This is an optimization exercise on Yosys and OpenROAD, whose aim is small area, a short achievable clock period and few clock cycles, not a production implementation. In this exercise RTL edits were held to simulation tests only and were not proved equivalent to the original. Some runs may be left out. An edit can pass the tests and still lose a function that they never use.

Fig. 1: run 1, a small window of the routed layout
Window x 284 to 334, y 408 to 458 µm. Cells in gray, sequential cells in the stronger gray; small squares are vias.
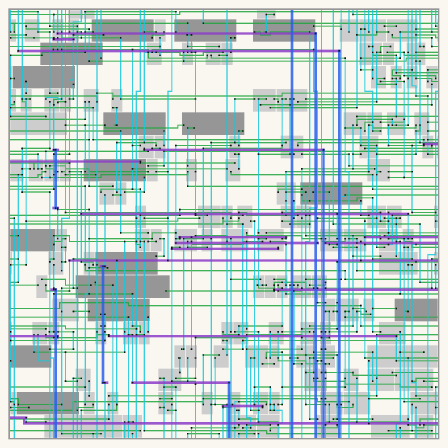
Fig. 2: run 1, the whole layout, all layers
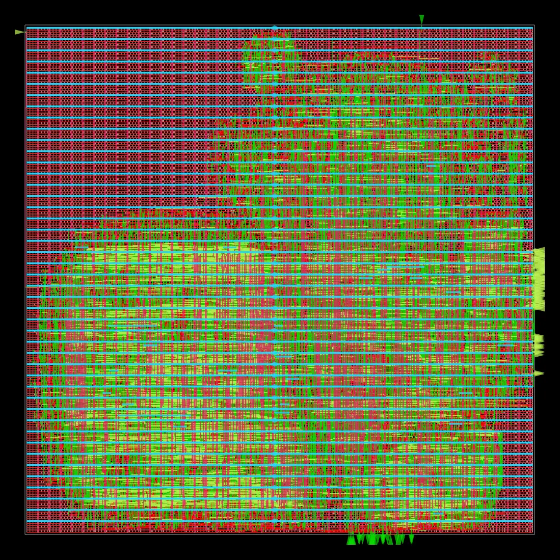
Fig. 3: run 1, sequential cells grouped by signal name
Scale: 1 px per µm.
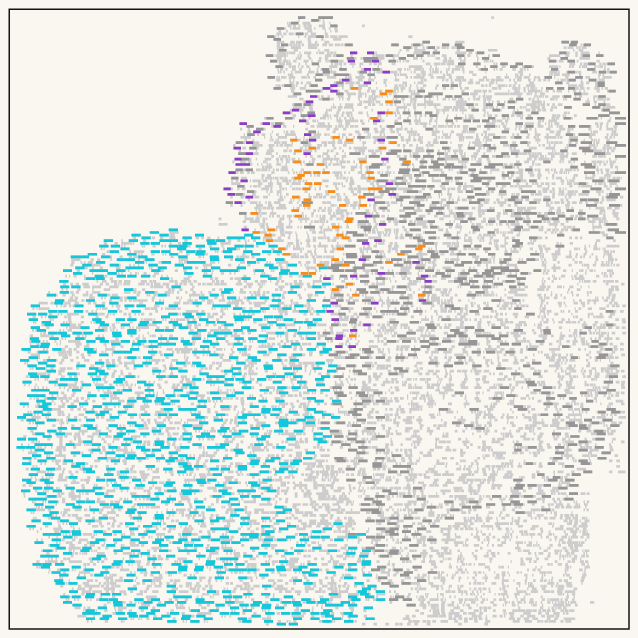
==> flow/run.sh <==
#!/bin/bash
# synth_recipe.tcl (not shown) runs the flow's synth.tcl, then flattens the netlist and writes it again
# the make line also repeats each setting of config.mk as NAME=value (left out here)
make -C /OpenROAD-flow-scripts/flow DESIGN_CONFIG=/design/flow/config.mk WORK_HOME=/design/flow/orfs CLKGATE_MAP_FILE= SYNTH_SCRIPT=/design/flow/synth_recipe.tcl finish
==> flow/config.mk <==
export PLATFORM = sky130hd
export DESIGN_NAME = cpu
export DESIGN_NICKNAME = cpu
export VERILOG_FILES = /design/flow/design.v
export SDC_FILE = /design/flow/constraint.sdc
export NUM_CORES = 4
export LEC_CHECK = 0
export CAP_MARGIN = 20
export CORE_MARGIN = 2
export CORE_UTILIZATION = 30
export PLACE_DENSITY = 0.45
export SLEW_MARGIN = 20
==> flow/constraint.sdc <==
create_clock -name core_clock -period 18.0 [get_ports {CLOCK}]
set_input_delay 3.6000 -clock core_clock [delete_from_list [all_inputs] [get_ports {CLOCK}]]
set_output_delay 3.6000 -clock core_clock [all_outputs]
set_load 0.01 [all_outputs]
==> flow/design.v <==
module Banco_reg (
    input  wire        Clk,
    input  wire        Reset,
    input  wire        RegWrite,
    input  wire [4:0]  ReadReg1,
    input  wire [4:0]  ReadReg2,
    input  wire [4:0]  WriteReg,
    input  wire [31:0] WriteData,
    output wire [31:0] ReadData1,
    output wire [31:0] ReadData2
);
reg [31:0] Reg [0:31];
integer i;
assign ReadData1 = Reg[ReadReg1];
assign ReadData2 = Reg[ReadReg2];
always @(posedge Clk or posedge Reset) begin
    if (Reset) begin
        for (i = 0; i < 32; i = i + 1)
            Reg[i] <= 32'd0;
    end else if (RegWrite) begin
        Reg[WriteReg] <= WriteData;
    end
end
endmodule
module Instr_Reg (
    input  wire        Clk,
    input  wire        Reset,
    input  wire        Load_ir,
    input  wire [31:0] Entrada,
    output reg  [5:0]  Instr31_26,
    output reg  [4:0]  Instr25_21,
    output reg  [4:0]  Instr20_16,
    output reg  [15:0] Instr15_0
);
always @(posedge Clk or posedge Reset) begin
    if (Reset) begin
        Instr31_26 <= 6'd0;
        Instr25_21 <= 5'd0;
        Instr20_16 <= 5'd0;
        Instr15_0  <= 16'd0;
    end else if (Load_ir) begin
        Instr31_26 <= Entrada[31:26];
        Instr25_21 <= Entrada[25:21];
        Instr20_16 <= Entrada[20:16];
        Instr15_0  <= Entrada[15:0];
    end
end
endmodule
module RegDesloc (
    input  wire        Clk,
    input  wire        Reset,
    input  wire [2:0]  Shift,
    input  wire [4:0]  N,
    input  wire [31:0] Entrada,
    output wire [31:0] Saida
);
reg [31:0] temp;
assign Saida = temp;
always @(posedge Clk or posedge Reset) begin
    if (Reset)
        temp <= 32'd0;
    else begin
        case (Shift)
            3'b001: temp <= Entrada;
            3'b010: temp <= temp << N;
            3'b011: temp <= temp >> N;
            3'b100: temp <= $signed(temp) >>> N;
            3'b101: temp <= (temp >> N) | (temp << (6'd32 - {1'b0, N}));
            3'b110: temp <= (temp << N) | (temp >> (6'd32 - {1'b0, N}));
            default: temp <= temp;
        endcase
    end
end
endmodule
module Registrador (
    input  wire        Clk,
    input  wire        Reset,
    input  wire        Load,
    input  wire [31:0] Entrada,
    output reg  [31:0] Saida
);
always @(posedge Clk or posedge Reset) begin
    if (Reset)
        Saida <= 32'd0;
    else if (Load)
        Saida <= Entrada;
end
endmodule
module Ula32 (
    input  wire [31:0] A,
    input  wire [31:0] B,
    input  wire [2:0]  Seletor,
    output wire [31:0] S,
    output wire        Overflow,
    output wire        Negativo,
    output wire        z,
    output wire        Igual,
    output wire        Maior,
    output wire        Menor
);
reg  [31:0] s_temp;
reg  [31:0] novo_B;
wire [31:0] soma_temp;
wire [31:0] carry_temp;
wire        igual_temp;
wire        overflow_temp;
always @(*) begin
    case (Seletor)
        3'b001:  novo_B = B;
        3'b100:  novo_B = 32'd1;
        default: novo_B = ~B;
    endcase
end
genvar k;
assign soma_temp[0]  = A[0] ^ novo_B[0] ^ Seletor[1];
assign carry_temp[0] = (Seletor[1] & (A[0] | novo_B[0])) | (A[0] & novo_B[0]);
generate
    for (k = 1; k < 32; k = k + 1) begin : g_add
        assign soma_temp[k]  = A[k] ^ novo_B[k] ^ carry_temp[k-1];
        assign carry_temp[k] = (carry_temp[k-1] & (A[k] | novo_B[k])) | (A[k] & novo_B[k]);
    end
endgenerate
always @(*) begin
    case (Seletor)
        3'b000:  s_temp = A;
        3'b001:  s_temp = soma_temp;
        3'b010:  s_temp = soma_temp;
        3'b011:  s_temp = A & B;
        3'b110:  s_temp = A ^ B;
        3'b101:  s_temp = ~A;
        3'b100:  s_temp = soma_temp;
        default: s_temp = 32'd0;
    endcase
end
assign S             = s_temp;
assign Negativo      = s_temp[31];
assign z             = (s_temp == 32'd0);
assign overflow_temp = carry_temp[31] ^ carry_temp[30];
assign Overflow      = overflow_temp;
assign igual_temp    = (soma_temp == 32'd0) ? ~overflow_temp : 1'b0;
assign Igual         = igual_temp;
assign Maior         = ((~soma_temp[31] & ~overflow_temp) | (overflow_temp & ~A[31])) & ~igual_temp;
assign Menor         = (soma_temp[31] & ~overflow_temp) | (overflow_temp & A[31]);
endmodule
module concatena_pc (
    input wire [27:0] shift_left_2_out,
    input wire [31:28] pc_out,
    output reg [31:0] concatena_pc_out
);
always @(*) begin
    concatena_pc_out <= {pc_out,shift_left_2_out};
end
endmodule
module controle(
    input clk,  
    input reset,
    input [5:0] opcode,  
    input [5:0] funct,
    input greater,  
    input equals,
    input lesser,
    input overflow,
    input zeroDiv,
    output reg memControl,  
    output reg PCControl, 
    output reg regControl,  
    output reg multControl, 
    output reg divControl,
    output reg memData,  
    output reg epcControl, 
    output reg aluOutControl,
    output reg IRControl,  
    output reg shiftSource,
    output reg shiftArtSource,
    output reg AControl,
    output reg BControl,
    output reg HILOControl,
    output reg muxHI,
    output reg muxLO,
    output reg[1:0] slsControl,  
    output reg[1:0] sssControl,  
    output reg[1:0] IorD, 
    output reg[1:0] muxAControl,
    output reg[1:0] muxBControl, 
    output reg[1:0] excptControl,  
    output reg[2:0] regDest,  
    output reg[2:0] PCSource, 
    output reg[2:0] shiftControl,  
    output reg[2:0] aluControl,  
    output reg[3:0] dataSource,  
    output reg [6:0] state 
);
    integer contador;
    parameter opADDI = 6'h8;
    parameter opADDIU = 6'h9;
	parameter opBEQ = 6'h4; 
    parameter opBNE = 6'h5; 
    parameter opBLE = 6'h6; 
    parameter opBGT = 6'h7;
    parameter opBLM = 6'h1;
	parameter opLB = 6'h20;
    parameter opLH = 6'h21; 
    parameter opLUI = 6'hF; 
    parameter opLW = 6'h23;
	parameter opSB = 6'h28; 
    parameter opSH = 6'h29; 
    parameter opSLTI = 6'hA; 
    parameter opSW = 6'h2B;
	parameter opJ = 6'h2; 
    parameter opJAL = 6'h3;
    parameter opRTYPE = 6'h0;  
    parameter fADD = 6'h20;
    parameter fSUB = 6'h22; 
    parameter fAND = 6'h24;
	parameter fDIV = 6'h1A;
    parameter fMULT = 6'h18;
	parameter fMFHI = 6'h10;
    parameter fMFLO = 6'h12;
    parameter fSLL = 6'h0;
    parameter fSLLV = 6'h4; 
    parameter fSLT = 6'h2a;
	parameter fSRA = 6'h3;
    parameter fSRAV = 6'h7;
    parameter fSRL = 6'h2;
    parameter fJR = 6'h8;
	parameter fBREAK = 6'hD;
	parameter fRTE = 6'h13;
    parameter fXCHG = 6'h5; 
    parameter START = 7'b0000000;
    parameter ADD = 7'b0000001;
    parameter ADD_AND_SUB = 7'b0000010;  
    parameter ADDI = 7'b0000011; 
    parameter ADDI_ADDIU = 7'b0000100;  
    parameter ADDIU = 7'b0000101;
    parameter AND = 7'b0000110;
    parameter BEQ = 7'b0000111;
    parameter BEQ2 = 7'b1010101;
    parameter BGT = 7'b0001000;
    parameter BGT2 = 7'b0111011;
    parameter BLE = 7'b0001001;
    parameter BLE2 = 7'b0111010;
    parameter BLM = 7'b0001010;
    parameter BLM2 = 7'b0001011;
    parameter BLM3 = 7'b0111101;
    parameter BLM_WAIT = 7'b0001100;
    parameter BNE = 7'b0001101;
    parameter BNE2 = 7'b1101011;
    parameter BREAK = 7'b00001111;
    parameter DECODE = 7'b0010000;
    parameter DIV = 7'b0010001;
    parameter DIV2 = 7'b1000011;
    parameter DIV_WAIT = 7'b1000001;
    parameter DIV0 = 7'b0010010;
    parameter EXCEPTION = 7'b0010011;
    parameter FETCH = 7'b0010100; 
    parameter FETCH2 = 7'b0010101;
    parameter FINAL_EXCEPTION = 7'b0001110;
    parameter J = 7'b0010110;
    parameter JAL1 = 7'b0010111;
    parameter JAL2 = 7'b0011000;
    parameter JR = 7'b0011001;
    parameter LOAD_WAIT = 7'b0011100;
    parameter LOAD_WAIT2 = 7'b1011100;
    parameter LOAD_SET = 7'b0111111; 
    parameter LUI = 7'b0011101;
    parameter LW_LH_LB = 7'b0011111;
    parameter MFHI = 7'b0100000;
    parameter MFLO = 7'b0100001;
    parameter MULT = 7'b0100010;
    parameter MULT2 = 7'b1000010;
    parameter MULT_WAIT = 7'b1000000;
    parameter NO_OPCODE = 7'b0100011;
    parameter OVERFLOWS = 7'b0100100;
    parameter RTE = 7'b0100101;
    parameter SB = 7'b0100110;  
    parameter SH = 7'b0100111;  
    parameter SHIFT_WAIT = 7'b1010111;
    parameter SLL = 7'b0101000;
    parameter SLLV = 7'b0101001;
    parameter SLT = 7'b0101010;
    parameter SLTI = 7'b0101011;
    parameter SRA = 7'b0101100;
    parameter SRAV = 7'b0101101;
    parameter SREG_OUT = 7'b0101110;  
    parameter SRL = 7'b0101111;
    parameter STORE_PC = 7'b0110000;  
    parameter STORE_SET = 7'b011110;
    parameter STORE_WAIT = 7'b0110001;
    parameter STORE_WAIT2 = 7'b1011101;
    parameter SUB = 7'b0110010;
    parameter SW = 7'b0110011;  
    parameter SW_SH_SB1 = 7'b0110100;
    parameter SW_SH_SB2 = 7'b0110101;
    parameter WAIT = 7'b0110110;
    parameter WAIT_FINAL = 7'b0111001;
    parameter XCHG1 = 7'b0110111;
    parameter XCHG2 = 7'b0111000;
    parameter EXC_WAIT = 7'b1111110;
    parameter BLM_WAIT2 = 7'b1111101;
    always @(posedge clk) begin
        if(reset) begin  
            memControl <= 1'b0;
            PCControl <= 1'b0; 
            regControl <= 1'b1; 
            multControl <= 1'b0;
            divControl <= 1'b0;
            memData <= 1'b0;
            epcControl <= 1'b0; 
            aluOutControl <= 1'b0;
            IRControl <= 1'b0; 
            shiftSource <= 1'b0;
            shiftArtSource <= 1'b0;            
            AControl <= 1'b0;
            BControl <= 1'b0;
            HILOControl <= 1'b0;
            muxHI <= 1'b0;
            muxLO <= 1'b0;
            slsControl <= 2'b0; 
            sssControl <= 2'b0; 
            IorD <= 2'b0; 
            muxAControl <= 2'b0;
            muxBControl <= 2'b0; 
            excptControl <= 2'b0; 
            regDest <= 3'b011; 
            PCSource <= 3'b0; 
            shiftControl <= 3'b0;
            aluControl <= 3'b0;   
            dataSource <= 4'b1010; 
            state <= FETCH;
        end
        else begin
            case(state)
               FETCH: begin
                    memControl <= 1'b0; 
                    PCControl <= 1'b1; 
                    regControl <= 1'b0;
                    multControl <= 1'b0;
                    divControl <= 1'b0;
                    memData <= 1'b0;
                    epcControl <= 1'b0; 
                    aluOutControl <= 1'b0;
                    IRControl <= 1'b0; 
                    shiftSource <= 1'b0;
                    shiftArtSource <= 1'b0;                    
                    AControl <= 1'b0;
                    BControl <= 1'b0;
                    HILOControl <= 1'b0;
                    muxHI <= 1'b0;
                    muxLO <= 1'b0;
                    slsControl <= 2'b0; 
                    sssControl <= 2'b0; 
                    IorD <= 2'b0; 
                    muxAControl <= 2'b0; 
                    muxBControl <= 2'b01; 
                    excptControl <= 2'b0; 
                    regDest <= 3'b0; 
                    PCSource <= 3'b0; 
                    shiftControl <= 3'b0;
                    aluControl <= 3'b001; 
                    dataSource <= 4'b0;
                    state <= FETCH2;
                end
                FETCH2: begin
                    memControl <= 1'b0; 
                    PCControl <= 1'b1; 
                    regControl <= 1'b0;
                    multControl <= 1'b0;
                    divControl <= 1'b0;
                    memData <= 1'b0;
                    epcControl <= 1'b0; 
                    aluOutControl <= 1'b0;
                    IRControl <= 1'b0; 
                    shiftSource <= 1'b0;
                    shiftArtSource <= 1'b0;                    
                    AControl <= 1'b0;
                    BControl <= 1'b0;
                    HILOControl <= 1'b0;
                    muxHI <= 1'b0;
                    muxLO <= 1'b0;
                    slsControl <= 2'b0; 
                    sssControl <= 2'b0; 
                    IorD <= 2'b0; 
                    muxAControl <= 2'b0;
                    muxBControl <= 2'b0; 
                    excptControl <= 2'b0; 
                    regDest <= 3'b0; 
                    PCSource <= 3'b0; 
                    shiftControl <= 3'b0;
                    aluControl <= 3'b0;   
                    dataSource <= 4'b0;
                    state <= WAIT;
                end
                WAIT: begin
                    memControl <= 1'b0;
                    PCControl <= 1'b0; 
                    regControl <= 1'b0;
                    multControl <= 1'b0;
                    divControl <= 1'b0;
                    memData <= 1'b0;
                    epcControl <= 1'b0; 
                    aluOutControl <= 1'b0;
                    IRControl <= 1'b1; 
                    shiftSource <= 1'b0;
                    shiftArtSource <= 1'b0;                    
                    AControl <= 1'b0;
                    BControl <= 1'b0;
                    HILOControl <= 1'b0;
                    muxHI <= 1'b0;
                    muxLO <= 1'b0;
                    slsControl <= 2'b0; 
                    sssControl <= 2'b0; 
                    IorD <= 2'b0; 
                    muxAControl <= 2'b0;
                    muxBControl <= 2'b0; 
                    excptControl <= 2'b0; 
                    regDest <= 3'b00; 
                    PCSource <= 3'b0; 
                    shiftControl <= 3'b0;
                    aluControl <= 3'b0;   
                    dataSource <= 4'b0;
                    state <= DECODE;
                end
                DECODE: begin
                    memControl <= 1'b0;
                    PCControl <= 1'b0; 
                    regControl <= 1'b0; 
                    multControl <= 1'b0;
                    divControl <= 1'b0;
                    memData <= 1'b0;
                    epcControl <= 1'b0; 
                    aluOutControl <= 1'b1; 
                    IRControl <= 1'b0; 
                    shiftSource <= 1'b0;
                    shiftArtSource <= 1'b0;                    
                    AControl <= 1'b1; 
                    BControl <= 1'b1;
                    HILOControl <= 1'b0;
                    muxHI <= 1'b0;
                    muxLO <= 1'b0;
                    slsControl <= 2'b0; 
                    sssControl <= 2'b0; 
                    IorD <= 2'b0; 
                    muxAControl <= 2'b0; 
                    muxBControl <= 2'b11; 
                    excptControl <= 2'b0; 
                    regDest <= 3'b0; 
                    PCSource <= 3'b0; 
                    shiftControl <= 3'b0;
                    aluControl <= 3'b001; 
                    dataSource <= 4'b0;
                    state <= START;
                end
                START: begin
                    case(opcode)
                        opRTYPE: begin
                            case(funct)
                                fADD: begin
                                    state <= ADD;
                                end
                                fSUB: begin
                                    state <= SUB;
                                end
                                fAND: begin
                                    state <= AND;
                                end
                                fDIV: begin
                                    state <= DIV;
                                end
                                fMULT: begin
                                    state <= MULT;
                                end
                                fMFHI: begin
                                    state <= MFHI;
                                end
                                fMFLO: begin
                                    state <= MFLO;
                                end
                                fSLL: begin
                                    state <= SLL;
                                end
                                fSRA: begin
                                    state <= SRA;
                                end
                                fSRAV: begin
                                    state <= SRAV;
                                end
                                fSRL: begin
                                    state <=SRL;
                                end
                                fSLLV: begin
                                    state <= SLLV;
                                end
                                fSLT: begin
                                    state <= SLT;
                                end
                                fJR: begin
                                    state <= JR;
                                end
                                fBREAK: begin
                                    state <= BREAK;
                                end
                                fRTE: begin
                                    state <= RTE;
                                end
                                fXCHG: begin
                                    state <= XCHG1;
                                end
                            endcase
                        end
                        opADDI: begin
                            state <= ADDI;
                        end
                        opADDIU: begin
                            state <= ADDIU;
                        end
                        opBEQ: begin
                            state <= BEQ;
                        end
                        opBNE: begin
                            state <= BNE;
                        end
                        opBLE: begin
                            state <= BLE;
                        end
                        opBGT: begin
                            state <= BGT;
                        end
                        opBLM: begin
                            state <= BLM;
                        end
                        opLB: begin
                            state <= LW_LH_LB;
                        end
                        opLH: begin
                            state <= LW_LH_LB;
                        end
                        opLW: begin
                            state <= LW_LH_LB;
                        end
                        opSB: begin
                            state <= SW_SH_SB1;
                        end
                        opSW: begin
                            state <= SW_SH_SB1;
                        end  
                        opSH: begin
                            state <= SW_SH_SB1;
                        end
                        opLUI: begin
                            state <= LUI;
                        end    
                        opSLTI: begin
                            state <= SLTI;
                        end
                        opJ: begin
                            state <= J;
                        end
                        opJAL: begin
                            state <= JAL1;
                        end 
                        default: begin  
							state <= NO_OPCODE;
                        end       
                    endcase                    
                end
                ADD: begin
                    memControl <= 1'b0; 
                    PCControl <= 1'b0;  
                    regControl <= 1'b0;
                    multControl <= 1'b0;
                    divControl <= 1'b0;
                    memData <= 1'b0;
                    epcControl <= 1'b0; 
                    aluOutControl <= 1'b1;
                    IRControl <= 1'b0; 
                    shiftSource <= 1'b0;
                    shiftArtSource <= 1'b0;                    
                    AControl <= 1'b0;
                    BControl <= 1'b0;
                    HILOControl <= 1'b0;
                    muxHI <= 1'b0;
                    muxLO <= 1'b0;
                    slsControl <= 2'b0; 
                    sssControl <= 2'b0; 
                    IorD <= 2'b0; 
                    muxAControl <= 2'b01;
                    muxBControl <= 2'b0; 
                    excptControl <= 2'b0; 
                    regDest <= 3'b00; 
                    PCSource <= 3'b0; 
                    shiftControl <= 3'b0;
                    aluControl <= 3'b001;
                    dataSource <= 4'b0;
                    state <= ADD_AND_SUB;
                end
                AND: begin
                    memControl <= 1'b0; 
                    PCControl <= 1'b0;  
                    regControl <= 1'b0;
                    multControl <= 1'b0;
                    divControl <= 1'b0;
                    memData <= 1'b0;
                    epcControl <= 1'b0; 
                    aluOutControl <= 1'b1;
                    IRControl <= 1'b0; 
                    shiftSource <= 1'b0;
                    shiftArtSource <= 1'b0;                    
                    AControl <= 1'b0;
                    BControl <= 1'b0;
                    HILOControl <= 1'b0;
                    muxHI <= 1'b0;
                    muxLO <= 1'b0;
                    slsControl <= 2'b0; 
                    sssControl <= 2'b0; 
                    IorD <= 2'b0; 
                    muxAControl <= 2'b01;
                    muxBControl <= 2'b0; 
                    excptControl <= 2'b0; 
                    regDest <= 3'b0; 
                    PCSource <= 3'b0; 
                    shiftControl <= 3'b0;
                    aluControl <= 3'b011; 
                    dataSource <= 4'b0;
                    state <= ADD_AND_SUB;
                end
                SUB: begin
                    memControl <= 1'b0; 
                    PCControl <= 1'b0;  
                    regControl <= 1'b0;
                    multControl <= 1'b0;
                    divControl <= 1'b0;
                    memData <= 1'b0;
                    epcControl <= 1'b0; 
                    aluOutControl <= 1'b1;
                    IRControl <= 1'b0; 
                    shiftSource <= 1'b0;
                    shiftArtSource <= 1'b0;                    
                    AControl <= 1'b0;
                    BControl <= 1'b0;
                    HILOControl <= 1'b0;
                    muxHI <= 1'b0;
                    muxLO <= 1'b0;
                    slsControl <= 2'b0; 
                    sssControl <= 2'b0; 
                    IorD <= 2'b0; 
                    muxAControl <= 2'b01; 
                    muxBControl <= 2'b0; 
                    excptControl <= 2'b0; 
                    regDest <= 3'b0; 
                    PCSource <= 3'b0; 
                    shiftControl <= 3'b0;
                    aluControl <= 3'b010;
                    dataSource <= 4'b0;
                    state <= ADD_AND_SUB;
                end
                ADD_AND_SUB: begin
                    memControl <= 1'b0; 
                    PCControl <= 1'b0;  
                    regControl <= 1'b1;
                    multControl <= 1'b0;
                    divControl <= 1'b0;
                    memData <= 1'b0;
                    epcControl <= 1'b0; 
                    aluOutControl <= 1'b0;
                    IRControl <= 1'b0; 
                    shiftSource <= 1'b0;
                    shiftArtSource <= 1'b0;                    
                    AControl <= 1'b0;
                    BControl <= 1'b0;
                    HILOControl <= 1'b0;
                    muxHI <= 1'b0;
                    muxLO <= 1'b0;
                    slsControl <= 2'b0; 
                    sssControl <= 2'b0; 
                    IorD <= 2'b0; 
                    muxAControl <= 2'b0;
                    muxBControl <= 2'b0; 
                    excptControl <= 2'b0; 
                    regDest <= 3'b001;
                    PCSource <= 3'b0; 
                    shiftControl <= 3'b0;
                    aluControl <= 3'b0;   
                    dataSource <= 4'b0;
                    if(overflow && funct != fAND) begin  
                        state <= OVERFLOWS;
                    end
                    else begin
						state <= WAIT_FINAL;                        
                    end
                end
                ADDI: begin
                    memControl <= 1'b0; 
                    PCControl <= 1'b0;  
                    regControl <= 1'b0;
                    multControl <= 1'b0;
                    divControl <= 1'b0;
                    memData <= 1'b0;
                    epcControl <= 1'b0; 
                    aluOutControl <= 1'b1;
                    IRControl <= 1'b0; 
                    shiftSource <= 1'b0;
                    shiftArtSource <= 1'b0;                      
                    AControl <= 1'b0;
                    BControl <= 1'b0;
                    HILOControl <= 1'b0;
                    muxHI <= 1'b0;
                    muxLO <= 1'b0;
                    slsControl <= 2'b0; 
                    sssControl <= 2'b0; 
                    IorD <= 2'b0; 
                    muxAControl <= 2'b01;
                    muxBControl <= 2'b10;
                    excptControl <= 2'b0; 
                    regDest <= 3'b0; 
                    PCSource <= 3'b0; 
                    shiftControl <= 3'b0;
                    aluControl <= 3'b001;
                    dataSource <= 4'b0;
                    state <= ADDI_ADDIU;
                end
                ADDIU: begin
                    memControl <= 1'b0; 
                    PCControl <= 1'b0;  
                    regControl <= 1'b0;
                    multControl <= 1'b0;
                    divControl <= 1'b0;
                    memData <= 1'b0;
                    epcControl <= 1'b0; 
                    aluOutControl <= 1'b1; 
                    IRControl <= 1'b0; 
                    shiftSource <= 1'b0;
                    shiftArtSource <= 1'b0;                    
                    AControl <= 1'b0;
                    BControl <= 1'b0;
                    HILOControl <= 1'b0;
                    muxHI <= 1'b0;
                    muxLO <= 1'b0;
                    slsControl <= 2'b0; 
                    sssControl <= 2'b0; 
                    IorD <= 2'b0; 
                    muxAControl <= 2'b01; 
                    muxBControl <= 2'b10; 
                    excptControl <= 2'b0; 
                    regDest <= 3'b0; 
                    PCSource <= 3'b0; 
                    shiftControl <= 3'b0;
                    aluControl <= 3'b001; 
                    dataSource <= 4'b0;
                    state <= ADDI_ADDIU;
                end
                ADDI_ADDIU: begin
                    memControl <= 1'b0; 
                    PCControl <= 1'b0;  
                    regControl <= 1'b1;
                    multControl <= 1'b0;
                    divControl <= 1'b0;
                    memData <= 1'b0;
                    epcControl <= 1'b0; 
                    aluOutControl <= 1'b0;
                    IRControl <= 1'b0; 
                    shiftSource <= 1'b0;
                    shiftArtSource <= 1'b0;                    
                    AControl <= 1'b0;
                    BControl <= 1'b0;
                    HILOControl <= 1'b0;
                    muxHI <= 1'b0;
                    muxLO <= 1'b0;
                    slsControl <= 2'b0; 
                    sssControl <= 2'b0; 
                    IorD <= 2'b0; 
                    muxAControl <= 2'b0;
                    muxBControl <= 2'b0; 
                    excptControl <= 2'b0; 
                    regDest <= 3'b0; 
                    PCSource <= 3'b0; 
                    shiftControl <= 3'b0;
                    aluControl <= 3'b0;   
                    dataSource <= 4'b0;
                    if(opcode == opADDI && overflow == 1'b1) begin
                        state <= OVERFLOWS;
                    end
                    else begin
                        state <= WAIT_FINAL;
                    end
                end
                JR: begin
                    memControl <= 1'b0; 
                    PCControl <= 1'b1;
                    regControl <= 1'b0;
                    multControl <= 1'b0;
                    divControl <= 1'b0;
                    memData <= 1'b0;
                    epcControl <= 1'b0; 
                    aluOutControl <= 1'b0;
                    IRControl <= 1'b0; 
                    shiftSource <= 1'b0;
                    shiftArtSource <= 1'b0;                    
                    AControl <= 1'b0;
                    BControl <= 1'b0;
                    HILOControl <= 1'b0;
                    muxHI <= 1'b0;
                    muxLO <= 1'b0;
                    slsControl <= 2'b0; 
                    sssControl <= 2'b0; 
                    IorD <= 2'b0; 
                    muxAControl <= 2'b01;
                    muxBControl <= 2'b0; 
                    excptControl <= 2'b0; 
                    regDest <= 3'b0; 
                    PCSource <= 3'b0; 
                    shiftControl <= 3'b0;
                    aluControl <= 3'b0; 
                    dataSource <= 4'b0;
                    state <= WAIT_FINAL;
                end
                MFHI: begin
                    memControl <= 1'b0; 
                    PCControl <= 1'b0;  
                    regControl <= 1'b1;
                    multControl <= 1'b0;
                    divControl <= 1'b0;
                    memData <= 1'b0;
                    epcControl <= 1'b0; 
                    aluOutControl <= 1'b0;
                    IRControl <= 1'b0; 
                    shiftSource <= 1'b0;
                    shiftArtSource <= 1'b0;                    
                    AControl <= 1'b0;
                    BControl <= 1'b0;
                    HILOControl <= 1'b0;
                    muxHI <= 1'b0;
                    muxLO <= 1'b0;
                    slsControl <= 2'b0; 
                    sssControl <= 2'b0; 
                    IorD <= 2'b0; 
                    muxAControl <= 2'b0;
                    muxBControl <= 2'b0; 
                    excptControl <= 2'b0; 
                    regDest <= 3'b001;
                    PCSource <= 3'b0; 
                    shiftControl <= 3'b0;
                    aluControl <= 3'b0;   
                    dataSource <= 4'b0011;
                    state <= WAIT_FINAL;
                end
                MFLO: begin
                    memControl <= 1'b0; 
                    PCControl <= 1'b0;  
                    regControl <= 1'b1;
                    multControl <= 1'b0;
                    divControl <= 1'b0;
                    memData <= 1'b0;
                    epcControl <= 1'b0; 
                    aluOutControl <= 1'b0;
                    IRControl <= 1'b0; 
                    shiftSource <= 1'b0;
                    shiftArtSource <= 1'b0;                    
                    AControl <= 1'b0;
                    BControl <= 1'b0;
                    HILOControl <= 1'b0;
                    muxHI <= 1'b0;
                    muxLO <= 1'b0;
                    slsControl <= 2'b0; 
                    sssControl <= 2'b0; 
                    IorD <= 2'b0; 
                    muxAControl <= 2'b0;
                    muxBControl <= 2'b0; 
                    excptControl <= 2'b0; 
                    regDest <= 3'b001;
                    PCSource <= 3'b0; 
                    shiftControl <= 3'b0;
                    aluControl <= 3'b0;   
                    dataSource <= 4'b0010;
                    state <= WAIT_FINAL;
                end
                SLL: begin
                    memControl <= 1'b0; 
                    PCControl <= 1'b0;  
                    regControl <= 1'b0;
                    multControl <= 1'b0;
                    divControl <= 1'b0;
                    memData <= 1'b0;
                    epcControl <= 1'b0; 
                    aluOutControl <= 1'b0;
                    IRControl <= 1'b0; 
                    shiftSource <= 1'b1;
                    shiftArtSource <= 1'b1;
                    AControl <= 1'b0;
                    BControl <= 1'b0;
                    HILOControl <= 1'b0;
                    muxHI <= 1'b0;
                    muxLO <= 1'b0;
                    slsControl <= 2'b0; 
                    sssControl <= 2'b0; 
                    IorD <= 2'b0; 
                    muxAControl <= 2'b0;
                    muxBControl <= 2'b0; 
                    excptControl <= 2'b0; 
                    regDest <= 3'b0; 
                    PCSource <= 3'b0; 
                    shiftControl <= 3'b1;
                    aluControl <= 3'b0;   
                    dataSource <= 4'b0;
                    state <= SHIFT_WAIT;
                end
                SRA: begin
                    memControl <= 1'b0; 
                    PCControl <= 1'b0;  
                    regControl <= 1'b0;
                    multControl <= 1'b0;
                    divControl <= 1'b0;
                    memData <= 1'b0;
                    epcControl <= 1'b0; 
                    aluOutControl <= 1'b0;
                    IRControl <= 1'b0; 
                    shiftSource <= 1'b1;
                    shiftArtSource <= 1'b1;
                    AControl <= 1'b0;
                    BControl <= 1'b0;
                    HILOControl <= 1'b0;
                    muxHI <= 1'b0;
                    muxLO <= 1'b0;
                    slsControl <= 2'b0; 
                    sssControl <= 2'b0; 
                    IorD <= 2'b0; 
                    muxAControl <= 2'b0;
                    muxBControl <= 2'b0; 
                    excptControl <= 2'b0; 
                    regDest <= 3'b0; 
                    PCSource <= 3'b0; 
                    shiftControl <= 3'b1;
                    aluControl <= 3'b0;   
                    dataSource <= 4'b0;
                    state <= SHIFT_WAIT;
                end
                SRL: begin
                    memControl <= 1'b0; 
                    PCControl <= 1'b0;  
                    regControl <= 1'b0;
                    multControl <= 1'b0;
                    divControl <= 1'b0;
                    memData <= 1'b0;
                    epcControl <= 1'b0; 
                    aluOutControl <= 1'b0;
                    IRControl <= 1'b0; 
                    shiftSource <= 1'b1;
                    shiftArtSource <= 1'b1;
                    AControl <= 1'b0;
                    BControl <= 1'b0;
                    HILOControl <= 1'b0;
                    muxHI <= 1'b0;
                    muxLO <= 1'b0;
                    slsControl <= 2'b0; 
                    sssControl <= 2'b0; 
                    IorD <= 2'b0; 
                    muxAControl <= 2'b0;
                    muxBControl <= 2'b0; 
                    excptControl <= 2'b0; 
                    regDest <= 3'b0; 
                    PCSource <= 3'b0; 
                    shiftControl <= 3'b1;
                    aluControl <= 3'b0;   
                    dataSource <= 4'b0;
                    state <= SHIFT_WAIT;
                end
                SLLV: begin 
                    memControl <= 1'b0; 
                    PCControl <= 1'b0;  
                    regControl <= 1'b0;
                    multControl <= 1'b0;
                    divControl <= 1'b0;
                    memData <= 1'b0;
                    epcControl <= 1'b0; 
                    aluOutControl <= 1'b0;
                    IRControl <= 1'b0; 
                    shiftSource <= 1'b0;
                    shiftArtSource <= 1'b0;
                    AControl <= 1'b0;
                    BControl <= 1'b0;
                    HILOControl <= 1'b0;
                    muxHI <= 1'b0;
                    muxLO <= 1'b0;
                    slsControl <= 2'b0; 
                    sssControl <= 2'b0; 
                    IorD <= 2'b0; 
                    muxAControl <= 2'b0;
                    muxBControl <= 2'b0; 
                    excptControl <= 2'b0; 
                    regDest <= 3'b0; 
                    PCSource <= 3'b0; 
                    shiftControl <= 3'b1;
                    aluControl <= 3'b0;   
                    dataSource <= 4'b0;
                    state <= SHIFT_WAIT;
                end
                SRAV: begin
                    memControl <= 1'b0; 
                    PCControl <= 1'b0;  
                    regControl <= 1'b0;
                    multControl <= 1'b0;
                    divControl <= 1'b0;
                    memData <= 1'b0;
                    epcControl <= 1'b0; 
                    aluOutControl <= 1'b0;
                    IRControl <= 1'b0; 
                    shiftSource <= 1'b0;
                    shiftArtSource <= 1'b0;
                    AControl <= 1'b0;
                    BControl <= 1'b0;
                    HILOControl <= 1'b0;
                    muxHI <= 1'b0;
                    muxLO <= 1'b0;
                    slsControl <= 2'b0; 
                    sssControl <= 2'b0; 
                    IorD <= 2'b0; 
                    muxAControl <= 2'b0;
                    muxBControl <= 2'b0; 
                    excptControl <= 2'b0; 
                    regDest <= 3'b0; 
                    PCSource <= 3'b0; 
                    shiftControl <= 3'b1;
                    aluControl <= 3'b0;   
                    dataSource <= 4'b0;
                    state <= SHIFT_WAIT;
                end
                SHIFT_WAIT: begin  
                    case(funct)
                        fSLL: begin  
                            memControl <= 1'b0; 
                            PCControl <= 1'b0;  
                            regControl <= 1'b0;
                            multControl <= 1'b0;
                            divControl <= 1'b0;
                            memData <= 1'b0;
                            epcControl <= 1'b0; 
                            aluOutControl <= 1'b0;
                            IRControl <= 1'b0; 
                            shiftSource <= 1'b1;
                            shiftArtSource <= 1'b1;
                            AControl <= 1'b0;
                            BControl <= 1'b0;
                            HILOControl <= 1'b0;
                            muxHI <= 1'b0;
                            muxLO <= 1'b0;
                            slsControl <= 2'b0; 
                            sssControl <= 2'b0; 
                            IorD <= 2'b0; 
                            muxAControl <= 2'b0;
                            muxBControl <= 2'b0; 
                            excptControl <= 2'b0; 
                            regDest <= 3'b0; 
                            PCSource <= 3'b0; 
                            shiftControl <= 3'b010;
                            aluControl <= 3'b0;   
                            dataSource <= 4'b0;
                        end
                        fSRA: begin  
                            memControl <= 1'b0; 
                            PCControl <= 1'b0;  
                            regControl <= 1'b0;
                            multControl <= 1'b0;
                            divControl <= 1'b0;
                            memData <= 1'b0;
                            epcControl <= 1'b0; 
                            aluOutControl <= 1'b0;
                            IRControl <= 1'b0; 
                            shiftSource <= 1'b1;
                            shiftArtSource <= 1'b1;
                            AControl <= 1'b0;
                            BControl <= 1'b0;
                            HILOControl <= 1'b0;
                            muxHI <= 1'b0;
                            muxLO <= 1'b0;
                            slsControl <= 2'b0; 
                            sssControl <= 2'b0; 
                            IorD <= 2'b0; 
                            muxAControl <= 2'b0;
                            muxBControl <= 2'b0; 
                            excptControl <= 2'b0; 
                            regDest <= 3'b0; 
                            PCSource <= 3'b0; 
                            shiftControl <= 3'b100;
                            aluControl <= 3'b0;   
                            dataSource <= 4'b0;
                        end
                        fSRL: begin  
                            memControl <= 1'b0; 
                            PCControl <= 1'b0;  
                            regControl <= 1'b0;
                            multControl <= 1'b0;
                            divControl <= 1'b0;
                            memData <= 1'b0;
                            epcControl <= 1'b0; 
                            aluOutControl <= 1'b0;
                            IRControl <= 1'b0; 
                            shiftSource <= 1'b1;
                            shiftArtSource <= 1'b1;
                            AControl <= 1'b0;
                            BControl <= 1'b0;
                            HILOControl <= 1'b0;
                            muxHI <= 1'b0;
                            muxLO <= 1'b0;
                            slsControl <= 2'b0; 
                            sssControl <= 2'b0; 
                            IorD <= 2'b0; 
                            muxAControl <= 2'b0;
                            muxBControl <= 2'b0; 
                            excptControl <= 2'b0; 
                            regDest <= 3'b0; 
                            PCSource <= 3'b0; 
                            shiftControl <= 3'b011;
                            aluControl <= 3'b0;   
                            dataSource <= 4'b0;
                        end
                        fSLLV: begin  
                            memControl <= 1'b0; 
                            PCControl <= 1'b0;  
                            regControl <= 1'b0;
                            multControl <= 1'b0;
                            divControl <= 1'b0;
                            memData <= 1'b0;
                            epcControl <= 1'b0; 
                            aluOutControl <= 1'b0;
                            IRControl <= 1'b0; 
                            shiftSource <= 1'b0;
                            shiftArtSource <= 1'b0;
                            AControl <= 1'b0;
                            BControl <= 1'b0;
                            HILOControl <= 1'b0;
                            muxHI <= 1'b0;
                            muxLO <= 1'b0;
                            slsControl <= 2'b0; 
                            sssControl <= 2'b0; 
                            IorD <= 2'b0; 
                            muxAControl <= 2'b0;
                            muxBControl <= 2'b0; 
                            excptControl <= 2'b0; 
                            regDest <= 3'b0; 
                            PCSource <= 3'b0; 
                            shiftControl <= 3'b010;
                            aluControl <= 3'b0;   
                            dataSource <= 4'b0;
                        end
                        fSRAV: begin  
                            memControl <= 1'b0; 
                            PCControl <= 1'b0;  
                            regControl <= 1'b0;
                            multControl <= 1'b0;
                            divControl <= 1'b0;
                            memData <= 1'b0;
                            epcControl <= 1'b0; 
                            aluOutControl <= 1'b0;
                            IRControl <= 1'b0; 
                            shiftSource <= 1'b0;
                            shiftArtSource <= 1'b0;
                            AControl <= 1'b0;
                            BControl <= 1'b0;
                            HILOControl <= 1'b0;
                            muxHI <= 1'b0;
                            muxLO <= 1'b0;
                            slsControl <= 2'b0; 
                            sssControl <= 2'b0; 
                            IorD <= 2'b0; 
                            muxAControl <= 2'b0;
                            muxBControl <= 2'b0; 
                            excptControl <= 2'b0; 
                            regDest <= 3'b0; 
                            PCSource <= 3'b0; 
                            shiftControl <= 3'b100;
                            aluControl <= 3'b0;   
                            dataSource <= 4'b0;
                        end
                    endcase
                    state <= SREG_OUT;                  
                end
                SREG_OUT: begin
                    memControl <= 1'b0; 
                    PCControl <= 1'b0;  
                    regControl <= 1'b1;
                    multControl <= 1'b0;
                    divControl <= 1'b0;
                    memData <= 1'b0;
                    epcControl <= 1'b0; 
                    aluOutControl <= 1'b0;
                    IRControl <= 1'b0; 
                    shiftSource <= 1'b0;
                    shiftArtSource <= 1'b0;                    
                    AControl <= 1'b0;
                    BControl <= 1'b0;
                    HILOControl <= 1'b0;
                    muxHI <= 1'b0;
                    muxLO <= 1'b0;
                    slsControl <= 2'b0; 
                    sssControl <= 2'b0; 
                    IorD <= 2'b0; 
                    muxAControl <= 2'b0;
                    muxBControl <= 2'b0; 
                    excptControl <= 2'b0; 
                    regDest <= 3'b001;
                    PCSource <= 3'b0; 
                    shiftControl <= 3'b0;
                    aluControl <= 3'b0;   
                    dataSource <= 4'b0100; 
                    state <= WAIT_FINAL;
                end
                SLT: begin
                    memControl <= 1'b0; 
                    PCControl <= 1'b0;  
                    regControl <= 1'b1;
                    multControl <= 1'b0;
                    divControl <= 1'b0;
                    memData <= 1'b0;
                    epcControl <= 1'b0; 
                    aluOutControl <= 1'b0;
                    IRControl <= 1'b0; 
                    shiftSource <= 1'b0;
                    shiftArtSource <= 1'b0;                    
                    AControl <= 1'b0;
                    BControl <= 1'b0;
                    HILOControl <= 1'b0;
                    muxHI <= 1'b0;
                    muxLO <= 1'b0;
                    slsControl <= 2'b0; 
                    sssControl <= 2'b0; 
                    IorD <= 2'b0; 
                    muxAControl <= 2'b01;
                    muxBControl <= 2'b00; 
                    excptControl <= 2'b0; 
                    regDest <= 3'b001;
                    PCSource <= 3'b0; 
                    shiftControl <= 3'b0;
                    aluControl <= 3'b111; 
                    dataSource <= 4'b0101;
                    state <= WAIT_FINAL;
                end
                BREAK: begin
                    memControl <= 1'b0; 
                    PCControl <= 1'b1; 
                    regControl <= 1'b0;
                    multControl <= 1'b0;
                    divControl <= 1'b0;
                    memData <= 1'b0;
                    epcControl <= 1'b0; 
                    aluOutControl <= 1'b0;
                    IRControl <= 1'b0; 
                    shiftSource <= 1'b0;
                    shiftArtSource <= 1'b0;                    
                    AControl <= 1'b0;
                    BControl <= 1'b0;
                    HILOControl <= 1'b0;
                    muxHI <= 1'b0;
                    muxLO <= 1'b0;
                    slsControl <= 2'b0; 
                    sssControl <= 2'b0; 
                    IorD <= 2'b0; 
                    muxAControl <= 2'b0; 
                    muxBControl <= 2'b01; 
                    excptControl <= 2'b0; 
                    regDest <= 3'b0; 
                    PCSource <= 3'b0; 
                    shiftControl <= 3'b0;
                    aluControl <= 3'b010;
                    dataSource <= 4'b0;
                    state <= WAIT_FINAL;
                end
                RTE: begin
                    memControl <= 1'b0; 
                    PCControl <= 1'b1; 
                    regControl <= 1'b0;
                    multControl <= 1'b0;
                    divControl <= 1'b0;
                    memData <= 1'b0;
                    epcControl <= 1'b0; 
                    aluOutControl <= 1'b0;
                    IRControl <= 1'b0; 
                    shiftSource <= 1'b0;
                    shiftArtSource <= 1'b0;                    
                    AControl <= 1'b0;
                    BControl <= 1'b0;
                    HILOControl <= 1'b0;
                    muxHI <= 1'b0;
                    muxLO <= 1'b0;
                    slsControl <= 2'b0; 
                    sssControl <= 2'b0; 
                    IorD <= 2'b0; 
                    muxAControl <= 2'b0;
                    muxBControl <= 2'b0; 
                    excptControl <= 2'b0; 
                    regDest <= 3'b0; 
                    PCSource <= 3'b100; 
                    shiftControl <= 3'b0;
                    aluControl <= 3'b0;   
                    dataSource <= 4'b0;
                    state <= WAIT_FINAL;
                end
                LUI: begin
                    memControl <= 1'b0; 
                    PCControl <= 1'b0;  
                    regControl <= 1'b1; 
                    multControl <= 1'b0;
                    divControl <= 1'b0;
                    memData <= 1'b0;
                    epcControl <= 1'b0; 
                    aluOutControl <= 1'b0;
                    IRControl <= 1'b0; 
                    shiftSource <= 1'b0;
                    shiftArtSource <= 1'b0;                    
                    AControl <= 1'b0;
                    BControl <= 1'b0;
                    HILOControl <= 1'b0;
                    muxHI <= 1'b0;
                    muxLO <= 1'b0;
                    slsControl <= 2'b0; 
                    sssControl <= 2'b0; 
                    IorD <= 2'b0; 
                    muxAControl <= 2'b0;
                    muxBControl <= 2'b0; 
                    excptControl <= 2'b0; 
                    regDest <= 3'b0; 
                    PCSource <= 3'b0; 
                    shiftControl <= 3'b0;
                    aluControl <= 3'b0;   
                    dataSource <= 4'b0111;
                    state <= WAIT_FINAL;
                end
                J: begin
                    memControl <= 1'b0; 
                    PCControl <= 1'b1;
                    regControl <= 1'b0;
                    multControl <= 1'b0;
                    divControl <= 1'b0;
                    memData <= 1'b0;
                    epcControl <= 1'b0; 
                    aluOutControl <= 1'b0;
                    IRControl <= 1'b0; 
                    shiftSource <= 1'b0;
                    shiftArtSource <= 1'b0;                    
                    AControl <= 1'b0;
                    BControl <= 1'b0;
                    HILOControl <= 1'b0;
                    muxHI <= 1'b0;
                    muxLO <= 1'b0;
                    slsControl <= 2'b0; 
                    sssControl <= 2'b0; 
                    IorD <= 2'b0; 
                    muxAControl <= 2'b0;
                    muxBControl <= 2'b0; 
                    excptControl <= 2'b0; 
                    regDest <= 3'b0; 
                    PCSource <= 3'b010;
                    shiftControl <= 3'b0;
                    aluControl <= 3'b0;   
                    dataSource <= 4'b0;
                    state <= WAIT_FINAL;
                end
                SLTI: begin
                    memControl <= 1'b0; 
                    PCControl <= 1'b0;  
                    regControl <= 1'b1;
                    multControl <= 1'b0;
                    divControl <= 1'b0;
                    memData <= 1'b0;
                    epcControl <= 1'b0; 
                    aluOutControl <= 1'b0;
                    IRControl <= 1'b0; 
                    shiftSource <= 1'b0;
                    shiftArtSource <= 1'b0;                    
                    AControl <= 1'b0;
                    BControl <= 1'b0;
                    HILOControl <= 1'b0;
                    muxHI <= 1'b0;
                    muxLO <= 1'b0;
                    slsControl <= 2'b0; 
                    sssControl <= 2'b0; 
                    IorD <= 2'b0; 
                    muxAControl <= 2'b01;
                    muxBControl <= 2'b10;
                    excptControl <= 2'b0; 
                    regDest <= 3'b0;
                    PCSource <= 3'b0; 
                    shiftControl <= 3'b0;
                    aluControl <= 3'b111;
                    dataSource <= 4'b0101;
                    state <= WAIT_FINAL;
                end
                JAL1: begin
                    memControl <= 1'b0; 
                    PCControl <= 1'b0;  
                    regControl <= 1'b0;
                    multControl <= 1'b0;
                    divControl <= 1'b0;
                    memData <= 1'b0;
                    epcControl <= 1'b0; 
                    aluOutControl <= 1'b1;
                    IRControl <= 1'b0; 
                    shiftSource <= 1'b0;
                    shiftArtSource <= 1'b0;                    
                    AControl <= 1'b0;
                    BControl <= 1'b0;
                    HILOControl <= 1'b0;
                    muxHI <= 1'b0;
                    muxLO <= 1'b0;
                    slsControl <= 2'b0; 
                    sssControl <= 2'b0; 
                    IorD <= 2'b0; 
                    muxAControl <= 2'b0;
                    muxBControl <= 2'b0; 
                    excptControl <= 2'b0; 
                    regDest <= 3'b0; 
                    PCSource <= 3'b0; 
                    shiftControl <= 3'b0;
                    aluControl <= 3'b0; 
                    dataSource <= 4'b0;
                    state <= JAL2;
                end
                JAL2: begin
                    memControl <= 1'b0; 
                    PCControl <= 1'b1;
                    regControl <= 1'b1;
                    multControl <= 1'b0;
                    divControl <= 1'b0;
                    memData <= 1'b0;
                    epcControl <= 1'b0; 
                    aluOutControl <= 1'b0;
                    IRControl <= 1'b0; 
                    shiftSource <= 1'b0;
                    shiftArtSource <= 1'b0;                    
                    AControl <= 1'b0;
                    BControl <= 1'b0;
                    HILOControl <= 1'b0;
                    muxHI <= 1'b0;
                    muxLO <= 1'b0;
                    slsControl <= 2'b0; 
                    sssControl <= 2'b0; 
                    IorD <= 2'b0; 
                    muxAControl <= 2'b0;
                    muxBControl <= 2'b0; 
                    excptControl <= 2'b0; 
                    regDest <= 3'b010;
                    PCSource <= 3'b010;
                    shiftControl <= 3'b0;
                    aluControl <= 3'b0;   
                    dataSource <= 4'b0;
                    state <= WAIT_FINAL;
                end
                XCHG2: begin
                    memControl <= 1'b0; 
                    PCControl <= 1'b0;  
                    regControl <= 1'b1;
                    multControl <= 1'b0;
                    divControl <= 1'b0;
                    memData <= 1'b0;
                    epcControl <= 1'b0; 
                    aluOutControl <= 1'b0;
                    IRControl <= 1'b0; 
                    shiftSource <= 1'b0;
                    shiftArtSource <= 1'b0;                    
                    AControl <= 1'b0;
                    BControl <= 1'b0;
                    HILOControl <= 1'b0;
                    muxHI <= 1'b0;
                    muxLO <= 1'b0;
                    slsControl <= 2'b0; 
                    sssControl <= 2'b0; 
                    IorD <= 2'b0; 
                    muxAControl <= 2'b0;
                    muxBControl <= 2'b0; 
                    excptControl <= 2'b0; 
                    regDest <= 3'b100;
                    PCSource <= 3'b0; 
                    shiftControl <= 3'b0;
                    aluControl <= 3'b0;   
                    dataSource <= 4'b1001;
                    state <= WAIT_FINAL;
                end
                XCHG1: begin
                    memControl <= 1'b0; 
                    PCControl <= 1'b0;  
                    regControl <= 1'b1;
                    multControl <= 1'b0;
                    divControl <= 1'b0;
                    memData <= 1'b0;
                    epcControl <= 1'b0; 
                    aluOutControl <= 1'b0;
                    IRControl <= 1'b0; 
                    shiftSource <= 1'b0;
                    shiftArtSource <= 1'b0;                    
                    AControl <= 1'b0;
                    BControl <= 1'b0;
                    HILOControl <= 1'b0;
                    muxHI <= 1'b0;
                    muxLO <= 1'b0;
                    slsControl <= 2'b0; 
                    sssControl <= 2'b0; 
                    IorD <= 2'b0; 
                    muxAControl <= 2'b0;
                    muxBControl <= 2'b0; 
                    excptControl <= 2'b0; 
                    regDest <= 3'b0; 
                    PCSource <= 3'b0; 
                    shiftControl <= 3'b0;
                    aluControl <= 3'b0;   
                    dataSource <= 4'b1000;
                    state <= XCHG2;
                end
                LW_LH_LB: begin
                    memControl <= 1'b0; 
                    PCControl <= 1'b0;  
                    regControl <= 1'b0;
                    multControl <= 1'b0;
                    divControl <= 1'b0;
                    memData <= 1'b0; 
                    epcControl <= 1'b0; 
                    aluOutControl <= 1'b0;
                    IRControl <= 1'b0; 
                    shiftSource <= 1'b0;
                    shiftArtSource <= 1'b0;                    
                    AControl <= 1'b0;
                    BControl <= 1'b0;
                    HILOControl <= 1'b0;
                    muxHI <= 1'b0;
                    muxLO <= 1'b0;
                    slsControl <= 2'b0; 
                    sssControl <= 2'b0; 
                    IorD <= 2'b10; 
                    muxAControl <= 2'b01;
                    muxBControl <= 2'b10; 
                    excptControl <= 2'b0; 
                    regDest <= 3'b0; 
                    PCSource <= 3'b0; 
                    shiftControl <= 3'b0;
                    aluControl <= 3'b001;
                    dataSource <= 4'b0;
                    state <= LOAD_WAIT;
                end
                LOAD_WAIT: begin
                    memControl <= 1'b0; 
                    PCControl <= 1'b0;  
                    regControl <= 1'b0;
                    multControl <= 1'b0;
                    divControl <= 1'b0;
                    memData <= 1'b0;
                    epcControl <= 1'b0; 
                    aluOutControl <= 1'b0;
                    IRControl <= 1'b0; 
                    shiftSource <= 1'b0;
                    shiftArtSource <= 1'b0;                    
                    AControl <= 1'b0;
                    BControl <= 1'b0;
                    HILOControl <= 1'b0;
                    muxHI <= 1'b0;
                    muxLO <= 1'b0;
                    slsControl <= 2'b0; 
                    sssControl <= 2'b0; 
                    IorD <= 2'b0; 
                    muxAControl <= 2'b0;
                    muxBControl <= 2'b0; 
                    excptControl <= 2'b0; 
                    regDest <= 3'b0; 
                    PCSource <= 3'b0; 
                    shiftControl <= 3'b0;
                    aluControl <= 3'b0;   
                    dataSource <= 4'b0;
                    state <= LOAD_WAIT2;
                end
                LOAD_WAIT2: begin  
                    memControl <= 1'b0; 
                    PCControl <= 1'b0;  
                    regControl <= 1'b0;
                    multControl <= 1'b0;
                    divControl <= 1'b0;
                    memData <= 1'b1;
                    epcControl <= 1'b0; 
                    aluOutControl <= 1'b0;
                    IRControl <= 1'b0; 
                    shiftSource <= 1'b0;
                    shiftArtSource <= 1'b0;                    
                    AControl <= 1'b0;
                    BControl <= 1'b0;
                    HILOControl <= 1'b0;
                    muxHI <= 1'b0;
                    muxLO <= 1'b0;
                    slsControl <= 2'b0; 
                    sssControl <= 2'b0; 
                    IorD <= 2'b0; 
                    muxAControl <= 2'b0;
                    muxBControl <= 2'b0; 
                    excptControl <= 2'b0; 
                    regDest <= 3'b0; 
                    PCSource <= 3'b0; 
                    shiftControl <= 3'b0;
                    aluControl <= 3'b0;   
                    dataSource <= 4'b0;
                    state <= LOAD_SET;
                end
                LOAD_SET: begin  
                    case(opcode)
                        opLB: begin  
                            memControl <= 1'b0; 
                            PCControl <= 1'b0;  
                            regControl <= 1'b1;
                            multControl <= 1'b0;
                            divControl <= 1'b0;
                            memData <= 1'b0;
                            epcControl <= 1'b0; 
                            aluOutControl <= 1'b0;
                            IRControl <= 1'b0; 
                            shiftSource <= 1'b0;
                            shiftArtSource <= 1'b0;                            
                            AControl <= 1'b0;
                            BControl <= 1'b0;
                            HILOControl <= 1'b0;
                            muxHI <= 1'b0;
                            muxLO <= 1'b0;
                            slsControl <= 2'b0; 
                            sssControl <= 2'b0; 
                            IorD <= 2'b0; 
                            muxAControl <= 2'b0;
                            muxBControl <= 2'b0; 
                            excptControl <= 2'b0; 
                            regDest <= 3'b0; 
                            PCSource <= 3'b0; 
                            shiftControl <= 3'b0;
                            aluControl <= 3'b0;   
                            dataSource <= 4'b0001; 
                        end
                        opLH: begin  
                            memControl <= 1'b0; 
                            PCControl <= 1'b0;  
                            regControl <= 1'b1;
                            multControl <= 1'b0;
                            divControl <= 1'b0;
                            memData <= 1'b0;
                            epcControl <= 1'b0; 
                            aluOutControl <= 1'b0;
                            IRControl <= 1'b0; 
                            shiftSource <= 1'b0;
                            shiftArtSource <= 1'b0;                            
                            AControl <= 1'b0;
                            BControl <= 1'b0;
                            HILOControl <= 1'b0;
                            muxHI <= 1'b0;
                            muxLO <= 1'b0;
                            slsControl <= 2'b01;
                            sssControl <= 2'b0; 
                            IorD <= 2'b0; 
                            muxAControl <= 2'b0;
                            muxBControl <= 2'b0; 
                            excptControl <= 2'b0; 
                            regDest <= 3'b0; 
                            PCSource <= 3'b0; 
                            shiftControl <= 3'b0;
                            aluControl <= 3'b0;   
                            dataSource <= 4'b0001;
                        end
                        opLW: begin  
                            memControl <= 1'b0; 
                            PCControl <= 1'b0;  
                            regControl <= 1'b1;
                            multControl <= 1'b0;
                            divControl <= 1'b0;
                            memData <= 1'b0;
                            epcControl <= 1'b0; 
                            aluOutControl <= 1'b0;
                            IRControl <= 1'b0; 
                            shiftSource <= 1'b0;
                            shiftArtSource <= 1'b0;                            
                            AControl <= 1'b0;
                            BControl <= 1'b0;
                            HILOControl <= 1'b0;
                            muxHI <= 1'b0;
                            muxLO <= 1'b0;
                            slsControl <= 2'b11; 
                            sssControl <= 2'b0; 
                            IorD <= 2'b0; 
                            muxAControl <= 2'b0;
                            muxBControl <= 2'b0; 
                            excptControl <= 2'b0; 
                            regDest <= 3'b0; 
                            PCSource <= 3'b0; 
                            shiftControl <= 3'b0;
                            aluControl <= 3'b0;   
                            dataSource <= 4'b0001;
                        end
                    endcase
                    state <= WAIT_FINAL;                  
                end
                SW_SH_SB1: begin  
                    memControl <= 1'b0; 
                    PCControl <= 1'b0;  
                    regControl <= 1'b0;
                    multControl <= 1'b0;
                    divControl <= 1'b0;
                    memData <= 1'b0;
                    epcControl <= 1'b0; 
                    aluOutControl <= 1'b1;
                    IRControl <= 1'b0; 
                    shiftSource <= 1'b0;
                    shiftArtSource <= 1'b0;                    
                    AControl <= 1'b0;
                    BControl <= 1'b0;
                    HILOControl <= 1'b0;
                    muxHI <= 1'b0;
                    muxLO <= 1'b0;
                    slsControl <= 2'b0; 
                    sssControl <= 2'b0; 
                    IorD <= 2'b0; 
                    muxAControl <= 2'b01;
                    muxBControl <= 2'b10; 
                    excptControl <= 2'b0; 
                    regDest <= 3'b0; 
                    PCSource <= 3'b0; 
                    shiftControl <= 3'b0;
                    aluControl <= 3'b001; 
                    dataSource <= 4'b0;
                    state <= SW_SH_SB2;
                end
                SW_SH_SB2: begin  
                    memControl <= 1'b0;
                    PCControl <= 1'b0;  
                    regControl <= 1'b0;
                    multControl <= 1'b0;
                    divControl <= 1'b0;
                    memData <= 1'b1; 
                    epcControl <= 1'b0; 
                    aluOutControl <= 1'b0;
                    IRControl <= 1'b0; 
                    shiftSource <= 1'b0;
                    shiftArtSource <= 1'b0;                    
                    AControl <= 1'b0;
                    BControl <= 1'b0;
                    HILOControl <= 1'b0;
                    muxHI <= 1'b0;
                    muxLO <= 1'b0;
                    slsControl <= 2'b0; 
                    sssControl <= 2'b0; 
                    IorD <= 2'b01; 
                    muxAControl <= 2'b0;
                    muxBControl <= 2'b0; 
                    excptControl <= 2'b0; 
                    regDest <= 3'b0; 
                    PCSource <= 3'b0; 
                    shiftControl <= 3'b0;
                    aluControl <= 3'b0;   
                    dataSource <= 4'b0;
                    state <= STORE_WAIT;
                end
                STORE_WAIT: begin  
                    memControl <= 1'b0; 
                    PCControl <= 1'b0;  
                    regControl <= 1'b0;
                    multControl <= 1'b0;
                    divControl <= 1'b0;
                    memData <= 1'b0; 
                    epcControl <= 1'b0; 
                    aluOutControl <= 1'b0;
                    IRControl <= 1'b0; 
                    shiftSource <= 1'b0;
                    shiftArtSource <= 1'b0;                    
                    AControl <= 1'b0;
                    BControl <= 1'b0;
                    HILOControl <= 1'b0;
                    muxHI <= 1'b0;
                    muxLO <= 1'b0;
                    slsControl <= 2'b0; 
                    sssControl <= 2'b0; 
                    IorD <= 2'b0; 
                    muxAControl <= 2'b0;
                    muxBControl <= 2'b0; 
                    excptControl <= 2'b0; 
                    regDest <= 3'b0; 
                    PCSource <= 3'b0; 
                    shiftControl <= 3'b0;
                    aluControl <= 3'b0;   
                    dataSource <= 4'b0;
                    state <= STORE_WAIT2;
                end
                STORE_WAIT2: begin  
                    memControl <= 1'b0; 
                    PCControl <= 1'b0;  
                    regControl <= 1'b0;
                    multControl <= 1'b0;
                    divControl <= 1'b0;
                    memData <= 1'b1;
                    epcControl <= 1'b0; 
                    aluOutControl <= 1'b0;
                    IRControl <= 1'b0; 
                    shiftSource <= 1'b0;
                    shiftArtSource <= 1'b0;                    
                    AControl <= 1'b0;
                    BControl <= 1'b0;
                    HILOControl <= 1'b0;
                    muxHI <= 1'b0;
                    muxLO <= 1'b0;
                    slsControl <= 2'b0; 
                    sssControl <= 2'b0; 
                    IorD <= 2'b0; 
                    muxAControl <= 2'b0;
                    muxBControl <= 2'b0; 
                    excptControl <= 2'b0; 
                    regDest <= 3'b0; 
                    PCSource <= 3'b0; 
                    shiftControl <= 3'b0;
                    aluControl <= 3'b0;   
                    dataSource <= 4'b0;
                    state <= STORE_SET;
                end
                STORE_SET: begin  
                    case(opcode)
                        opSB: begin  
                            memControl <= 1'b1;
                            PCControl <= 1'b0;  
                            regControl <= 1'b0;
                            multControl <= 1'b0;
                            divControl <= 1'b0;
                            memData <= 1'b0; 
                            epcControl <= 1'b0; 
                            aluOutControl <= 1'b0;
                            IRControl <= 1'b0; 
                            shiftSource <= 1'b0;
                            shiftArtSource <= 1'b0;                            
                            AControl <= 1'b0;
                            BControl <= 1'b0;
                            HILOControl <= 1'b0;
                            muxHI <= 1'b0;
                            muxLO <= 1'b0;
                            slsControl <= 2'b0; 
                            sssControl <= 2'b0; 
                            IorD <= 2'b01; 
                            muxAControl <= 2'b0;
                            muxBControl <= 2'b0; 
                            excptControl <= 2'b0; 
                            regDest <= 3'b0; 
                            PCSource <= 3'b0; 
                            shiftControl <= 3'b0;
                            aluControl <= 3'b0;   
                            dataSource <= 4'b0; 
                        end
                        opSH: begin  
                            memControl <= 1'b1;
                            PCControl <= 1'b0;  
                            regControl <= 1'b0;
                            multControl <= 1'b0;
                            divControl <= 1'b0;
                            memData <= 1'b0; 
                            epcControl <= 1'b0; 
                            aluOutControl <= 1'b0;
                            IRControl <= 1'b0; 
                            shiftSource <= 1'b0;
                            shiftArtSource <= 1'b0;                            
                            AControl <= 1'b0;
                            BControl <= 1'b0;
                            HILOControl <= 1'b0;
                            muxHI <= 1'b0;
                            muxLO <= 1'b0;
                            slsControl <= 2'b0;
                            sssControl <= 2'b01; 
                            IorD <= 2'b01;
                            muxAControl <= 2'b0;
                            muxBControl <= 2'b0; 
                            excptControl <= 2'b0; 
                            regDest <= 3'b0; 
                            PCSource <= 3'b0; 
                            shiftControl <= 3'b0;
                            aluControl <= 3'b0;   
                            dataSource <= 4'b0;
                        end
                        opSW: begin  
                            memControl <= 1'b1; 
                            PCControl <= 1'b0;  
                            regControl <= 1'b0;
                            multControl <= 1'b0;
                            divControl <= 1'b0;
                            memData <= 1'b0; 
                            epcControl <= 1'b0; 
                            aluOutControl <= 1'b0;
                            IRControl <= 1'b0; 
                            shiftSource <= 1'b0;
                            shiftArtSource <= 1'b0;                            
                            AControl <= 1'b0;
                            BControl <= 1'b0;
                            HILOControl <= 1'b0;
                            muxHI <= 1'b0;
                            muxLO <= 1'b0;
                            slsControl <= 2'b0; 
                            sssControl <= 2'b10; 
                            IorD <= 2'b01; 
                            muxAControl <= 2'b0;
                            muxBControl <= 2'b0; 
                            excptControl <= 2'b0; 
                            regDest <= 3'b0; 
                            PCSource <= 3'b0; 
                            shiftControl <= 3'b0;
                            aluControl <= 3'b0;   
                            dataSource <= 4'b0;
                        end
                    endcase
                    state <= WAIT_FINAL;                  
                end
                BEQ: begin
                    memControl <= 1'b0; 
                    PCControl <= 1'b0;  
                    regControl <= 1'b0;
                    multControl <= 1'b0;
                    divControl <= 1'b0;
                    memData <= 1'b0;
                    epcControl <= 1'b0; 
                    aluOutControl <= 1'b0;
                    IRControl <= 1'b0; 
                    shiftSource <= 1'b0;
                    shiftArtSource <= 1'b0;                    
                    AControl <= 1'b0;
                    BControl <= 1'b0;
                    HILOControl <= 1'b0;
                    muxHI <= 1'b0;
                    muxLO <= 1'b0;
                    slsControl <= 2'b0; 
                    sssControl <= 2'b0; 
                    IorD <= 2'b0; 
                    muxAControl <= 2'b01;
                    muxBControl <= 2'b0;
                    excptControl <= 2'b0; 
                    regDest <= 3'b0; 
                    PCSource <= 3'b0; 
                    shiftControl <= 3'b0;
                    aluControl <= 3'b111;
                    dataSource <= 4'b0;
                    state <= BEQ2;
                end
                BEQ2: begin
                    if(equals) begin
                        memControl <= 1'b0; 
                        PCControl <= 1'b1;
                        regControl <= 1'b0;
                        multControl <= 1'b0;
                        divControl <= 1'b0;
                        memData <= 1'b0;
                        epcControl <= 1'b0; 
                        aluOutControl <= 1'b0;
                        IRControl <= 1'b0; 
                        shiftSource <= 1'b0;
                        shiftArtSource <= 1'b0;                        
                        AControl <= 1'b0;
                        BControl <= 1'b0;
                        HILOControl <= 1'b0;
                        muxHI <= 1'b0;
                        muxLO <= 1'b0;
                        slsControl <= 2'b0; 
                        sssControl <= 2'b0; 
                        IorD <= 2'b0; 
                        muxAControl <= 2'b0;
                        muxBControl <= 2'b0; 
                        excptControl <= 2'b0; 
                        regDest <= 3'b0; 
                        PCSource <= 3'b001;
                        shiftControl <= 3'b0;
                        aluControl <= 3'b0;   
                        dataSource <= 4'b0; 
                    end
                    else begin
                        memControl <= 1'b0; 
                        PCControl <= 1'b0;  
                        regControl <= 1'b0;
                        multControl <= 1'b0;
                        divControl <= 1'b0;
                        memData <= 1'b0;
                        epcControl <= 1'b0; 
                        aluOutControl <= 1'b0;
                        IRControl <= 1'b0; 
                        shiftSource <= 1'b0;
                        shiftArtSource <= 1'b0;                        
                        AControl <= 1'b0;
                        BControl <= 1'b0;
                        HILOControl <= 1'b0;
                        muxHI <= 1'b0;
                        muxLO <= 1'b0;
                        slsControl <= 2'b0; 
                        sssControl <= 2'b0; 
                        IorD <= 2'b0; 
                        muxAControl <= 2'b0;
                        muxBControl <= 2'b0; 
                        excptControl <= 2'b0; 
                        regDest <= 3'b0; 
                        PCSource <= 3'b0; 
                        shiftControl <= 3'b0;
                        aluControl <= 3'b0;   
                        dataSource <= 4'b0;
                    end
                    state <= WAIT_FINAL;
                end
                BNE: begin
                    memControl <= 1'b0; 
                    PCControl <= 1'b0;  
                    regControl <= 1'b0;
                    multControl <= 1'b0;
                    divControl <= 1'b0;
                    memData <= 1'b0;
                    epcControl <= 1'b0; 
                    aluOutControl <= 1'b0;
                    IRControl <= 1'b0; 
                    shiftSource <= 1'b0;
                    shiftArtSource <= 1'b0;                    
                    AControl <= 1'b0;
                    BControl <= 1'b0;
                    HILOControl <= 1'b0;
                    muxHI <= 1'b0;
                    muxLO <= 1'b0;
                    slsControl <= 2'b0; 
                    sssControl <= 2'b0; 
                    IorD <= 2'b0; 
                    muxAControl <= 2'b01;
                    muxBControl <= 2'b0;
                    excptControl <= 2'b0; 
                    regDest <= 3'b0; 
                    PCSource <= 3'b0; 
                    shiftControl <= 3'b0;
                    aluControl <= 3'b111;
                    dataSource <= 4'b0;
                    state <= BNE2;
                end
                BNE2: begin
                    if(equals == 1'b0) begin
                        memControl <= 1'b0; 
                        PCControl <= 1'b1;
                        regControl <= 1'b0;
                        multControl <= 1'b0;
                        divControl <= 1'b0;
                        memData <= 1'b0;
                        epcControl <= 1'b0; 
                        aluOutControl <= 1'b0;
                        IRControl <= 1'b0; 
                        shiftSource <= 1'b0;
                        shiftArtSource <= 1'b0;                        
                        AControl <= 1'b0;
                        BControl <= 1'b0;
                        HILOControl <= 1'b0;
                        muxHI <= 1'b0;
                        muxLO <= 1'b0;
                        slsControl <= 2'b0; 
                        sssControl <= 2'b0; 
                        IorD <= 2'b0; 
                        muxAControl <= 2'b0;
                        muxBControl <= 2'b0; 
                        excptControl <= 2'b0; 
                        regDest <= 3'b0; 
                        PCSource <= 3'b001;
                        shiftControl <= 3'b0;
                        aluControl <= 3'b0;   
                        dataSource <= 4'b0; 
                    end
                    else begin
                        memControl <= 1'b0; 
                        PCControl <= 1'b0;  
                        regControl <= 1'b0;
                        multControl <= 1'b0;
                        divControl <= 1'b0;
                        memData <= 1'b0;
                        epcControl <= 1'b0; 
                        aluOutControl <= 1'b0;
                        IRControl <= 1'b0; 
                        shiftSource <= 1'b0;
                        shiftArtSource <= 1'b0;                        
                        AControl <= 1'b0;
                        BControl <= 1'b0;
                        HILOControl <= 1'b0;
                        muxHI <= 1'b0;
                        muxLO <= 1'b0;
                        slsControl <= 2'b0; 
                        sssControl <= 2'b0; 
                        IorD <= 2'b0; 
                        muxAControl <= 2'b0;
                        muxBControl <= 2'b0; 
                        excptControl <= 2'b0; 
                        regDest <= 3'b0; 
                        PCSource <= 3'b0; 
                        shiftControl <= 3'b0;
                        aluControl <= 3'b0;   
                        dataSource <= 4'b0;
                    end
                    state <= WAIT_FINAL;
                end
                BLE: begin
                    memControl <= 1'b0; 
                    PCControl <= 1'b0;  
                    regControl <= 1'b0;
                    multControl <= 1'b0;
                    divControl <= 1'b0;
                    memData <= 1'b0;
                    epcControl <= 1'b0; 
                    aluOutControl <= 1'b0;
                    IRControl <= 1'b0; 
                    shiftSource <= 1'b0;
                    shiftArtSource <= 1'b0;                    
                    AControl <= 1'b0;
                    BControl <= 1'b0;
                    HILOControl <= 1'b0;
                    muxHI <= 1'b0;
                    muxLO <= 1'b0;
                    slsControl <= 2'b0; 
                    sssControl <= 2'b0; 
                    IorD <= 2'b0; 
                    muxAControl <= 2'b01;
                    muxBControl <= 2'b0;
                    excptControl <= 2'b0; 
                    regDest <= 3'b0; 
                    PCSource <= 3'b0; 
                    shiftControl <= 3'b0;
                    aluControl <= 3'b111;
                    dataSource <= 4'b0;
                    state <= BLE2;
                end
                BLE2: begin
                    if(greater == 1'b0) begin
                        memControl <= 1'b0; 
                        PCControl <= 1'b1;
                        regControl <= 1'b0;
                        multControl <= 1'b0;
                        divControl <= 1'b0;
                        memData <= 1'b0;
                        epcControl <= 1'b0; 
                        aluOutControl <= 1'b0;
                        IRControl <= 1'b0; 
                        shiftSource <= 1'b0;
                        shiftArtSource <= 1'b0;                        
                        AControl <= 1'b0;
                        BControl <= 1'b0;
                        HILOControl <= 1'b0;
                        muxHI <= 1'b0;
                        muxLO <= 1'b0;
                        slsControl <= 2'b0; 
                        sssControl <= 2'b0; 
                        IorD <= 2'b0; 
                        muxAControl <= 2'b0;
                        muxBControl <= 2'b0; 
                        excptControl <= 2'b0; 
                        regDest <= 3'b0; 
                        PCSource <= 3'b001;
                        shiftControl <= 3'b0;
                        aluControl <= 3'b0;   
                        dataSource <= 4'b0; 
                    end
                    else begin
                        memControl <= 1'b0; 
                        PCControl <= 1'b0;  
                        regControl <= 1'b0;
                        multControl <= 1'b0;
                        divControl <= 1'b0;
                        memData <= 1'b0;
                        epcControl <= 1'b0; 
                        aluOutControl <= 1'b0;
                        IRControl <= 1'b0; 
                        shiftSource <= 1'b0;
                        shiftArtSource <= 1'b0;                        
                        AControl <= 1'b0;
                        BControl <= 1'b0;
                        HILOControl <= 1'b0;
                        muxHI <= 1'b0;
                        muxLO <= 1'b0;
                        slsControl <= 2'b0; 
                        sssControl <= 2'b0; 
                        IorD <= 2'b0; 
                        muxAControl <= 2'b0;
                        muxBControl <= 2'b0; 
                        excptControl <= 2'b0; 
                        regDest <= 3'b0; 
                        PCSource <= 3'b0; 
                        shiftControl <= 3'b0;
                        aluControl <= 3'b0;   
                        dataSource <= 4'b0;
                    end
                    state <= WAIT_FINAL;
                end
                BGT: begin
                    memControl <= 1'b0; 
                    PCControl <= 1'b0;  
                    regControl <= 1'b0;
                    multControl <= 1'b0;
                    divControl <= 1'b0;
                    memData <= 1'b0;
                    epcControl <= 1'b0; 
                    aluOutControl <= 1'b0;
                    IRControl <= 1'b0; 
                    shiftSource <= 1'b0;
                    shiftArtSource <= 1'b0;                    
                    AControl <= 1'b0;
                    BControl <= 1'b0;
                    HILOControl <= 1'b0;
                    muxHI <= 1'b0;
                    muxLO <= 1'b0;
                    slsControl <= 2'b0; 
                    sssControl <= 2'b0; 
                    IorD <= 2'b0; 
                    muxAControl <= 2'b01;
                    muxBControl <= 2'b0;
                    excptControl <= 2'b0; 
                    regDest <= 3'b0; 
                    PCSource <= 3'b0; 
                    shiftControl <= 3'b0;
                    aluControl <= 3'b111;
                    dataSource <= 4'b0;
                    state <= BGT2;
                end
                BGT2: begin
                    if(greater) begin
                        memControl <= 1'b0; 
                        PCControl <= 1'b1;
                        regControl <= 1'b0;
                        multControl <= 1'b0;
                        divControl <= 1'b0;
                        memData <= 1'b0;
                        epcControl <= 1'b0; 
                        aluOutControl <= 1'b0;
                        IRControl <= 1'b0; 
                        shiftSource <= 1'b0;
                        shiftArtSource <= 1'b0;                        
                        AControl <= 1'b0;
                        BControl <= 1'b0;
                        HILOControl <= 1'b0;
                        muxHI <= 1'b0;
                        muxLO <= 1'b0;
                        slsControl <= 2'b0; 
                        sssControl <= 2'b0; 
                        IorD <= 2'b0; 
                        muxAControl <= 2'b0;
                        muxBControl <= 2'b0; 
                        excptControl <= 2'b0; 
                        regDest <= 3'b0; 
                        PCSource <= 3'b001;
                        shiftControl <= 3'b0;
                        aluControl <= 3'b0;   
                        dataSource <= 4'b0; 
                    end
                    else begin
                        memControl <= 1'b0; 
                        PCControl <= 1'b0;  
                        regControl <= 1'b0;
                        multControl <= 1'b0;
                        divControl <= 1'b0;
                        memData <= 1'b0;
                        epcControl <= 1'b0; 
                        aluOutControl <= 1'b0;
                        IRControl <= 1'b0; 
                        shiftSource <= 1'b0;
                        shiftArtSource <= 1'b0;                        
                        AControl <= 1'b0;
                        BControl <= 1'b0;
                        HILOControl <= 1'b0;
                        muxHI <= 1'b0;
                        muxLO <= 1'b0;
                        slsControl <= 2'b0; 
                        sssControl <= 2'b0; 
                        IorD <= 2'b0; 
                        muxAControl <= 2'b0;
                        muxBControl <= 2'b0; 
                        excptControl <= 2'b0; 
                        regDest <= 3'b0; 
                        PCSource <= 3'b0; 
                        shiftControl <= 3'b0;
                        aluControl <= 3'b0;   
                        dataSource <= 4'b0;
                    end
                    state <= WAIT_FINAL;
                end
                BLM: begin
                    memControl <= 1'b0; 
                    PCControl <= 1'b0;  
                    regControl <= 1'b0;
                    multControl <= 1'b0;
                    divControl <= 1'b0;
                    memData <= 1'b0;  
                    epcControl <= 1'b0; 
                    aluOutControl <= 1'b0;
                    IRControl <= 1'b0; 
                    shiftSource <= 1'b0;
                    shiftArtSource <= 1'b0;                    
                    AControl <= 1'b0;
                    BControl <= 1'b0;
                    HILOControl <= 1'b0;
                    muxHI <= 1'b0;
                    muxLO <= 1'b0;
                    slsControl <= 2'b0; 
                    sssControl <= 2'b0; 
                    IorD <= 2'b10; 
                    muxAControl <= 2'b01;
                    muxBControl <= 2'b0; 
                    excptControl <= 2'b0; 
                    regDest <= 3'b0; 
                    PCSource <= 3'b0; 
                    shiftControl <= 3'b0;
                    aluControl <= 3'b0;   
                    dataSource <= 4'b0;
                    state <= BLM_WAIT;
                end
                BLM_WAIT: begin
                    memControl <= 1'b0; 
                    PCControl <= 1'b0;  
                    regControl <= 1'b0;
                    multControl <= 1'b0;
                    divControl <= 1'b0;
                    memData <= 1'b0;
                    epcControl <= 1'b0; 
                    aluOutControl <= 1'b0;
                    IRControl <= 1'b0; 
                    shiftSource <= 1'b0;
                    shiftArtSource <= 1'b0;                    
                    AControl <= 1'b0;
                    BControl <= 1'b0;
                    HILOControl <= 1'b0;
                    muxHI <= 1'b0;
                    muxLO <= 1'b0;
                    slsControl <= 2'b0; 
                    sssControl <= 2'b0; 
                    IorD <= 2'b0; 
                    muxAControl <= 2'b0;
                    muxBControl <= 2'b0; 
                    excptControl <= 2'b0; 
                    regDest <= 3'b0; 
                    PCSource <= 3'b0; 
                    shiftControl <= 3'b0;
                    aluControl <= 3'b0;   
                    dataSource <= 4'b0;
                    state <= BLM_WAIT2;
                end
                BLM_WAIT2: begin  
                    memControl <= 1'b0; 
                    PCControl <= 1'b0;  
                    regControl <= 1'b0;
                    multControl <= 1'b0;
                    divControl <= 1'b0;
                    memData <= 1'b1;
                    epcControl <= 1'b0; 
                    aluOutControl <= 1'b0;
                    IRControl <= 1'b0; 
                    shiftSource <= 1'b0;
                    shiftArtSource <= 1'b0;                    
                    AControl <= 1'b0;
                    BControl <= 1'b0;
                    HILOControl <= 1'b0;
                    muxHI <= 1'b0;
                    muxLO <= 1'b0;
                    slsControl <= 2'b0; 
                    sssControl <= 2'b0; 
                    IorD <= 2'b0; 
                    muxAControl <= 2'b0;
                    muxBControl <= 2'b0; 
                    excptControl <= 2'b0; 
                    regDest <= 3'b0; 
                    PCSource <= 3'b0; 
                    shiftControl <= 3'b0;
                    aluControl <= 3'b0;   
                    dataSource <= 4'b0;
                    state <= BLM2;
                end
                BLM2: begin
                    memControl <= 1'b0; 
                    PCControl <= 1'b0;  
                    regControl <= 1'b0;
                    multControl <= 1'b0;
                    divControl <= 1'b0;
                    memData <= 1'b0;
                    epcControl <= 1'b0; 
                    aluOutControl <= 1'b0;
                    IRControl <= 1'b0; 
                    shiftSource <= 1'b0;
                    shiftArtSource <= 1'b0;                    
                    AControl <= 1'b0;
                    BControl <= 1'b0;
                    HILOControl <= 1'b0;
                    muxHI <= 1'b0;
                    muxLO <= 1'b0;
                    slsControl <= 2'b0; 
                    sssControl <= 2'b0; 
                    IorD <= 2'b0; 
                    muxAControl <= 2'b10;
                    muxBControl <= 2'b0; 
                    excptControl <= 2'b0; 
                    regDest <= 3'b0; 
                    PCSource <= 3'b0; 
                    shiftControl <= 3'b0;
                    aluControl <= 3'b111;
                    dataSource <= 4'b0;
                    state <= BLM3;
                end
                BLM3: begin
                    if(lesser) begin
                        memControl <= 1'b0; 
                        PCControl <= 1'b1;
                        regControl <= 1'b0;
                        multControl <= 1'b0;
                        divControl <= 1'b0;
                        memData <= 1'b0;
                        epcControl <= 1'b0; 
                        aluOutControl <= 1'b0;
                        IRControl <= 1'b0; 
                        shiftSource <= 1'b0;
                        shiftArtSource <= 1'b0;                        
                        AControl <= 1'b0;
                        BControl <= 1'b0;
                        HILOControl <= 1'b0;
                        muxHI <= 1'b0;
                        muxLO <= 1'b0;
                        slsControl <= 2'b0; 
                        sssControl <= 2'b0; 
                        IorD <= 2'b0; 
                        muxAControl <= 2'b0;
                        muxBControl <= 2'b0; 
                        excptControl <= 2'b0; 
                        regDest <= 3'b0; 
                        PCSource <= 3'b001;
                        shiftControl <= 3'b0;
                        aluControl <= 3'b0;   
                        dataSource <= 4'b0; 
                    end
                    else begin
                        memControl <= 1'b0; 
                        PCControl <= 1'b0;  
                        regControl <= 1'b0;
                        multControl <= 1'b0;
                        divControl <= 1'b0;
                        memData <= 1'b0;
                        epcControl <= 1'b0; 
                        aluOutControl <= 1'b0;
                        IRControl <= 1'b0; 
                        shiftSource <= 1'b0;
                        shiftArtSource <= 1'b0;                        
                        AControl <= 1'b0;
                        BControl <= 1'b0;
                        HILOControl <= 1'b0;
                        muxHI <= 1'b0;
                        muxLO <= 1'b0;
                        slsControl <= 2'b0; 
                        sssControl <= 2'b0; 
                        IorD <= 2'b0; 
                        muxAControl <= 2'b0;
                        muxBControl <= 2'b0; 
                        excptControl <= 2'b0; 
                        regDest <= 3'b0; 
                        PCSource <= 3'b0; 
                        shiftControl <= 3'b0;
                        aluControl <= 3'b0;   
                        dataSource <= 4'b0;
                    end
                    state <= WAIT_FINAL;
                end
                DIV: begin
                    memControl <= 1'b0; 
                    PCControl <= 1'b0;  
                    regControl <= 1'b0;
                    multControl <= 1'b0;
                    divControl <= 1'b1;
                    memData <= 1'b0;
                    epcControl <= 1'b0; 
                    aluOutControl <= 1'b0;
                    IRControl <= 1'b0; 
                    shiftSource <= 1'b0;
                    shiftArtSource <= 1'b0;                    
                    AControl <= 1'b0;
                    BControl <= 1'b0;
                    HILOControl <= 1'b0;
                    muxHI <= 1'b0;
                    muxLO <= 1'b0;
                    slsControl <= 2'b0; 
                    sssControl <= 2'b0; 
                    IorD <= 2'b0; 
                    muxAControl <= 2'b0;
                    muxBControl <= 2'b0; 
                    excptControl <= 2'b0; 
                    regDest <= 3'b0; 
                    PCSource <= 3'b0; 
                    shiftControl <= 3'b0;
                    aluControl <= 3'b0;   
                    dataSource <= 4'b0;
                    contador = 0; 
                    state <= DIV_WAIT;
                end
                DIV_WAIT: begin 
                    memControl <= 1'b0; 
                    PCControl <= 1'b0;  
                    regControl <= 1'b0;
                    multControl <= 1'b0;
                    divControl <= 1'b0;
                    memData <= 1'b0;
                    epcControl <= 1'b0; 
                    aluOutControl <= 1'b0;
                    IRControl <= 1'b0; 
                    shiftSource <= 1'b0;
                    shiftArtSource <= 1'b0;                    
                    AControl <= 1'b0;
                    BControl <= 1'b0;
                    HILOControl <= 1'b1;
                    muxHI <= 1'b0;
                    muxLO <= 1'b0;
                    slsControl <= 2'b0; 
                    sssControl <= 2'b0; 
                    IorD <= 2'b0; 
                    muxAControl <= 2'b0;
                    muxBControl <= 2'b0; 
                    excptControl <= 2'b0; 
                    regDest <= 3'b0; 
                    PCSource <= 3'b0; 
                    shiftControl <= 3'b0;
                    aluControl <= 3'b0;   
                    dataSource <= 4'b0;
                    contador = contador + 1;
                    if(contador >= 33) begin
                        state <= DIV2;
                    end
                    else begin
                        state <= DIV_WAIT;
                    end
                end
                DIV2: begin
                    memControl <= 1'b0; 
                    PCControl <= 1'b0;  
                    regControl <= 1'b0;
                    multControl <= 1'b0;
                    divControl <= 1'b0;
                    memData <= 1'b0;
                    epcControl <= 1'b0; 
                    aluOutControl <= 1'b0;
                    IRControl <= 1'b0; 
                    shiftSource <= 1'b0;
                    shiftArtSource <= 1'b0;                    
                    AControl <= 1'b0;
                    BControl <= 1'b0;
                    HILOControl <= 1'b1;
                    muxHI <= 1'b0;
                    muxLO <= 1'b0;
                    slsControl <= 2'b0; 
                    sssControl <= 2'b0; 
                    IorD <= 2'b0; 
                    muxAControl <= 2'b0;
                    muxBControl <= 2'b0; 
                    excptControl <= 2'b0; 
                    regDest <= 3'b0; 
                    PCSource <= 3'b0; 
                    shiftControl <= 3'b0;
                    aluControl <= 3'b0;   
                    dataSource <= 4'b0;
                    if(zeroDiv) begin  
                       state <=  DIV0;
                    end
                    else begin
                       state <= WAIT_FINAL;
                    end
                end
                MULT: begin
                    memControl <= 1'b0; 
                    PCControl <= 1'b0;  
                    regControl <= 1'b0;
                    multControl <= 1'b1;
                    divControl <= 1'b0;
                    memData <= 1'b0;
                    epcControl <= 1'b0; 
                    aluOutControl <= 1'b0;
                    IRControl <= 1'b0; 
                    shiftSource <= 1'b0;
                    shiftArtSource <= 1'b0;                    
                    AControl <= 1'b0;
                    BControl <= 1'b0;
                    HILOControl <= 1'b0;
                    muxHI <= 1'b0;
                    muxLO <= 1'b0;
                    slsControl <= 2'b0; 
                    sssControl <= 2'b0; 
                    IorD <= 2'b0; 
                    muxAControl <= 2'b0;
                    muxBControl <= 2'b0; 
                    excptControl <= 2'b0; 
                    regDest <= 3'b0; 
                    PCSource <= 3'b0; 
                    shiftControl <= 3'b0;
                    aluControl <= 3'b0;   
                    dataSource <= 4'b0;
                    contador = 0; 
                    state <= MULT_WAIT;
                end
                MULT_WAIT: begin 
                    memControl <= 1'b0; 
                    PCControl <= 1'b0;  
                    regControl <= 1'b0;
                    multControl <= 1'b0;
                    divControl <= 1'b0;
                    memData <= 1'b0;
                    epcControl <= 1'b0; 
                    aluOutControl <= 1'b0;
                    IRControl <= 1'b0; 
                    shiftSource <= 1'b0;
                    shiftArtSource <= 1'b0;                    
                    AControl <= 1'b0;
                    BControl <= 1'b0;
                    HILOControl <= 1'b1;
                    muxHI <= 1'b1;
                    muxLO <= 1'b1;
                    slsControl <= 2'b0; 
                    sssControl <= 2'b0; 
                    IorD <= 2'b0; 
                    muxAControl <= 2'b0;
                    muxBControl <= 2'b0; 
                    excptControl <= 2'b0; 
                    regDest <= 3'b0; 
                    PCSource <= 3'b0; 
                    shiftControl <= 3'b0;
                    aluControl <= 3'b0;   
                    dataSource <= 4'b0;
                    contador = contador + 1;
                    if(contador >= 32) begin
                        state <= MULT2;
                    end
                    else begin
                        state <= MULT_WAIT;
                    end
                end
                MULT2: begin
                    memControl <= 1'b0; 
                    PCControl <= 1'b0;  
                    regControl <= 1'b0;
                    multControl <= 1'b0;
                    divControl <= 1'b0;
                    memData <= 1'b0;
                    epcControl <= 1'b0; 
                    aluOutControl <= 1'b0;
                    IRControl <= 1'b0; 
                    shiftSource <= 1'b0;
                    shiftArtSource <= 1'b0;                    
                    AControl <= 1'b0;
                    BControl <= 1'b0;
                    HILOControl <= 1'b1;
                    muxHI <= 1'b1;
                    muxLO <= 1'b1;
                    slsControl <= 2'b0; 
                    sssControl <= 2'b0; 
                    IorD <= 2'b0; 
                    muxAControl <= 2'b0;
                    muxBControl <= 2'b0; 
                    excptControl <= 2'b0; 
                    regDest <= 3'b0; 
                    PCSource <= 3'b0; 
                    shiftControl <= 3'b0;
                    aluControl <= 3'b0;   
                    dataSource <= 4'b0;
                    state <= WAIT_FINAL;
                end
                OVERFLOWS: begin  
                    memControl <= 1'b0; 
                    PCControl <= 1'b0;  
                    regControl <= 1'b0;
                    multControl <= 1'b0;
                    divControl <= 1'b0;
                    memData <= 1'b0;
                    epcControl <= 1'b1; 
                    aluOutControl <= 1'b0;
                    IRControl <= 1'b0; 
                    shiftSource <= 1'b0;
                    shiftArtSource <= 1'b0;                    
                    AControl <= 1'b0;
                    BControl <= 1'b0;
                    HILOControl <= 1'b0;
                    muxHI <= 1'b0;
                    muxLO <= 1'b0;
                    slsControl <= 2'b0; 
                    sssControl <= 2'b0; 
                    IorD <= 2'b11; 
                    muxAControl <= 2'b0;
                    muxBControl <= 2'b01; 
                    excptControl <= 2'b01; 
                    regDest <= 3'b0; 
                    PCSource <= 3'b0; 
                    shiftControl <= 3'b0;
                    aluControl <= 3'b001; 
                    dataSource <= 4'b0;
                    state <= EXC_WAIT;
                end
                NO_OPCODE: begin  
                    memControl <= 1'b0; 
                    PCControl <= 1'b0;  
                    regControl <= 1'b0;
                    multControl <= 1'b0;
                    divControl <= 1'b0;
                    memData <= 1'b0;
                    epcControl <= 1'b1; 
                    aluOutControl <= 1'b0;
                    IRControl <= 1'b0; 
                    shiftSource <= 1'b0;
                    shiftArtSource <= 1'b0;                    
                    AControl <= 1'b0;
                    BControl <= 1'b0;
                    HILOControl <= 1'b0;
                    muxHI <= 1'b0;
                    muxLO <= 1'b0;
                    slsControl <= 2'b0; 
                    sssControl <= 2'b0; 
                    IorD <= 2'b11; 
                    muxAControl <= 2'b0;
                    muxBControl <= 2'b01; 
                    excptControl <= 2'b00; 
                    regDest <= 3'b0; 
                    PCSource <= 3'b0; 
                    shiftControl <= 3'b0;
                    aluControl <= 3'b001; 
                    dataSource <= 4'b0;
                    state <= EXC_WAIT;
                end
                DIV0: begin  
                    memControl <= 1'b0; 
                    PCControl <= 1'b0;  
                    regControl <= 1'b0;
                    multControl <= 1'b0;
                    divControl <= 1'b0;
                    memData <= 1'b0;
                    epcControl <= 1'b1; 
                    aluOutControl <= 1'b0;
                    IRControl <= 1'b0; 
                    shiftSource <= 1'b0;
                    shiftArtSource <= 1'b0;                    
                    AControl <= 1'b0;
                    BControl <= 1'b0;
                    HILOControl <= 1'b0;
                    muxHI <= 1'b0;
                    muxLO <= 1'b0;
                    slsControl <= 2'b0; 
                    sssControl <= 2'b0; 
                    IorD <= 2'b11; 
                    muxAControl <= 2'b0;
                    muxBControl <= 2'b01; 
                    excptControl <= 2'b10; 
                    regDest <= 3'b0; 
                    PCSource <= 3'b0; 
                    shiftControl <= 3'b0;
                    aluControl <= 3'b001; 
                    dataSource <= 4'b0;
                    state <= EXC_WAIT;
                end
                EXC_WAIT: begin  
                    memControl <= 1'b0; 
                    PCControl <= 1'b0;  
                    regControl <= 1'b0;
                    multControl <= 1'b0;
                    divControl <= 1'b0;
                    memData <= 1'b0;
                    epcControl <= 1'b0; 
                    aluOutControl <= 1'b0;
                    IRControl <= 1'b0; 
                    shiftSource <= 1'b0;
                    shiftArtSource <= 1'b0;                    
                    AControl <= 1'b0;
                    BControl <= 1'b0;
                    HILOControl <= 1'b0;
                    muxHI <= 1'b0;
                    muxLO <= 1'b0;
                    slsControl <= 2'b0; 
                    sssControl <= 2'b0; 
                    IorD <= 2'b0; 
                    muxAControl <= 2'b0;
                    muxBControl <= 2'b0; 
                    excptControl <= 2'b0; 
                    regDest <= 3'b0; 
                    PCSource <= 3'b0; 
                    shiftControl <= 3'b0;
                    aluControl <= 3'b0;   
                    dataSource <= 4'b0;
                    state <= EXCEPTION;
                end
                EXCEPTION: begin
                    memControl <= 1'b0; 
                    PCControl <= 1'b0;  
                    regControl <= 1'b0;
                    multControl <= 1'b0;
                    divControl <= 1'b0;
                    memData <= 1'b1;
                    epcControl <= 1'b0; 
                    aluOutControl <= 1'b0;
                    IRControl <= 1'b0; 
                    shiftSource <= 1'b0;
                    shiftArtSource <= 1'b0;                    
                    AControl <= 1'b0;
                    BControl <= 1'b0;
                    HILOControl <= 1'b0;
                    muxHI <= 1'b0;
                    muxLO <= 1'b0;
                    slsControl <= 2'b0; 
                    sssControl <= 2'b0; 
                    IorD <= 2'b0; 
                    muxAControl <= 2'b0;
                    muxBControl <= 2'b0; 
                    excptControl <= 2'b0; 
                    regDest <= 3'b0; 
                    PCSource <= 3'b0; 
                    shiftControl <= 3'b0;
                    aluControl <= 3'b0;   
                    dataSource <= 4'b0;
                    state <= FINAL_EXCEPTION;
                end
                FINAL_EXCEPTION: begin
                    memControl <= 1'b0; 
                    PCControl <= 1'b1;
                    regControl <= 1'b0;
                    multControl <= 1'b0;
                    divControl <= 1'b0;
                    memData <= 1'b0;
                    epcControl <= 1'b0; 
                    aluOutControl <= 1'b0;
                    IRControl <= 1'b0; 
                    shiftSource <= 1'b0;
                    shiftArtSource <= 1'b0;                    
                    AControl <= 1'b0;
                    BControl <= 1'b0;
                    HILOControl <= 1'b0;
                    muxHI <= 1'b0;
                    muxLO <= 1'b0;
                    slsControl <= 2'b0; 
                    sssControl <= 2'b0; 
                    IorD <= 2'b0; 
                    muxAControl <= 2'b0;
                    muxBControl <= 2'b0; 
                    excptControl <= 2'b0; 
                    regDest <= 3'b0; 
                    PCSource <= 3'b011;
                    shiftControl <= 3'b0;
                    aluControl <= 3'b0;   
                    dataSource <= 4'b0;
                    state <= WAIT_FINAL;
                end
                WAIT_FINAL: begin  
                    memControl <= 1'b0; 
                    PCControl <= 1'b0; 
                    regControl <= 1'b0;
                    multControl <= 1'b0;
                    divControl <= 1'b0;
                    memData <= 1'b0;
                    epcControl <= 1'b0; 
                    aluOutControl <= 1'b0;
                    IRControl <= 1'b0; 
                    shiftSource <= 1'b0;
                    shiftArtSource <= 1'b0;                    
                    AControl <= 1'b0;
                    BControl <= 1'b0;
                    HILOControl <= 1'b0;
                    muxHI <= 1'b0;
                    muxLO <= 1'b0;
                    slsControl <= 2'b0; 
                    sssControl <= 2'b0; 
                    IorD <= 2'b0; 
                    muxAControl <= 2'b0;
                    muxBControl <= 2'b0; 
                    excptControl <= 2'b0; 
                    regDest <= 3'b0; 
                    PCSource <= 3'b0; 
                    shiftControl <= 3'b0;
                    aluControl <= 3'b0;   
                    dataSource <= 4'b0;
                    state <= FETCH;
                end
            endcase                 
        end
    end
endmodule
module div (
    input wire [31:0] regA_out,
    input wire [31:0] regB_out,
    input wire clock,
    input wire reset,
    input wire divControl,
    output reg zeroDiv,
    output reg [31:0] hi_entrance,
    output reg [31:0] lo_entrance
);
reg signed[63:0] Divisor;
reg signed[63:0] Resto;
reg signed[63:0] RestoAux;
reg signed[31:0] Quociente;
reg ativado;
integer Ciclos;
reg[31:0] aux;
reg[31:0] aux1;
reg zd_v;
reg [31:0] hi_v;
reg [31:0] lo_v;
always @(posedge clock) begin
        if (reset == 1) begin
                hi_v = 32'b0;
                lo_v = 32'b0;
                Resto = 64'b0;
                Divisor = 64'b0;
                Ciclos = 0;
                RestoAux = 64'b0;
                ativado = 1'b0;
                zd_v = 1'b0;
                end
        if (divControl == 1) begin
                zd_v = 0;
                Divisor = {regB_out,32'b0};
                Resto = {32'b0,regA_out};
                RestoAux = 64'b0;
                Quociente = 32'b0;
                Ciclos = 0;
                ativado = 1'b1;
                if (regB_out[31] == 1'b1) begin
                        aux = ~regB_out + 1;
                        Divisor = {aux, 32'b0};
                        end
                if (regA_out[31] == 1'b1) begin
                        aux1 = ~regA_out + 1;
                        Resto = {32'b0,aux1};
                        end
                end
        if(ativado && regB_out == 32'b0) begin
                zd_v = 1'b1;
                hi_v = 32'b0;
                lo_v = 32'b0;
                end
        if (ativado == 1'b1 && zd_v == 1'b0) begin             
                if (Ciclos < 33) begin
                        RestoAux = ~Divisor + 1;
                        Ciclos = Ciclos + 1;
                        RestoAux = RestoAux + Resto;
                        case(RestoAux[63])
                                        1'b1: begin
                                                Quociente = Quociente <<< 1;                                             
                                                Divisor = Divisor >> 1;
                                                Quociente[0] = 1'b0;
                                                end
                                        1'b0: begin
                                                Quociente = Quociente <<< 1;
                                                Resto = RestoAux;
                                                Divisor = Divisor >> 1;
                                                Quociente[0] = 1'b1;
                                                end
                                endcase
                        end
                else begin                     
                        hi_v = Resto;
                        lo_v = Quociente;
                        ativado = 1'b0;
                        if (regA_out[31] == 1'b1 && regB_out[31] == 1'b1) begin
                                hi_v = ~hi_v + 1;
                                end
                        else if (regB_out[31] == 1'b1) begin
                                lo_v = ~lo_v+ 1;
                                end
                        else if (regA_out[31] == 1'b1) begin
                                hi_v = ~hi_v + 1;
                                lo_v= ~lo_v + 1;
                                end
                        end
                end
                zeroDiv <= zd_v;
        hi_entrance <= hi_v;
        lo_entrance <= lo_v;
        end
endmodule
module inst_concatener (
    input wire [15:0] Instr15_0,
    input wire [4:0] Instr20_16,
    input wire [4:0] Instr25_21,
    output reg [25:0] inst_concatener_out
);
always @(*) begin
    inst_concatener_out <= {Instr25_21, Instr20_16, Instr15_0};
end
endmodule
module mult (
    input wire [31:0] regA_out,
    input wire [31:0] regB_out,
    input wire multControl,
    input wire clock,
    input wire reset,
    output reg [31:0] hi_entrance,
    output reg [31:0] lo_entrance
);
reg [65:0] A_aux;    
reg [32:0] Negativ;
reg [65:0] ANeg;
reg [65:0] Produto;
integer counter;
reg [31:0] hi_v;   
reg [31:0] lo_v;
always @ (posedge clock) begin
    if(reset) begin
        hi_v = 32'd0;
        lo_v = 32'd0;
        A_aux = 66'd0;
        Negativ = 33'd0;
        ANeg = 66'd0;
        Produto = 66'd0;
        counter = -1;
    end
    if(multControl) begin
        counter = 32;
        Negativ = ~{regA_out[31], regA_out} + 1;
        A_aux = {regA_out[31], regA_out[31:0], 33'd0};
        ANeg = {Negativ[32:0], 33'd0};
        Produto = {33'd0, regB_out[31:0], 1'b0};
    end
    case(Produto[1:0])
        2'b01: begin
         Produto = Produto + A_aux;
        end
        2'b10: begin
         Produto = Produto + ANeg;
        end
    endcase
    Produto = {Produto[65], Produto[65:1]};
    if(counter > 0) begin
        counter = counter - 1;
    end
    if(counter == 0) begin
        hi_v = Produto[64:33];
        lo_v = Produto[32:1];
        counter = -1;
    end
    if(counter == -1) begin
        A_aux = 66'd0;
        ANeg = 66'd0;
        Produto = 66'd0;
        Negativ = 33'd0;
    end
    hi_entrance <= hi_v;
    lo_entrance <= lo_v;
end
endmodule
module mux_a (
    input wire  [1:0]  mux_a_control,
    input wire  [31:0] pc_out,
    input wire  [31:0] regA_out,
    input wire  [31:0] mdr_out,
    output reg [31:0] mux_a_out
);
always @(*) begin
    case(mux_a_control)
        2'b00 : mux_a_out <= pc_out;
        2'b01 : mux_a_out <= regA_out;
        2'b10 : mux_a_out <= mdr_out;
        default : mux_a_out <= 32'd0;
    endcase
end
endmodule
module mux_b (
    input wire  [1:0]  mux_b_control,
    input wire  [31:0] regB_out,
    input wire  [31:0] singExtend16_32_out,
    input wire  [31:0] shift_left_2_mux_out,
    output reg [31:0] mux_b_out
);
always @(*) begin
    case(mux_b_control)
        2'b00 : mux_b_out <= regB_out;
        2'b01 : mux_b_out <= 32'd4;
        2'b10 : mux_b_out <= singExtend16_32_out;
        2'b11 : mux_b_out <= shift_left_2_mux_out;
    endcase
end
endmodule
module mux_data_source (
    input wire [3:0] mux_dataSource_control,
    input wire [31:0] AluOut_out,
    input wire [31:0] SLS_out,
    input wire [31:0] LO_out,
    input wire [31:0] HI_out,
    input wire [31:0] shiftReg_out,
    input wire [31:0] LT_out,
    input wire [31:0] signalExtend_out,
    input wire [31:0] shiftleft16_out,
    input wire [31:0] regA_out,
    input wire [31:0] regB_out,
    output reg [31:0] mux_dataSource_out
);
always @(*) begin
    case (mux_dataSource_control)
        4'b0000 : mux_dataSource_out <= AluOut_out;
        4'b0001 : mux_dataSource_out <= SLS_out;
        4'b0010 : mux_dataSource_out <= LO_out;
        4'b0011 : mux_dataSource_out <= HI_out;
        4'b0100 : mux_dataSource_out <= shiftReg_out;
        4'b0101 : mux_dataSource_out <= LT_out;
        4'b0110 : mux_dataSource_out <= signalExtend_out;
        4'b0111 : mux_dataSource_out <= shiftleft16_out;
        4'b1000 : mux_dataSource_out <= regA_out;
        4'b1001 : mux_dataSource_out <= regB_out;
        4'b1010 : mux_dataSource_out <= 32'd227;
        default : mux_dataSource_out <= 32'd0;
    endcase
end
endmodule
module mux_excpt (
    input wire [1:0] excpt_Control,
    output reg [31:0] mux_excpt_out
);
always @(*) begin
    case (excpt_Control)
        2'b00 : mux_excpt_out <= 32'd253;
        2'b01 : mux_excpt_out <= 32'd254;
        2'b10 : mux_excpt_out <= 32'd255;
        default : mux_excpt_out <= 32'd0;
    endcase
end
endmodule
module mux_hi (
    input wire mux_hi_control,
    input wire [31:0] hi_div_out,
    input wire [31:0] hi_mult_out,
    output reg [31:0] mux_hi_out
);
    always @* begin
        case (mux_hi_control)
            1'b0: mux_hi_out <= hi_div_out;
            1'b1: mux_hi_out <= hi_mult_out;
        endcase
    end
endmodule
module mux_iord(
    input wire  [1:0]  mux_iord_control,
    input wire  [31:0] pc_out,
    input wire  [31:0] aluOut_out,
    input wire  [31:0] ula_out,
    input wire  [31:0] exec_out,
    output reg [31:0] mux_iord_out
);
always @(*) begin
    case (mux_iord_control)
        2'b00 : mux_iord_out <= pc_out;
        2'b01 : mux_iord_out <= aluOut_out;
        2'b10 : mux_iord_out <= ula_out;
        2'b11 : mux_iord_out <= exec_out;
    endcase
end
endmodule
module mux_lo (
    input wire mux_lo_control,
    input wire [31:0] lo_div_out,
    input wire [31:0] lo_mult_out,
    output reg [31:0] mux_lo_out
);
    always @* begin
        case (mux_lo_control)
            1'b0: mux_lo_out <= lo_div_out;
            1'b1: mux_lo_out <= lo_mult_out;
        endcase
    end
endmodule
module mux_pc_source (
    input wire [2:0] mux_pc_source_control,
    input wire [31:0] ULA_out,
    input wire [31:0] AluOut_out,
    input wire [31:0] concatena_pc_out,
    input wire [31:0] mdr_out,
    input wire [31:0] epc_out,
    output reg [31:0] mux_pc_source_out
);
always @(*) begin
    case (mux_pc_source_control)
        3'b000 : mux_pc_source_out <= ULA_out;
        3'b001 : mux_pc_source_out <= AluOut_out;
        3'b010 : mux_pc_source_out <= concatena_pc_out;
        3'b011 : mux_pc_source_out <= mdr_out;
        3'b100 : mux_pc_source_out <= epc_out;
        default : mux_pc_source_out <= 32'd0;
    endcase
end
endmodule
module mux_regDest(
    input wire  [2:0]  mux_regDest_control,
    input wire [25:21] inst25_21_out,
    input wire  [20:16] inst20_16_out,
    input wire  [15:11] inst15_11_out,
    output reg [4:0] mux_regDest_out
);
always @(*) begin
    case (mux_regDest_control)
        3'b000 : mux_regDest_out <= inst20_16_out;
        3'b001 : mux_regDest_out <= inst15_11_out;
        3'b010 : mux_regDest_out <= 5'd31;
        3'b011 : mux_regDest_out <= 5'd29;
        3'b100 : mux_regDest_out <= inst25_21_out;
        default : mux_regDest_out <= 5'd0;
    endcase
end
endmodule
module mux_shiftART(
    input wire  mux_shiftART_control,
    input wire  [4:0] regB_out,
    input wire  [10:6] Instr15_0,
    output reg [4:0] mux_shiftART_out
);
always @(*) begin
    case (mux_shiftART_control)
        1'b0 : mux_shiftART_out <= regB_out;
        1'b1 : mux_shiftART_out <= Instr15_0;
    endcase
end
endmodule
module mux_shiftSource(
    input wire  mux_shiftSource_control,
    input wire  [31:0] regA_out,
    input wire  [31:0] regB_out,
    output reg [31:0] mux_shiftSource_out
);
always @(*) begin
    case (mux_shiftSource_control)
        1'b0 : mux_shiftSource_out <= regA_out;
        1'b1 : mux_shiftSource_out <= regB_out;
    endcase
end
endmodule
module set_load_size (
    input wire [31:0] memory_data_register_out,
    input wire [1:0] set_load_size_control,
    output reg [31:0] set_load_size_out
);
always @(*) begin
    case (set_load_size_control)
        2'b00 : set_load_size_out <= {24'd0,memory_data_register_out[7:0]};
        2'b01 : set_load_size_out <= {16'd0,memory_data_register_out[15:0]};
        default : set_load_size_out <= memory_data_register_out;
    endcase
end
endmodule
module set_store_size (
    input wire [1:0] set_store_size_control,
    input wire [31:0] b_out,
    input wire [31:0] memory_data_register_out,
    output reg [31:0] set_store_size_out
);
    always @(*) begin
        case (set_store_size_control)
            2'b00 : set_store_size_out <= {memory_data_register_out[31:8],b_out[7:0]};
            2'b01 : set_store_size_out <= {memory_data_register_out[31:16],b_out[15:0]};
            2'b10 : set_store_size_out <= b_out[31:0];
            default : set_store_size_out <= 32'd0;
        endcase
    end
endmodule
module shift_left_16 (
    input wire [15:0] Instr15_0,
    output reg [31:0] shift_left_16_out
);
    always @(*) begin
        shift_left_16_out <= {Instr15_0, 16'd0};
    end
endmodule
module shift_left_2 (
    input wire [25:0] inst_concatener_out,
    output reg [27:0] shift_left_2_out
);
always @(*) begin
    shift_left_2_out <= inst_concatener_out << 2;
end
endmodule
module shift_left_2_mux (
    input wire [31:0] inst_concatener_out,
    output reg [31:0] shift_left_2_mux_out
);
always @(*) begin
    shift_left_2_mux_out <= inst_concatener_out << 2;
end
endmodule
module sign_extend_16_32 (
    input wire [15:0] Instr15_0,
    output reg [31:0] sign_extend_16_32_out
);
    always @(*) sign_extend_16_32_out <= $signed(Instr15_0);
endmodule
module sign_extend_1_32(
    input wire onebit_LT_out,
    output reg [31:0] sign_extend_out
);
always @(*) sign_extend_out <= {31'd0, onebit_LT_out};
endmodule
module cpu(
	CLOCK,
	RESET,
	mem_address,
	mem_wr,
	mem_wdata,
	mem_rdata
);
input	CLOCK;
input	RESET;
output wire	[31:0] mem_address;
output wire	mem_wr;
output wire	[31:0] mem_wdata;
input wire	[31:0] mem_rdata;
wire	[15:0] Instr15_0;
wire	[31:0] Saida;
wire	[31:0] Saida_b;
wire	SYNTHESIZED_WIRE_0;
wire	[31:0] SYNTHESIZED_WIRE_1;
wire	SYNTHESIZED_WIRE_2;
wire	[31:0] SYNTHESIZED_WIRE_90;
wire	SYNTHESIZED_WIRE_4;
wire	[31:0] SYNTHESIZED_WIRE_5;
wire	SYNTHESIZED_WIRE_6;
wire	SYNTHESIZED_WIRE_91;
 wire	[31:0] HI_in;
wire	SYNTHESIZED_WIRE_10;
 wire	[31:0] SYNTHESIZED_WIRE_11;
wire	[31:0] Mem_in;
wire	[31:0] SYNTHESIZED_WIRE_92;
wire	[1:0] SYNTHESIZED_WIRE_14;
wire	[1:0] SYNTHESIZED_WIRE_16;
 wire	[31:0] SYNTHESIZED_WIRE_17;
  wire	[4:0] SYNTHESIZED_WIRE_18;
wire	[2:0] SYNTHESIZED_WIRE_19;
wire	SYNTHESIZED_WIRE_20;
wire	SYNTHESIZED_WIRE_22;
wire	[4:0] Instr20_16;
wire	[4:0] Instr25_21;
wire	[25:0] SYNTHESIZED_WIRE_26;
wire	SYNTHESIZED_WIRE_27;
 wire	[31:0] SYNTHESIZED_WIRE_95;
wire	[27:0] SYNTHESIZED_WIRE_29;
 wire	[31:0] SYNTHESIZED_WIRE_96;
wire	SYNTHESIZED_WIRE_97;
wire	[1:0] SYNTHESIZED_WIRE_32;
wire	[31:0] SYNTHESIZED_WIRE_98;
wire	[31:0] SYNTHESIZED_WIRE_34;
wire	[1:0] SYNTHESIZED_WIRE_35;
wire	SYNTHESIZED_WIRE_37;
wire	SYNTHESIZED_WIRE_39;
 wire	Reg_write;
wire	[31:0] Write_data;
wire	[4:0] Write_reg;
wire	[31:0] SYNTHESIZED_WIRE_46;
wire	[31:0] SYNTHESIZED_WIRE_47;
wire	[31:0] SYNTHESIZED_WIRE_48;
wire	[3:0] SYNTHESIZED_WIRE_49;
wire	[31:0] SYNTHESIZED_WIRE_51;
 wire	[31:0] SYNTHESIZED_WIRE_52;
wire	[31:0] SYNTHESIZED_WIRE_54;
wire	[1:0] SYNTHESIZED_WIRE_56;
 wire	[31:0] SYNTHESIZED_WIRE_57;
wire	SYNTHESIZED_WIRE_58;
  wire	[31:0] SYNTHESIZED_WIRE_59;
wire	[31:0] SYNTHESIZED_WIRE_60;
wire	SYNTHESIZED_WIRE_61;
  wire	[31:0] SYNTHESIZED_WIRE_62;
wire	[31:0] SYNTHESIZED_WIRE_63;
wire	[31:0] SYNTHESIZED_WIRE_65;
 wire	[31:0] EPC_out;
wire	[2:0] SYNTHESIZED_WIRE_68;
wire	[1:0] SYNTHESIZED_WIRE_70;
wire	[31:0] SYNTHESIZED_WIRE_71;
wire	[2:0] SYNTHESIZED_WIRE_74;
 wire	[31:0] muxA_out;
 wire	[31:0] muxB_out;
wire	[2:0] SYNTHESIZED_WIRE_77;
wire	SYNTHESIZED_WIRE_78;
wire	SYNTHESIZED_WIRE_79;
wire	SYNTHESIZED_WIRE_81;
wire	SYNTHESIZED_WIRE_82;
wire	[5:0] Instr31_26;
 wire	[31:0] LO_in;
wire	SYNTHESIZED_WIRE_86;
wire	SYNTHESIZED_WIRE_88;
 wire	[31:0] PC_in;
Registrador	b2v_A(
	.Clk(CLOCK),
	.Reset(RESET),
	.Load(SYNTHESIZED_WIRE_0),
	.Entrada(SYNTHESIZED_WIRE_1),
	.Saida(SYNTHESIZED_WIRE_57));
Registrador	b2v_ALUout(
	.Clk(CLOCK),
	.Reset(RESET),
	.Load(SYNTHESIZED_WIRE_2),
	.Entrada(SYNTHESIZED_WIRE_90),
	.Saida(SYNTHESIZED_WIRE_98));
Registrador	b2v_B(
	.Clk(CLOCK),
	.Reset(RESET),
	.Load(SYNTHESIZED_WIRE_4),
	.Entrada(SYNTHESIZED_WIRE_5),
	.Saida(Saida_b));
Registrador	b2v_EPC(
	.Clk(CLOCK),
	.Reset(RESET),
	.Load(SYNTHESIZED_WIRE_6),
	.Entrada(SYNTHESIZED_WIRE_90),
	.Saida(EPC_out));
Registrador	b2v_HI(
	.Clk(CLOCK),
	.Reset(RESET),
	.Load(SYNTHESIZED_WIRE_91),
	.Entrada(HI_in),
	.Saida(SYNTHESIZED_WIRE_46));
assign	mem_address = SYNTHESIZED_WIRE_11;
assign	mem_wr = SYNTHESIZED_WIRE_10;
assign	mem_wdata = Mem_in;
assign	SYNTHESIZED_WIRE_95 = mem_rdata;
set_store_size	b2v_inst10(
	.b_out(Saida_b),
	.memory_data_register_out(SYNTHESIZED_WIRE_92),
	.set_store_size_control(SYNTHESIZED_WIRE_14),
	.set_store_size_out(Mem_in));
set_load_size	b2v_inst11(
	.memory_data_register_out(SYNTHESIZED_WIRE_92),
	.set_load_size_control(SYNTHESIZED_WIRE_16),
	.set_load_size_out(SYNTHESIZED_WIRE_54));
RegDesloc	b2v_inst12(
	.Clk(CLOCK),
	.Reset(RESET),
	.Entrada(SYNTHESIZED_WIRE_17),
	.N(SYNTHESIZED_WIRE_18),
	.Shift(SYNTHESIZED_WIRE_19),
	.Saida(SYNTHESIZED_WIRE_52));
mult	b2v_inst14(
	.multControl(SYNTHESIZED_WIRE_20),
	.clock(CLOCK),
	.reset(RESET),
	.regA_out(SYNTHESIZED_WIRE_57),
	.regB_out(Saida_b),
	.hi_entrance(SYNTHESIZED_WIRE_60),
	.lo_entrance(SYNTHESIZED_WIRE_63));
div	b2v_inst15(
	.clock(CLOCK),
	.reset(RESET),
	.divControl(SYNTHESIZED_WIRE_22),
	.regA_out(SYNTHESIZED_WIRE_57),
	.regB_out(Saida_b),
	.zeroDiv(SYNTHESIZED_WIRE_82),
	.hi_entrance(SYNTHESIZED_WIRE_59),
	.lo_entrance(SYNTHESIZED_WIRE_62));
inst_concatener	b2v_inst18(
	.Instr15_0(Instr15_0),
	.Instr20_16(Instr20_16),
	.Instr25_21(Instr25_21),
	.inst_concatener_out(SYNTHESIZED_WIRE_26));
shift_left_2	b2v_inst19(
	.inst_concatener_out(SYNTHESIZED_WIRE_26),
	.shift_left_2_out(SYNTHESIZED_WIRE_29));
Instr_Reg	b2v_inst2(
	.Clk(CLOCK),
	.Reset(RESET),
	.Load_ir(SYNTHESIZED_WIRE_27),
	.Entrada(SYNTHESIZED_WIRE_95),
	.Instr15_0(Instr15_0),
	.Instr20_16(Instr20_16),
	.Instr25_21(Instr25_21),
	.Instr31_26(Instr31_26));
concatena_pc	b2v_inst20(
	.pc_out(Saida[31:28]),
	.shift_left_2_out(SYNTHESIZED_WIRE_29),
	.concatena_pc_out(SYNTHESIZED_WIRE_65));
shift_left_2_mux	b2v_inst21(
	.inst_concatener_out(SYNTHESIZED_WIRE_96),
	.shift_left_2_mux_out(SYNTHESIZED_WIRE_71));
sign_extend_1_32	b2v_inst22(
	.onebit_LT_out(SYNTHESIZED_WIRE_97),
	.sign_extend_out(SYNTHESIZED_WIRE_48));
shift_left_16	b2v_inst23(
	.Instr15_0(Instr15_0),
	.shift_left_16_out(SYNTHESIZED_WIRE_51));
mux_excpt	b2v_inst25(
	.excpt_Control(SYNTHESIZED_WIRE_32),
	.mux_excpt_out(SYNTHESIZED_WIRE_34));
mux_iord	b2v_inst26(
	.aluOut_out(SYNTHESIZED_WIRE_98),
	.exec_out(SYNTHESIZED_WIRE_34),
	.mux_iord_control(SYNTHESIZED_WIRE_35),
	.pc_out(Saida),
	.ula_out(SYNTHESIZED_WIRE_90),
	.mux_iord_out(SYNTHESIZED_WIRE_11));
mux_shiftSource	b2v_inst27(
	.mux_shiftSource_control(SYNTHESIZED_WIRE_37),
	.regA_out(SYNTHESIZED_WIRE_57),
	.regB_out(Saida_b),
	.mux_shiftSource_out(SYNTHESIZED_WIRE_17));
mux_shiftART	b2v_inst28(
	.mux_shiftART_control(SYNTHESIZED_WIRE_39),
	.Instr15_0(Instr15_0[10:6]),
	.regB_out(Saida_b[4:0]),
	.mux_shiftART_out(SYNTHESIZED_WIRE_18));
Banco_reg	b2v_inst3(
	.Clk(CLOCK),
	.Reset(RESET),
	.RegWrite(Reg_write),
	.ReadReg1(Instr25_21),
	.ReadReg2(Instr20_16),
	.WriteData(Write_data),
	.WriteReg(Write_reg),
	.ReadData1(SYNTHESIZED_WIRE_1),
	.ReadData2(SYNTHESIZED_WIRE_5));
mux_data_source	b2v_inst30(
	.AluOut_out(SYNTHESIZED_WIRE_98),
	.HI_out(SYNTHESIZED_WIRE_46),
	.LO_out(SYNTHESIZED_WIRE_47),
	.LT_out(SYNTHESIZED_WIRE_48),
	.mux_dataSource_control(SYNTHESIZED_WIRE_49),
	.regA_out(SYNTHESIZED_WIRE_57),
	.regB_out(Saida_b),
	.shiftleft16_out(SYNTHESIZED_WIRE_51),
	.shiftReg_out(SYNTHESIZED_WIRE_52),
	.signalExtend_out(SYNTHESIZED_WIRE_96),
	.SLS_out(SYNTHESIZED_WIRE_54),
	.mux_dataSource_out(Write_data));
mux_a	b2v_inst31(
	.mdr_out(SYNTHESIZED_WIRE_92),
	.mux_a_control(SYNTHESIZED_WIRE_56),
	.pc_out(Saida),
	.regA_out(SYNTHESIZED_WIRE_57),
	.mux_a_out(muxA_out));
mux_hi	b2v_inst33(
	.mux_hi_control(SYNTHESIZED_WIRE_58),
	.hi_div_out(SYNTHESIZED_WIRE_59),
	.hi_mult_out(SYNTHESIZED_WIRE_60),
	.mux_hi_out(HI_in));
mux_lo	b2v_inst34(
	.mux_lo_control(SYNTHESIZED_WIRE_61),
	.lo_div_out(SYNTHESIZED_WIRE_62),
	.lo_mult_out(SYNTHESIZED_WIRE_63),
	.mux_lo_out(LO_in));
mux_pc_source	b2v_inst35(
	.AluOut_out(SYNTHESIZED_WIRE_98),
	.concatena_pc_out(SYNTHESIZED_WIRE_65),
	.epc_out(EPC_out),
	.mdr_out(SYNTHESIZED_WIRE_92),
	.mux_pc_source_control(SYNTHESIZED_WIRE_68),
	.ULA_out(SYNTHESIZED_WIRE_90),
	.mux_pc_source_out(PC_in));
mux_b	b2v_inst36(
	.mux_b_control(SYNTHESIZED_WIRE_70),
	.regB_out(Saida_b),
	.shift_left_2_mux_out(SYNTHESIZED_WIRE_71),
	.singExtend16_32_out(SYNTHESIZED_WIRE_96),
	.mux_b_out(muxB_out));
mux_regDest	b2v_inst37(
	.inst15_11_out(Instr15_0[15:11]),
	.inst20_16_out(Instr20_16),
	.inst25_21_out(Instr25_21),
	.mux_regDest_control(SYNTHESIZED_WIRE_74),
	.mux_regDest_out(Write_reg));
sign_extend_16_32	b2v_inst38(
	.Instr15_0(Instr15_0),
	.sign_extend_16_32_out(SYNTHESIZED_WIRE_96));
Ula32	b2v_inst6(
	.A(muxA_out),
	.B(muxB_out),
	.Seletor(SYNTHESIZED_WIRE_77),
	.Overflow(SYNTHESIZED_WIRE_81),
	.Igual(SYNTHESIZED_WIRE_79),
	.Maior(SYNTHESIZED_WIRE_78),
	.Menor(SYNTHESIZED_WIRE_97),
	.S(SYNTHESIZED_WIRE_90));
controle	b2v_inst7(
	.clk(CLOCK),
	.reset(RESET),
	.greater(SYNTHESIZED_WIRE_78),
	.equals(SYNTHESIZED_WIRE_79),
	.lesser(SYNTHESIZED_WIRE_97),
	.overflow(SYNTHESIZED_WIRE_81),
	.zeroDiv(SYNTHESIZED_WIRE_82),
	.funct(Instr15_0[5:0]),
	.opcode(Instr31_26),
	.memControl(SYNTHESIZED_WIRE_10),
	.PCControl(SYNTHESIZED_WIRE_88),
	.regControl(Reg_write),
	.multControl(SYNTHESIZED_WIRE_20),
	.divControl(SYNTHESIZED_WIRE_22),
	.memData(SYNTHESIZED_WIRE_86),
	.epcControl(SYNTHESIZED_WIRE_6),
	.aluOutControl(SYNTHESIZED_WIRE_2),
	.IRControl(SYNTHESIZED_WIRE_27),
	.shiftSource(SYNTHESIZED_WIRE_37),
	.shiftArtSource(SYNTHESIZED_WIRE_39),
	.AControl(SYNTHESIZED_WIRE_0),
	.BControl(SYNTHESIZED_WIRE_4),
	.HILOControl(SYNTHESIZED_WIRE_91),
	.muxHI(SYNTHESIZED_WIRE_58),
	.muxLO(SYNTHESIZED_WIRE_61),
	.aluControl(SYNTHESIZED_WIRE_77),
	.dataSource(SYNTHESIZED_WIRE_49),
	.excptControl(SYNTHESIZED_WIRE_32),
	.IorD(SYNTHESIZED_WIRE_35),
	.muxAControl(SYNTHESIZED_WIRE_56),
	.muxBControl(SYNTHESIZED_WIRE_70),
	.PCSource(SYNTHESIZED_WIRE_68),
	.regDest(SYNTHESIZED_WIRE_74),
	.shiftControl(SYNTHESIZED_WIRE_19),
	.slsControl(SYNTHESIZED_WIRE_16),
	.sssControl(SYNTHESIZED_WIRE_14));
	defparam	b2v_inst7.ADD = 7'b0000001;
	defparam	b2v_inst7.ADD_AND_SUB = 7'b0000010;
	defparam	b2v_inst7.ADDI = 7'b0000011;
	defparam	b2v_inst7.ADDI_ADDIU = 7'b0000100;
	defparam	b2v_inst7.ADDIU = 7'b0000101;
	defparam	b2v_inst7.AND = 7'b0000110;
	defparam	b2v_inst7.BEQ = 7'b0000111;
	defparam	b2v_inst7.BEQ2 = 7'b1010101;
	defparam	b2v_inst7.BGT = 7'b0001000;
	defparam	b2v_inst7.BGT2 = 7'b0111011;
	defparam	b2v_inst7.BLE = 7'b0001001;
	defparam	b2v_inst7.BLE2 = 7'b0111010;
	defparam	b2v_inst7.BLM = 7'b0001010;
	defparam	b2v_inst7.BLM2 = 7'b0001011;
	defparam	b2v_inst7.BLM3 = 7'b0111101;
	defparam	b2v_inst7.BLM_WAIT = 7'b0001100;
	defparam	b2v_inst7.BNE = 7'b0001101;
	defparam	b2v_inst7.BNE2 = 7'b1101011;
	defparam	b2v_inst7.BREAK = 7'b0001111;
	defparam	b2v_inst7.DECODE = 7'b0010000;
	defparam	b2v_inst7.DIV = 7'b0010001;
	defparam	b2v_inst7.DIV0 = 7'b0010010;
	defparam	b2v_inst7.DIV2 = 7'b1000011;
	defparam	b2v_inst7.DIV_WAIT = 7'b1000001;
	defparam	b2v_inst7.EXCEPTION = 7'b0010011;
	defparam	b2v_inst7.fADD = 6'b100000;
	defparam	b2v_inst7.fAND = 6'b100100;
	defparam	b2v_inst7.fBREAK = 6'b001101;
	defparam	b2v_inst7.fDIV = 6'b011010;
	defparam	b2v_inst7.FETCH = 7'b0010100;
	defparam	b2v_inst7.FETCH2 = 7'b0010101;
	defparam	b2v_inst7.FINAL_EXCEPTION = 7'b0001110;
	defparam	b2v_inst7.fJR = 6'b001000;
	defparam	b2v_inst7.fMFHI = 6'b010000;
	defparam	b2v_inst7.fMFLO = 6'b010010;
	defparam	b2v_inst7.fMULT = 6'b011000;
	defparam	b2v_inst7.fRTE = 6'b010011;
	defparam	b2v_inst7.fSLL = 6'b000000;
	defparam	b2v_inst7.fSLLV = 6'b000100;
	defparam	b2v_inst7.fSLT = 6'b101010;
	defparam	b2v_inst7.fSRA = 6'b000011;
	defparam	b2v_inst7.fSRAV = 6'b000111;
	defparam	b2v_inst7.fSRL = 6'b000010;
	defparam	b2v_inst7.fSUB = 6'b100010;
	defparam	b2v_inst7.fXCHG = 6'b000101;
	defparam	b2v_inst7.J = 7'b0010110;
	defparam	b2v_inst7.JAL1 = 7'b0010111;
	defparam	b2v_inst7.JAL2 = 7'b0011000;
	defparam	b2v_inst7.JR = 7'b0011001;
	defparam	b2v_inst7.LOAD_SET = 7'b0111111;
	defparam	b2v_inst7.LOAD_WAIT = 7'b0011100;
	defparam	b2v_inst7.LUI = 7'b0011101;
	defparam	b2v_inst7.LW_LH_LB = 7'b0011111;
	defparam	b2v_inst7.MFHI = 7'b0100000;
	defparam	b2v_inst7.MFLO = 7'b0100001;
	defparam	b2v_inst7.MULT = 7'b0100010;
	defparam	b2v_inst7.MULT2 = 7'b1000010;
	defparam	b2v_inst7.MULT_WAIT = 7'b1000000;
	defparam	b2v_inst7.NO_OPCODE = 7'b0100011;
	defparam	b2v_inst7.opADDI = 6'b001000;
	defparam	b2v_inst7.opADDIU = 6'b001001;
	defparam	b2v_inst7.opBEQ = 6'b000100;
	defparam	b2v_inst7.opBGT = 6'b000111;
	defparam	b2v_inst7.opBLE = 6'b000110;
	defparam	b2v_inst7.opBLM = 6'b000001;
	defparam	b2v_inst7.opBNE = 6'b000101;
	defparam	b2v_inst7.opJ = 6'b000010;
	defparam	b2v_inst7.opJAL = 6'b000011;
	defparam	b2v_inst7.opLB = 6'b100000;
	defparam	b2v_inst7.opLH = 6'b100001;
	defparam	b2v_inst7.opLUI = 6'b001111;
	defparam	b2v_inst7.opLW = 6'b100011;
	defparam	b2v_inst7.opRTYPE = 6'b000000;
	defparam	b2v_inst7.opSB = 6'b101000;
	defparam	b2v_inst7.opSH = 6'b101001;
	defparam	b2v_inst7.opSLTI = 6'b001010;
	defparam	b2v_inst7.opSW = 6'b101011;
	defparam	b2v_inst7.OVERFLOWS = 7'b0100100;
	defparam	b2v_inst7.RTE = 7'b0100101;
	defparam	b2v_inst7.SB = 7'b0100110;
	defparam	b2v_inst7.SH = 7'b0100111;
	defparam	b2v_inst7.SLL = 7'b0101000;
	defparam	b2v_inst7.SLLV = 7'b0101001;
	defparam	b2v_inst7.SLT = 7'b0101010;
	defparam	b2v_inst7.SLTI = 7'b0101011;
	defparam	b2v_inst7.SRA = 7'b0101100;
	defparam	b2v_inst7.SRAV = 7'b0101101;
	defparam	b2v_inst7.SREG_OUT = 7'b0101110;
	defparam	b2v_inst7.SRL = 7'b0101111;
	defparam	b2v_inst7.START = 7'b0000000;
	defparam	b2v_inst7.STORE_PC = 7'b0110000;
	defparam	b2v_inst7.STORE_SET = 7'b0011110;
	defparam	b2v_inst7.STORE_WAIT = 7'b0110001;
	defparam	b2v_inst7.SUB = 7'b0110010;
	defparam	b2v_inst7.SW = 7'b0110011;
	defparam	b2v_inst7.SW_SH_SB1 = 7'b0110100;
	defparam	b2v_inst7.SW_SH_SB2 = 7'b0110101;
	defparam	b2v_inst7.WAIT = 7'b0110110;
	defparam	b2v_inst7.WAIT_FINAL = 7'b0111001;
	defparam	b2v_inst7.XCHG1 = 7'b0110111;
	defparam	b2v_inst7.XCHG2 = 7'b0111000;
Registrador	b2v_LO(
	.Clk(CLOCK),
	.Reset(RESET),
	.Load(SYNTHESIZED_WIRE_91),
	.Entrada(LO_in),
	.Saida(SYNTHESIZED_WIRE_47));
Registrador	b2v_Memory_Data_Register(
	.Clk(CLOCK),
	.Reset(RESET),
	.Load(SYNTHESIZED_WIRE_86),
	.Entrada(SYNTHESIZED_WIRE_95),
	.Saida(SYNTHESIZED_WIRE_92));
Registrador	b2v_PC(
	.Clk(CLOCK),
	.Reset(RESET),
	.Load(SYNTHESIZED_WIRE_88),
	.Entrada(PC_in),
	.Saida(Saida));
endmodule
==> key figures, run 1 <==
Timing
  • Count of endpoints failing setup in the final report: 0
  • Fin. max-slew vios: 0
  • Setup tns final: 0 ns
  • Worst clock skew: 0.127 ns
  • Setup slack after layout: 0.530 ns
  • Worst Hold Margin: 0.451 ns
  • Final worst-path cycle share: 97.1%
  • Relative slew slack: 15.0%
  • Min cycle time layout: 17.47 ns
  • Final count of hold timing violations: 0

Place
  • Total half-perimeter wirelength after legalization and detailed placement: 433000 µm
  • Placement-stage cell area: 0.120 mm²
  • Placed cell count: 17700
  • Buffers on Ports: 98

Cells and area
  • Area added between synthesis and finish: 14.0%
  • Filler-free cell count of the finished design: 18200
  • Fraction of final layout cells with drive strength greater than 1: 8.98%
  • Layout net count: 13200

Min path
  • Hold Crit Class: flop to flop

Synth
  • Compound-cell area share of the yosys netlist: 26.2%
  • Warning count from the yosys run: 29
  • Register bit total from synthesis: 1975
  • Synth cell types: 99
  • Main combinational cell family by area after synthesis: compound AO/OA/AOI/OAI gates
  • Syn nets: 13600
  • Share of synthesized area occupied by flip-flops and latches: 41.7%
  • Share of the synthesized netlist area taken by xor and xnor gates: 2.58%
  • Area of the mapped netlist: 0.113 mm²
  • Gate count after technology mapping: 13400
  • Proportion of synthesized flip-flops having asynchronous set or reset: 68.1%
  • Main flop type after synthesis: dfrtp_1
  • Number of enable-type register cells in the synthesized netlist: 96
  • Average instance area after synthesis: 8.45 µm²

Clock network
  • Root Driver: clkbuf_16
  • Max Root-Sink Buffers: 4
  • CTS Buf Count: 238
  • Sinks on Clock Net: 1975
  • H-tree depth: 4
  • Clock-pin transition on the worst setup and hold timing paths: 0.06 ns

Routing
  • WL per Instance: 35.5 µm
  • Detailed Route WL: 646000 µm
  • Via count: 113000
  • Iteration-0 DRC count of the detailed router: 15500
  • Pre-antenna DRT Iters: 7
  • Post-detailed-route DRC marker count: 0
  • Number of routed nets with antenna violations: 0

Status
  • Outcome: no timing/DRC/antenna violations

Critical path
  • Most used cell, CP: fa_1
  • Data required time at the worst endpoint: 14.40 ns
  • CP Max Fanout: 16
  • Worst reg2reg path depth: 46
  • Register-to-register setup slack: 4.42 ns
  • Crit end category: primary output
  • Worst Path Class, Setup: flop to primary output
  • Critical path data arrival time: 13.87 ns
  • Launch point of the critical path: b2v_inst7.muxAControl[0]
  • Slowest Stage Delay on Critical Path: 0.64 ns
  • Slowest cell on crit path: fa_1

GRT
  • Number of antenna violations at the first check in global routing: 59
  • Pin count of the biggest net entering global routing: 145
  • Overflow after GRT: 0
  • Number of global-route vias before repair: 104000

Floorplan
  • Core region area: 0.376 mm²
  • Initial Utilization: 30.1%
  • Number of I/O pins: 99

Job
  • Total of max-cap violations: 0
Testbench counts for the RTL of run 1, summed over its fixed seeds: cycles 198,153.
## Picture notes: Fig. 1
M2 -> cyan
M3 -> purple
M4 -> blue
M1 -> green
netlist names of flops here include = `b2v_inst14.Produto` (15), `b2v_inst14.lo_entrance` (1)
most frequent = nor2_1 (23), o21ai_0 (19), nand2_1 (17)
cells with their middle in the window = 137
sequential cells in the window = 16

## Picture notes: Fig. 2
horizontal die dimension: 618 µm
height of the chip: 618 µm
post-route standard cell area excluding fillers: 0.129 mm²

## Picture notes: Fig. 3
`b2v_inst3.Reg` -> cyan  # flops 1024
`b2v_inst14.Produto` -> orange  # flops 65
`b2v_inst14.A_aux` -> purple  # flops 66
not colored = 820

-- run 1: final cells by class --
class,instances,area (µm²)
flip-flops and latches,1975,47300
clock buffers,338,7000
fillers,39100,247000
inverters,235,890
multi-input cells,9979,61700
clock inverters,106,1390
well taps,4994,6250
diodes,28,70.1
repair buffers,540,4440
-- run 1: flip-flops by register name (all words and copies together), names as in the netlist, 32 cells and up --
signal	count
b2v_inst14.hi_entrance	32
b2v_B.Saida	32
b2v_inst15.Quociente	32
b2v_PC.Saida	32
b2v_inst14.ANeg	66
b2v_inst14.Produto	65
b2v_inst3.Reg	1024
b2v_inst15.Divisor	64
b2v_HI.Saida	32
b2v_inst7.contador	32
b2v_inst15.Resto	64
b2v_LO.Saida	32
b2v_inst14.counter	32
b2v_inst15.Ciclos	32
b2v_EPC.Saida	32
b2v_inst14.A_aux	66
b2v_inst15.lo_entrance	32
b2v_inst14.lo_entrance	32
b2v_Memory_Data_Register.Saida	32
b2v_A.Saida	32
b2v_inst15.hi_v	32
b2v_inst12.temp	32
b2v_ALUout.Saida	32
-- run 1: cell usage in the layout (no fill, tap or decap), types with 175 or more instances in the layout --
master     instances
a21oi_1         1298
a221oi_1         566
a22o_1           507
a22oi_1          200
buf_4            430
clkbuf_16        246
dfrtp_1         1342
dfxtp_1          518
inv_1            225
mux2i_1          493
nand2_1         1570
nand3_1          177
nand4_1          203
nor2_1          1542
o21ai_0          974
o22ai_1          175
xnor2_1          212
-- run 1: cells in the mapped netlist (57+ instances only) --
library cell	instances	share of area, %
nand3_1	177	0.78
o21ai_0	984	4.4
and3_1	129	0.71
xor2_1	117	0.91
nor3_1	157	0.69
nand2_1	1585	5.3
mux2_2	89	0.89
o221ai_1	78	0.60
buf_1	88	0.29
nor4_1	59	0.33
clkbuf_1	1078	3.6
and2_1	98	0.54
o31ai_1	64	0.42
nand4_1	203	1.1
inv_1	227	0.75
dfrtp_1	1344	30
mux2i_1	495	4.4
dfxtp_1	535	9.5
a211oi_1	66	0.44
edfxtp_1	96	2.5
a22o_1	507	3.9
a22oi_1	200	1.3
nor2_1	1624	5.4
a31oi_1	78	0.43
a21oi_1	1308	5.8
nor2b_1	57	0.32
o22ai_1	175	0.97
ha_1	174	1.9
xnor2_1	217	1.7
a221oi_1	566	4.4
a21o_1	125	0.83
-- run 1: logic make-up (layout without fill, tap and decap cells) --
logic type               count (synthesis)  after routing
flip-flops                            1975           1975
other                                    0             28
multiplexers                           590            590
XOR/XNOR                               334            334
AND/OR/NAND/NOR                       4331           4331
AO/OA/AOI/OAI                         4515           4515
adder cells (fa/ha/maj)                209            209
buffers and inverters                 1437           1219
-- run 1: how the worst min path moves through the flow --
stage,from,end,slack [ns],cells past startpoint
3_5_place_dp,b2v_inst15.lo_entrance[2],b2v_inst15.lo_entrance[2],0.44,2
2_1_floorplan,b2v_inst15.hi_v[0],b2v_inst15.hi_v[0],0.42,2
5_1_grt,b2v_inst15.lo_entrance[24],b2v_inst15.lo_entrance[24],0.47,2
6_report,b2v_inst15.lo_entrance[2],b2v_inst15.lo_entrance[2],0.45,2
4_1_cts,b2v_inst15.Ciclos[31],b2v_inst15.Ciclos[31],0.45,2
3_3_place_gp,b2v_inst15.lo_entrance[22],b2v_inst15.lo_entrance[22],0.43,2
-- run 1: critical path, delay by kind of cell (launching register included) --
| family | cells | cell delay (ns) |
|---|---|---|
| fa+ha+maj | 32 | 10.15 |
| buf+inv | 4 | 0.74 |
| flops | 1 | 0.57 |
| mux | 1 | 0.13 |
| simple gates | 1 | 0.07 |
| compound gates | 6 | 1.28 |
-- run 1: layer usage --
metal | vias up | share of wire [%] | track usage [%]
met1 | 55400 | 40 | 42.2
met2 | 6990 | 41 | 47.2
met5 | - | 0.074 | 0.164
li1 | 48100 | - | -
met4 | 50 | 7.4 | 19.8
met3 | 1976 | 11 | 9.97
-- run 1: repair_timing --
item,in CTS,in global routing
hold buffers,0,0
endpoints found under the setup margin,0,1
gates resized for setup,0,2
buffers inserted,0,1
--- run 2 (changed files replaced; the others as in run 1) ---
==> flow/design.v <==
module cpu (
    input  wire        CLOCK,
    input  wire        RESET,
    output wire [31:0] mem_address,
    output wire        mem_wr,
    output wire [31:0] mem_wdata,
    input  wire [31:0] mem_rdata
);
reg  [31:0] maddr;
reg         mwr;
reg  [31:0] mwdata;
assign mem_address = maddr;
assign mem_wr      = mwr;
assign mem_wdata   = mwdata;
localparam [5:0] OP_R = 6'h00, OP_BLM = 6'h01, OP_J = 6'h02, OP_JAL = 6'h03,
                 OP_BEQ = 6'h04, OP_BNE = 6'h05, OP_BLE = 6'h06, OP_BGT = 6'h07,
                 OP_ADDI = 6'h08, OP_ADDIU = 6'h09, OP_SLTI = 6'h0A, OP_LUI = 6'h0F,
                 OP_LB = 6'h20, OP_LH = 6'h21, OP_LW = 6'h23, OP_SB = 6'h28,
                 OP_SH = 6'h29, OP_SW = 6'h2B;
localparam [5:0] F_SLL = 6'h00, F_SRL = 6'h02, F_SRA = 6'h03, F_SLLV = 6'h04,
                 F_XCHG = 6'h05, F_SRAV = 6'h07, F_JR = 6'h08, F_BREAK = 6'h0D,
                 F_MFHI = 6'h10, F_MFLO = 6'h12, F_RTE = 6'h13, F_MULT = 6'h18,
                 F_DIV = 6'h1A, F_ADD = 6'h20, F_SUB = 6'h22, F_AND = 6'h24,
                 F_SLT = 6'h2A;
localparam [1:0] K_LOAD = 2'd0, K_BLM = 2'd1, K_SBSH = 2'd2, K_VEC = 2'd3;
reg  [31:0] fpc;             
reg         fv0, fv1, fv2;   
reg  [31:0] q0, q1, q2, q3;  
reg  [2:0]  qn;
reg         ev;
reg  [31:0] eir;
reg  [31:0] ea, eb;
reg  [31:0] epc4;
reg  [1:0]  estep;
reg         l1v, l2v, l3v, l4v;
reg  [1:0]  l1k, l2k, l3k, l4k;
reg  [4:0]  l1r, l2r, l3r, l4r;
reg  [1:0]  l1s, l2s, l3s, l4s;    
reg  [31:0] ldr;
reg  [31:0] epc_r;
reg  [31:0] rf [0:31];
reg  [31:0] rvalid;
reg  [33:0] H;
reg  [31:0] L;
reg  [31:0] M;
reg         mdb, mdiv, ybit, negq, negr;
reg  [1:0]  mph;             
reg  [3:0]  mcnt;
wire [5:0]  e_op = eir[31:26];
wire [4:0]  e_rs = eir[25:21];
wire [4:0]  e_rt = eir[20:16];
wire [4:0]  e_rd = eir[15:11];
wire [4:0]  e_sh = eir[10:6];
wire [5:0]  e_fn = eir[5:0];
wire [31:0] e_simm = {{16{eir[15]}}, eir[15:0]};
wire        e_R = (e_op == OP_R);
wire i_add   = e_R && e_fn == F_ADD;
wire i_sub   = e_R && e_fn == F_SUB;
wire i_and   = e_R && e_fn == F_AND;
wire i_slt   = e_R && e_fn == F_SLT;
wire i_sll   = e_R && e_fn == F_SLL;
wire i_srl   = e_R && e_fn == F_SRL;
wire i_sra   = e_R && e_fn == F_SRA;
wire i_sllv  = e_R && e_fn == F_SLLV;
wire i_srav  = e_R && e_fn == F_SRAV;
wire i_xchg  = e_R && e_fn == F_XCHG;
wire i_jr    = e_R && e_fn == F_JR;
wire i_break = e_R && e_fn == F_BREAK;
wire i_mfhi  = e_R && e_fn == F_MFHI;
wire i_mflo  = e_R && e_fn == F_MFLO;
wire i_rte   = e_R && e_fn == F_RTE;
wire i_mult  = e_R && e_fn == F_MULT;
wire i_div   = e_R && e_fn == F_DIV;
wire i_addi  = e_op == OP_ADDI;
wire i_addiu = e_op == OP_ADDIU;
wire i_slti  = e_op == OP_SLTI;
wire i_lui   = e_op == OP_LUI;
wire i_beq   = e_op == OP_BEQ;
wire i_bne   = e_op == OP_BNE;
wire i_ble   = e_op == OP_BLE;
wire i_bgt   = e_op == OP_BGT;
wire i_blm   = e_op == OP_BLM;
wire i_j     = e_op == OP_J;
wire i_jal   = e_op == OP_JAL;
wire i_lb    = e_op == OP_LB;
wire i_lh    = e_op == OP_LH;
wire i_lw    = e_op == OP_LW;
wire i_sb    = e_op == OP_SB;
wire i_sh    = e_op == OP_SH;
wire i_sw    = e_op == OP_SW;
wire i_load  = i_lb | i_lh | i_lw;
wire i_und   = !(e_R | i_blm | i_j | i_jal | i_beq | i_bne | i_ble | i_bgt |
                 i_addi | i_addiu | i_slti | i_lui | i_load | i_sb | i_sh | i_sw);
wire        use_imm = i_addi | i_addiu | i_slti | i_load | i_sb | i_sh | i_sw;
wire        do_sub  = i_sub | i_slt | i_slti | i_ble | i_bgt | i_blm;
wire [31:0] opb     = use_imm ? e_simm : eb;
wire [31:0] opb_x   = do_sub ? ~opb : opb;
wire [31:0] sum     = ea + opb_x + {31'd0, do_sub};
wire        ovf     = (ea[31] == opb_x[31]) && (sum[31] != ea[31]);
wire        lt      = sum[31] ^ ovf;
wire        eq      = (ea == eb);
wire        sh_var   = i_sllv | i_srav;
wire [31:0] sh_in    = sh_var ? ea : eb;
wire [4:0]  sh_amt   = sh_var ? eb[4:0] : e_sh;
wire        sh_left  = i_sll | i_sllv;
wire        sh_arith = i_sra | i_srav;
reg  [31:0] sh_rev;
integer k;
always @(*) for (k = 0; k < 32; k = k + 1) sh_rev[k] = sh_in[31 - k];
wire [31:0] sh_src   = sh_left ? sh_rev : sh_in;
wire [31:0] sh_r     = $signed({sh_arith & sh_in[31], sh_src}) >>> sh_amt;
reg  [31:0] sh_out;
always @(*) for (k = 0; k < 32; k = k + 1) sh_out[k] = sh_left ? sh_r[31 - k] : sh_r[k];
wire        wb_load = l4v && l4k == K_LOAD;
reg  [31:0] wb_ldata;
always @(*) begin
    case (l4s)
        2'd0:    wb_ldata = {24'd0, ldr[7:0]};
        2'd1:    wb_ldata = {16'd0, ldr[15:0]};
        default: wb_ldata = ldr;
    endcase
end
reg  [31:0] e_res;
always @(*) begin
    if (i_add | i_sub | i_addi | i_addiu) e_res = sum;
    else if (i_and)                       e_res = ea & eb;
    else if (i_slt | i_slti)              e_res = {31'd0, lt};
    else if (i_lui)                       e_res = {eir[15:0], 16'd0};
    else if (i_mfhi)                      e_res = H[31:0];
    else if (i_mflo)                      e_res = L;
    else if (i_jal)                       e_res = epc4;
    else if (i_xchg)                      e_res = (estep == 2'd0) ? ea : eb;
    else                                  e_res = sh_out;
end
wire e_writes = i_add | i_sub | i_and | i_slt | i_sll | i_srl | i_sra | i_sllv |
                i_srav | i_mfhi | i_mflo | i_addi | i_addiu | i_slti | i_lui |
                i_jal | i_xchg;
reg  [4:0] e_wa;
always @(*) begin
    if (i_jal)                    e_wa = 5'd31;
    else if (i_xchg)              e_wa = (estep == 2'd0) ? e_rt : e_rs;
    else if (e_R)                 e_wa = e_rd;
    else                          e_wa = e_rt;
end
wire md_use  = i_mult | i_div | i_mfhi | i_mflo;
wire e_wait  = ((i_sb | i_sh | i_blm) && estep == 2'd1 && !(l3v && (l3k == K_SBSH || l3k == K_BLM))) ||
               (estep == 2'd3 && !(l4v && l4k == K_VEC)) ||
               i_break;
wire e_go    = ev && !e_wait && !(md_use && mdb) && !(e_writes && estep != 2'd3 && wb_load);
wire trap_ovf = (i_add | i_sub | i_addi) && ovf;
wire trap_div = i_div && (eb == 32'd0);
wire trap_now = e_go && estep == 2'd0 && (trap_ovf || trap_div || i_und);
wire [11:0] st_a   = ea[11:0] + eir[11:0];
wire [11:0] win_l  = fpc[11:0] - epc4[11:0];
wire [11:0] st_d   = st_a + 12'd3 - epc4[11:0];
wire        st_ovl = (win_l != 12'd0) && (st_d < win_l + 12'd3);
wire br_take = (i_beq & eq) | (i_bne & ~eq) | (i_ble & ~(~lt & ~eq)) | (i_bgt & ~lt & ~eq);
wire [31:0] br_tgt = epc4 + {e_simm[29:0], 2'b00};
reg         e_done;       
reg         e_we;
reg         dop, dwr;     
reg  [31:0] daddr, dwdata;
reg         l1_push;
reg  [1:0]  l1_kind;
reg         redirect;
reg  [31:0] rtgt;
reg  [1:0]  estep_n;
reg         blm_cap;
always @(*) begin
    e_done = 1'b0; e_we = 1'b0; dop = 1'b0; dwr = 1'b0;
    daddr = sum; dwdata = eb; l1_push = 1'b0; l1_kind = K_LOAD;
    redirect = 1'b0; rtgt = br_tgt; estep_n = estep; blm_cap = 1'b0;
    if (ev && (i_sb | i_sh | i_blm) && estep == 2'd1 && l3v) begin
        if (l3k == K_BLM) begin blm_cap = 1'b1; estep_n = 2'd2; end
        if (l3k == K_SBSH) begin
            dop = 1'b1; dwr = 1'b1;
            dwdata = i_sb ? {mem_rdata[31:8], eb[7:0]} : {mem_rdata[31:16], eb[15:0]};
            e_done = 1'b1;
            if (st_ovl) begin redirect = 1'b1; rtgt = epc4; end
        end
    end
    if (e_go) begin
        if (estep == 2'd3) begin
            redirect = 1'b1; rtgt = ldr; e_done = 1'b1;
        end else if (trap_now) begin
            e_we = trap_ovf;
            dop = 1'b1; dwr = 1'b0;
            daddr = trap_div ? 32'd255 : (trap_ovf ? 32'd254 : 32'd253);
            l1_push = 1'b1; l1_kind = K_VEC;
            estep_n = 2'd3;
        end else if (i_xchg) begin
            e_we = 1'b1;
            if (estep == 2'd0) estep_n = 2'd1;
            else e_done = 1'b1;
        end else if (i_load) begin
            dop = 1'b1; l1_push = 1'b1; l1_kind = K_LOAD; e_done = 1'b1;
        end else if (i_sw) begin
            dop = 1'b1; dwr = 1'b1; e_done = 1'b1;
            if (st_ovl) begin redirect = 1'b1; rtgt = epc4; end
        end else if (i_sb | i_sh) begin
            if (estep == 2'd0) begin
                dop = 1'b1; l1_push = 1'b1; l1_kind = K_SBSH; estep_n = 2'd1;
            end
        end else if (i_blm) begin
            if (estep == 2'd0) begin
                dop = 1'b1; daddr = ea; l1_push = 1'b1; l1_kind = K_BLM; estep_n = 2'd1;
            end else if (estep == 2'd2) begin
                e_done = 1'b1;
                if (lt) redirect = 1'b1;
            end
        end else begin
            e_we = e_writes;
            e_done = 1'b1;
            if (i_beq | i_bne | i_ble | i_bgt) redirect = br_take;
            if (i_j | i_jal) begin redirect = 1'b1; rtgt = {epc4[31:28], eir[25:0], 2'b00}; end
            if (i_jr)  begin redirect = 1'b1; rtgt = ea; end
            if (i_rte) begin redirect = 1'b1; rtgt = epc_r; end
        end
    end
end
wire        we    = wb_load | e_we;
wire [4:0]  waddr = wb_load ? l4r : e_wa;
wire [31:0] wdata = wb_load ? wb_ldata : e_res;
wire        qv   = (qn != 3'd0);
wire [5:0]  d_op = q0[31:26];
wire [4:0]  d_rs = q0[25:21];
wire [4:0]  d_rt = q0[20:16];
wire [4:0]  d_rd = q0[15:11];
wire        d_R  = (d_op == OP_R);
wire        d_use_rs = !(d_op == OP_J || d_op == OP_JAL || d_op == OP_LUI);
wire pe = ev && i_load;
function automatic pend_hit(input [4:0] r);
    pend_hit = (pe && e_rt == r) ||
               (l1v && l1k == K_LOAD && l1r == r) ||
               (l2v && l2k == K_LOAD && l2r == r) ||
               (l3v && l3k == K_LOAD && l3r == r);
endfunction
wire d_hazard = (d_use_rs && pend_hit(d_rs)) || pend_hit(d_rt) ||
                (d_R && pend_hit(d_rd)) || (d_op == OP_JAL && pend_hit(5'd31));
wire xfer = qv && (!ev || e_done) && !d_hazard;
wire [31:0] rs_rf  = rvalid[d_rs] ? rf[d_rs] : ((d_rs == 5'd29) ? 32'd227 : 32'd0);
wire [31:0] rt_rf  = rvalid[d_rt] ? rf[d_rt] : ((d_rt == 5'd29) ? 32'd227 : 32'd0);
wire [31:0] d_rsv  = (we && waddr == d_rs) ? wdata : rs_rf;
wire [31:0] d_rtv  = (we && waddr == d_rt) ? wdata : rt_rf;
wire [2:0]  nfl    = qn + {2'd0, fv0} + {2'd0, fv1} + {2'd0, fv2};
wire [31:0] d_pc4  = fpc - {27'd0, nfl - 3'd1, 2'b00};
wire        push   = fv2;
wire [2:0]  qn_pop = qn - {2'd0, xfer};
wire [2:0]  qn_nxt = qn_pop + {2'd0, push};
wire        credit = (qn_nxt + {2'd0, fv0} + {2'd0, fv1}) <= 3'd3;
wire        md_start_mul = e_go && estep == 2'd0 && i_mult;
wire        md_start_div = e_go && estep == 2'd0 && i_div && !trap_div;
wire        md_zero      = e_go && estep == 2'd0 && trap_div;
function automatic [33:0] booth(input [2:0] t, input [31:0] m);
    case (t)
        3'b001, 3'b010: booth = {{2{m[31]}}, m};
        3'b011:         booth = {m[31], m, 1'b0};
        3'b100:         booth = ~{m[31], m, 1'b0};
        3'b101, 3'b110: booth = ~{{2{m[31]}}, m};
        default:        booth = 34'd0;
    endcase
endfunction
reg  [33:0] x1, y1, x2, y2;
reg         c1, c2;
wire [33:0] s1 = x1 + y1 + {33'd0, c1};
wire [32:0] r1 = s1[33] ? {H[31:0], L[31]} : s1[32:0];
wire [33:0] h1m = {{2{s1[33]}}, s1[33:2]};
always @(*) begin
    x2 = 34'd0; y2 = 34'd0; c2 = 1'b0;
    x1 = 34'd0; y1 = 34'd0; c1 = 1'b0;
    if (mph == 2'd0 && !mdiv) begin
        x1 = H; y1 = booth({L[1:0], ybit}, M); c1 = L[1] & ~(L[0] & ybit);
        x2 = h1m; y2 = booth(L[3:1], M); c2 = L[3] & ~(L[2] & L[1]);
    end else if (mph == 2'd0) begin
        x1 = {1'b0, H[31:0], L[31]}; y1 = ~{2'b00, M}; c1 = 1'b1;
        x2 = {r1, L[30]};            y2 = ~{2'b00, M}; c2 = 1'b1;
    end else if (mph == 2'd1) begin
        x1 = 34'd0; y1 = ~{2'b00, L}; c1 = 1'b1;
        x2 = 34'd0; y2 = ~{2'b00, M}; c2 = 1'b1;
    end else begin
        x1 = 34'd0; y1 = ~{2'b00, L}; c1 = 1'b1;
        x2 = 34'd0; y2 = ~{2'b00, H[31:0]}; c2 = 1'b1;
    end
end
wire [33:0] s2 = x2 + y2 + {33'd0, c2};
always @(posedge CLOCK or posedge RESET) begin
    if (RESET) begin
        H <= 34'd0; L <= 32'd0; mdb <= 1'b0; mdiv <= 1'b0; mph <= 2'd0; mcnt <= 4'd0;
        ybit <= 1'b0; negq <= 1'b0; negr <= 1'b0;
    end else if (md_zero) begin
        H <= 34'd0; L <= 32'd0;
    end else if (md_start_mul) begin
        H <= 34'd0; L <= eb; M <= ea; ybit <= 1'b0; mdb <= 1'b1; mdiv <= 1'b0;
        mph <= 2'd0; mcnt <= 4'd7;
    end else if (md_start_div) begin
        H <= 34'd0; L <= ea; M <= eb; mdb <= 1'b1; mdiv <= 1'b1; mph <= 2'd1;
        mcnt <= 4'd15; negq <= ea[31] ^ eb[31]; negr <= ea[31];
    end else if (mdb) begin
        case (mph)
            2'd0: begin
                if (!mdiv) begin
                    H <= {{2{s2[33]}}, s2[33:2]};
                    L <= {s2[1:0], s1[1:0], L[31:4]};
                    ybit <= L[3];
                    if (mcnt == 4'd0) mdb <= 1'b0;
                end else begin
                    H <= {2'b00, s2[33] ? {r1[30:0], L[30]} : s2[31:0]};
                    L <= {L[29:0], ~s1[33], ~s2[33]};
                    if (mcnt == 4'd0) mph <= 2'd2;
                end
                mcnt <= mcnt - 4'd1;
            end
            2'd1: begin
                if (L[31]) L <= s1[31:0];
                if (M[31]) M <= s2[31:0];
                mph <= 2'd0;
            end
            default: begin
                if (negq) L <= s1[31:0];
                if (negr) H <= {2'b00, s2[31:0]};
                mdb <= 1'b0; mph <= 2'd0;
            end
        endcase
    end
end
always @(posedge CLOCK or posedge RESET) begin
    if (RESET) begin
        maddr <= 32'd0; mwr <= 1'b0; fpc <= 32'd4;
        fv0 <= 1'b1; fv1 <= 1'b0; fv2 <= 1'b0; qn <= 3'd0;
        ev <= 1'b0; estep <= 2'd0;
        l1v <= 1'b0; l2v <= 1'b0; l3v <= 1'b0; l4v <= 1'b0;
        epc_r <= 32'd0; rvalid <= 32'd0;
    end else begin
        if (dop) begin
            maddr <= daddr; mwr <= dwr; fv0 <= 1'b0;
            fpc <= redirect ? rtgt : fpc;
        end else if (redirect) begin
            maddr <= rtgt; mwr <= 1'b0; fv0 <= 1'b1; fpc <= rtgt + 32'd4;
        end else if (credit) begin
            maddr <= fpc; mwr <= 1'b0; fv0 <= 1'b1; fpc <= fpc + 32'd4;
        end else begin
            mwr <= 1'b0; fv0 <= 1'b0;
        end
        fv1 <= fv0 & ~redirect;
        fv2 <= fv1 & ~redirect;
        qn  <= redirect ? 3'd0 : qn_nxt;
        if (redirect)      ev <= 1'b0;
        else if (xfer)     ev <= 1'b1;
        else if (e_done)   ev <= 1'b0;
        if (xfer)          estep <= 2'd0;
        else               estep <= estep_n;
        if (trap_now) epc_r <= {epc4[31:2] + 30'd1, epc4[1:0]};
        l1v <= l1_push; l2v <= l1v; l3v <= l2v; l4v <= l3v;
        if (we) rvalid[waddr] <= 1'b1;
    end
end
always @(posedge CLOCK) begin
    if (dop) mwdata <= dwdata;
    if (xfer) begin
        q0 <= (push && qn_pop == 3'd0) ? mem_rdata : q1;
        q1 <= (push && qn_pop == 3'd1) ? mem_rdata : q2;
        q2 <= (push && qn_pop == 3'd2) ? mem_rdata : q3;
        q3 <= mem_rdata;
    end else if (push) begin
        if (qn == 3'd0) q0 <= mem_rdata;
        if (qn == 3'd1) q1 <= mem_rdata;
        if (qn == 3'd2) q2 <= mem_rdata;
        if (qn == 3'd3) q3 <= mem_rdata;
    end
    if (xfer) begin
        eir  <= q0;
        ea   <= d_rsv;
        eb   <= d_rtv;
        epc4 <= d_pc4;
    end else if (blm_cap) begin
        ea   <= mem_rdata;
    end
    l1k <= l1_kind; l1r <= e_rt; l1s <= i_lb ? 2'd0 : (i_lh ? 2'd1 : 2'd2);
    l2k <= l1k; l2r <= l1r; l2s <= l1s;
    l3k <= l2k; l3r <= l2r; l3s <= l2s;
    l4k <= l3k; l4r <= l3r; l4s <= l3s;
    if (l3v) ldr <= mem_rdata;
    if (we) rf[waddr] <= wdata;
end
endmodule
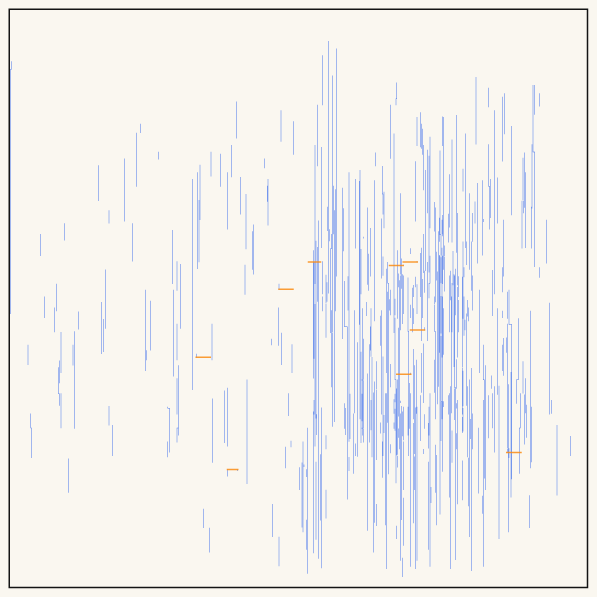
Fig. 4. Metal layers overlaid (run 2).
Scale: 1 px per µm. Two of the layers only.
M4 -> blue  # wire length 25.0 mm
M5 -> orange  # wire length 119 µm

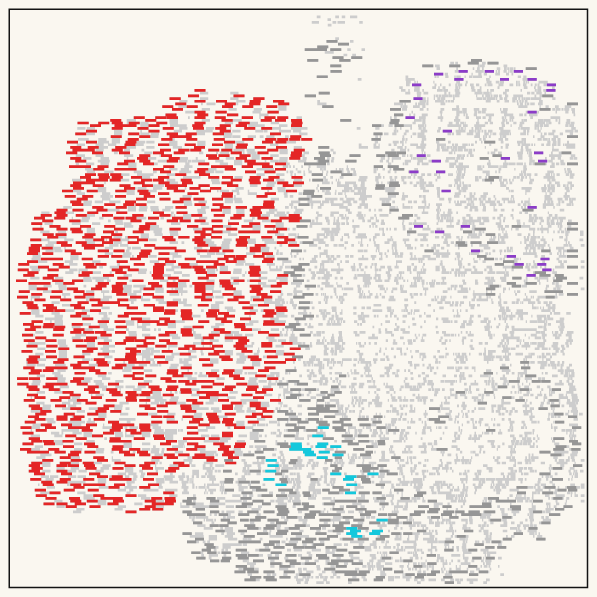
Fig. 5. Sequential cells grouped by signal name (run 2).
Scale: 1 px per µm.
`rf` -> red  # flops 1024
`H` -> purple  # flops 33
`eir` -> cyan  # flops 32, where bottom center

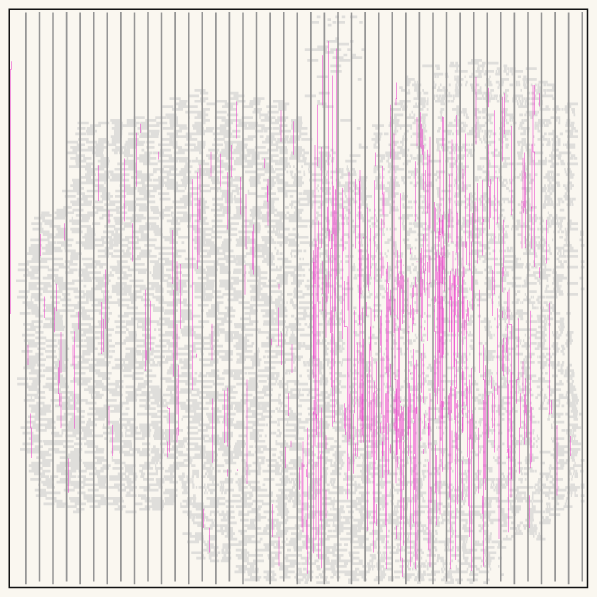
Fig. 6. Signal wires on met4 (run 2).
Scale: 1 px per µm. Supply wires on this layer in gray. Cells faint in the background.
longest straight run = 338 µm
main direction = vertical
wire length on this layer = 25.0 mm
via count: 75000
Detailed Route WL: 439000 µm

==> run 2 against run 1 <==
- sequential cell count shrank 335
- still clean on timing, DRC and antenna
- count of clock-buffer cells in the layout shrank 96
- worst hold slack lost 0.13 ns
==> key figures, run 2 <==
Synth
  • Main combinational cell family by area after synthesis: multiplexers
  • Gate count after technology mapping: 7920
  • Share of synthesized area occupied by flip-flops and latches: 48.5%
  • Area share of the largest cell type after synthesis: 42.0%
  • Biggest area contributors in the synthesized netlist: edfxtp_1, mux4_2, dfrtp_1
  • Average instance area after synthesis: 12.4 µm²
  • Register bit total from synthesis: 1640
  • Cell type contributing the most total cell area after synthesis: edfxtp_1
  • Compound-cell area share of the yosys netlist: 12.4%
  • Warning count from the yosys run: 1
  • Share of the synthesized netlist area taken by xor and xnor gates: 3.28%
  • Synth cell types: 102
  • Main flop type after synthesis: edfxtp_1
  • Most common cell in the netlist: edfxtp_1
  • Most common library cells after synthesis: edfxtp_1, mux4_2, nand2_1, nor2_1, a21oi_1
  • Proportion of synthesized flip-flops having asynchronous set or reset: 13.3%

Floorplan
  • Height of the chip: 577 µm
  • Horizontal die dimension: 577 µm
  • Number of I/O pins: 99
  • Core region area: 0.327 mm²
  • Initial Utilization: 30.1%
  • Cell Rows: 210

Timing
  • Count of endpoints failing setup in the final report: 0
  • Final count of hold timing violations: 0
  • Fin. max-slew vios: 0
  • Worst clock skew: 0.0739 ns
  • Min cycle time layout: 12.98 ns
  • Relative slew slack: 13.3%
  • Setup tns final: 0 ns
  • Setup slack after layout: 5.02 ns

Min path
  • Hold Crit Class: flop to flop
  • Launch point of the worst hold path: l2s[1]

Critical path
  • Launch point of the critical path: mph[1]
  • Number of buffer and inverter instances along the worst setup path: 2
  • Most used cell, CP: o21ai_0
  • CP Max Fanout: 52
  • Worst Path Class, Setup: flop to flop
  • Slowest cell on crit path: nor2_1
  • Cell type group with the largest total delay on the critical path: compound AO/OA/AOI/OAI gates
  • Critical path data arrival time: 13.75 ns
  • Crit end category: flop
  • Data required time at the worst endpoint: 18.77 ns
  • Slowest Stage Delay on Critical Path: 0.89 ns

Cells and area
  • Area taken by flip-flops and latches: 0.0477 mm²
  • Filler-free cell count of the finished design: 12400
  • Largest register by flop count: rf
  • Most used cells in the layout excluding fill and tap cells: edfxtp_1, mux4_2, nand2_1
  • Max FFs per register: 1024
  • Combined area of the multi-input logic cells: 0.0483 mm²
  • Layout net count: 8180
  • Fraction of final layout cells with drive strength greater than 1: 20.3%
  • Leading cell type in the layout, fill and taps excluded: edfxtp_1
  • Area added between synthesis and finish: 13.9%

Clock network
  • Number of gates given a new drive strength after cts: 0
  • Sinks on Clock Net: 1640
  • CTS Buf Count: 196
  • Post-CTS Repair Setup Buffers: 0
  • Clock-pin transition on the worst setup and hold timing paths: 0.06 ns
  • H-tree depth: 4
  • Hold_buf cts: 0
  • Max Root-Sink Buffers: 4
  • Root Driver: clkbuf_16

Place
  • Placed cell count: 12100
  • Buffers on Ports: 98
  • Total half-perimeter wirelength after legalization and detailed placement: 296000 µm

GRT
  • Overflow after GRT: 0
  • Pin count of the biggest net entering global routing: 104
  • Number of antenna violations at the first check in global routing: 36
  • Number of global-route vias before repair: 73200

Status
  • Outcome: no timing/DRC/antenna violations

Routing
  • Post-detailed-route DRC marker count: 0
  • Number of routed nets with antenna violations: 0
  • WL per Instance: 35.3 µm
  • Pre-antenna DRT Iters: 9
  • Via density: 6.04
  • Iteration-0 DRC count of the detailed router: 8694

Job
  • Total of max-cap violations: 0
Testbench counts for the RTL of run 2, summed over its fixed seeds: cycles 38,927.
==> run 2: cell types whose count changed after synthesis, moves of 140 or more <==
cell      delta
a22oi_1    -140
nand4_1    -150
nor2_1    -1092
clkbuf_1   -585
dfxtp_1    -489
a21oi_1    -814
o21ai_0    -605
a22o_1     -495
a221oi_1   -513
dfrtp_1   -1128
mux2i_1    -169
nand2_1    -964
edfxtp_1  +1280
mux4_2     +684
==> run 2: final cells by class <==
cell class | count | share of cell area, %
diodes | 18 | 0.0402
clock inverters | 119 | 0.996
well taps | 4346 | 4.85
multi-input cells | 5479 | 43.1
clock buffers | 242 | 4.66
inverters | 164 | 0.557
repair buffers | 424 | 3.15
flip-flops and latches | 1640 | 42.6
==> run 2: metrics by stage <==
step	cell area, µm²	hold WS, ns
floorplan	98400	0.310
global placement	106000	0.314
detailed placement	106000	0.313
CTS	112000	0.327
global route	112000	0.331
finish	112000	0.325
==> run 2: worst paths after layout <==
check                           cells after the start     end  slack (ns)
worst max-delay path                               38   H[30]        5.02
worst min-delay path                                0  l3s[1]        0.33
worst max register to register                     38   H[30]        5.02
worst min register to register                      0  l3s[1]        0.33
max in group asynchronous                           3    mdiv       13.29
min in group asynchronous                           2    ybit        3.33
==> run 2: cell families (layout without fill, tap and decap cells) <==
group	Yosys count	in the layout
mux	1192	1192
flops	1640	1640
other cells	0	18
fa+ha+maj	243	243
xor+xnor	369	369
simple gates	1810	1810
compound gates	1865	1865
buf+inv	801	949
==> run 2: metal layers <==
| layer | part of all wire [%] | track usage, % |
|---|---|---|
| met5 | 0.027 | 0 |
| met2 | 46 | 41.0 |
| met1 | 41 | 34.1 |
| met3 | 7.7 | 4.25 |
| met4 | 5.7 | 13.0 |
==> run 3: a larger rewrite; changed files in full <==
==> flow/design.v <==
module cpu (
    input  wire        CLOCK,
    input  wire        RESET,
    output wire [31:0] mem_address,
    output wire        mem_wr,
    output wire [31:0] mem_wdata,
    input  wire [31:0] mem_rdata
);
reg  [31:0] maddr;
reg         mwr;
reg  [31:0] mwdata;
assign mem_address = maddr;
assign mem_wr      = mwr;
assign mem_wdata   = mwdata;
reg         rst_q;
always @(posedge CLOCK) rst_q <= RESET;
localparam [5:0] OP_R = 6'h00, OP_BLM = 6'h01, OP_J = 6'h02, OP_JAL = 6'h03,
                 OP_BEQ = 6'h04, OP_BNE = 6'h05, OP_BLE = 6'h06, OP_BGT = 6'h07,
                 OP_ADDI = 6'h08, OP_ADDIU = 6'h09, OP_SLTI = 6'h0A, OP_LUI = 6'h0F,
                 OP_LB = 6'h20, OP_LH = 6'h21, OP_LW = 6'h23, OP_SB = 6'h28,
                 OP_SH = 6'h29, OP_SW = 6'h2B;
localparam [5:0] F_SLL = 6'h00, F_SRL = 6'h02, F_SRA = 6'h03, F_SLLV = 6'h04,
                 F_XCHG = 6'h05, F_SRAV = 6'h07, F_JR = 6'h08, F_BREAK = 6'h0D,
                 F_MFHI = 6'h10, F_MFLO = 6'h12, F_RTE = 6'h13, F_MULT = 6'h18,
                 F_DIV = 6'h1A, F_ADD = 6'h20, F_SUB = 6'h22, F_AND = 6'h24,
                 F_SLT = 6'h2A;
localparam [1:0] K_LOAD = 2'd0, K_BLM = 2'd1, K_SBSH = 2'd2, K_VEC = 2'd3;
reg  [31:0] fl;              
reg         fli;             
reg         fv0, fv1, fv2;   
reg  [31:0] q0, q1, q2, q3;  
reg  [2:0]  qn;
reg         ev;
reg  [25:0] ef;              
reg  [31:0] ea, eb;
reg  [31:0] epc4;
reg  [31:0] e_btgt;          
reg  [1:0]  estep;
reg         tw;              
reg         tv;              
reg  [1:0]  tcause;          
reg e_add, e_and, e_slt, e_shift, e_lui, e_mfhi, e_mflo, e_jal, e_xchg;
reg e_wr, e_useimm, e_sub;
reg e_beq, e_bne, e_ble, e_bgt, e_blm, e_j, e_jr, e_rte, e_break;
reg e_load, e_sw, e_sbh, e_sb;
reg e_ovt, e_div, e_mult, e_und, e_md;
reg e_shvar, e_shleft, e_sharith;
reg [1:0] e_lsz;
reg [4:0] e_wa0;
reg         l1v, l2v, l3v, l4v;
reg  [1:0]  l1k, l2k, l3k, l4k;
reg  [4:0]  l1r, l2r, l3r, l4r;
reg  [1:0]  l1s, l2s, l3s, l4s;    
reg  [31:0] ldr;
reg  [31:0] epc_r;
reg  [31:0] rf [0:31];
reg  [31:0] rvalid;
reg  [33:0] H;
reg  [31:0] L;
reg  [31:0] M;
reg         mdb, ybit, negq, negr;
reg         m_mul, m_div, m_nega, m_negb, m_negq, m_negr;   
reg  [4:0]  mcnt;
wire [31:0] fl_p4  = fl + 32'd4;
wire [31:0] fpc    = fli ? fl_p4 : fl;    
wire [4:0]  e_rs   = ef[25:21];
wire [4:0]  e_rt   = ef[20:16];
wire [4:0]  e_sh   = ef[10:6];
wire [31:0] e_simm = {{16{ef[15]}}, ef[15:0]};
wire [31:0] opb     = e_useimm ? e_simm : eb;
wire [31:0] opb_x   = e_sub ? ~opb : opb;
wire [32:0] sum_c   = {ea, 1'b1} + {opb_x, e_sub};
wire [31:0] sum     = sum_c[32:1];
wire        ovf     = (ea[31] == opb_x[31]) && (sum[31] != ea[31]);
wire        lt      = sum[31] ^ ovf;
wire        eq      = (ea == eb);
wire        blt     = $signed(ea) < $signed(eb);    
wire [31:0] sh_in  = e_shvar ? ea : eb;
wire [4:0]  sh_amt = e_shvar ? eb[4:0] : e_sh;
reg  [31:0] sh_rev;
integer k;
always @(*) for (k = 0; k < 32; k = k + 1) sh_rev[k] = sh_in[31 - k];
wire [31:0] sh_src = e_shleft ? sh_rev : sh_in;
wire [31:0] sh_r   = $signed({e_sharith & sh_in[31], sh_src}) >>> sh_amt;
reg  [31:0] sh_out;
always @(*) for (k = 0; k < 32; k = k + 1) sh_out[k] = e_shleft ? sh_r[31 - k] : sh_r[k];
wire        wb_load = l4v && l4k == K_LOAD;
reg  [31:0] wb_ldata;
always @(*) begin
    case (l4s)
        2'd0:    wb_ldata = {24'd0, ldr[7:0]};
        2'd1:    wb_ldata = {16'd0, ldr[15:0]};
        default: wb_ldata = ldr;
    endcase
end
reg  [31:0] e_res;
always @(*) begin
    e_res = 32'd0;
    if (e_add)   e_res = e_res | sum;
    if (e_and)   e_res = e_res | (ea & eb);
    if (e_slt)   e_res = e_res | {31'd0, lt};
    if (e_shift) e_res = e_res | sh_out;
    if (e_lui)   e_res = e_res | {ef[15:0], 16'd0};
    if (e_mfhi)  e_res = e_res | H[31:0];
    if (e_mflo)  e_res = e_res | L;
    if (e_jal)   e_res = e_res | epc4;
    if (e_xchg)  e_res = e_res | ((estep == 2'd0) ? ea : eb);
end
wire [4:0] e_wa = (e_xchg && estep != 2'd0) ? e_rs : e_wa0;
wire e_wait = ((e_sbh | e_blm) && estep == 2'd1) || e_break;
wire e_go   = ev && !e_wait && !(e_md && mdb) && !(e_wr && wb_load);
wire trap_ovf = e_ovt && ovf;
wire trap_div = e_div && (eb == 32'd0);
wire trap_now = e_go && estep == 2'd0 && (trap_ovf || trap_div || e_und);
wire sbh_wr  = ev && e_sbh && estep == 2'd1 && l3v && l3k == K_SBSH;
wire blm_cap = ev && e_blm && estep == 2'd1 && l3v && l3k == K_BLM;
wire [11:0] st_a   = ea[11:0] + ef[11:0];
wire [11:0] win_l  = fpc[11:0] - epc4[11:0];    
wire [11:0] st_d   = st_a - (epc4[11:0] - 12'd3);
wire        st_ovl = (win_l != 12'd0) && (st_d < win_l + 12'd3);
reg  [31:0] rtgt;
always @(*) begin
    if (tw)                    rtgt = ldr;
    else if (e_sw | e_sbh)     rtgt = epc4;
    else if (e_j)              rtgt = {epc4[31:28], ef[25:0], 2'b00};
    else if (e_jr)             rtgt = ea;
    else if (e_rte)            rtgt = epc_r;
    else                       rtgt = e_btgt;
end
wire simple   = !(e_load | e_sw | e_sbh | e_blm | e_xchg) && estep == 2'd0;
wire br_take  = (e_beq & eq) | (e_bne & ~eq) | (e_ble & (blt | eq)) | (e_bgt & ~blt & ~eq);
wire vec_in   = tw && l4v && l4k == K_VEC;
wire redirect = vec_in ||
                (e_go && e_sw && st_ovl) ||
                (sbh_wr && st_ovl) ||
                (e_go && e_blm && estep == 2'd2 && blt) ||
                (e_go && simple && !trap_now && (br_take | e_j | e_jr | e_rte));
wire e_done = sbh_wr ||
              (e_go && (e_load | e_sw | (e_blm & estep == 2'd2) | (e_xchg & estep == 2'd1) | simple));
wire e_we   = e_go && e_wr && (estep == 2'd0 || (e_xchg && estep == 2'd1));
wire dop_vec = tv;
wire dop_ld  = !tv && e_go && estep == 2'd0 && (e_load | e_sw | e_sbh | e_blm);
wire dop     = dop_vec | dop_ld | sbh_wr;
wire dwr     = sbh_wr | (dop_ld & e_sw);
wire [31:0] daddr = dop_vec ? {30'd63, tcause} + 32'd1 :
                    (e_blm ? ea : sum);
wire [31:0] dwdata = sbh_wr ? (e_sb ? {mem_rdata[31:8], eb[7:0]} : {mem_rdata[31:16], eb[15:0]}) : eb;
wire        l1_push = dop_vec | dop_ld & ~e_sw;
wire [1:0]  l1_kind = dop_vec ? K_VEC : (e_blm ? K_BLM : (e_sbh ? K_SBSH : K_LOAD));
reg [1:0] estep_n;
always @(*) begin
    estep_n = estep;
    if (blm_cap) estep_n = 2'd2;
    if (e_go && estep == 2'd0) begin
        if (e_xchg)         estep_n = 2'd1;
        else if (e_sbh | e_blm)  estep_n = 2'd1;
    end
end
wire        we    = wb_load | e_we;
wire [4:0]  waddr = wb_load ? l4r : e_wa;
wire [31:0] wdata = wb_load ? wb_ldata : e_res;
wire        qv   = (qn != 3'd0);
wire [5:0]  d_op = q0[31:26];
wire [5:0]  d_fn = q0[5:0];
wire [4:0]  d_rs = q0[25:21];
wire [4:0]  d_rt = q0[20:16];
wire [4:0]  d_rd = q0[15:11];
wire        d_R  = (d_op == OP_R);
wire        d_use_rs = !(d_op == OP_J || d_op == OP_JAL || d_op == OP_LUI);
wire pe = ev && e_load;
function automatic pend_hit(input [4:0] r);
    pend_hit = (pe && e_rt == r) ||
               (l1v && l1k == K_LOAD && l1r == r) ||
               (l2v && l2k == K_LOAD && l2r == r) ||
               (l3v && l3k == K_LOAD && l3r == r);
endfunction
wire d_hazard = (d_use_rs && pend_hit(d_rs)) || pend_hit(d_rt) ||
                (d_R && pend_hit(d_rd)) || (d_op == OP_JAL && pend_hit(5'd31));
wire xfer = qv && !tw && (!ev || e_done) && !d_hazard;
wire [31:0] rs_rf  = rvalid[d_rs] ? rf[d_rs] : ((d_rs == 5'd29) ? 32'd227 : 32'd0);
wire [31:0] rt_rf  = rvalid[d_rt] ? rf[d_rt] : ((d_rt == 5'd29) ? 32'd227 : 32'd0);
wire [31:0] d_rsv  = (we && waddr == d_rs) ? wdata : rs_rf;
wire [31:0] d_rtv  = (we && waddr == d_rt) ? wdata : rt_rf;
wire [2:0]  nfl    = qn + {2'd0, fv0} + {2'd0, fv1} + {2'd0, fv2};
wire [31:0] d_pc4  = fpc - {27'd0, nfl - 3'd1, 2'b00};
wire [16:0] d_boff = {q0[15], q0[15:0]} - {14'd0, nfl - 3'd1};
wire [31:0] d_btgt = {fpc[31:2] + {{13{d_boff[16]}}, d_boff}, fpc[1:0]};
wire f_add  = d_R && d_fn == F_ADD,   f_sub  = d_R && d_fn == F_SUB;
wire f_and  = d_R && d_fn == F_AND,   f_slt  = d_R && d_fn == F_SLT;
wire f_sll  = d_R && d_fn == F_SLL,   f_srl  = d_R && d_fn == F_SRL;
wire f_sra  = d_R && d_fn == F_SRA,   f_sllv = d_R && d_fn == F_SLLV;
wire f_srav = d_R && d_fn == F_SRAV,  f_xchg = d_R && d_fn == F_XCHG;
wire f_jr   = d_R && d_fn == F_JR,    f_brk  = d_R && d_fn == F_BREAK;
wire f_mfhi = d_R && d_fn == F_MFHI,  f_mflo = d_R && d_fn == F_MFLO;
wire f_rte  = d_R && d_fn == F_RTE,   f_mult = d_R && d_fn == F_MULT;
wire f_div  = d_R && d_fn == F_DIV;
wire o_addi = d_op == OP_ADDI, o_addiu = d_op == OP_ADDIU, o_slti = d_op == OP_SLTI;
wire o_lui  = d_op == OP_LUI,  o_beq = d_op == OP_BEQ, o_bne = d_op == OP_BNE;
wire o_ble  = d_op == OP_BLE,  o_bgt = d_op == OP_BGT, o_blm = d_op == OP_BLM;
wire o_j    = d_op == OP_J,    o_jal = d_op == OP_JAL;
wire o_lb   = d_op == OP_LB,   o_lh = d_op == OP_LH, o_lw = d_op == OP_LW;
wire o_sb   = d_op == OP_SB,   o_sh = d_op == OP_SH, o_sw = d_op == OP_SW;
wire o_ld   = o_lb | o_lh | o_lw;
wire o_und  = !(d_R | o_blm | o_j | o_jal | o_beq | o_bne | o_ble | o_bgt |
                o_addi | o_addiu | o_slti | o_lui | o_ld | o_sb | o_sh | o_sw);
wire f_shift = f_sll | f_srl | f_sra | f_sllv | f_srav;
wire d_wr    = f_add | f_sub | f_and | f_slt | f_shift | f_mfhi | f_mflo |
               o_addi | o_addiu | o_slti | o_lui | o_jal | f_xchg;
wire [4:0] d_wa = o_jal ? 5'd31 : ((d_R && !f_xchg) ? d_rd : d_rt);
wire        push   = fv2;
wire [2:0]  qn_pop = qn - {2'd0, xfer};
wire [2:0]  qn_nxt = qn_pop + {2'd0, push};
wire [2:0]  occ    = qn + {2'd0, push} + {2'd0, fv0} + {2'd0, fv1};
wire        credit = xfer ? (occ <= 3'd4) : (occ <= 3'd3);
wire md_start_mul = e_go && estep == 2'd0 && e_mult;
wire md_start_div = e_go && estep == 2'd0 && e_div && !trap_div;
wire md_zero      = e_go && estep == 2'd0 && trap_div;
function automatic [34:0] booth(input [2:0] t, input [31:0] m);
    case (t)
        3'b001, 3'b010: booth = {1'b0, {2{m[31]}}, m};
        3'b011:         booth = {1'b0, m[31], m, 1'b0};
        3'b100:         booth = {1'b1, ~{m[31], m, 1'b0}};
        3'b101, 3'b110: booth = {1'b1, ~{{2{m[31]}}, m}};
        default:        booth = 35'd0;
    endcase
endfunction
wire [34:0] bd1 = booth({L[1:0], ybit}, M);
wire [34:0] bd2 = booth(L[3:1], M);
wire [35:0] hx  = {{2{H[33]}}, H};
wire [35:0] ax1 = {{2{bd1[33]}}, bd1[33:0]};
wire [35:0] ax2 = {bd2[33:0], bd2[34], bd2[34]};
wire [35:0] cs_s = hx ^ ax1 ^ ax2;
wire [35:0] cs_c = {((hx & ax1) | (hx & ax2) | (ax1 & ax2)), bd1[34]} ;
wire [31:0] negv = m_negb ? M : (m_negr ? H[31:0] : L);
wire [35:0] ad_x = m_mul ? cs_s : (m_div ? {3'b000, H[31:0], L[31]} : 36'd0);
wire [35:0] ad_y = m_mul ? cs_c[35:0] : ~{4'b0000, (m_div ? M : negv)};
wire        ad_c = m_mul ? bd2[34] : 1'b1;
wire [36:0] ad_s = {ad_x, 1'b1} + {ad_y, ad_c};
wire [35:0] S    = ad_s[36:1];
wire        dq   = ~S[35];
always @(posedge CLOCK) begin
    if (rst_q) begin
        H <= 34'd0; L <= 32'd0; mdb <= 1'b0;
        m_mul <= 1'b0; m_div <= 1'b0; m_nega <= 1'b0; m_negb <= 1'b0; m_negq <= 1'b0; m_negr <= 1'b0;
    end else if (md_zero) begin
        H <= 34'd0; L <= 32'd0;
    end else if (md_start_mul) begin
        H <= 34'd0; L <= eb; M <= ea; ybit <= 1'b0; mdb <= 1'b1; m_mul <= 1'b1; mcnt <= 5'd7;
    end else if (md_start_div) begin
        H <= 34'd0; L <= ea; M <= eb; mdb <= 1'b1; mcnt <= 5'd31;
        negq <= ea[31] ^ eb[31]; negr <= ea[31];
        m_nega <= ea[31]; m_negb <= !ea[31] && eb[31]; m_div <= !ea[31] && !eb[31];
    end else begin
        if (m_mul) begin
            H <= {{2{S[35]}}, S[35:4]};
            L <= {S[3:0], L[31:4]};
            ybit <= L[3];
            mcnt <= mcnt - 5'd1;
            if (mcnt == 5'd0) begin m_mul <= 1'b0; mdb <= 1'b0; end
        end
        if (m_nega) begin
            L <= S[31:0];
            m_nega <= 1'b0; m_negb <= M[31]; m_div <= !M[31];
        end
        if (m_negb) begin
            M <= S[31:0];
            m_negb <= 1'b0; m_div <= 1'b1;
        end
        if (m_div) begin
            H <= {2'b00, dq ? S[31:0] : {H[30:0], L[31]}};
            L <= {L[30:0], dq};
            mcnt <= mcnt - 5'd1;
            if (mcnt == 5'd0) begin
                m_div <= 1'b0; m_negq <= negq; m_negr <= !negq && negr;
                if (!negq && !negr) mdb <= 1'b0;
            end
        end
        if (m_negq) begin
            L <= S[31:0];
            m_negq <= 1'b0; m_negr <= negr;
            if (!negr) mdb <= 1'b0;
        end
        if (m_negr) begin
            H <= {2'b00, S[31:0]};
            m_negr <= 1'b0; mdb <= 1'b0;
        end
    end
end
always @(posedge CLOCK) begin
    if (rst_q) begin
        maddr <= 32'd0; mwr <= 1'b0; fl <= 32'd0; fli <= 1'b1;
        fv0 <= 1'b1; fv1 <= 1'b0; fv2 <= 1'b0; qn <= 3'd0;
        ev <= 1'b0; estep <= 2'd0; tw <= 1'b0; tv <= 1'b0;
        l1v <= 1'b0; l2v <= 1'b0; l3v <= 1'b0; l4v <= 1'b0;
        epc_r <= 32'd0; rvalid <= 32'd0;
    end else begin
        if (dop) begin
            maddr <= daddr; mwr <= dwr; fv0 <= 1'b0;
            if (redirect) begin fl <= rtgt; fli <= 1'b0; end
        end else if (redirect) begin
            maddr <= rtgt; mwr <= 1'b0; fv0 <= 1'b1; fl <= rtgt; fli <= 1'b1;
        end else if (credit) begin
            maddr <= fpc; mwr <= 1'b0; fv0 <= 1'b1; fl <= fpc; fli <= 1'b1;
        end else begin
            mwr <= 1'b0; fv0 <= 1'b0;
        end
        fv1 <= fv0 & ~redirect;
        fv2 <= fv1 & ~redirect;
        qn  <= redirect ? 3'd0 : qn_nxt;
        if (redirect | trap_now) ev <= 1'b0;
        else if (xfer)     ev <= 1'b1;
        else if (e_done)   ev <= 1'b0;
        if (xfer)          estep <= 2'd0;
        else               estep <= estep_n;
        if (trap_now) epc_r <= {epc4[31:2] + 30'd1, epc4[1:0]};
        if (trap_now) begin
            tv <= 1'b1;
            tcause <= trap_div ? 2'd2 : (trap_ovf ? 2'd1 : 2'd0);
        end else tv <= 1'b0;
        if (trap_now) tw <= 1'b1;
        else if (vec_in) tw <= 1'b0;
        l1v <= l1_push; l2v <= l1v; l3v <= l2v; l4v <= l3v;
        if (we) rvalid[waddr] <= 1'b1;
    end
end
always @(posedge CLOCK) begin
    mwdata <= dwdata;
    if (xfer) begin
        q0 <= (push && qn_pop == 3'd0) ? mem_rdata : q1;
        q1 <= (push && qn_pop == 3'd1) ? mem_rdata : q2;
        q2 <= (push && qn_pop == 3'd2) ? mem_rdata : q3;
        q3 <= mem_rdata;
    end else if (push) begin
        if (qn == 3'd0) q0 <= mem_rdata;
        if (qn == 3'd1) q1 <= mem_rdata;
        if (qn == 3'd2) q2 <= mem_rdata;
        if (qn == 3'd3) q3 <= mem_rdata;
    end
    if (xfer) begin
        ef   <= q0[25:0];
        ea   <= d_rsv;
        eb   <= d_rtv;
        epc4 <= d_pc4;
        e_btgt <= d_btgt;
        e_add <= f_add | f_sub | o_addi | o_addiu;
        e_and <= f_and;  e_slt <= f_slt | o_slti;  e_shift <= f_shift;
        e_lui <= o_lui;  e_mfhi <= f_mfhi;  e_mflo <= f_mflo;  e_jal <= o_jal;
        e_xchg <= f_xchg;
        e_wr <= d_wr;  e_wa0 <= d_wa;
        e_useimm <= o_addi | o_addiu | o_slti | o_ld | o_sb | o_sh | o_sw;
        e_sub <= f_sub | f_slt | o_slti | o_ble | o_bgt | o_blm;
        e_beq <= o_beq;  e_bne <= o_bne;  e_ble <= o_ble;  e_bgt <= o_bgt;  e_blm <= o_blm;
        e_j <= o_j | o_jal;  e_jr <= f_jr;  e_rte <= f_rte;  e_break <= f_brk;
        e_load <= o_ld;  e_sw <= o_sw;  e_sbh <= o_sb | o_sh;  e_sb <= o_sb;
        e_lsz <= o_lb ? 2'd0 : (o_lh ? 2'd1 : 2'd2);
        e_ovt <= f_add | f_sub | o_addi;  e_div <= f_div;  e_mult <= f_mult;  e_und <= o_und;
        e_md <= f_mult | f_div | f_mfhi | f_mflo;
        e_shvar <= f_sllv | f_srav;  e_shleft <= f_sll | f_sllv;  e_sharith <= f_sra | f_srav;
    end else if (blm_cap) begin
        ea   <= mem_rdata;
    end
    l1k <= l1_kind; l1r <= e_rt; l1s <= e_lsz;
    l2k <= l1k; l2r <= l1r; l2s <= l1s;
    l3k <= l2k; l3r <= l2r; l3s <= l2s;
    l4k <= l3k; l4r <= l3r; l4s <= l3s;
    if (l3v) ldr <= mem_rdata;
    if (we) rf[waddr] <= wdata;
end
endmodule
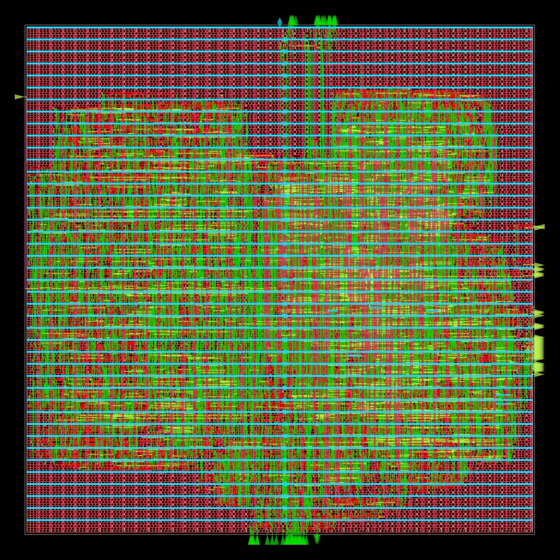
Fig. 7. The whole layout, all layers (run 3).
number of I/O pins: 99
horizontal die dimension: 577 µm

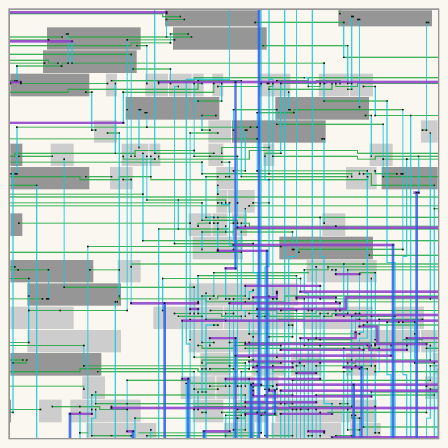
Fig. 8. A small window of the routed layout (run 3).
Window x 263 to 313, y 379 to 429 µm. Cells in gray, sequential cells in the stronger gray; small squares are vias.
M2 -> cyan
M1 -> green
M3 -> purple
M4 -> blue
netlist names of flops here include = `ea` (8), `eb` (7)
most frequent = edfxtp_1 (15), buf_4 (15), mux4_2 (11)
sequential cells in the window = 15
cells with their middle in the window = 73

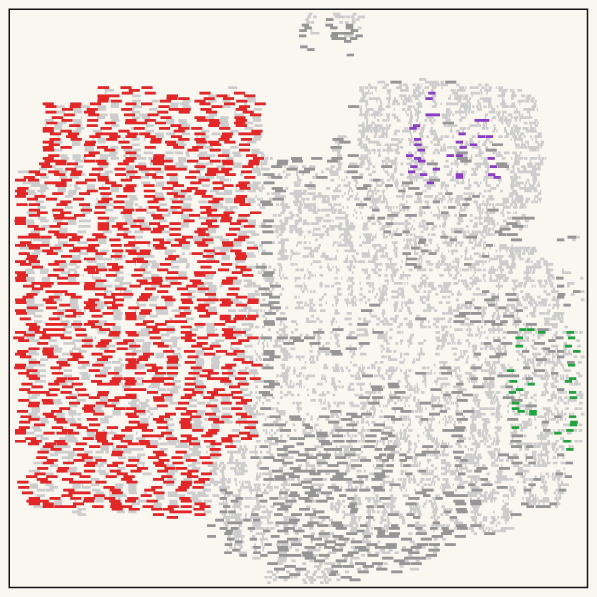
Fig. 9. Sequential cells grouped by signal name (run 3).
Scale: 1 px per µm.
`maddr` -> green  # flops 32
`H` -> purple  # flops 33, where upper right
`rf` -> red  # flops 1024
not colored = 625
register fraction of the total cell area: 43.3%

==> run 3 against run 2 <==
- clock skew up 0.00052 ns
- synthesized area about the same
- non-clock buffer count down 53
- design area about the same
- register-to-register slack better by 6.0 ns
- fmax up 85%
- final cell count down 1.5%
- sequential share of layout area up 0.71 points
- first-iteration DRC count up 10%
- worst setup slack better by 6.0 ns
- critical endpoint is now H[25]
==> key figures, run 3 <==
Floorplan
  • Cell Rows: 210
  • Total die area: 0.333 mm²
  • Initial Utilization: 30.1%
  • Core region area: 0.327 mm²

Timing
  • Setup tns final: 0 ns
  • Min cycle time layout: 7.00 ns
  • Final count of hold timing violations: 0
  • Count of endpoints failing setup in the final report: 0
  • Worst clock skew: 0.0744 ns
  • Highest Clock Rate: 143 MHz
  • Transition time at the pin with the least slew margin: 1.26 ns
  • Worst Hold Margin: 0.325 ns
  • Setup repair after global routing missed its margin: no
  • Final worst-path cycle share: 38.9%
  • Relative slew slack: 15.8%
  • Fin. max-slew vios: 0

Clock network
  • Post-CTS Repair Setup Buffers: 0
  • Clock insertion delay at the later pin of the skew report: 0.90 ns
  • Hold_buf cts: 0
  • CTS tree: done
  • Root Driver: clkbuf_16
  • Max Root-Sink Buffers: 4
  • Number of gates given a new drive strength after cts: 0
  • H-tree depth: 4
  • CTS Buf Count: 205
  • Clock-pin transition on the worst setup and hold timing paths: 0.07 ns
  • Sinks on Clock Net: 1714

Synth
  • Proportion of synthesized flip-flops having asynchronous set or reset: 0%
  • Most common library cells after synthesis: edfxtp_1, mux4_2, nor2_1, nand2_1, a21oi_1
  • Warning count from the yosys run: 1
  • Area of the mapped netlist: 0.0984 mm²
  • Synth cell types: 108
  • Average instance area after synthesis: 12.8 µm²
  • Share of synthesized area occupied by flip-flops and latches: 49.3%
  • Register bit total from synthesis: 1714
  • Number of enable-type register cells in the synthesized netlist: 1418
  • Most common cell in the netlist: edfxtp_1
  • Area share of the largest cell type after synthesis: 43.3%
  • Cell type contributing the most total cell area after synthesis: edfxtp_1
  • Gate count after technology mapping: 7716
  • Main flop type after synthesis: edfxtp_1
  • Syn nets: 8030
  • Biggest area contributors in the synthesized netlist: edfxtp_1, mux4_2, dfxtp_1

Critical path
  • Worst reg2reg path depth: 20
  • Worst Path Class, Setup: flop to flop
  • Critical path data arrival time: 7.77 ns
  • Data required time at the worst endpoint: 18.77 ns
  • Crit end category: flop
  • Register-to-register setup slack: 11.00 ns
  • R2r endpoint: H[25]
  • CP Max Fanout: 25
  • Worst Setup Start Kind: flop
  • Reg-to-reg critical path startpoint: L[1]

GRT
  • Pin count of the biggest net entering global routing: 114
  • First-pass GRT wire length: 582000 µm
  • Overflow after GRT: 0
  • Total routing usage reported by global routing: 24.8%
  • Number of antenna violations at the first check in global routing: 34
  • Number of global-route vias before repair: 71100

Job
  • Total of max-cap violations: 0

Min path
  • Number of cells on the worst hold path: 0
  • Launch point of the worst hold path: l1s[1]
  • Endpoint, Worst Hold: l2s[1]
  • Hold Crit Class: flop to flop

Cells and area
  • Most used cells in the layout excluding fill and tap cells: edfxtp_1, mux4_2, nor2_1
  • Largest register by flop count: rf
  • Layout net count: 8024
  • Layout filler cell count: 32000
  • Max FFs per register: 1024
  • Post-route core utilization: 34.3%
  • Fraction of final layout cells with drive strength greater than 1: 20.4%
  • Area added between synthesis and finish: 13.9%
  • Combined area of the multi-input logic cells: 0.0472 mm²
  • Leading cell type in the layout, fill and taps excluded: edfxtp_1
  • Area taken by flip-flops and latches: 0.0486 mm²

Routing
  • Iteration-0 DRC count of the detailed router: 9575
  • Detailed Route WL: 423000 µm
  • WL per Instance: 34.6 µm
  • Number of routed nets with antenna violations: 0
  • Pre-antenna DRT Iters: 8
  • Via count: 72700
  • Via density: 5.94
  • Post-detailed-route DRC marker count: 0

Place
  • Routability Congestion: 0.976
  • Total half-perimeter wirelength after legalization and detailed placement: 279000 µm
  • Buffers on Ports: 98

Status
  • Outcome: no timing/DRC/antenna violations
Testbench counts for the RTL of run 3, summed over its fixed seeds: cycles 39,975.
[run 3: changes by cell type after synthesis, sizes merged, moves of 37 or more]
cell / change
mux2i: -50
xnor2: +105
o31ai: -37
clkbuf: -130
a21oi: -62
o221ai: -69
edfxtp: +42
xor2: -56
buf: +77
nor2: +55
dfrtp: -216
inv: +89
dfxtp: +250
nand2: -156
[run 3: cell families after synthesis]
group | share of synthesized area (%)
flip-flops | 49.3
AO/OA/AOI/OAI | 11.4
AND/OR/NAND/NOR | 7.66
multiplexers | 20.6
buffers and inverters | 3.34
XOR/XNOR | 3.74
adder cells (fa/ha/maj) | 4.00
[run 3: routing by layer]
metal	wire (µm)	global-route usage (%)	up-vias
met5	76	0	-
li1	-	-	30200
met2	196000	39.9	3676
met3	32500	3.84	900
met1	171000	32.6	37900
met4	23300	12.1	12
[run 3: critical path: stages (launching register included)]
cell and delay (ns):
dfxtp_2 0.80, buf_4 0.52, nor2_1 0.12, nand2_1 0.56
nor2_1 0.08, a211oi_1 0.28, fa_1 0.48, o21ai_0 0.18
ha_1 0.32, a21oi_1 0.23, o211ai_1 0.13, buf_4 0.18
a211o_1 0.27, o21ai_0 0.47, a31oi_1 0.23, o21a_1 0.28
o211a_1 0.31, o31ai_1 0.71, buf_4 0.29, a22oi_1 0.09
a221oi_1 0.35
[run 3: stage by stage]
step	cells	area, µm²	setup WS [ns]
final	12200	112000	11.00
after global routing	12200	112000	10.53
after CTS	12200	112000	10.59
after detailed placement	11800	105000	10.59
after global placement	11800	105000	10.78
after floorplan	7716	98400	12.06
[run 3: layout make-up]
type,instances,area share (%)
Clock buffer,264,5.01
Sequential cell,1714,43.3
Clock inverter,112,1.05
Multi-Input combinational cell,5165,42.1
Antenna cell,16,0.0357
Inverter,253,0.852
Tap cell,4346,4.85
Timing Repair Buffer,371,2.80
[run 3: worst max path at each step]
stage                      endpoint  cells after the start  slack (ns)  startpoint
after global routing      maddr[30]                     22       10.53       fl[2]
after floorplan              q0[10]                     16       12.06         l3v
after CTS                 maddr[30]                     22       10.59       fl[2]
after global placement    maddr[30]                     22       10.78       fl[2]
after detailed placement  maddr[30]                     21       10.59       fl[2]
final                         H[25]                     20       11.00        L[1]
==> run 4, diff against run 3 <==
--- a/flow/design.v
+++ b/flow/design.v
@@ -30,6 +30,7 @@
 reg         fv0, fv1, fv2;   
 reg  [31:0] q0, q1, q2, q3;  
 reg  [2:0]  qn;
+reg  [2:0]  nfl;             
 reg         ev;
 reg  [25:0] ef;              
 reg  [31:0] ea, eb;
@@ -39,6 +40,11 @@
 reg         tw;              
 reg         tv;              
 reg  [1:0]  tcause;          
+reg         sbp;             
+reg         sbs;             
+reg  [31:0] sba;
+reg  [15:0] sbd;
+reg         sbb;             
 reg e_add, e_and, e_slt, e_shift, e_lui, e_mfhi, e_mflo, e_jal, e_xchg;
 reg e_wr, e_useimm, e_sub;
 reg e_beq, e_bne, e_ble, e_bgt, e_blm, e_j, e_jr, e_rte, e_break;
@@ -62,6 +68,7 @@
 reg         m_mul, m_div, m_nega, m_negb, m_negq, m_negr;   
 reg  [4:0]  mcnt;
 wire [31:0] fl_p4  = fl + 32'd4;
+wire        f_issue;         
 wire [31:0] fpc    = fli ? fl_p4 : fl;    
 wire [4:0]  e_rs   = ef[25:21];
 wire [4:0]  e_rt   = ef[20:16];
@@ -107,15 +114,16 @@
     if (e_xchg)  e_res = e_res | ((estep == 2'd0) ? ea : eb);
 end
 wire [4:0] e_wa = (e_xchg && estep != 2'd0) ? e_rs : e_wa0;
-wire e_wait = ((e_sbh | e_blm) && estep == 2'd1) || e_break;
+wire e_mem  = e_load | e_sw | e_sbh | e_blm;
+wire e_wait = (e_blm && estep == 2'd1) || e_break || (e_mem && estep == 2'd0 && sbp);
 wire e_go   = ev && !e_wait && !(e_md && mdb) && !(e_wr && wb_load);
 wire trap_ovf = e_ovt && ovf;
 wire trap_div = e_div && (eb == 32'd0);
 wire trap_now = e_go && estep == 2'd0 && (trap_ovf || trap_div || e_und);
-wire sbh_wr  = ev && e_sbh && estep == 2'd1 && l3v && l3k == K_SBSH;
+wire sbh_wr  = l3v && l3k == K_SBSH;
 wire blm_cap = ev && e_blm && estep == 2'd1 && l3v && l3k == K_BLM;
 wire [11:0] st_a   = ea[11:0] + ef[11:0];
-wire [11:0] win_l  = fpc[11:0] - epc4[11:0];    
+wire [11:0] win_l  = {7'd0, nfl, 2'b00};
 wire [11:0] st_d   = st_a - (epc4[11:0] - 12'd3);
 wire        st_ovl = (win_l != 12'd0) && (st_d < win_l + 12'd3);
 reg  [31:0] rtgt;
@@ -132,19 +140,18 @@
 wire vec_in   = tw && l4v && l4k == K_VEC;
 wire redirect = vec_in ||
                 (e_go && e_sw && st_ovl) ||
-                (sbh_wr && st_ovl) ||
+                (e_go && e_sbh && estep == 2'd0 && st_ovl) ||
                 (e_go && e_blm && estep == 2'd2 && blt) ||
                 (e_go && simple && !trap_now && (br_take | e_j | e_jr | e_rte));
-wire e_done = sbh_wr ||
-              (e_go && (e_load | e_sw | (e_blm & estep == 2'd2) | (e_xchg & estep == 2'd1) | simple));
+wire e_done = (e_go && (e_load | e_sw | (e_sbh & estep == 2'd0) | (e_blm & estep == 2'd2) | (e_xchg & estep == 2'd1) | simple));
 wire e_we   = e_go && e_wr && (estep == 2'd0 || (e_xchg && estep == 2'd1));
-wire dop_vec = tv;
+wire dop_vec = tv && !sbp;
 wire dop_ld  = !tv && e_go && estep == 2'd0 && (e_load | e_sw | e_sbh | e_blm);
 wire dop     = dop_vec | dop_ld | sbh_wr;
 wire dwr     = sbh_wr | (dop_ld & e_sw);
-wire [31:0] daddr = dop_vec ? {30'd63, tcause} + 32'd1 :
+wire [31:0] daddr = sbh_wr ? sba : dop_vec ? {30'd63, tcause} + 32'd1 :
                     (e_blm ? ea : sum);
-wire [31:0] dwdata = sbh_wr ? (e_sb ? {mem_rdata[31:8], eb[7:0]} : {mem_rdata[31:16], eb[15:0]}) : eb;
+wire [31:0] dwdata = sbh_wr ? (sbb ? {mem_rdata[31:8], sbd[7:0]} : {mem_rdata[31:16], sbd}) : eb;
 wire        l1_push = dop_vec | dop_ld & ~e_sw;
 wire [1:0]  l1_kind = dop_vec ? K_VEC : (e_blm ? K_BLM : (e_sbh ? K_SBSH : K_LOAD));
 reg [1:0] estep_n;
@@ -153,7 +160,7 @@
     if (blm_cap) estep_n = 2'd2;
     if (e_go && estep == 2'd0) begin
         if (e_xchg)         estep_n = 2'd1;
-        else if (e_sbh | e_blm)  estep_n = 2'd1;
+        else if (e_blm)  estep_n = 2'd1;
     end
 end
 wire        we    = wb_load | e_we;
@@ -181,10 +188,10 @@
 wire [31:0] rt_rf  = rvalid[d_rt] ? rf[d_rt] : ((d_rt == 5'd29) ? 32'd227 : 32'd0);
 wire [31:0] d_rsv  = (we && waddr == d_rs) ? wdata : rs_rf;
 wire [31:0] d_rtv  = (we && waddr == d_rt) ? wdata : rt_rf;
-wire [2:0]  nfl    = qn + {2'd0, fv0} + {2'd0, fv1} + {2'd0, fv2};
-wire [31:0] d_pc4  = fpc - {27'd0, nfl - 3'd1, 2'b00};
-wire [16:0] d_boff = {q0[15], q0[15:0]} - {14'd0, nfl - 3'd1};
-wire [31:0] d_btgt = {fpc[31:2] + {{13{d_boff[16]}}, d_boff}, fpc[1:0]};
+wire [4:0]  d_off  = (fli ? 5'd8 : 5'd4) - {nfl, 2'b00};
+wire [31:0] d_pc4  = fl + {{27{d_off[4]}}, d_off};
+wire [16:0] d_boff = {q0[15], q0[15:0]} + {{14{d_off[4]}}, d_off[4:2]};
+wire [31:0] d_btgt = fl + {{13{d_boff[16]}}, d_boff, 2'b00};
 wire f_add  = d_R && d_fn == F_ADD,   f_sub  = d_R && d_fn == F_SUB;
 wire f_and  = d_R && d_fn == F_AND,   f_slt  = d_R && d_fn == F_SLT;
 wire f_sll  = d_R && d_fn == F_SLL,   f_srl  = d_R && d_fn == F_SRL;
@@ -208,10 +215,13 @@
                o_addi | o_addiu | o_slti | o_lui | o_jal | f_xchg;
 wire [4:0] d_wa = o_jal ? 5'd31 : ((d_R && !f_xchg) ? d_rd : d_rt);
 wire        push   = fv2;
-wire [2:0]  qn_pop = qn - {2'd0, xfer};
-wire [2:0]  qn_nxt = qn_pop + {2'd0, push};
-wire [2:0]  occ    = qn + {2'd0, push} + {2'd0, fv0} + {2'd0, fv1};
-wire        credit = xfer ? (occ <= 3'd4) : (occ <= 3'd3);
+wire [2:0]  qn_nxt = qn - {2'd0, xfer} + {2'd0, push};
+wire [2:0]  occ    = nfl;
+wire [11:0] sb_fd  = fpc[11:0] - sba[11:0] + 12'd3;
+wire        credit = (xfer ? (occ <= 3'd4) : (occ <= 3'd3)) && !(sbp && (sbs || sb_fd < 12'd7));
+assign      f_issue = !dop && (redirect ? !sbp : credit);
+wire [3:0]  qa = push ? {qn == 3'd4, qn == 3'd3, qn == 3'd2, qn == 3'd1} : 4'd0;
+wire [3:0]  qb = push ? {qn == 3'd3, qn == 3'd2, qn == 3'd1, qn == 3'd0} : 4'd0;
 wire md_start_mul = e_go && estep == 2'd0 && e_mult;
 wire md_start_div = e_go && estep == 2'd0 && e_div && !trap_div;
 wire md_zero      = e_go && estep == 2'd0 && trap_div;
@@ -289,14 +299,16 @@
 always @(posedge CLOCK) begin
     if (rst_q) begin
         maddr <= 32'd0; mwr <= 1'b0; fl <= 32'd0; fli <= 1'b1;
-        fv0 <= 1'b1; fv1 <= 1'b0; fv2 <= 1'b0; qn <= 3'd0;
-        ev <= 1'b0; estep <= 2'd0; tw <= 1'b0; tv <= 1'b0;
+        fv0 <= 1'b1; fv1 <= 1'b0; fv2 <= 1'b0; qn <= 3'd0; nfl <= 3'd1;
+        ev <= 1'b0; estep <= 2'd0; tw <= 1'b0; tv <= 1'b0; sbp <= 1'b0;
         l1v <= 1'b0; l2v <= 1'b0; l3v <= 1'b0; l4v <= 1'b0;
         epc_r <= 32'd0; rvalid <= 32'd0;
     end else begin
         if (dop) begin
             maddr <= daddr; mwr <= dwr; fv0 <= 1'b0;
             if (redirect) begin fl <= rtgt; fli <= 1'b0; end
+        end else if (redirect && sbp) begin
+            fl <= rtgt; fli <= 1'b0; mwr <= 1'b0; fv0 <= 1'b0;
         end else if (redirect) begin
             maddr <= rtgt; mwr <= 1'b0; fv0 <= 1'b1; fl <= rtgt; fli <= 1'b1;
         end else if (credit) begin
@@ -307,6 +319,7 @@
         fv1 <= fv0 & ~redirect;
         fv2 <= fv1 & ~redirect;
         qn  <= redirect ? 3'd0 : qn_nxt;
+        nfl <= redirect ? {2'd0, f_issue} : nfl - {2'd0, xfer} + {2'd0, f_issue};
         if (redirect | trap_now) ev <= 1'b0;
         else if (xfer)     ev <= 1'b1;
         else if (e_done)   ev <= 1'b0;
@@ -316,7 +329,10 @@
         if (trap_now) begin
             tv <= 1'b1;
             tcause <= trap_div ? 2'd2 : (trap_ovf ? 2'd1 : 2'd0);
-        end else tv <= 1'b0;
+        end else if (dop_vec) tv <= 1'b0;
+        if (dop_ld && e_sbh) begin
+            sbp <= 1'b1; sbs <= st_ovl; sba <= sum; sbd <= eb[15:0]; sbb <= e_sb;
+        end else if (sbh_wr) sbp <= 1'b0;
         if (trap_now) tw <= 1'b1;
         else if (vec_in) tw <= 1'b0;
         l1v <= l1_push; l2v <= l1v; l3v <= l2v; l4v <= l3v;
@@ -325,17 +341,10 @@
 end
 always @(posedge CLOCK) begin
     mwdata <= dwdata;
-    if (xfer) begin
-        q0 <= (push && qn_pop == 3'd0) ? mem_rdata : q1;
-        q1 <= (push && qn_pop == 3'd1) ? mem_rdata : q2;
-        q2 <= (push && qn_pop == 3'd2) ? mem_rdata : q3;
-        q3 <= mem_rdata;
-    end else if (push) begin
-        if (qn == 3'd0) q0 <= mem_rdata;
-        if (qn == 3'd1) q1 <= mem_rdata;
-        if (qn == 3'd2) q2 <= mem_rdata;
-        if (qn == 3'd3) q3 <= mem_rdata;
-    end
+    if (xfer | qb[0]) q0 <= xfer ? (qa[0] ? mem_rdata : q1) : mem_rdata;
+    if (xfer | qb[1]) q1 <= xfer ? (qa[1] ? mem_rdata : q2) : mem_rdata;
+    if (xfer | qb[2]) q2 <= xfer ? (qa[2] ? mem_rdata : q3) : mem_rdata;
+    if (xfer | qb[3]) q3 <= mem_rdata;
     if (xfer) begin
         ef   <= q0[25:0];
         ea   <= d_rsv;
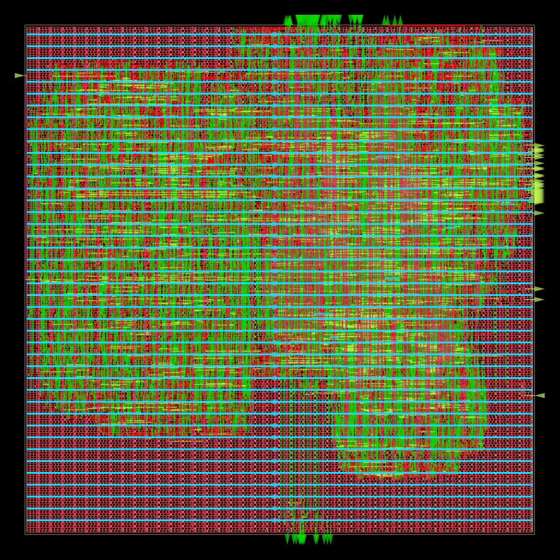
Fig. 10. The whole layout, all layers (run 4).
height of the chip: 585 µm
post-route core utilization: 34.1%
Cell Rows: 213

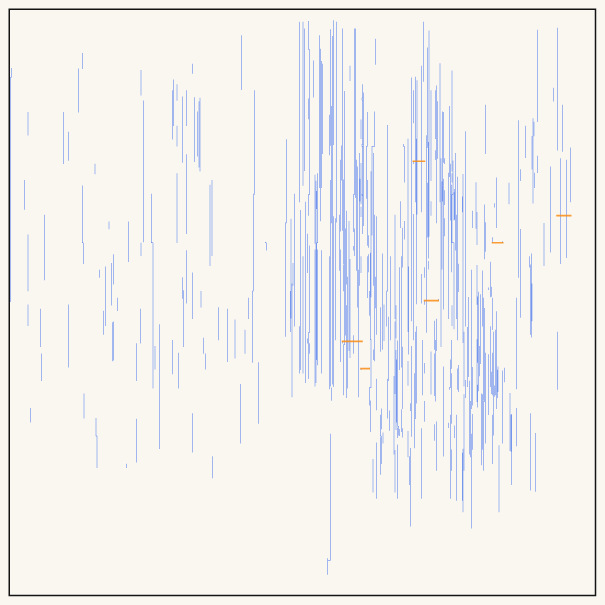
Fig. 11. Metal layers overlaid (run 4).
Scale: 1 px per µm. Two of the layers only.
M4 -> blue  # wire length 25.3 mm
M5 -> orange  # wire length 76.4 µm
via count: 74400
WL per Instance: 34.8 µm

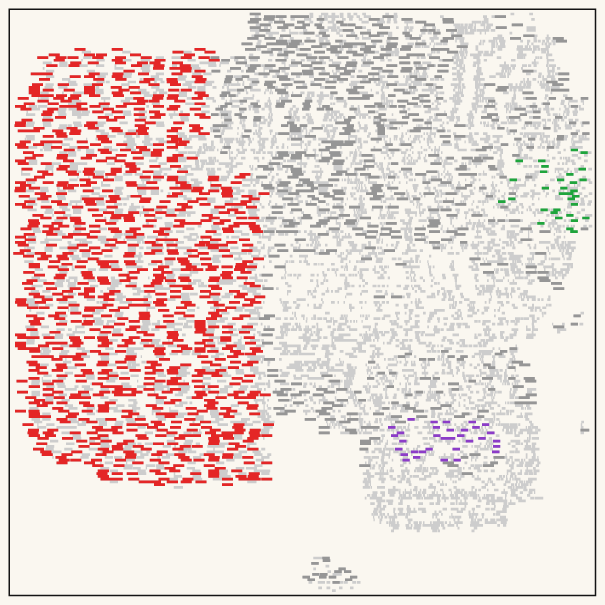
Fig. 12. Sequential cells grouped by signal name (run 4).
Scale: 1 px per µm.
`maddr` -> green  # flops 32
`rf` -> red  # flops 1024
`H` -> purple  # flops 33, where lower right
not colored = 679

==> run 4 against run 3 <==
- synthesized area is 2.8% higher
- critical endpoint is now e_btgt[30]
- first-iteration DRC count is 6.9% lower
- utilization is 0.15 points lower
- critical path depth is 6 higher
- design area is 2.4% higher
- worst setup slack better by 0.16 ns
- routed wire length is 3.8% higher
- highest routed layer unchanged
- count of clock-buffer cells in the layout is 16 higher
- global-route usage is 0.31 points higher
- fmax is 2.3% higher
==> key figures, run 4 <==
Cells and area
  • Filler-free cell count of the finished design: 12600
  • Leading cell type in the layout, fill and taps excluded: edfxtp_1
  • Layout filler cell count: 32900
  • Area added between synthesis and finish: 13.4%
  • Max FFs per register: 1024
  • Combined area of the multi-input logic cells: 0.0483 mm²
  • Area taken by flip-flops and latches: 0.0501 mm²
  • Largest register by flop count: rf
  • Most used cells in the layout excluding fill and tap cells: edfxtp_1, mux4_2, nor2_1
  • Fraction of final layout cells with drive strength greater than 1: 19.8%
  • Post-route standard cell area excluding fillers: 0.115 mm²

Timing
  • Relative slew slack: 16.4%
  • Final worst-path cycle share: 38.0%
  • Setup slack after layout: 11.16 ns
  • Setup repair after global routing missed its margin: no
  • Fin. max-slew vios: 0
  • Count of endpoints failing setup in the final report: 0
  • Min cycle time layout: 6.84 ns
  • Transition time at the pin with the least slew margin: 1.24 ns
  • Worst clock skew: 0.0720 ns
  • Worst Hold Margin: 0.326 ns
  • Highest Clock Rate: 146 MHz
  • Final count of hold timing violations: 0
  • Setup tns final: 0 ns

Clock network
  • Hold_buf cts: 0
  • Clock insertion delay at the later pin of the skew report: 0.92 ns
  • CTS Buf Count: 210
  • Number of gates given a new drive strength after cts: 0
  • Root Driver: clkbuf_16
  • Sinks on Clock Net: 1768
  • Max Root-Sink Buffers: 4
  • H-tree depth: 4
  • Post-CTS Repair Setup Buffers: 0
  • CTS tree: done

Synth
  • Most common library cells after synthesis: edfxtp_1, mux4_2, nor2_1, nand2_1, a21oi_1
  • Area share of the largest cell type after synthesis: 43.6%
  • Biggest area contributors in the synthesized netlist: edfxtp_1, mux4_2, dfxtp_1
  • Syn nets: 8274
  • Register bit total from synthesis: 1768
  • Proportion of synthesized flip-flops having asynchronous set or reset: 0%
  • Synth cell types: 111
  • Warning count from the yosys run: 1
  • Most common cell in the netlist: edfxtp_1
  • Area of the mapped netlist: 0.101 mm²
  • Gate count after technology mapping: 7921
  • Share of synthesized area occupied by flip-flops and latches: 49.5%
  • Main flop type after synthesis: edfxtp_1
  • Average instance area after synthesis: 12.8 µm²
  • Cell type contributing the most total cell area after synthesis: edfxtp_1

Place
  • Total half-perimeter wirelength after legalization and detailed placement: 293000 µm
  • Placement-stage cell area: 0.108 mm²
  • Post-placement worst setup slack: 11.30 ns
  • Routability Congestion: 0.961
  • Buffers on Ports: 98
  • Placed cell count: 12200

Critical path
  • Data required time at the worst endpoint: 18.64 ns
  • Crit end category: flop
  • Critical path data arrival time: 7.49 ns
  • Worst Path Class, Setup: flop to flop
  • Worst Setup Start Kind: flop
  • Slowest cell on crit path: dfxtp_1
  • CP Max Fanout: 42
  • Slowest Stage Delay on Critical Path: 0.56 ns

Floorplan
  • Total die area: 0.342 mm²
  • Initial Utilization: 30.1%
  • Core region area: 0.336 mm²
  • Horizontal die dimension: 585 µm
  • Number of I/O pins: 99

Routing
  • Pre-antenna DRT Iters: 9
  • Number of routed nets with antenna violations: 0
  • Post-detailed-route DRC marker count: 0
  • Detailed Route WL: 439000 µm
  • Iteration-0 DRC count of the detailed router: 8916
  • Via density: 5.90

GRT
  • Met2 usage: 40.9%
  • Number of global-route vias before repair: 72400
  • Number of antenna violations at the first check in global routing: 30
  • First-pass GRT wire length: 603000 µm
  • Most Crowded Layer GR: met2
  • Overflow after GRT: 0
  • Total routing usage reported by global routing: 25.1%
  • Global-route met3 utilization: 3.48%
  • Pin count of the biggest net entering global routing: 120
  • GRT met1 Usage: 32.8%

Min path
  • Hold Crit Class: flop to flop

Status
  • Outcome: no timing/DRC/antenna violations
Testbench counts for the RTL of run 4, summed over its fixed seeds: cycles 38,933.
-- run 4: cell types whose count changed in the layout (fill, tap and decap cells not counted), sizes merged, moves of 21 or more --
cell / before / now
xnor2: 306 / 240
ha: 224 / 264
mux2i: 277 / 304
xor2: 112 / 133
o22ai: 22 / 50
edfxtp: 1418 / 1468
a211oi: 188 / 131
a221oi: 76 / 127
o21ai: 370 / 392
-- run 4: layout make-up --
cell class	instances	area share [%]
Antenna cell	16	0.0349
Clock buffer	280	5.08
Clock inverter	105	0.773
Inverter	245	0.808
Multi-Input combinational cell	5319	42.1
Sequential cell	1768	43.7
Tap cell	4515	4.92
Timing Repair Buffer	357	2.58
-- run 4: cells by family after synthesis --
kind of cell,after synthesis,synth area share [%]
AOI/OAI and AO/OA,1781,11.8
DFF,1768,49.5
and+or+nand+nor,1679,7.63
muxes,1164,20.3
buffers and inverters,834,3.21
xor gates and xnor gates,375,3.27
adders and majority gates,320,4.36
-- run 4: layer usage --
metal | wire, µm | vias to the layer above
met4 | 25300 | 12
met2 | 206000 | 3507
met5 | 76 | -
met3 | 29500 | 867
met1 | 178000 | 38800
li1 | - | 31200
-- run 4: final timing paths --
path,cells after the start,start,slack (ns),to
hold reg to reg,0,l3s[1],0.33,l4s[1]
setup / recovery,26,fli,11.16,e_btgt[30]
hold / removal,0,l3s[1],0.33,l4s[1]
setup reg to reg,26,fli,11.16,e_btgt[30]
-- run 4: critical path: cells and delay by family, from the launching register on --
| family | cells | cell delay [ns] |
|---|---|---|
| mux | 1 | 0.38 |
| xor+xnor | 2 | 0.24 |
| fa+ha+maj | 4 | 1.35 |
| simple gates | 3 | 0.65 |
| buf+inv | 2 | 0.50 |
| flops | 1 | 0.56 |
| compound gates | 14 | 2.83 |
==> run 5, diff against run 4 <==
--- a/flow/design.v
+++ b/flow/design.v
@@ -47,17 +47,16 @@
 reg         sbb;             
 reg e_add, e_and, e_slt, e_shift, e_lui, e_mfhi, e_mflo, e_jal, e_xchg;
 reg e_wr, e_useimm, e_sub;
-reg e_beq, e_bne, e_ble, e_bgt, e_blm, e_j, e_jr, e_rte, e_break;
+reg e_beq, e_bne, e_ble, e_bgt, e_blm, e_break;
 reg e_load, e_sw, e_sbh, e_sb;
 reg e_ovt, e_div, e_mult, e_und, e_md;
 reg e_shvar, e_shleft, e_sharith;
 reg [1:0] e_lsz;
 reg [4:0] e_wa0;
-reg         l1v, l2v, l3v, l4v;
-reg  [1:0]  l1k, l2k, l3k, l4k;
-reg  [4:0]  l1r, l2r, l3r, l4r;
-reg  [1:0]  l1s, l2s, l3s, l4s;    
-reg  [31:0] ldr;
+reg         l1v, l2v, l3v;
+reg  [1:0]  l1k, l2k, l3k;
+reg  [4:0]  l1r, l2r, l3r;
+reg  [1:0]  l1s, l2s, l3s;    
 reg  [31:0] epc_r;
 reg  [31:0] rf [0:31];
 reg  [31:0] rvalid;
@@ -91,13 +90,13 @@
 wire [31:0] sh_r   = $signed({e_sharith & sh_in[31], sh_src}) >>> sh_amt;
 reg  [31:0] sh_out;
 always @(*) for (k = 0; k < 32; k = k + 1) sh_out[k] = e_shleft ? sh_r[31 - k] : sh_r[k];
-wire        wb_load = l4v && l4k == K_LOAD;
+wire        wb_load = l3v && l3k == K_LOAD;
 reg  [31:0] wb_ldata;
 always @(*) begin
-    case (l4s)
-        2'd0:    wb_ldata = {24'd0, ldr[7:0]};
-        2'd1:    wb_ldata = {16'd0, ldr[15:0]};
-        default: wb_ldata = ldr;
+    case (l3s)
+        2'd0:    wb_ldata = {24'd0, mem_rdata[7:0]};
+        2'd1:    wb_ldata = {16'd0, mem_rdata[15:0]};
+        default: wb_ldata = mem_rdata;
     endcase
 end
 reg  [31:0] e_res;
@@ -128,21 +127,18 @@
 wire        st_ovl = (win_l != 12'd0) && (st_d < win_l + 12'd3);
 reg  [31:0] rtgt;
 always @(*) begin
-    if (tw)                    rtgt = ldr;
+    if (tw)                    rtgt = mem_rdata;
     else if (e_sw | e_sbh)     rtgt = epc4;
-    else if (e_j)              rtgt = {epc4[31:28], ef[25:0], 2'b00};
-    else if (e_jr)             rtgt = ea;
-    else if (e_rte)            rtgt = epc_r;
     else                       rtgt = e_btgt;
 end
 wire simple   = !(e_load | e_sw | e_sbh | e_blm | e_xchg) && estep == 2'd0;
 wire br_take  = (e_beq & eq) | (e_bne & ~eq) | (e_ble & (blt | eq)) | (e_bgt & ~blt & ~eq);
-wire vec_in   = tw && l4v && l4k == K_VEC;
+wire vec_in   = tw && l3v && l3k == K_VEC;
 wire redirect = vec_in ||
                 (e_go && e_sw && st_ovl) ||
                 (e_go && e_sbh && estep == 2'd0 && st_ovl) ||
                 (e_go && e_blm && estep == 2'd2 && blt) ||
-                (e_go && simple && !trap_now && (br_take | e_j | e_jr | e_rte));
+                (e_go && simple && !trap_now && br_take);
 wire e_done = (e_go && (e_load | e_sw | (e_sbh & estep == 2'd0) | (e_blm & estep == 2'd2) | (e_xchg & estep == 2'd1) | simple));
 wire e_we   = e_go && e_wr && (estep == 2'd0 || (e_xchg && estep == 2'd1));
 wire dop_vec = tv && !sbp;
@@ -164,7 +160,7 @@
     end
 end
 wire        we    = wb_load | e_we;
-wire [4:0]  waddr = wb_load ? l4r : e_wa;
+wire [4:0]  waddr = wb_load ? l3r : e_wa;
 wire [31:0] wdata = wb_load ? wb_ldata : e_res;
 wire        qv   = (qn != 3'd0);
 wire [5:0]  d_op = q0[31:26];
@@ -178,8 +174,7 @@
 function automatic pend_hit(input [4:0] r);
     pend_hit = (pe && e_rt == r) ||
                (l1v && l1k == K_LOAD && l1r == r) ||
-               (l2v && l2k == K_LOAD && l2r == r) ||
-               (l3v && l3k == K_LOAD && l3r == r);
+               (l2v && l2k == K_LOAD && l2r == r);
 endfunction
 wire d_hazard = (d_use_rs && pend_hit(d_rs)) || pend_hit(d_rt) ||
                 (d_R && pend_hit(d_rd)) || (d_op == OP_JAL && pend_hit(5'd31));
@@ -219,7 +214,11 @@
 wire [2:0]  occ    = nfl;
 wire [11:0] sb_fd  = fpc[11:0] - sba[11:0] + 12'd3;
 wire        credit = (xfer ? (occ <= 3'd4) : (occ <= 3'd3)) && !(sbp && (sbs || sb_fd < 12'd7));
-assign      f_issue = !dop && (redirect ? !sbp : credit);
+wire        dredir  = xfer && (o_j | o_jal | f_jr | f_rte) && !redirect && !trap_now;
+wire        anyredir = redirect | dredir;
+wire [31:0] dtgt    = f_jr ? d_rsv : (f_rte ? epc_r : {d_pc4[31:28], q0[25:0], 2'b00});
+wire [31:0] atgt    = redirect ? rtgt : dtgt;
+assign      f_issue = !dop && (anyredir ? !sbp : credit);
 wire [3:0]  qa = push ? {qn == 3'd4, qn == 3'd3, qn == 3'd2, qn == 3'd1} : 4'd0;
 wire [3:0]  qb = push ? {qn == 3'd3, qn == 3'd2, qn == 3'd1, qn == 3'd0} : 4'd0;
 wire md_start_mul = e_go && estep == 2'd0 && e_mult;
@@ -301,25 +300,25 @@
         maddr <= 32'd0; mwr <= 1'b0; fl <= 32'd0; fli <= 1'b1;
         fv0 <= 1'b1; fv1 <= 1'b0; fv2 <= 1'b0; qn <= 3'd0; nfl <= 3'd1;
         ev <= 1'b0; estep <= 2'd0; tw <= 1'b0; tv <= 1'b0; sbp <= 1'b0;
-        l1v <= 1'b0; l2v <= 1'b0; l3v <= 1'b0; l4v <= 1'b0;
+        l1v <= 1'b0; l2v <= 1'b0; l3v <= 1'b0;
         epc_r <= 32'd0; rvalid <= 32'd0;
     end else begin
         if (dop) begin
             maddr <= daddr; mwr <= dwr; fv0 <= 1'b0;
-            if (redirect) begin fl <= rtgt; fli <= 1'b0; end
-        end else if (redirect && sbp) begin
-            fl <= rtgt; fli <= 1'b0; mwr <= 1'b0; fv0 <= 1'b0;
-        end else if (redirect) begin
-            maddr <= rtgt; mwr <= 1'b0; fv0 <= 1'b1; fl <= rtgt; fli <= 1'b1;
+            if (anyredir) begin fl <= atgt; fli <= 1'b0; end
+        end else if (anyredir && sbp) begin
+            fl <= atgt; fli <= 1'b0; mwr <= 1'b0; fv0 <= 1'b0;
+        end else if (anyredir) begin
+            maddr <= atgt; mwr <= 1'b0; fv0 <= 1'b1; fl <= atgt; fli <= 1'b1;
         end else if (credit) begin
             maddr <= fpc; mwr <= 1'b0; fv0 <= 1'b1; fl <= fpc; fli <= 1'b1;
         end else begin
             mwr <= 1'b0; fv0 <= 1'b0;
         end
-        fv1 <= fv0 & ~redirect;
-        fv2 <= fv1 & ~redirect;
-        qn  <= redirect ? 3'd0 : qn_nxt;
-        nfl <= redirect ? {2'd0, f_issue} : nfl - {2'd0, xfer} + {2'd0, f_issue};
+        fv1 <= fv0 & ~anyredir;
+        fv2 <= fv1 & ~anyredir;
+        qn  <= anyredir ? 3'd0 : qn_nxt;
+        nfl <= anyredir ? {2'd0, f_issue} : nfl - {2'd0, xfer} + {2'd0, f_issue};
         if (redirect | trap_now) ev <= 1'b0;
         else if (xfer)     ev <= 1'b1;
         else if (e_done)   ev <= 1'b0;
@@ -335,7 +334,7 @@
         end else if (sbh_wr) sbp <= 1'b0;
         if (trap_now) tw <= 1'b1;
         else if (vec_in) tw <= 1'b0;
-        l1v <= l1_push; l2v <= l1v; l3v <= l2v; l4v <= l3v;
+        l1v <= l1_push; l2v <= l1v; l3v <= l2v;
         if (we) rvalid[waddr] <= 1'b1;
     end
 end
@@ -359,7 +358,7 @@
         e_useimm <= o_addi | o_addiu | o_slti | o_ld | o_sb | o_sh | o_sw;
         e_sub <= f_sub | f_slt | o_slti | o_ble | o_bgt | o_blm;
         e_beq <= o_beq;  e_bne <= o_bne;  e_ble <= o_ble;  e_bgt <= o_bgt;  e_blm <= o_blm;
-        e_j <= o_j | o_jal;  e_jr <= f_jr;  e_rte <= f_rte;  e_break <= f_brk;
+  e_break <= f_brk;
         e_load <= o_ld;  e_sw <= o_sw;  e_sbh <= o_sb | o_sh;  e_sb <= o_sb;
         e_lsz <= o_lb ? 2'd0 : (o_lh ? 2'd1 : 2'd2);
         e_ovt <= f_add | f_sub | o_addi;  e_div <= f_div;  e_mult <= f_mult;  e_und <= o_und;
@@ -371,8 +370,6 @@
     l1k <= l1_kind; l1r <= e_rt; l1s <= e_lsz;
     l2k <= l1k; l2r <= l1r; l2s <= l1s;
     l3k <= l2k; l3r <= l2r; l3s <= l2s;
-    l4k <= l3k; l4r <= l3r; l4s <= l3s;
-    if (l3v) ldr <= mem_rdata;
     if (we) rf[waddr] <= wdata;
 end
 endmodule
==> flow/flow/run.sh (new file) <==
#!/bin/bash
# The standard layout (standard.sh: standard synthesis, floorplan, placement,
# CTS, routing), with the setup repair asked to leave a large slack margin so that it
# sizes and buffers the critical paths for a short achieved period. The clock period
# and the constraints are unchanged. make's output goes to flow_make.log here; each
# ORFS step also writes its own log under orfs/logs/.
set -euo pipefail
bash standard.sh SETUP_SLACK_MARGIN=12.5 TNS_END_PERCENT=100 finish > flow_make.log 2>&1
==> flow/standard.sh (new file) <==
#!/bin/bash
# synth_recipe.tcl (not shown) runs the flow's synth.tcl, then flattens the netlist and writes it again
# the make line also repeats each setting of config.mk as NAME=value (left out here)
make -C /OpenROAD-flow-scripts/flow DESIGN_CONFIG=/design/flow/config.mk WORK_HOME=/design/flow/orfs CLKGATE_MAP_FILE= SYNTH_SCRIPT=/design/flow/synth_recipe.tcl "${@:-finish}"
removed: flow/run.sh
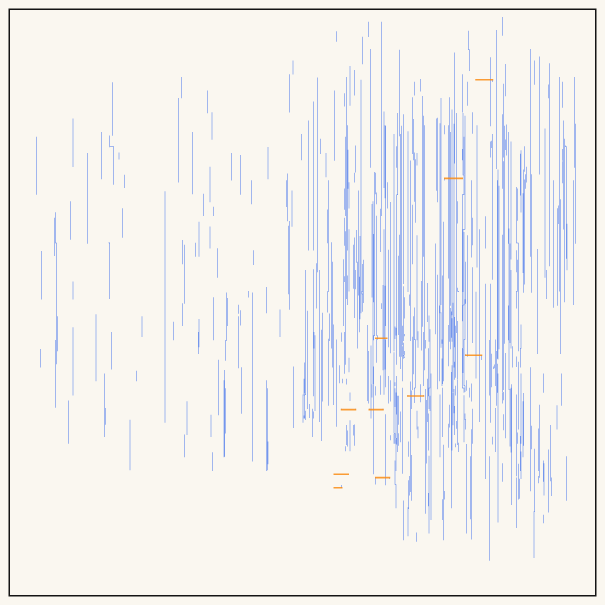
Fig. 13. Metal layers overlaid (run 5).
Scale: 1 px per µm. Two of the layers only.
M4 -> blue  # wire length 29.0 mm
M5 -> orange  # wire length 139 µm
via count: 78500
WL per Instance: 35.4 µm

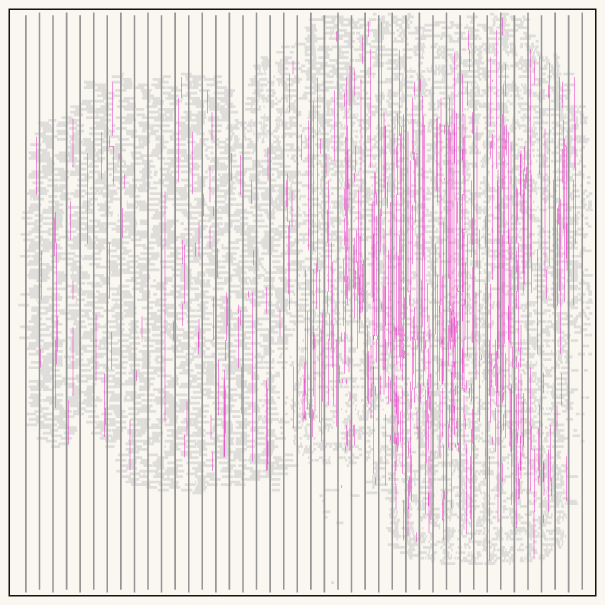
Fig. 14. Signal wires on met4 (run 5).
Scale: 1 px per µm. Supply wires on this layer in gray. Cells faint in the background.
main direction = vertical
share of all routed wire = 6.3%
longest straight run = 245 µm
nets with wire on the layer = 313

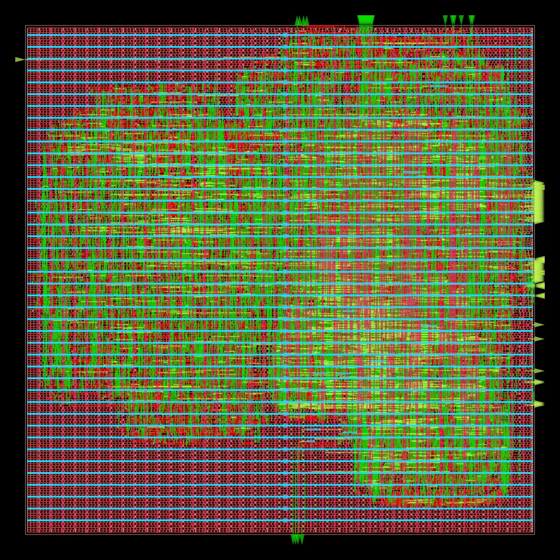
Fig. 15. The whole layout, all layers (run 5).
height of the chip: 585 µm
post-route core utilization: 35.1%
filler-free cell count of the finished design: 13100

==> run 5 against run 4 <==
- via count rose by 5.6%
- die area about the same
- worst hold slack hardly changed
- still clean on timing, DRC and antenna
- routed wire length increased by 5.2%
- sequential share of layout area fell by 2.2 points
- critical path type is now primary input to flop
- synthesized cell count is 4.0% higher
- sequential cell count decreased by 45
==> key figures, run 5 <==
Routing
  • Post-detailed-route DRC marker count: 0
  • Detailed Route WL: 462000 µm
  • Number of routed nets with antenna violations: 0
  • Pre-antenna DRT Iters: 8

Synth
  • Number of enable-type register cells in the synthesized netlist: 1433
  • Warning count from the yosys run: 1
  • Area of the mapped netlist: 0.101 mm²
  • Register bit total from synthesis: 1723
  • Cell type contributing the most total cell area after synthesis: edfxtp_1
  • Most common cell in the netlist: edfxtp_1
  • Proportion of synthesized flip-flops having asynchronous set or reset: 0%
  • Share of synthesized area occupied by flip-flops and latches: 48.2%
  • Synth cell types: 105
  • Main flop type after synthesis: edfxtp_1
  • Syn nets: 8591
  • Gate count after technology mapping: 8237
  • Biggest area contributors in the synthesized netlist: edfxtp_1, mux4_2, dfxtp_1

Floorplan
  • Cell Rows: 213
  • Total die area: 0.342 mm²
  • Number of I/O pins: 99
  • Initial Utilization: 30.1%

Critical path
  • Crit-path cells: clkdlybuf4s50_1 -> buf_4 -> o22ai_1 -> clkinvlp_4
  • Crit end category: flop
  • Worst Setup Start Kind: primary input
  • Data required time at the worst endpoint: 18.43 ns
  • Worst Path Class, Setup: primary input to flop
  • Number of buffer and inverter instances along the worst setup path: 3
  • Critical path data arrival time: 6.04 ns
  • CP Max Fanout: 32

Clock network
  • H-tree depth: 4
  • Clock-pin transition on the worst setup and hold timing paths: 0.06 ns
  • Root Driver: clkbuf_16
  • Max Root-Sink Buffers: 4
  • Sinks on Clock Net: 1723
  • CTS tree: done
  • Hold_buf cts: 0

GRT
  • Total routing usage reported by global routing: 26.3%
  • Number of global-route vias before repair: 76100
  • First-pass GRT wire length: 631000 µm
  • Pin count of the biggest net entering global routing: 105

Place
  • Placement-stage cell area: 0.109 mm²
  • Total half-perimeter wirelength after legalization and detailed placement: 307000 µm
  • Routability Congestion: 1.01
  • Placed cell count: 12500

Timing
  • Relative slew slack: 22.0%
  • Final count of hold timing violations: 0
  • Setup tns final: 0 ns
  • Count of endpoints failing setup in the final report: 0
  • Highest Clock Rate: 178 MHz
  • Transition time at the pin with the least slew margin: 1.14 ns

Cells and area
  • Most used cells in the layout excluding fill and tap cells: edfxtp_1, mux4_2, nor2_1
  • Post-route standard cell area excluding fillers: 0.118 mm²
  • Fraction of final layout cells with drive strength greater than 1: 22.7%
  • Max FFs per register: 1024
  • Largest register by flop count: rf
  • Layout net count: 8707

Min path
  • Hold Crit Class: flop to flop

Status
  • Outcome: no timing/DRC/antenna violations
Testbench counts for the RTL of run 5, summed over its fixed seeds: cycles 38,149.
run 5: cell count changes in the layout (fill, tap and decap cells not counted), moves of 35 or more:
cell | before | now
dfxtp_1 | 282 | 242
nand2_1 | 478 | 533
a221oi_1 | 125 | 66
nor3_1 | 120 | 179
o22ai_1 | 50 | 94
xnor2_1 | 237 | 278
a211oi_1 | 130 | 207
xor2_1 | 132 | 81
buf_4 | 256 | 390
edfxtp_1 | 1468 | 1433
run 5: cell families after synthesis:
family | Yosys count | share of synthesized area (%)
fa+ha+maj | 320 | 4.36
simple gates | 1870 | 8.46
mux | 1101 | 19.3
flops | 1723 | 48.2
compound gates | 1960 | 13.0
buf+inv | 894 | 3.47
xor+xnor | 369 | 3.21
run 5: final timing paths:
path	from	end	slack [ns]	cells past startpoint
max	mem_rdata[1]	rf[9][1]	12.39	4
min	l2s[0]	l3s[0]	0.33	0
max reg2reg	nfl[1]	e_btgt[30]	12.43	29
min reg2reg	l2s[0]	l3s[0]	0.33	0
run 5: routing by layer:
layer	routed length [µm]	track usage, %
met2	210000	41.4
met3	37000	4.57
met1	186000	34.4
met5	138	0
met4	29000	14.4
run 5: cell type report:
type                            instances  area [µm²]
Clock inverter                        118        1350
Clock buffer                          270        5720
Multi-Input combinational cell       5622       50400
Timing Repair Buffer                  541        4840
Inverter                              256        1010
Fill cell                           32900      218000
Tap cell                             4515        5650
Antenna cell                           21        52.6
Sequential cell                      1723       48900
Timing Repair inverter                  1        5.00
run 5: what timing repair did:
action                                  4_1_cts  5_1_grt
setup buffers                                64       33
pin swaps                                    52       70
resized for setup                           170      129
endpoints found under the setup margin      710      207
cloned                                        9        3
run 5: stage by stage:
stage	hold WS, ns	setup slack (ns)
global route	0.334	12.16
global placement	0.315	10.05
detailed placement	0.312	10.10
finish	0.326	12.39
floorplan	0.310	12.25
CTS	0.325	12.30
==> run 6, diff against run 5 <==
==> flow/flow/run.sh (replaced) <==
#!/bin/bash
# The standard layout (standard.sh: standard synthesis, floorplan, placement,
# CTS, routing) with two changes to how it is optimised; the clock period and the
# constraints are unchanged:
#  - the setup repair is asked to leave a large slack margin, so that it sizes and
#    buffers the critical paths for a short achieved period;
#  - the input and output ports are buffered, as usual, but with buf_4 instead of the
#    slow delay cell the tool picks by itself.
# make's output goes to flow_make.log here; each ORFS step also writes its own log
# under orfs/logs/.
set -euo pipefail
bash standard.sh SETUP_SLACK_MARGIN=12.5 TNS_END_PERCENT=100 \
  "BUFFER_PORTS_ARGS=-buffer_cell sky130_fd_sc_hd__buf_4" finish > flow_make.log 2>&1
--- a/flow/config.mk
+++ b/flow/config.mk
@@ -7,6 +7,6 @@
 export LEC_CHECK = 0
 export CAP_MARGIN = 20
 export CORE_MARGIN = 2
-export CORE_UTILIZATION = 30
-export PLACE_DENSITY = 0.45
+export CORE_UTILIZATION = 50
+export PLACE_DENSITY = 0.65
 export SLEW_MARGIN = 20
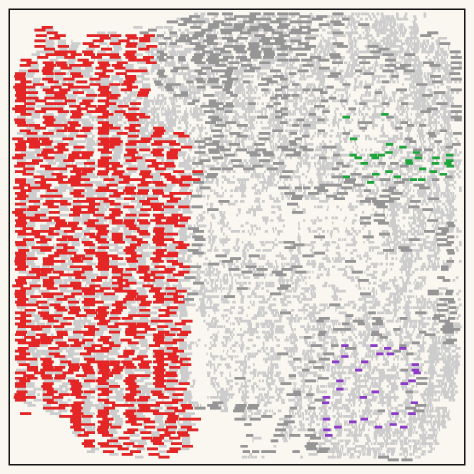
Fig. 16. Sequential cells grouped by signal name (run 6).
Scale: 1 px per µm.
`maddr` -> green  # flops 32
`H` -> purple  # flops 33, where lower right
`rf` -> red  # flops 1024
post-route core utilization: 56.6%
register fraction of the total cell area: 42.9%

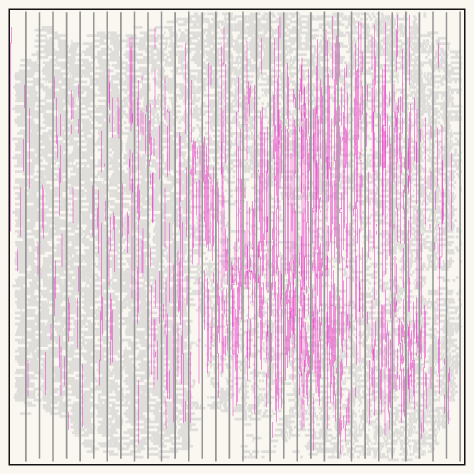
Fig. 17. Signal wires on met4 (run 6).
Scale: 1 px per µm. Supply wires on this layer in gray. Cells faint in the background.
main direction = vertical
longest straight run = 328 µm

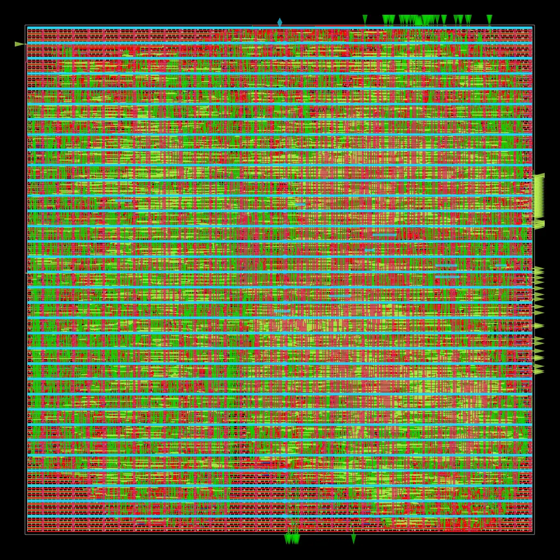
Fig. 18. The whole layout, all layers (run 6).
Detailed Route WL: 418000 µm
height of the chip: 454 µm
filler-free cell count of the finished design: 11100

==> run 6 against run 5 <==
- critical path depth up 22
- sequential share of layout area grew 1.4 points
- clock skew increased by 0.0032 ns
- register-to-register slack lost 0.11 ns
- design area fell by 3.3%
- routed wire length fell by 9.6%
- worst setup slack lost 0.065 ns
- first-iteration DRC count up 32%
- synthesized cell count unchanged
- synthesized area unchanged
- sequential cell count unchanged
==> key figures, run 6 <==
Clock network
  • Clock insertion delay at the later pin of the skew report: 0.89 ns
  • Sinks on Clock Net: 1723
  • Root Driver: clkbuf_16
  • Max Root-Sink Buffers: 3
  • CTS tree: done

Synth
  • Number of enable-type register cells in the synthesized netlist: 1433
  • Most common library cells after synthesis: edfxtp_1, mux4_2, nor2_1, nand2_1, a21oi_1
  • Cell type contributing the most total cell area after synthesis: edfxtp_1
  • Area share of the largest cell type after synthesis: 42.5%
  • Proportion of synthesized flip-flops having asynchronous set or reset: 0%
  • Most common cell in the netlist: edfxtp_1
  • Synth cell types: 105
  • Share of the synthesized netlist area taken by xor and xnor gates: 3.21%
  • Warning count from the yosys run: 1
  • Main combinational cell family by area after synthesis: multiplexers
  • Area share of fa/ha/maj cells after synthesis: 4.36%
  • Main flop type after synthesis: edfxtp_1
  • Register bit total from synthesis: 1723
  • Biggest area contributors in the synthesized netlist: edfxtp_1, mux4_2, dfxtp_1
  • Area of the mapped netlist: 0.101 mm²

Cells and area
  • Layout filler cell count: 16300
  • Area added between synthesis and finish: 12.7%
  • Most used cells in the layout excluding fill and tap cells: edfxtp_1, mux4_2, nor2_1
  • Leading cell type in the layout, fill and taps excluded: edfxtp_1
  • Largest register by flop count: rf
  • Fraction of final layout cells with drive strength greater than 1: 22.4%

Timing
  • Highest Clock Rate: 176 MHz
  • Setup tns final: 0 ns
  • Worst Hold Margin: 0.327 ns
  • Worst clock skew: 0.0613 ns
  • Final count of hold timing violations: 0
  • Setup slack after layout: 12.32 ns
  • Fin. max-slew vios: 0
  • Final worst-path cycle share: 31.5%
  • Count of endpoints failing setup in the final report: 0

Routing
  • Pre-antenna DRT Iters: 8
  • Number of routed nets with antenna violations: 0

GRT
  • Number of antenna violations at the first check in global routing: 34
  • Total routing usage reported by global routing: 39.6%
  • First-pass GRT wire length: 575000 µm

Status
  • Outcome: no timing/DRC/antenna violations

Critical path
  • Slowest cell on crit path: fa_2
  • Most used cell, CP: a21oi_2
  • CP Max Fanout: 5
  • Critical path data arrival time: 6.28 ns
  • Register-to-register setup slack: 12.32 ns
  • Worst reg2reg path depth: 26

Floorplan
  • Cell Rows: 165
  • Initial Utilization: 50.2%

Min path
  • Hold Crit Class: flop to flop

Place
  • Placement-stage cell area: 0.106 mm²
  • Placed cell count: 10600
-- run 6: worst max-delay path, delay by kind of cell (launching register included) --
kind                     cells  cell delay [ns]
flip-flops                   1             0.39
XOR/XNOR                     2             0.23
adder cells (fa/ha/maj)      3             1.10
buffers and inverters        1             0.16
AO/OA/AOI/OAI               19             3.43
AND/OR/NAND/NOR              1             0.07
-- run 6: layout make-up --
type / count / area, µm² / area share, %
Antenna cell: 29 / 72.6 / 0.0636
Sequential cell: 1723 / 48900 / 42.9
Timing Repair Buffer: 479 / 4230 / 3.70
Inverter: 256 / 992 / 0.869
Clock buffer: 248 / 5050 / 4.42
Clock inverter: 97 / 1100 / 0.967
Tap cell: 2672 / 3340 / 2.93
Multi-Input combinational cell: 5625 / 50400 / 44.2
-- run 6: kinds of logic after synthesis --
logic type               Yosys count
flip-flops                      1723
multiplexers                    1101
AND/OR/NAND/NOR                 1870
XOR/XNOR                         369
buffers and inverters            894
AO/OA/AOI/OAI                   1960
adder cells (fa/ha/maj)          320
-- run 6: worst paths after layout --
kind | start | end
worst max-delay path | nfl[1] | e_btgt[31]
worst min-delay path | l1s[0] | l2s[0]
worst max register to register | nfl[1] | e_btgt[31]
worst min register to register | l1s[0] | l2s[0]
-- run 6: what timing repair did --
item                                    CTS  global route
cloned                                    9             5
setup buffers                            63            47
pin swaps                                41            64
resized for setup                       124           117
endpoints found under the setup margin  386           162
-- run 6: metal layers --
layer | vias to the layer above | global-route usage (%) | routed length [µm]
met2 | 5993 | 58.9 | 184000
met4 | 18 | 26.2 | 32800
met1 | 40000 | 50.9 | 150000
met3 | 1426 | 10.9 | 51000
li1 | 32400 | - | -
met5 | - | 0 | 120
==> run 7, diff against run 6 <==
--- a/flow/design.v
+++ b/flow/design.v
@@ -35,7 +35,6 @@
 reg  [25:0] ef;              
 reg  [31:0] ea, eb;
 reg  [31:0] epc4;
-reg  [31:0] e_btgt;          
 reg  [1:0]  estep;
 reg         tw;              
 reg         tv;              
@@ -125,11 +124,12 @@
 wire [11:0] win_l  = {7'd0, nfl, 2'b00};
 wire [11:0] st_d   = st_a - (epc4[11:0] - 12'd3);
 wire        st_ovl = (win_l != 12'd0) && (st_d < win_l + 12'd3);
+wire [31:0] e_btgt = epc4 + {e_simm[29:0], 2'b00};
 reg  [31:0] rtgt;
 always @(*) begin
     if (tw)                    rtgt = mem_rdata;
     else if (e_sw | e_sbh)     rtgt = epc4;
-    else                       rtgt = e_btgt;
+    else                       rtgt = e_btgt;    
 end
 wire simple   = !(e_load | e_sw | e_sbh | e_blm | e_xchg) && estep == 2'd0;
 wire br_take  = (e_beq & eq) | (e_bne & ~eq) | (e_ble & (blt | eq)) | (e_bgt & ~blt & ~eq);
@@ -185,8 +185,6 @@
 wire [31:0] d_rtv  = (we && waddr == d_rt) ? wdata : rt_rf;
 wire [4:0]  d_off  = (fli ? 5'd8 : 5'd4) - {nfl, 2'b00};
 wire [31:0] d_pc4  = fl + {{27{d_off[4]}}, d_off};
-wire [16:0] d_boff = {q0[15], q0[15:0]} + {{14{d_off[4]}}, d_off[4:2]};
-wire [31:0] d_btgt = fl + {{13{d_boff[16]}}, d_boff, 2'b00};
 wire f_add  = d_R && d_fn == F_ADD,   f_sub  = d_R && d_fn == F_SUB;
 wire f_and  = d_R && d_fn == F_AND,   f_slt  = d_R && d_fn == F_SLT;
 wire f_sll  = d_R && d_fn == F_SLL,   f_srl  = d_R && d_fn == F_SRL;
@@ -349,7 +347,6 @@
         ea   <= d_rsv;
         eb   <= d_rtv;
         epc4 <= d_pc4;
-        e_btgt <= d_btgt;
         e_add <= f_add | f_sub | o_addi | o_addiu;
         e_and <= f_and;  e_slt <= f_slt | o_slti;  e_shift <= f_shift;
         e_lui <= o_lui;  e_mfhi <= f_mfhi;  e_mflo <= f_mflo;  e_jal <= o_jal;
--- a/flow/flow/run.sh
+++ b/flow/flow/run.sh
@@ -9,5 +9,5 @@
 # make's output goes to flow_make.log here; each ORFS step also writes its own log
 # under orfs/logs/.
 set -euo pipefail
-bash standard.sh SETUP_SLACK_MARGIN=12.5 TNS_END_PERCENT=100 \
+bash standard.sh SETUP_SLACK_MARGIN=13 TNS_END_PERCENT=100 \
   "BUFFER_PORTS_ARGS=-buffer_cell sky130_fd_sc_hd__buf_4" finish > flow_make.log 2>&1
--- a/flow/config.mk
+++ b/flow/config.mk
@@ -5,7 +5,8 @@
 export SDC_FILE = /design/flow/constraint.sdc
 export NUM_CORES = 4
 export LEC_CHECK = 0
-export CAP_MARGIN = 20
+export ABC_AREA = 1
+export CAP_MARGIN = 30
 export CORE_MARGIN = 2
 export CORE_UTILIZATION = 50
 export PLACE_DENSITY = 0.65
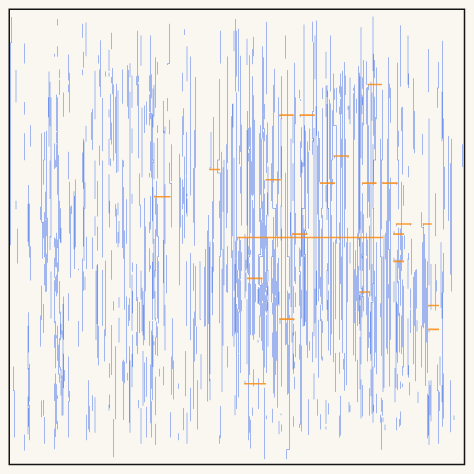
Fig. 19. Metal layers overlaid (run 7).
Scale: 1 px per µm. Two of the layers only.
M5 -> orange  # wire length 405 µm
M4 -> blue  # wire length 40.7 mm
via count: 101000
Detailed Route WL: 484000 µm
WL per Instance: 32.8 µm
total routing usage reported by global routing: 45.2%

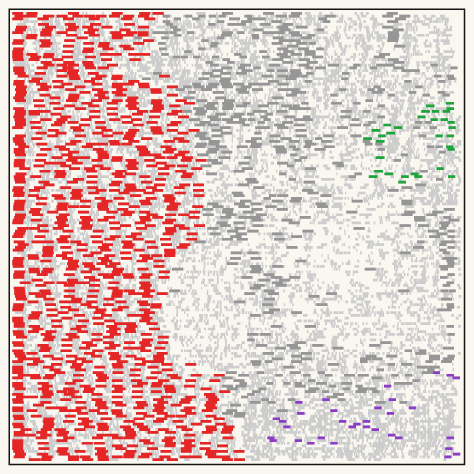
Fig. 20. Sequential cells grouped by signal name (run 7).
Scale: 1 px per µm.
`H` -> purple  # flops 33, where lower right
`rf` -> red  # flops 1024
`maddr` -> green  # flops 32, where upper right
not colored = 604

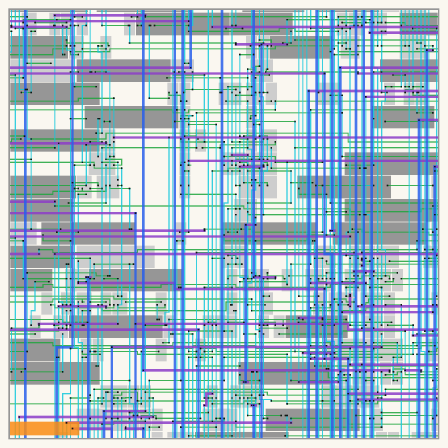
Fig. 21. A small window of the routed layout (run 7).
Window x 202 to 252, y 293 to 343 µm. Cells in gray, sequential cells in the stronger gray; small squares are vias.
M1 -> green
M4 -> blue
M2 -> cyan
M5 -> orange
M3 -> purple
sequential cells in the window = 27
netlist names of flops here include = `q0` (4), `q2` (4), `q3` (4)
most frequent = nand2_1 (31), inv_1 (25), edfxtp_1 (21)
cells with their middle in the window = 145

==> run 7 against run 6 <==
- count of clock-buffer cells in the layout decreased by 3
- largest cell class is now sequential cells
- sequential share of layout area decreased by 0.59 points
- synthesized cell count increased by 46%
- routed wire length increased by 16%
- synthesized area decreased by 0.14%
- global-route usage increased by 5.6 points
- die area decreased by 0.13%
- via count increased by 26%
- clock skew increased by 0.0028 ns
- non-clock buffer count decreased by 7
==> key figures, run 7 <==
Timing
  • Final count of hold timing violations: 0
  • Setup slack after layout: 12.77 ns
  • Relative slew slack: 20.1%
  • Setup tns final: 0 ns
  • Transition time at the pin with the least slew margin: 1.20 ns
  • Min cycle time layout: 5.23 ns
  • Worst clock skew: 0.0641 ns
  • Final worst-path cycle share: 29.0%
  • Setup repair after global routing missed its margin: yes
  • Fin. max-slew vios: 0
  • Highest Clock Rate: 191 MHz
  • Count of endpoints failing setup in the final report: 0

Synth
  • Share of synthesized area occupied by flip-flops and latches: 47.4%
  • Biggest area contributors in the synthesized netlist: edfxtp_1, o21ai_0, nand3_1
  • Gate count after technology mapping: 12100
  • Synth cell types: 79
  • Syn nets: 12400
  • Main flop type after synthesis: edfxtp_1
  • Average instance area after synthesis: 8.39 µm²
  • Simple-Gate Fraction of Synth Area: 16.5%
  • Area share of fa/ha/maj cells after synthesis: 4.14%
  • Main combinational cell family by area after synthesis: compound AO/OA/AOI/OAI gates
  • Area share of the largest cell type after synthesis: 41.7%
  • Most common library cells after synthesis: o21ai_0, nand2_1, edfxtp_1, nand3_1, a21oi_1
  • Number of enable-type register cells in the synthesized netlist: 1403
  • Register bit total from synthesis: 1693
  • Cell type contributing the most total cell area after synthesis: edfxtp_1
  • Most common cell in the netlist: o21ai_0
  • Area of the mapped netlist: 0.101 mm²
  • Proportion of synthesized flip-flops having asynchronous set or reset: 0%
  • Compound-cell area share of the yosys netlist: 22.5%
  • Share of the synthesized netlist area taken by xor and xnor gates: 1.84%
  • Mux contribution to synthesized area: 0.0396%
  • Warning count from the yosys run: 1

Critical path
  • Worst Setup Start Kind: flop
  • Data required time at the worst endpoint: 18.76 ns
  • Worst reg2reg path depth: 15
  • Register-to-register setup slack: 12.77 ns
  • Crit end category: flop
  • R2r endpoint: L[2]
  • Reg-to-reg critical path startpoint: eb[0]
  • Critical path data arrival time: 5.99 ns
  • CP Max Fanout: 42
  • Worst Path Class, Setup: flop to flop

Place
  • Buffers on Ports: 98
  • Total half-perimeter wirelength after legalization and detailed placement: 318000 µm
  • Post-placement worst setup slack: 11.70 ns
  • Routability Congestion: 1.09

Min path
  • Number of cells on the worst hold path: 0
  • Hold Crit Class: flop to flop
  • Launch point of the worst hold path: l1s[0]
  • Endpoint, Worst Hold: l2s[0]

Clock network
  • Max Root-Sink Buffers: 3
  • H-tree depth: 4
  • CTS Buf Count: 187
  • Root Driver: clkbuf_16
  • CTS tree: done
  • Hold_buf cts: 0
  • Clock-pin transition on the worst setup and hold timing paths: 0.06 ns
  • Sinks on Clock Net: 1693
  • Clock insertion delay at the later pin of the skew report: 0.89 ns

Cells and area
  • Max FFs per register: 1024
  • Layout net count: 12300
  • Most used cells in the layout excluding fill and tap cells: o21ai_0, nand2_1, edfxtp_1
  • Fraction of final layout cells with drive strength greater than 1: 9.85%
  • Leading cell type in the layout, fill and taps excluded: o21ai_0
  • Largest register by flop count: rf
  • Area added between synthesis and finish: 12.4%

Status
  • Outcome: no timing/DRC/antenna violations

Floorplan
  • Number of I/O pins: 99
  • Height of the chip: 454 µm
  • Initial Utilization: 50.2%
  • Cell Rows: 165
  • Core region area: 0.201 mm²
  • Horizontal die dimension: 454 µm
  • Total die area: 0.206 mm²

Routing
  • Pre-antenna DRT Iters: 9
  • Iteration-0 DRC count of the detailed router: 17300
  • Number of routed nets with antenna violations: 0
  • Post-detailed-route DRC marker count: 0
  • Via density: 6.82

GRT
  • Number of global-route vias before repair: 90700
  • First-pass GRT wire length: 668000 µm
  • Overflow after GRT: 0
  • Number of antenna violations at the first check in global routing: 45
  • Pin count of the biggest net entering global routing: 223

Job
  • Total of max-cap violations: 0
Testbench counts for the RTL of run 7, summed over its fixed seeds: cycles 38,149.
run 7: changes by cell type after synthesis, sizes merged, moves of 149 or more:
cell,before,now
mux4,663,0
nand2,535,1594
o21ai,395,1838
o211ai,67,322
a21oi,446,1292
mux2,149,0
a211oi,216,19
mux2i,289,4
nand3,152,1325
inv,253,1135
xnor2,284,66
clkbuf,425,604
run 7: worst max path at each step:
stage	start	slack (ns)	endpoint	depth (start not counted)
floorplan	e_blm	13.02	qn[2]	20
CTS	L[1]	12.95	H[13]	25
global route	ea[1]	12.58	nfl[2]	26
global placement	ea[1]	11.64	nfl[2]	25
finish	eb[0]	12.77	L[2]	15
detailed placement	ea[1]	11.70	nfl[2]	25
run 7: worst max-delay path, stage by stage, from the launching register on:
cell      delay, ns
edfxtp_1       0.59
buf_4          0.26
inv_1          0.13
nand3_1        0.17
nor3_1         0.12
nand4_1        0.44
inv_1          0.30
nor2_1         0.47
inv_1          0.24
nor2_2         0.12
buf_4          0.51
clkinv_2       0.44
buf_16         0.29
o22ai_1        0.57
nor3_1         0.18
a211oi_1       0.24
run 7: per-stage QoR:
stage | hold slack [ns] | cells | area (µm²) | utilization (%)
4_1_cts | 0.328 | 14700 | 112000 | 55.6
3_5_place_dp | 0.315 | 14300 | 105000 | 51.9
3_3_place_gp | 0.310 | 14300 | 104000 | 51.8
2_1_floorplan | 0.310 | 12100 | 101000 | -
6_report | 0.327 | 14800 | 114000 | 56.4
5_1_grt | 0.346 | 14700 | 114000 | 56.4
run 7: routing by layer:
metal  GRT usage (%)  share of wire [%]
met5           0.490              0.084
met4            31.2                8.4
met3            12.1                 13
met2            66.2                 42
met1            58.3                 36
run 7: layout make-up:
| cell class | count | area, µm² |
|---|---|---|
| sequential | 1693 | 48000 |
| timing repair inverter | 1 | 7.51 |
| clock buffer | 245 | 5120 |
| tap | 2672 | 3340 |
| multi-input combinational | 8391 | 47200 |
| antenna | 12 | 30.0 |
| timing repair buffer | 472 | 4300 |
| clock inverter | 101 | 1160 |
| fill | 18200 | 87800 |
| inverter | 1171 | 4490 |
run 7: cell families (layout without fill, tap and decap cells):
group / Yosys count / count (layout)
muxes: 4 / 4
DFF: 1693 / 1693
buffers and inverters: 1976 / 1990
and+or+nand+nor: 3813 / 3819
other: 0 / 12
xor gates and xnor gates: 212 / 213
AOI/OAI and AO/OA: 4052 / 4053
adders and majority gates: 302 / 302
run 7: timing repair:
item	CTS	global route
setup endpoints to repair	233	192
cloned	7	7
resized for setup	158	248
buffers inserted	45	42
pin swaps	19	42
==> run 8, diff against run 7 <==
--- a/flow/config.mk
+++ b/flow/config.mk
@@ -5,7 +5,6 @@
 export SDC_FILE = /design/flow/constraint.sdc
 export NUM_CORES = 4
 export LEC_CHECK = 0
-export ABC_AREA = 1
 export CAP_MARGIN = 30
 export CORE_MARGIN = 2
 export CORE_UTILIZATION = 50
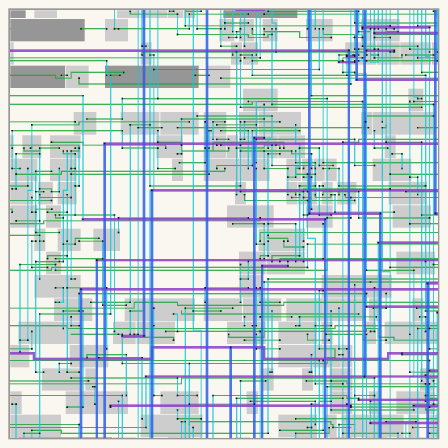
Fig. 22. A small window of the routed layout (run 8).
Window x 201 to 251, y 291 to 341 µm. Cells in gray, sequential cells in the stronger gray; small squares are vias.
M2 -> cyan
M4 -> blue
M3 -> purple
M1 -> green
cells with their middle in the window = 109
sequential cells in the window = 3
netlist names of flops here include = `eb` (3)
most frequent = ha_1 (17), inv_1 (13), buf_4 (9)

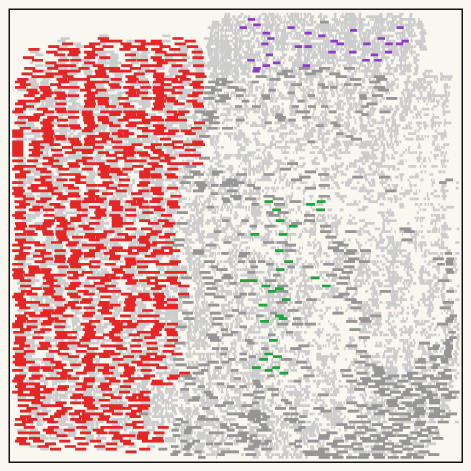
Fig. 23. Sequential cells grouped by signal name (run 8).
Scale: 1 px per µm.
`maddr` -> green  # flops 32
`H` -> purple  # flops 33
`rf` -> red  # flops 1024

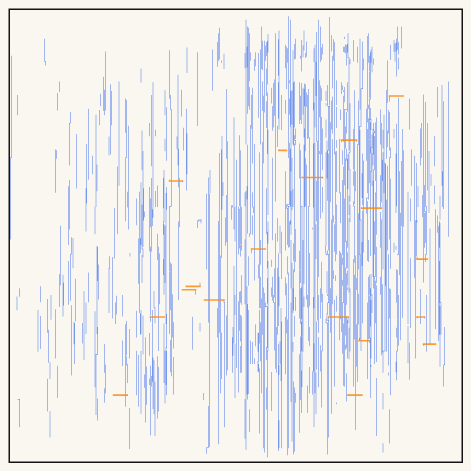
Fig. 24. Metal layers overlaid (run 8).
Scale: 1 px per µm. Two of the layers only.
M5 -> orange  # wire length 248 µm
M4 -> blue  # wire length 37.0 mm
total routing usage reported by global routing: 42.4%
via count: 82900
WL per Instance: 39.1 µm
Detailed Route WL: 444000 µm

==> run 8 against run 7 <==
- routed wire length down 8.1%
- design area up 1.9%
- final cell count down 23%
- fmax down 1.3%
- non-clock buffer count up 149
- synthesized cell count down 30%
- worst hold slack better by 0.0023 ns
- global-route usage down 2.8 points
- via count down 18%
- critical endpoint is now nfl[1]
==> key figures, run 8 <==
Timing
  • Setup tns final: 0 ns
  • Min cycle time layout: 5.30 ns
  • Setup slack after layout: 12.70 ns
  • Transition time at the pin with the least slew margin: 1.26 ns
  • Highest Clock Rate: 189 MHz
  • Count of endpoints failing setup in the final report: 0
  • Final worst-path cycle share: 29.4%
  • Final count of hold timing violations: 0
  • Fin. max-slew vios: 0
  • Relative slew slack: 16.2%
  • Worst clock skew: 0.0705 ns

Synth
  • Most common cell in the netlist: edfxtp_1
  • Most common library cells after synthesis: edfxtp_1, nor2_1, nand2_1, mux4_2, clkbuf_1
  • Number of enable-type register cells in the synthesized netlist: 1403
  • Average instance area after synthesis: 11.9 µm²
  • Proportion of synthesized flip-flops having asynchronous set or reset: 0%
  • Synth cell types: 114
  • Area of the mapped netlist: 0.100 mm²
  • Gate count after technology mapping: 8389
  • Cell type contributing the most total cell area after synthesis: edfxtp_1
  • Area share of the largest cell type after synthesis: 42.1%
  • Warning count from the yosys run: 1
  • Main flop type after synthesis: edfxtp_1

Clock network
  • Hold_buf cts: 0
  • Clock insertion delay at the later pin of the skew report: 0.87 ns
  • Clock-pin transition on the worst setup and hold timing paths: 0.07 ns
  • H-tree depth: 4
  • CTS Buf Count: 182
  • Sinks on Clock Net: 1693
  • CTS tree: done
  • Max Root-Sink Buffers: 3
  • Root Driver: clkbuf_16

Routing
  • Number of routed nets with antenna violations: 0
  • Pre-antenna DRT Iters: 7
  • Iteration-0 DRC count of the detailed router: 13600

Critical path
  • Most used cell, CP: buf_12
  • Data required time at the worst endpoint: 18.77 ns
  • Number of buffer and inverter instances along the worst setup path: 4
  • Slowest Stage Delay on Critical Path: 0.51 ns
  • Worst Path Class, Setup: flop to flop
  • Crit-path cells: buf_12 -> buf_12 -> mux2i_1 -> xnor2_1 -> ha_2 -> nor3_1 -> nor2_2 -> a32oi_4 -> a21oi_2 -> o2111a_2 -> or3_4 -> and3b_2 -> a211oi_4 -> buf_12 -> mux2i_4 -> nand2_4 -> ha_4 -> inv_2 -> ha_4 -> fa_2 -> and3_4
  • Crit end category: flop
  • CP Max Fanout: 8
  • Critical path data arrival time: 6.06 ns
  • Launch point of the critical path: e_useimm
  • Cell type group with the largest total delay on the critical path: adder cells
  • Reg-to-reg critical path startpoint: e_useimm
  • Worst Setup Start Kind: flop

Floorplan
  • Core region area: 0.199 mm²
  • Cell Rows: 164
  • Total die area: 0.204 mm²
  • Number of I/O pins: 99
  • Horizontal die dimension: 451 µm

Cells and area
  • Largest register by flop count: rf
  • Most used cells in the layout excluding fill and tap cells: edfxtp_1, nand2_1, mux4_2
  • Leading cell type in the layout, fill and taps excluded: edfxtp_1
  • Area taken by flip-flops and latches: 0.0481 mm²
  • Layout filler cell count: 16000

Place
  • Placement-stage cell area: 0.105 mm²
  • Buffers on Ports: 98
  • Total half-perimeter wirelength after legalization and detailed placement: 287000 µm

Min path
  • Hold Crit Class: flop to flop
  • Launch point of the worst hold path: l1s[0]

GRT
  • Overflow after GRT: 0
  • Number of antenna violations at the first check in global routing: 31
  • Pin count of the biggest net entering global routing: 91
  • Number of global-route vias before repair: 77300

Status
  • Outcome: no timing/DRC/antenna violations
run 8: cell count changes after synthesis, moves of 262 or more:
cell and change:
o21ai_0 -1379, nand2_1 -997, inv_1 -876, mux2i_1 +354, nand3_1 -1152, mux4_2 +566
o211ai_1 -262, a21oi_1 -809
run 8: cell families (layout without fill, tap and decap cells):
kind of cell	Yosys count	count (layout)	share of synthesized area, %
compound gates	2120	2124	14.3
xor+xnor	342	343	2.99
mux	1076	1076	18.0
other cells	0	10	0
simple gates	1969	1969	9.11
fa+ha+maj	302	302	4.18
flops	1693	1693	47.9
buf+inv	887	1199	3.51
run 8: layout make-up:
type | instances | area share [%]
Timing Repair inverter | 4 | 0.0259
Inverter | 236 | 0.811
Clock inverter | 109 | 1.08
Sequential cell | 1693 | 41.5
Antenna cell | 10 | 0.0216
Multi-Input combinational cell | 5814 | 44.4
Clock buffer | 229 | 4.32
Timing Repair Buffer | 621 | 4.97
Tap cell | 2656 | 2.87
run 8: what timing repair did:
item	4_1_cts	5_1_grt
pin swaps	80	71
setup endpoints to repair	1064	524
resized for setup	370	235
setup buffers	115	75
cloned	16	8
run 8: final timing paths:
path                               end  slack (ns)  depth (start not counted)
worst max-delay path            nfl[1]       12.70                         21
worst max register to register  nfl[1]       12.70                         21
worst min-delay path            l2s[0]        0.33                          0
worst min register to register  l2s[0]        0.33                          0
run 8: routing by layer:
metal | GRT usage [%] | part of all wire, %
met2 | 61.5 | 42
met5 | 0 | 0.056
met4 | 27.2 | 8.3
met1 | 54.9 | 36
met3 | 13.5 | 14
run 8: stage by stage:
stage               hold slack (ns)
detailed placement            0.315
CTS                           0.330
global placement              0.313
global route                  0.338
floorplan                     0.310
finish                        0.330
run 8: worst register-to-register path: cells and delay by family (launching register included):
kind                     cells  cell delay, ns
AO/OA/AOI/OAI                4            1.02
XOR/XNOR                     1            0.26
adder cells (fa/ha/maj)      4            1.32
buffers and inverters        4            0.52
flip-flops                   1            0.43
multiplexers                 2            0.40
AND/OR/NAND/NOR              6            1.24
==> run 9, diff against run 8 <==
--- a/flow/flow/run.sh
+++ b/flow/flow/run.sh
@@ -9,5 +9,5 @@
 # make's output goes to flow_make.log here; each ORFS step also writes its own log
 # under orfs/logs/.
 set -euo pipefail
-bash standard.sh SETUP_SLACK_MARGIN=13 TNS_END_PERCENT=100 \
+bash standard.sh SETUP_SLACK_MARGIN=13.4 TNS_END_PERCENT=100 \
   "BUFFER_PORTS_ARGS=-buffer_cell sky130_fd_sc_hd__buf_4" finish > flow_make.log 2>&1
--- a/flow/config.mk
+++ b/flow/config.mk
@@ -5,6 +5,7 @@
 export SDC_FILE = /design/flow/constraint.sdc
 export NUM_CORES = 4
 export LEC_CHECK = 0
+export ABC_AREA = 1
 export CAP_MARGIN = 30
 export CORE_MARGIN = 2
 export CORE_UTILIZATION = 50
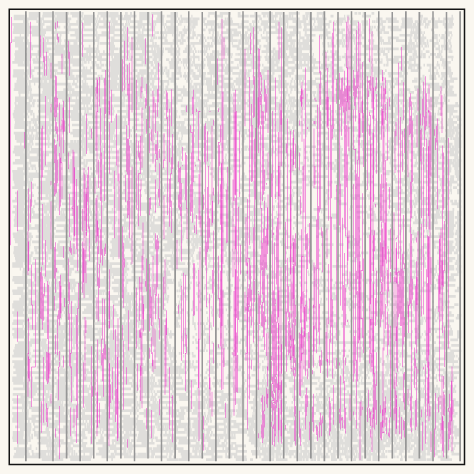
Fig. 25. Signal wires on met4 (run 9).
Scale: 1 px per µm. Supply wires on this layer in gray. Cells faint in the background.
nets with wire on the layer = 569
main direction = vertical
wire length on this layer = 42.0 mm
via count: 102000
Detailed Route WL: 499000 µm

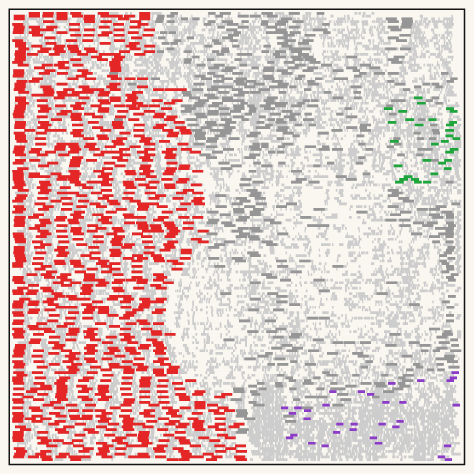
Fig. 26. Sequential cells grouped by signal name (run 9).
Scale: 1 px per µm.
`H` -> purple  # flops 33, where lower right
`rf` -> red  # flops 1024
`maddr` -> green  # flops 32
not colored = 604

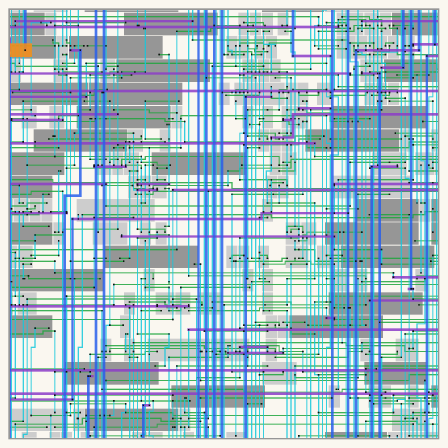
Fig. 27. A small window of the routed layout (run 9).
Window x 202 to 252, y 293 to 343 µm. Cells in gray, sequential cells in the stronger gray; small squares are vias.
M2 -> cyan
M3 -> purple
M1 -> green
M4 -> blue
M5 -> orange
netlist names of flops here include = `q0` (5), `q1` (4), `q2` (2)
most frequent = nand2_1 (26), nor2_1 (22), edfxtp_1 (20)
cells with their middle in the window = 137
sequential cells in the window = 24

==> run 9 against run 8 <==
- now fails the layout checks on max-slew violations
- final cell count is 31% higher
- sequential share of layout area decreased by 0.65 points
- design area is 1.6% higher
- die area is 0.97% higher
- first-iteration DRC count increased by 36%
- worst setup slack improved by 0.15 ns
- largest cell class unchanged
- highest routed layer unchanged
==> key figures, run 9 <==
Critical path
  • Slowest cell on crit path: xor2_2
  • Capture point of the worst path: maddr[22]
  • Launch point of the critical path: ef[15]
  • Slowest Stage Delay on Critical Path: 0.37 ns
  • Data required time at the worst endpoint: 18.80 ns
  • Critical path data arrival time: 5.94 ns
  • Register-to-register setup slack: 12.86 ns
  • CP Max Fanout: 18
  • Worst reg2reg path depth: 20
  • R2r endpoint: maddr[22]

Clock network
  • Max Root-Sink Buffers: 3
  • CTS Buf Count: 187
  • Clock insertion delay at the later pin of the skew report: 0.90 ns
  • Clock-pin transition on the worst setup and hold timing paths: 0.06 ns
  • Root Driver: clkbuf_16
  • H-tree depth: 4
  • Sinks on Clock Net: 1693
  • CTS tree: done

Routing
  • Iteration-0 DRC count of the detailed router: 18500
  • WL per Instance: 33.4 µm
  • Post-detailed-route DRC marker count: 0
  • Number of routed nets with antenna violations: 0
  • Via density: 6.86
  • Max Used Layer: met5

Synth
  • Area of the mapped netlist: 0.101 mm²
  • Most common library cells after synthesis: o21ai_0, nand2_1, edfxtp_1, nand3_1, a21oi_1
  • Register bit total from synthesis: 1693
  • Warning count from the yosys run: 1
  • Synth cell types: 79
  • Area share of the largest cell type after synthesis: 41.7%
  • Cell type contributing the most total cell area after synthesis: edfxtp_1
  • Share of synthesized area occupied by flip-flops and latches: 47.4%
  • Biggest area contributors in the synthesized netlist: edfxtp_1, o21ai_0, nand3_1
  • Proportion of synthesized flip-flops having asynchronous set or reset: 0%
  • Syn nets: 12400

Timing
  • Min cycle time layout: 5.14 ns
  • Fin. max-slew vios: 54
  • Worst Hold Margin: 0.330 ns
  • Setup slack after layout: 12.86 ns
  • Relative slew slack: -2.80%
  • Worst clock skew: 0.0599 ns
  • Setup tns final: 0 ns

Floorplan
  • Number of I/O pins: 99
  • Height of the chip: 454 µm
  • Initial Utilization: 50.2%

Status
  • Layout Check Failures: max-slew violations
  • Outcome: finished with violations

GRT
  • Overflow after GRT: 0
  • Number of antenna violations at the first check in global routing: 40
  • Total routing usage reported by global routing: 46.1%
  • First-pass GRT wire length: 680000 µm
  • Number of global-route vias before repair: 92400

Place
  • Routability Congestion: 1.12
  • Total half-perimeter wirelength after legalization and detailed placement: 322000 µm

Job
  • Total of max-cap violations: 0

Cells and area
  • Area added between synthesis and finish: 16.4%
  • Fraction of final layout cells with drive strength greater than 1: 13.6%
[run 9: how the worst min path moves through the flow]
stage             end   start  cells after the start
6_report       l2s[1]  l1s[1]                      0
4_1_cts        l3s[0]  l2s[0]                      0
5_1_grt        l2s[1]  l1s[1]                      0
3_5_place_dp   l2s[1]  l1s[1]                      0
2_1_floorplan  l2s[0]  l1s[0]                      0
3_3_place_gp   l3s[0]  l2s[0]                      0
[run 9: metrics by stage]
step / cell area [µm²] / utilization [%]
CTS: 114000 / 56.6
detailed placement: 105000 / 52.0
global placement: 104000 / 51.8
floorplan: 101000 / -
global route: 118000 / 58.4
finish: 118000 / 58.4
[run 9: layout make-up]
cell class / instances / area (µm²)
inverter: 1171 / 4580
antenna: 25 / 62.6
clock inverter: 111 / 1390
timing repair inverter: 4 / 28.8
timing repair buffer: 623 / 6160
sequential: 1693 / 48100
fill: 17600 / 83800
tap: 2672 / 3340
multi-input combinational: 8399 / 49000
clock buffer: 241 / 5050
[run 9: repair_timing]
item                                    4_1_cts  5_1_grt
pin swaps                                    55      137
endpoints found under the setup margin      698      380
gates cloned                                 20       18
resized for setup                           467      513
buffers inserted                             99      139
[run 9: per-layer routing]
metal	GRT usage [%]	up-vias
met4	31.4	30
li1	-	43200
met2	67.2	8402
met3	13.2	2039
met5	0	-
met1	59.2	48700
[run 9: critical path: cells and delay by family (launching register included)]
kind | cells | cell delay [ns]
simple gates | 11 | 2.35
compound gates | 5 | 1.14
flops | 1 | 0.32
buf+inv | 1 | 0.34
fa+ha+maj | 1 | 0.34
xor+xnor | 2 | 0.55
[run 9: cells by family after synthesis]
kind of cell	after synthesis	synth area share, %
buf+inv	1976	7.56
fa+ha+maj	302	4.14
mux	4	0.0396
compound gates	4052	22.5
xor+xnor	212	1.84
simple gates	3813	16.5
flops	1693	47.4

## static timing again, ports no longer ideal
How much do the figures lean on ideal ports? The routed layouts below were timed once more, with nothing changed but the port constraints.
Step 1 assumes that a clkbuf_16 drives the clock port and a buf_2 every other input.
Step 2 also shifts input and output timing later by t, the mid clock arrival at the registers, as if the neighbouring blocks saw the same clock.
Slacks: ideal / step 1 / step 2; pairs: ideal / step 1.
| run | shift t [ns] | setup WS [ns] | worst data-port slew with drivers (ns) | pins driven straight from the clock port |
|---|---|---|---|---|
| run 1 | 1.053 | 0.530 / 0.422 / 1.475 | 0.16 | 1 |
| run 2 | 0.961 | 5.018 / 5.018 / 5.018 | 0.08 | 1 |
| run 3 | 0.958 | 11.000 / 11.000 / 11.000 | 0.04 | 1 |
| run 4 | 0.980 | 11.157 / 11.157 / 11.157 | 0.05 | 1 |
| run 5 | 0.990 | 12.389 / 12.421 / 11.467 | 0.04 | 1 |
| run 6 | 0.949 | 12.324 / 12.324 / 11.573 | 0.04 | 1 |
| run 7 | 0.958 | 12.773 / 12.773 / 12.215 | 0.09 | 1 |
| run 8 | 0.919 | 12.702 / 12.702 / 12.208 | 0.04 | 1 |
| run 9 | 0.961 | 12.856 / 12.856 / 12.394 | 0.04 | 1 |
For run 5, which loses most, drivers alone change the setup slack by +0.032 ns; drivers and shift together by -0.922 ns.
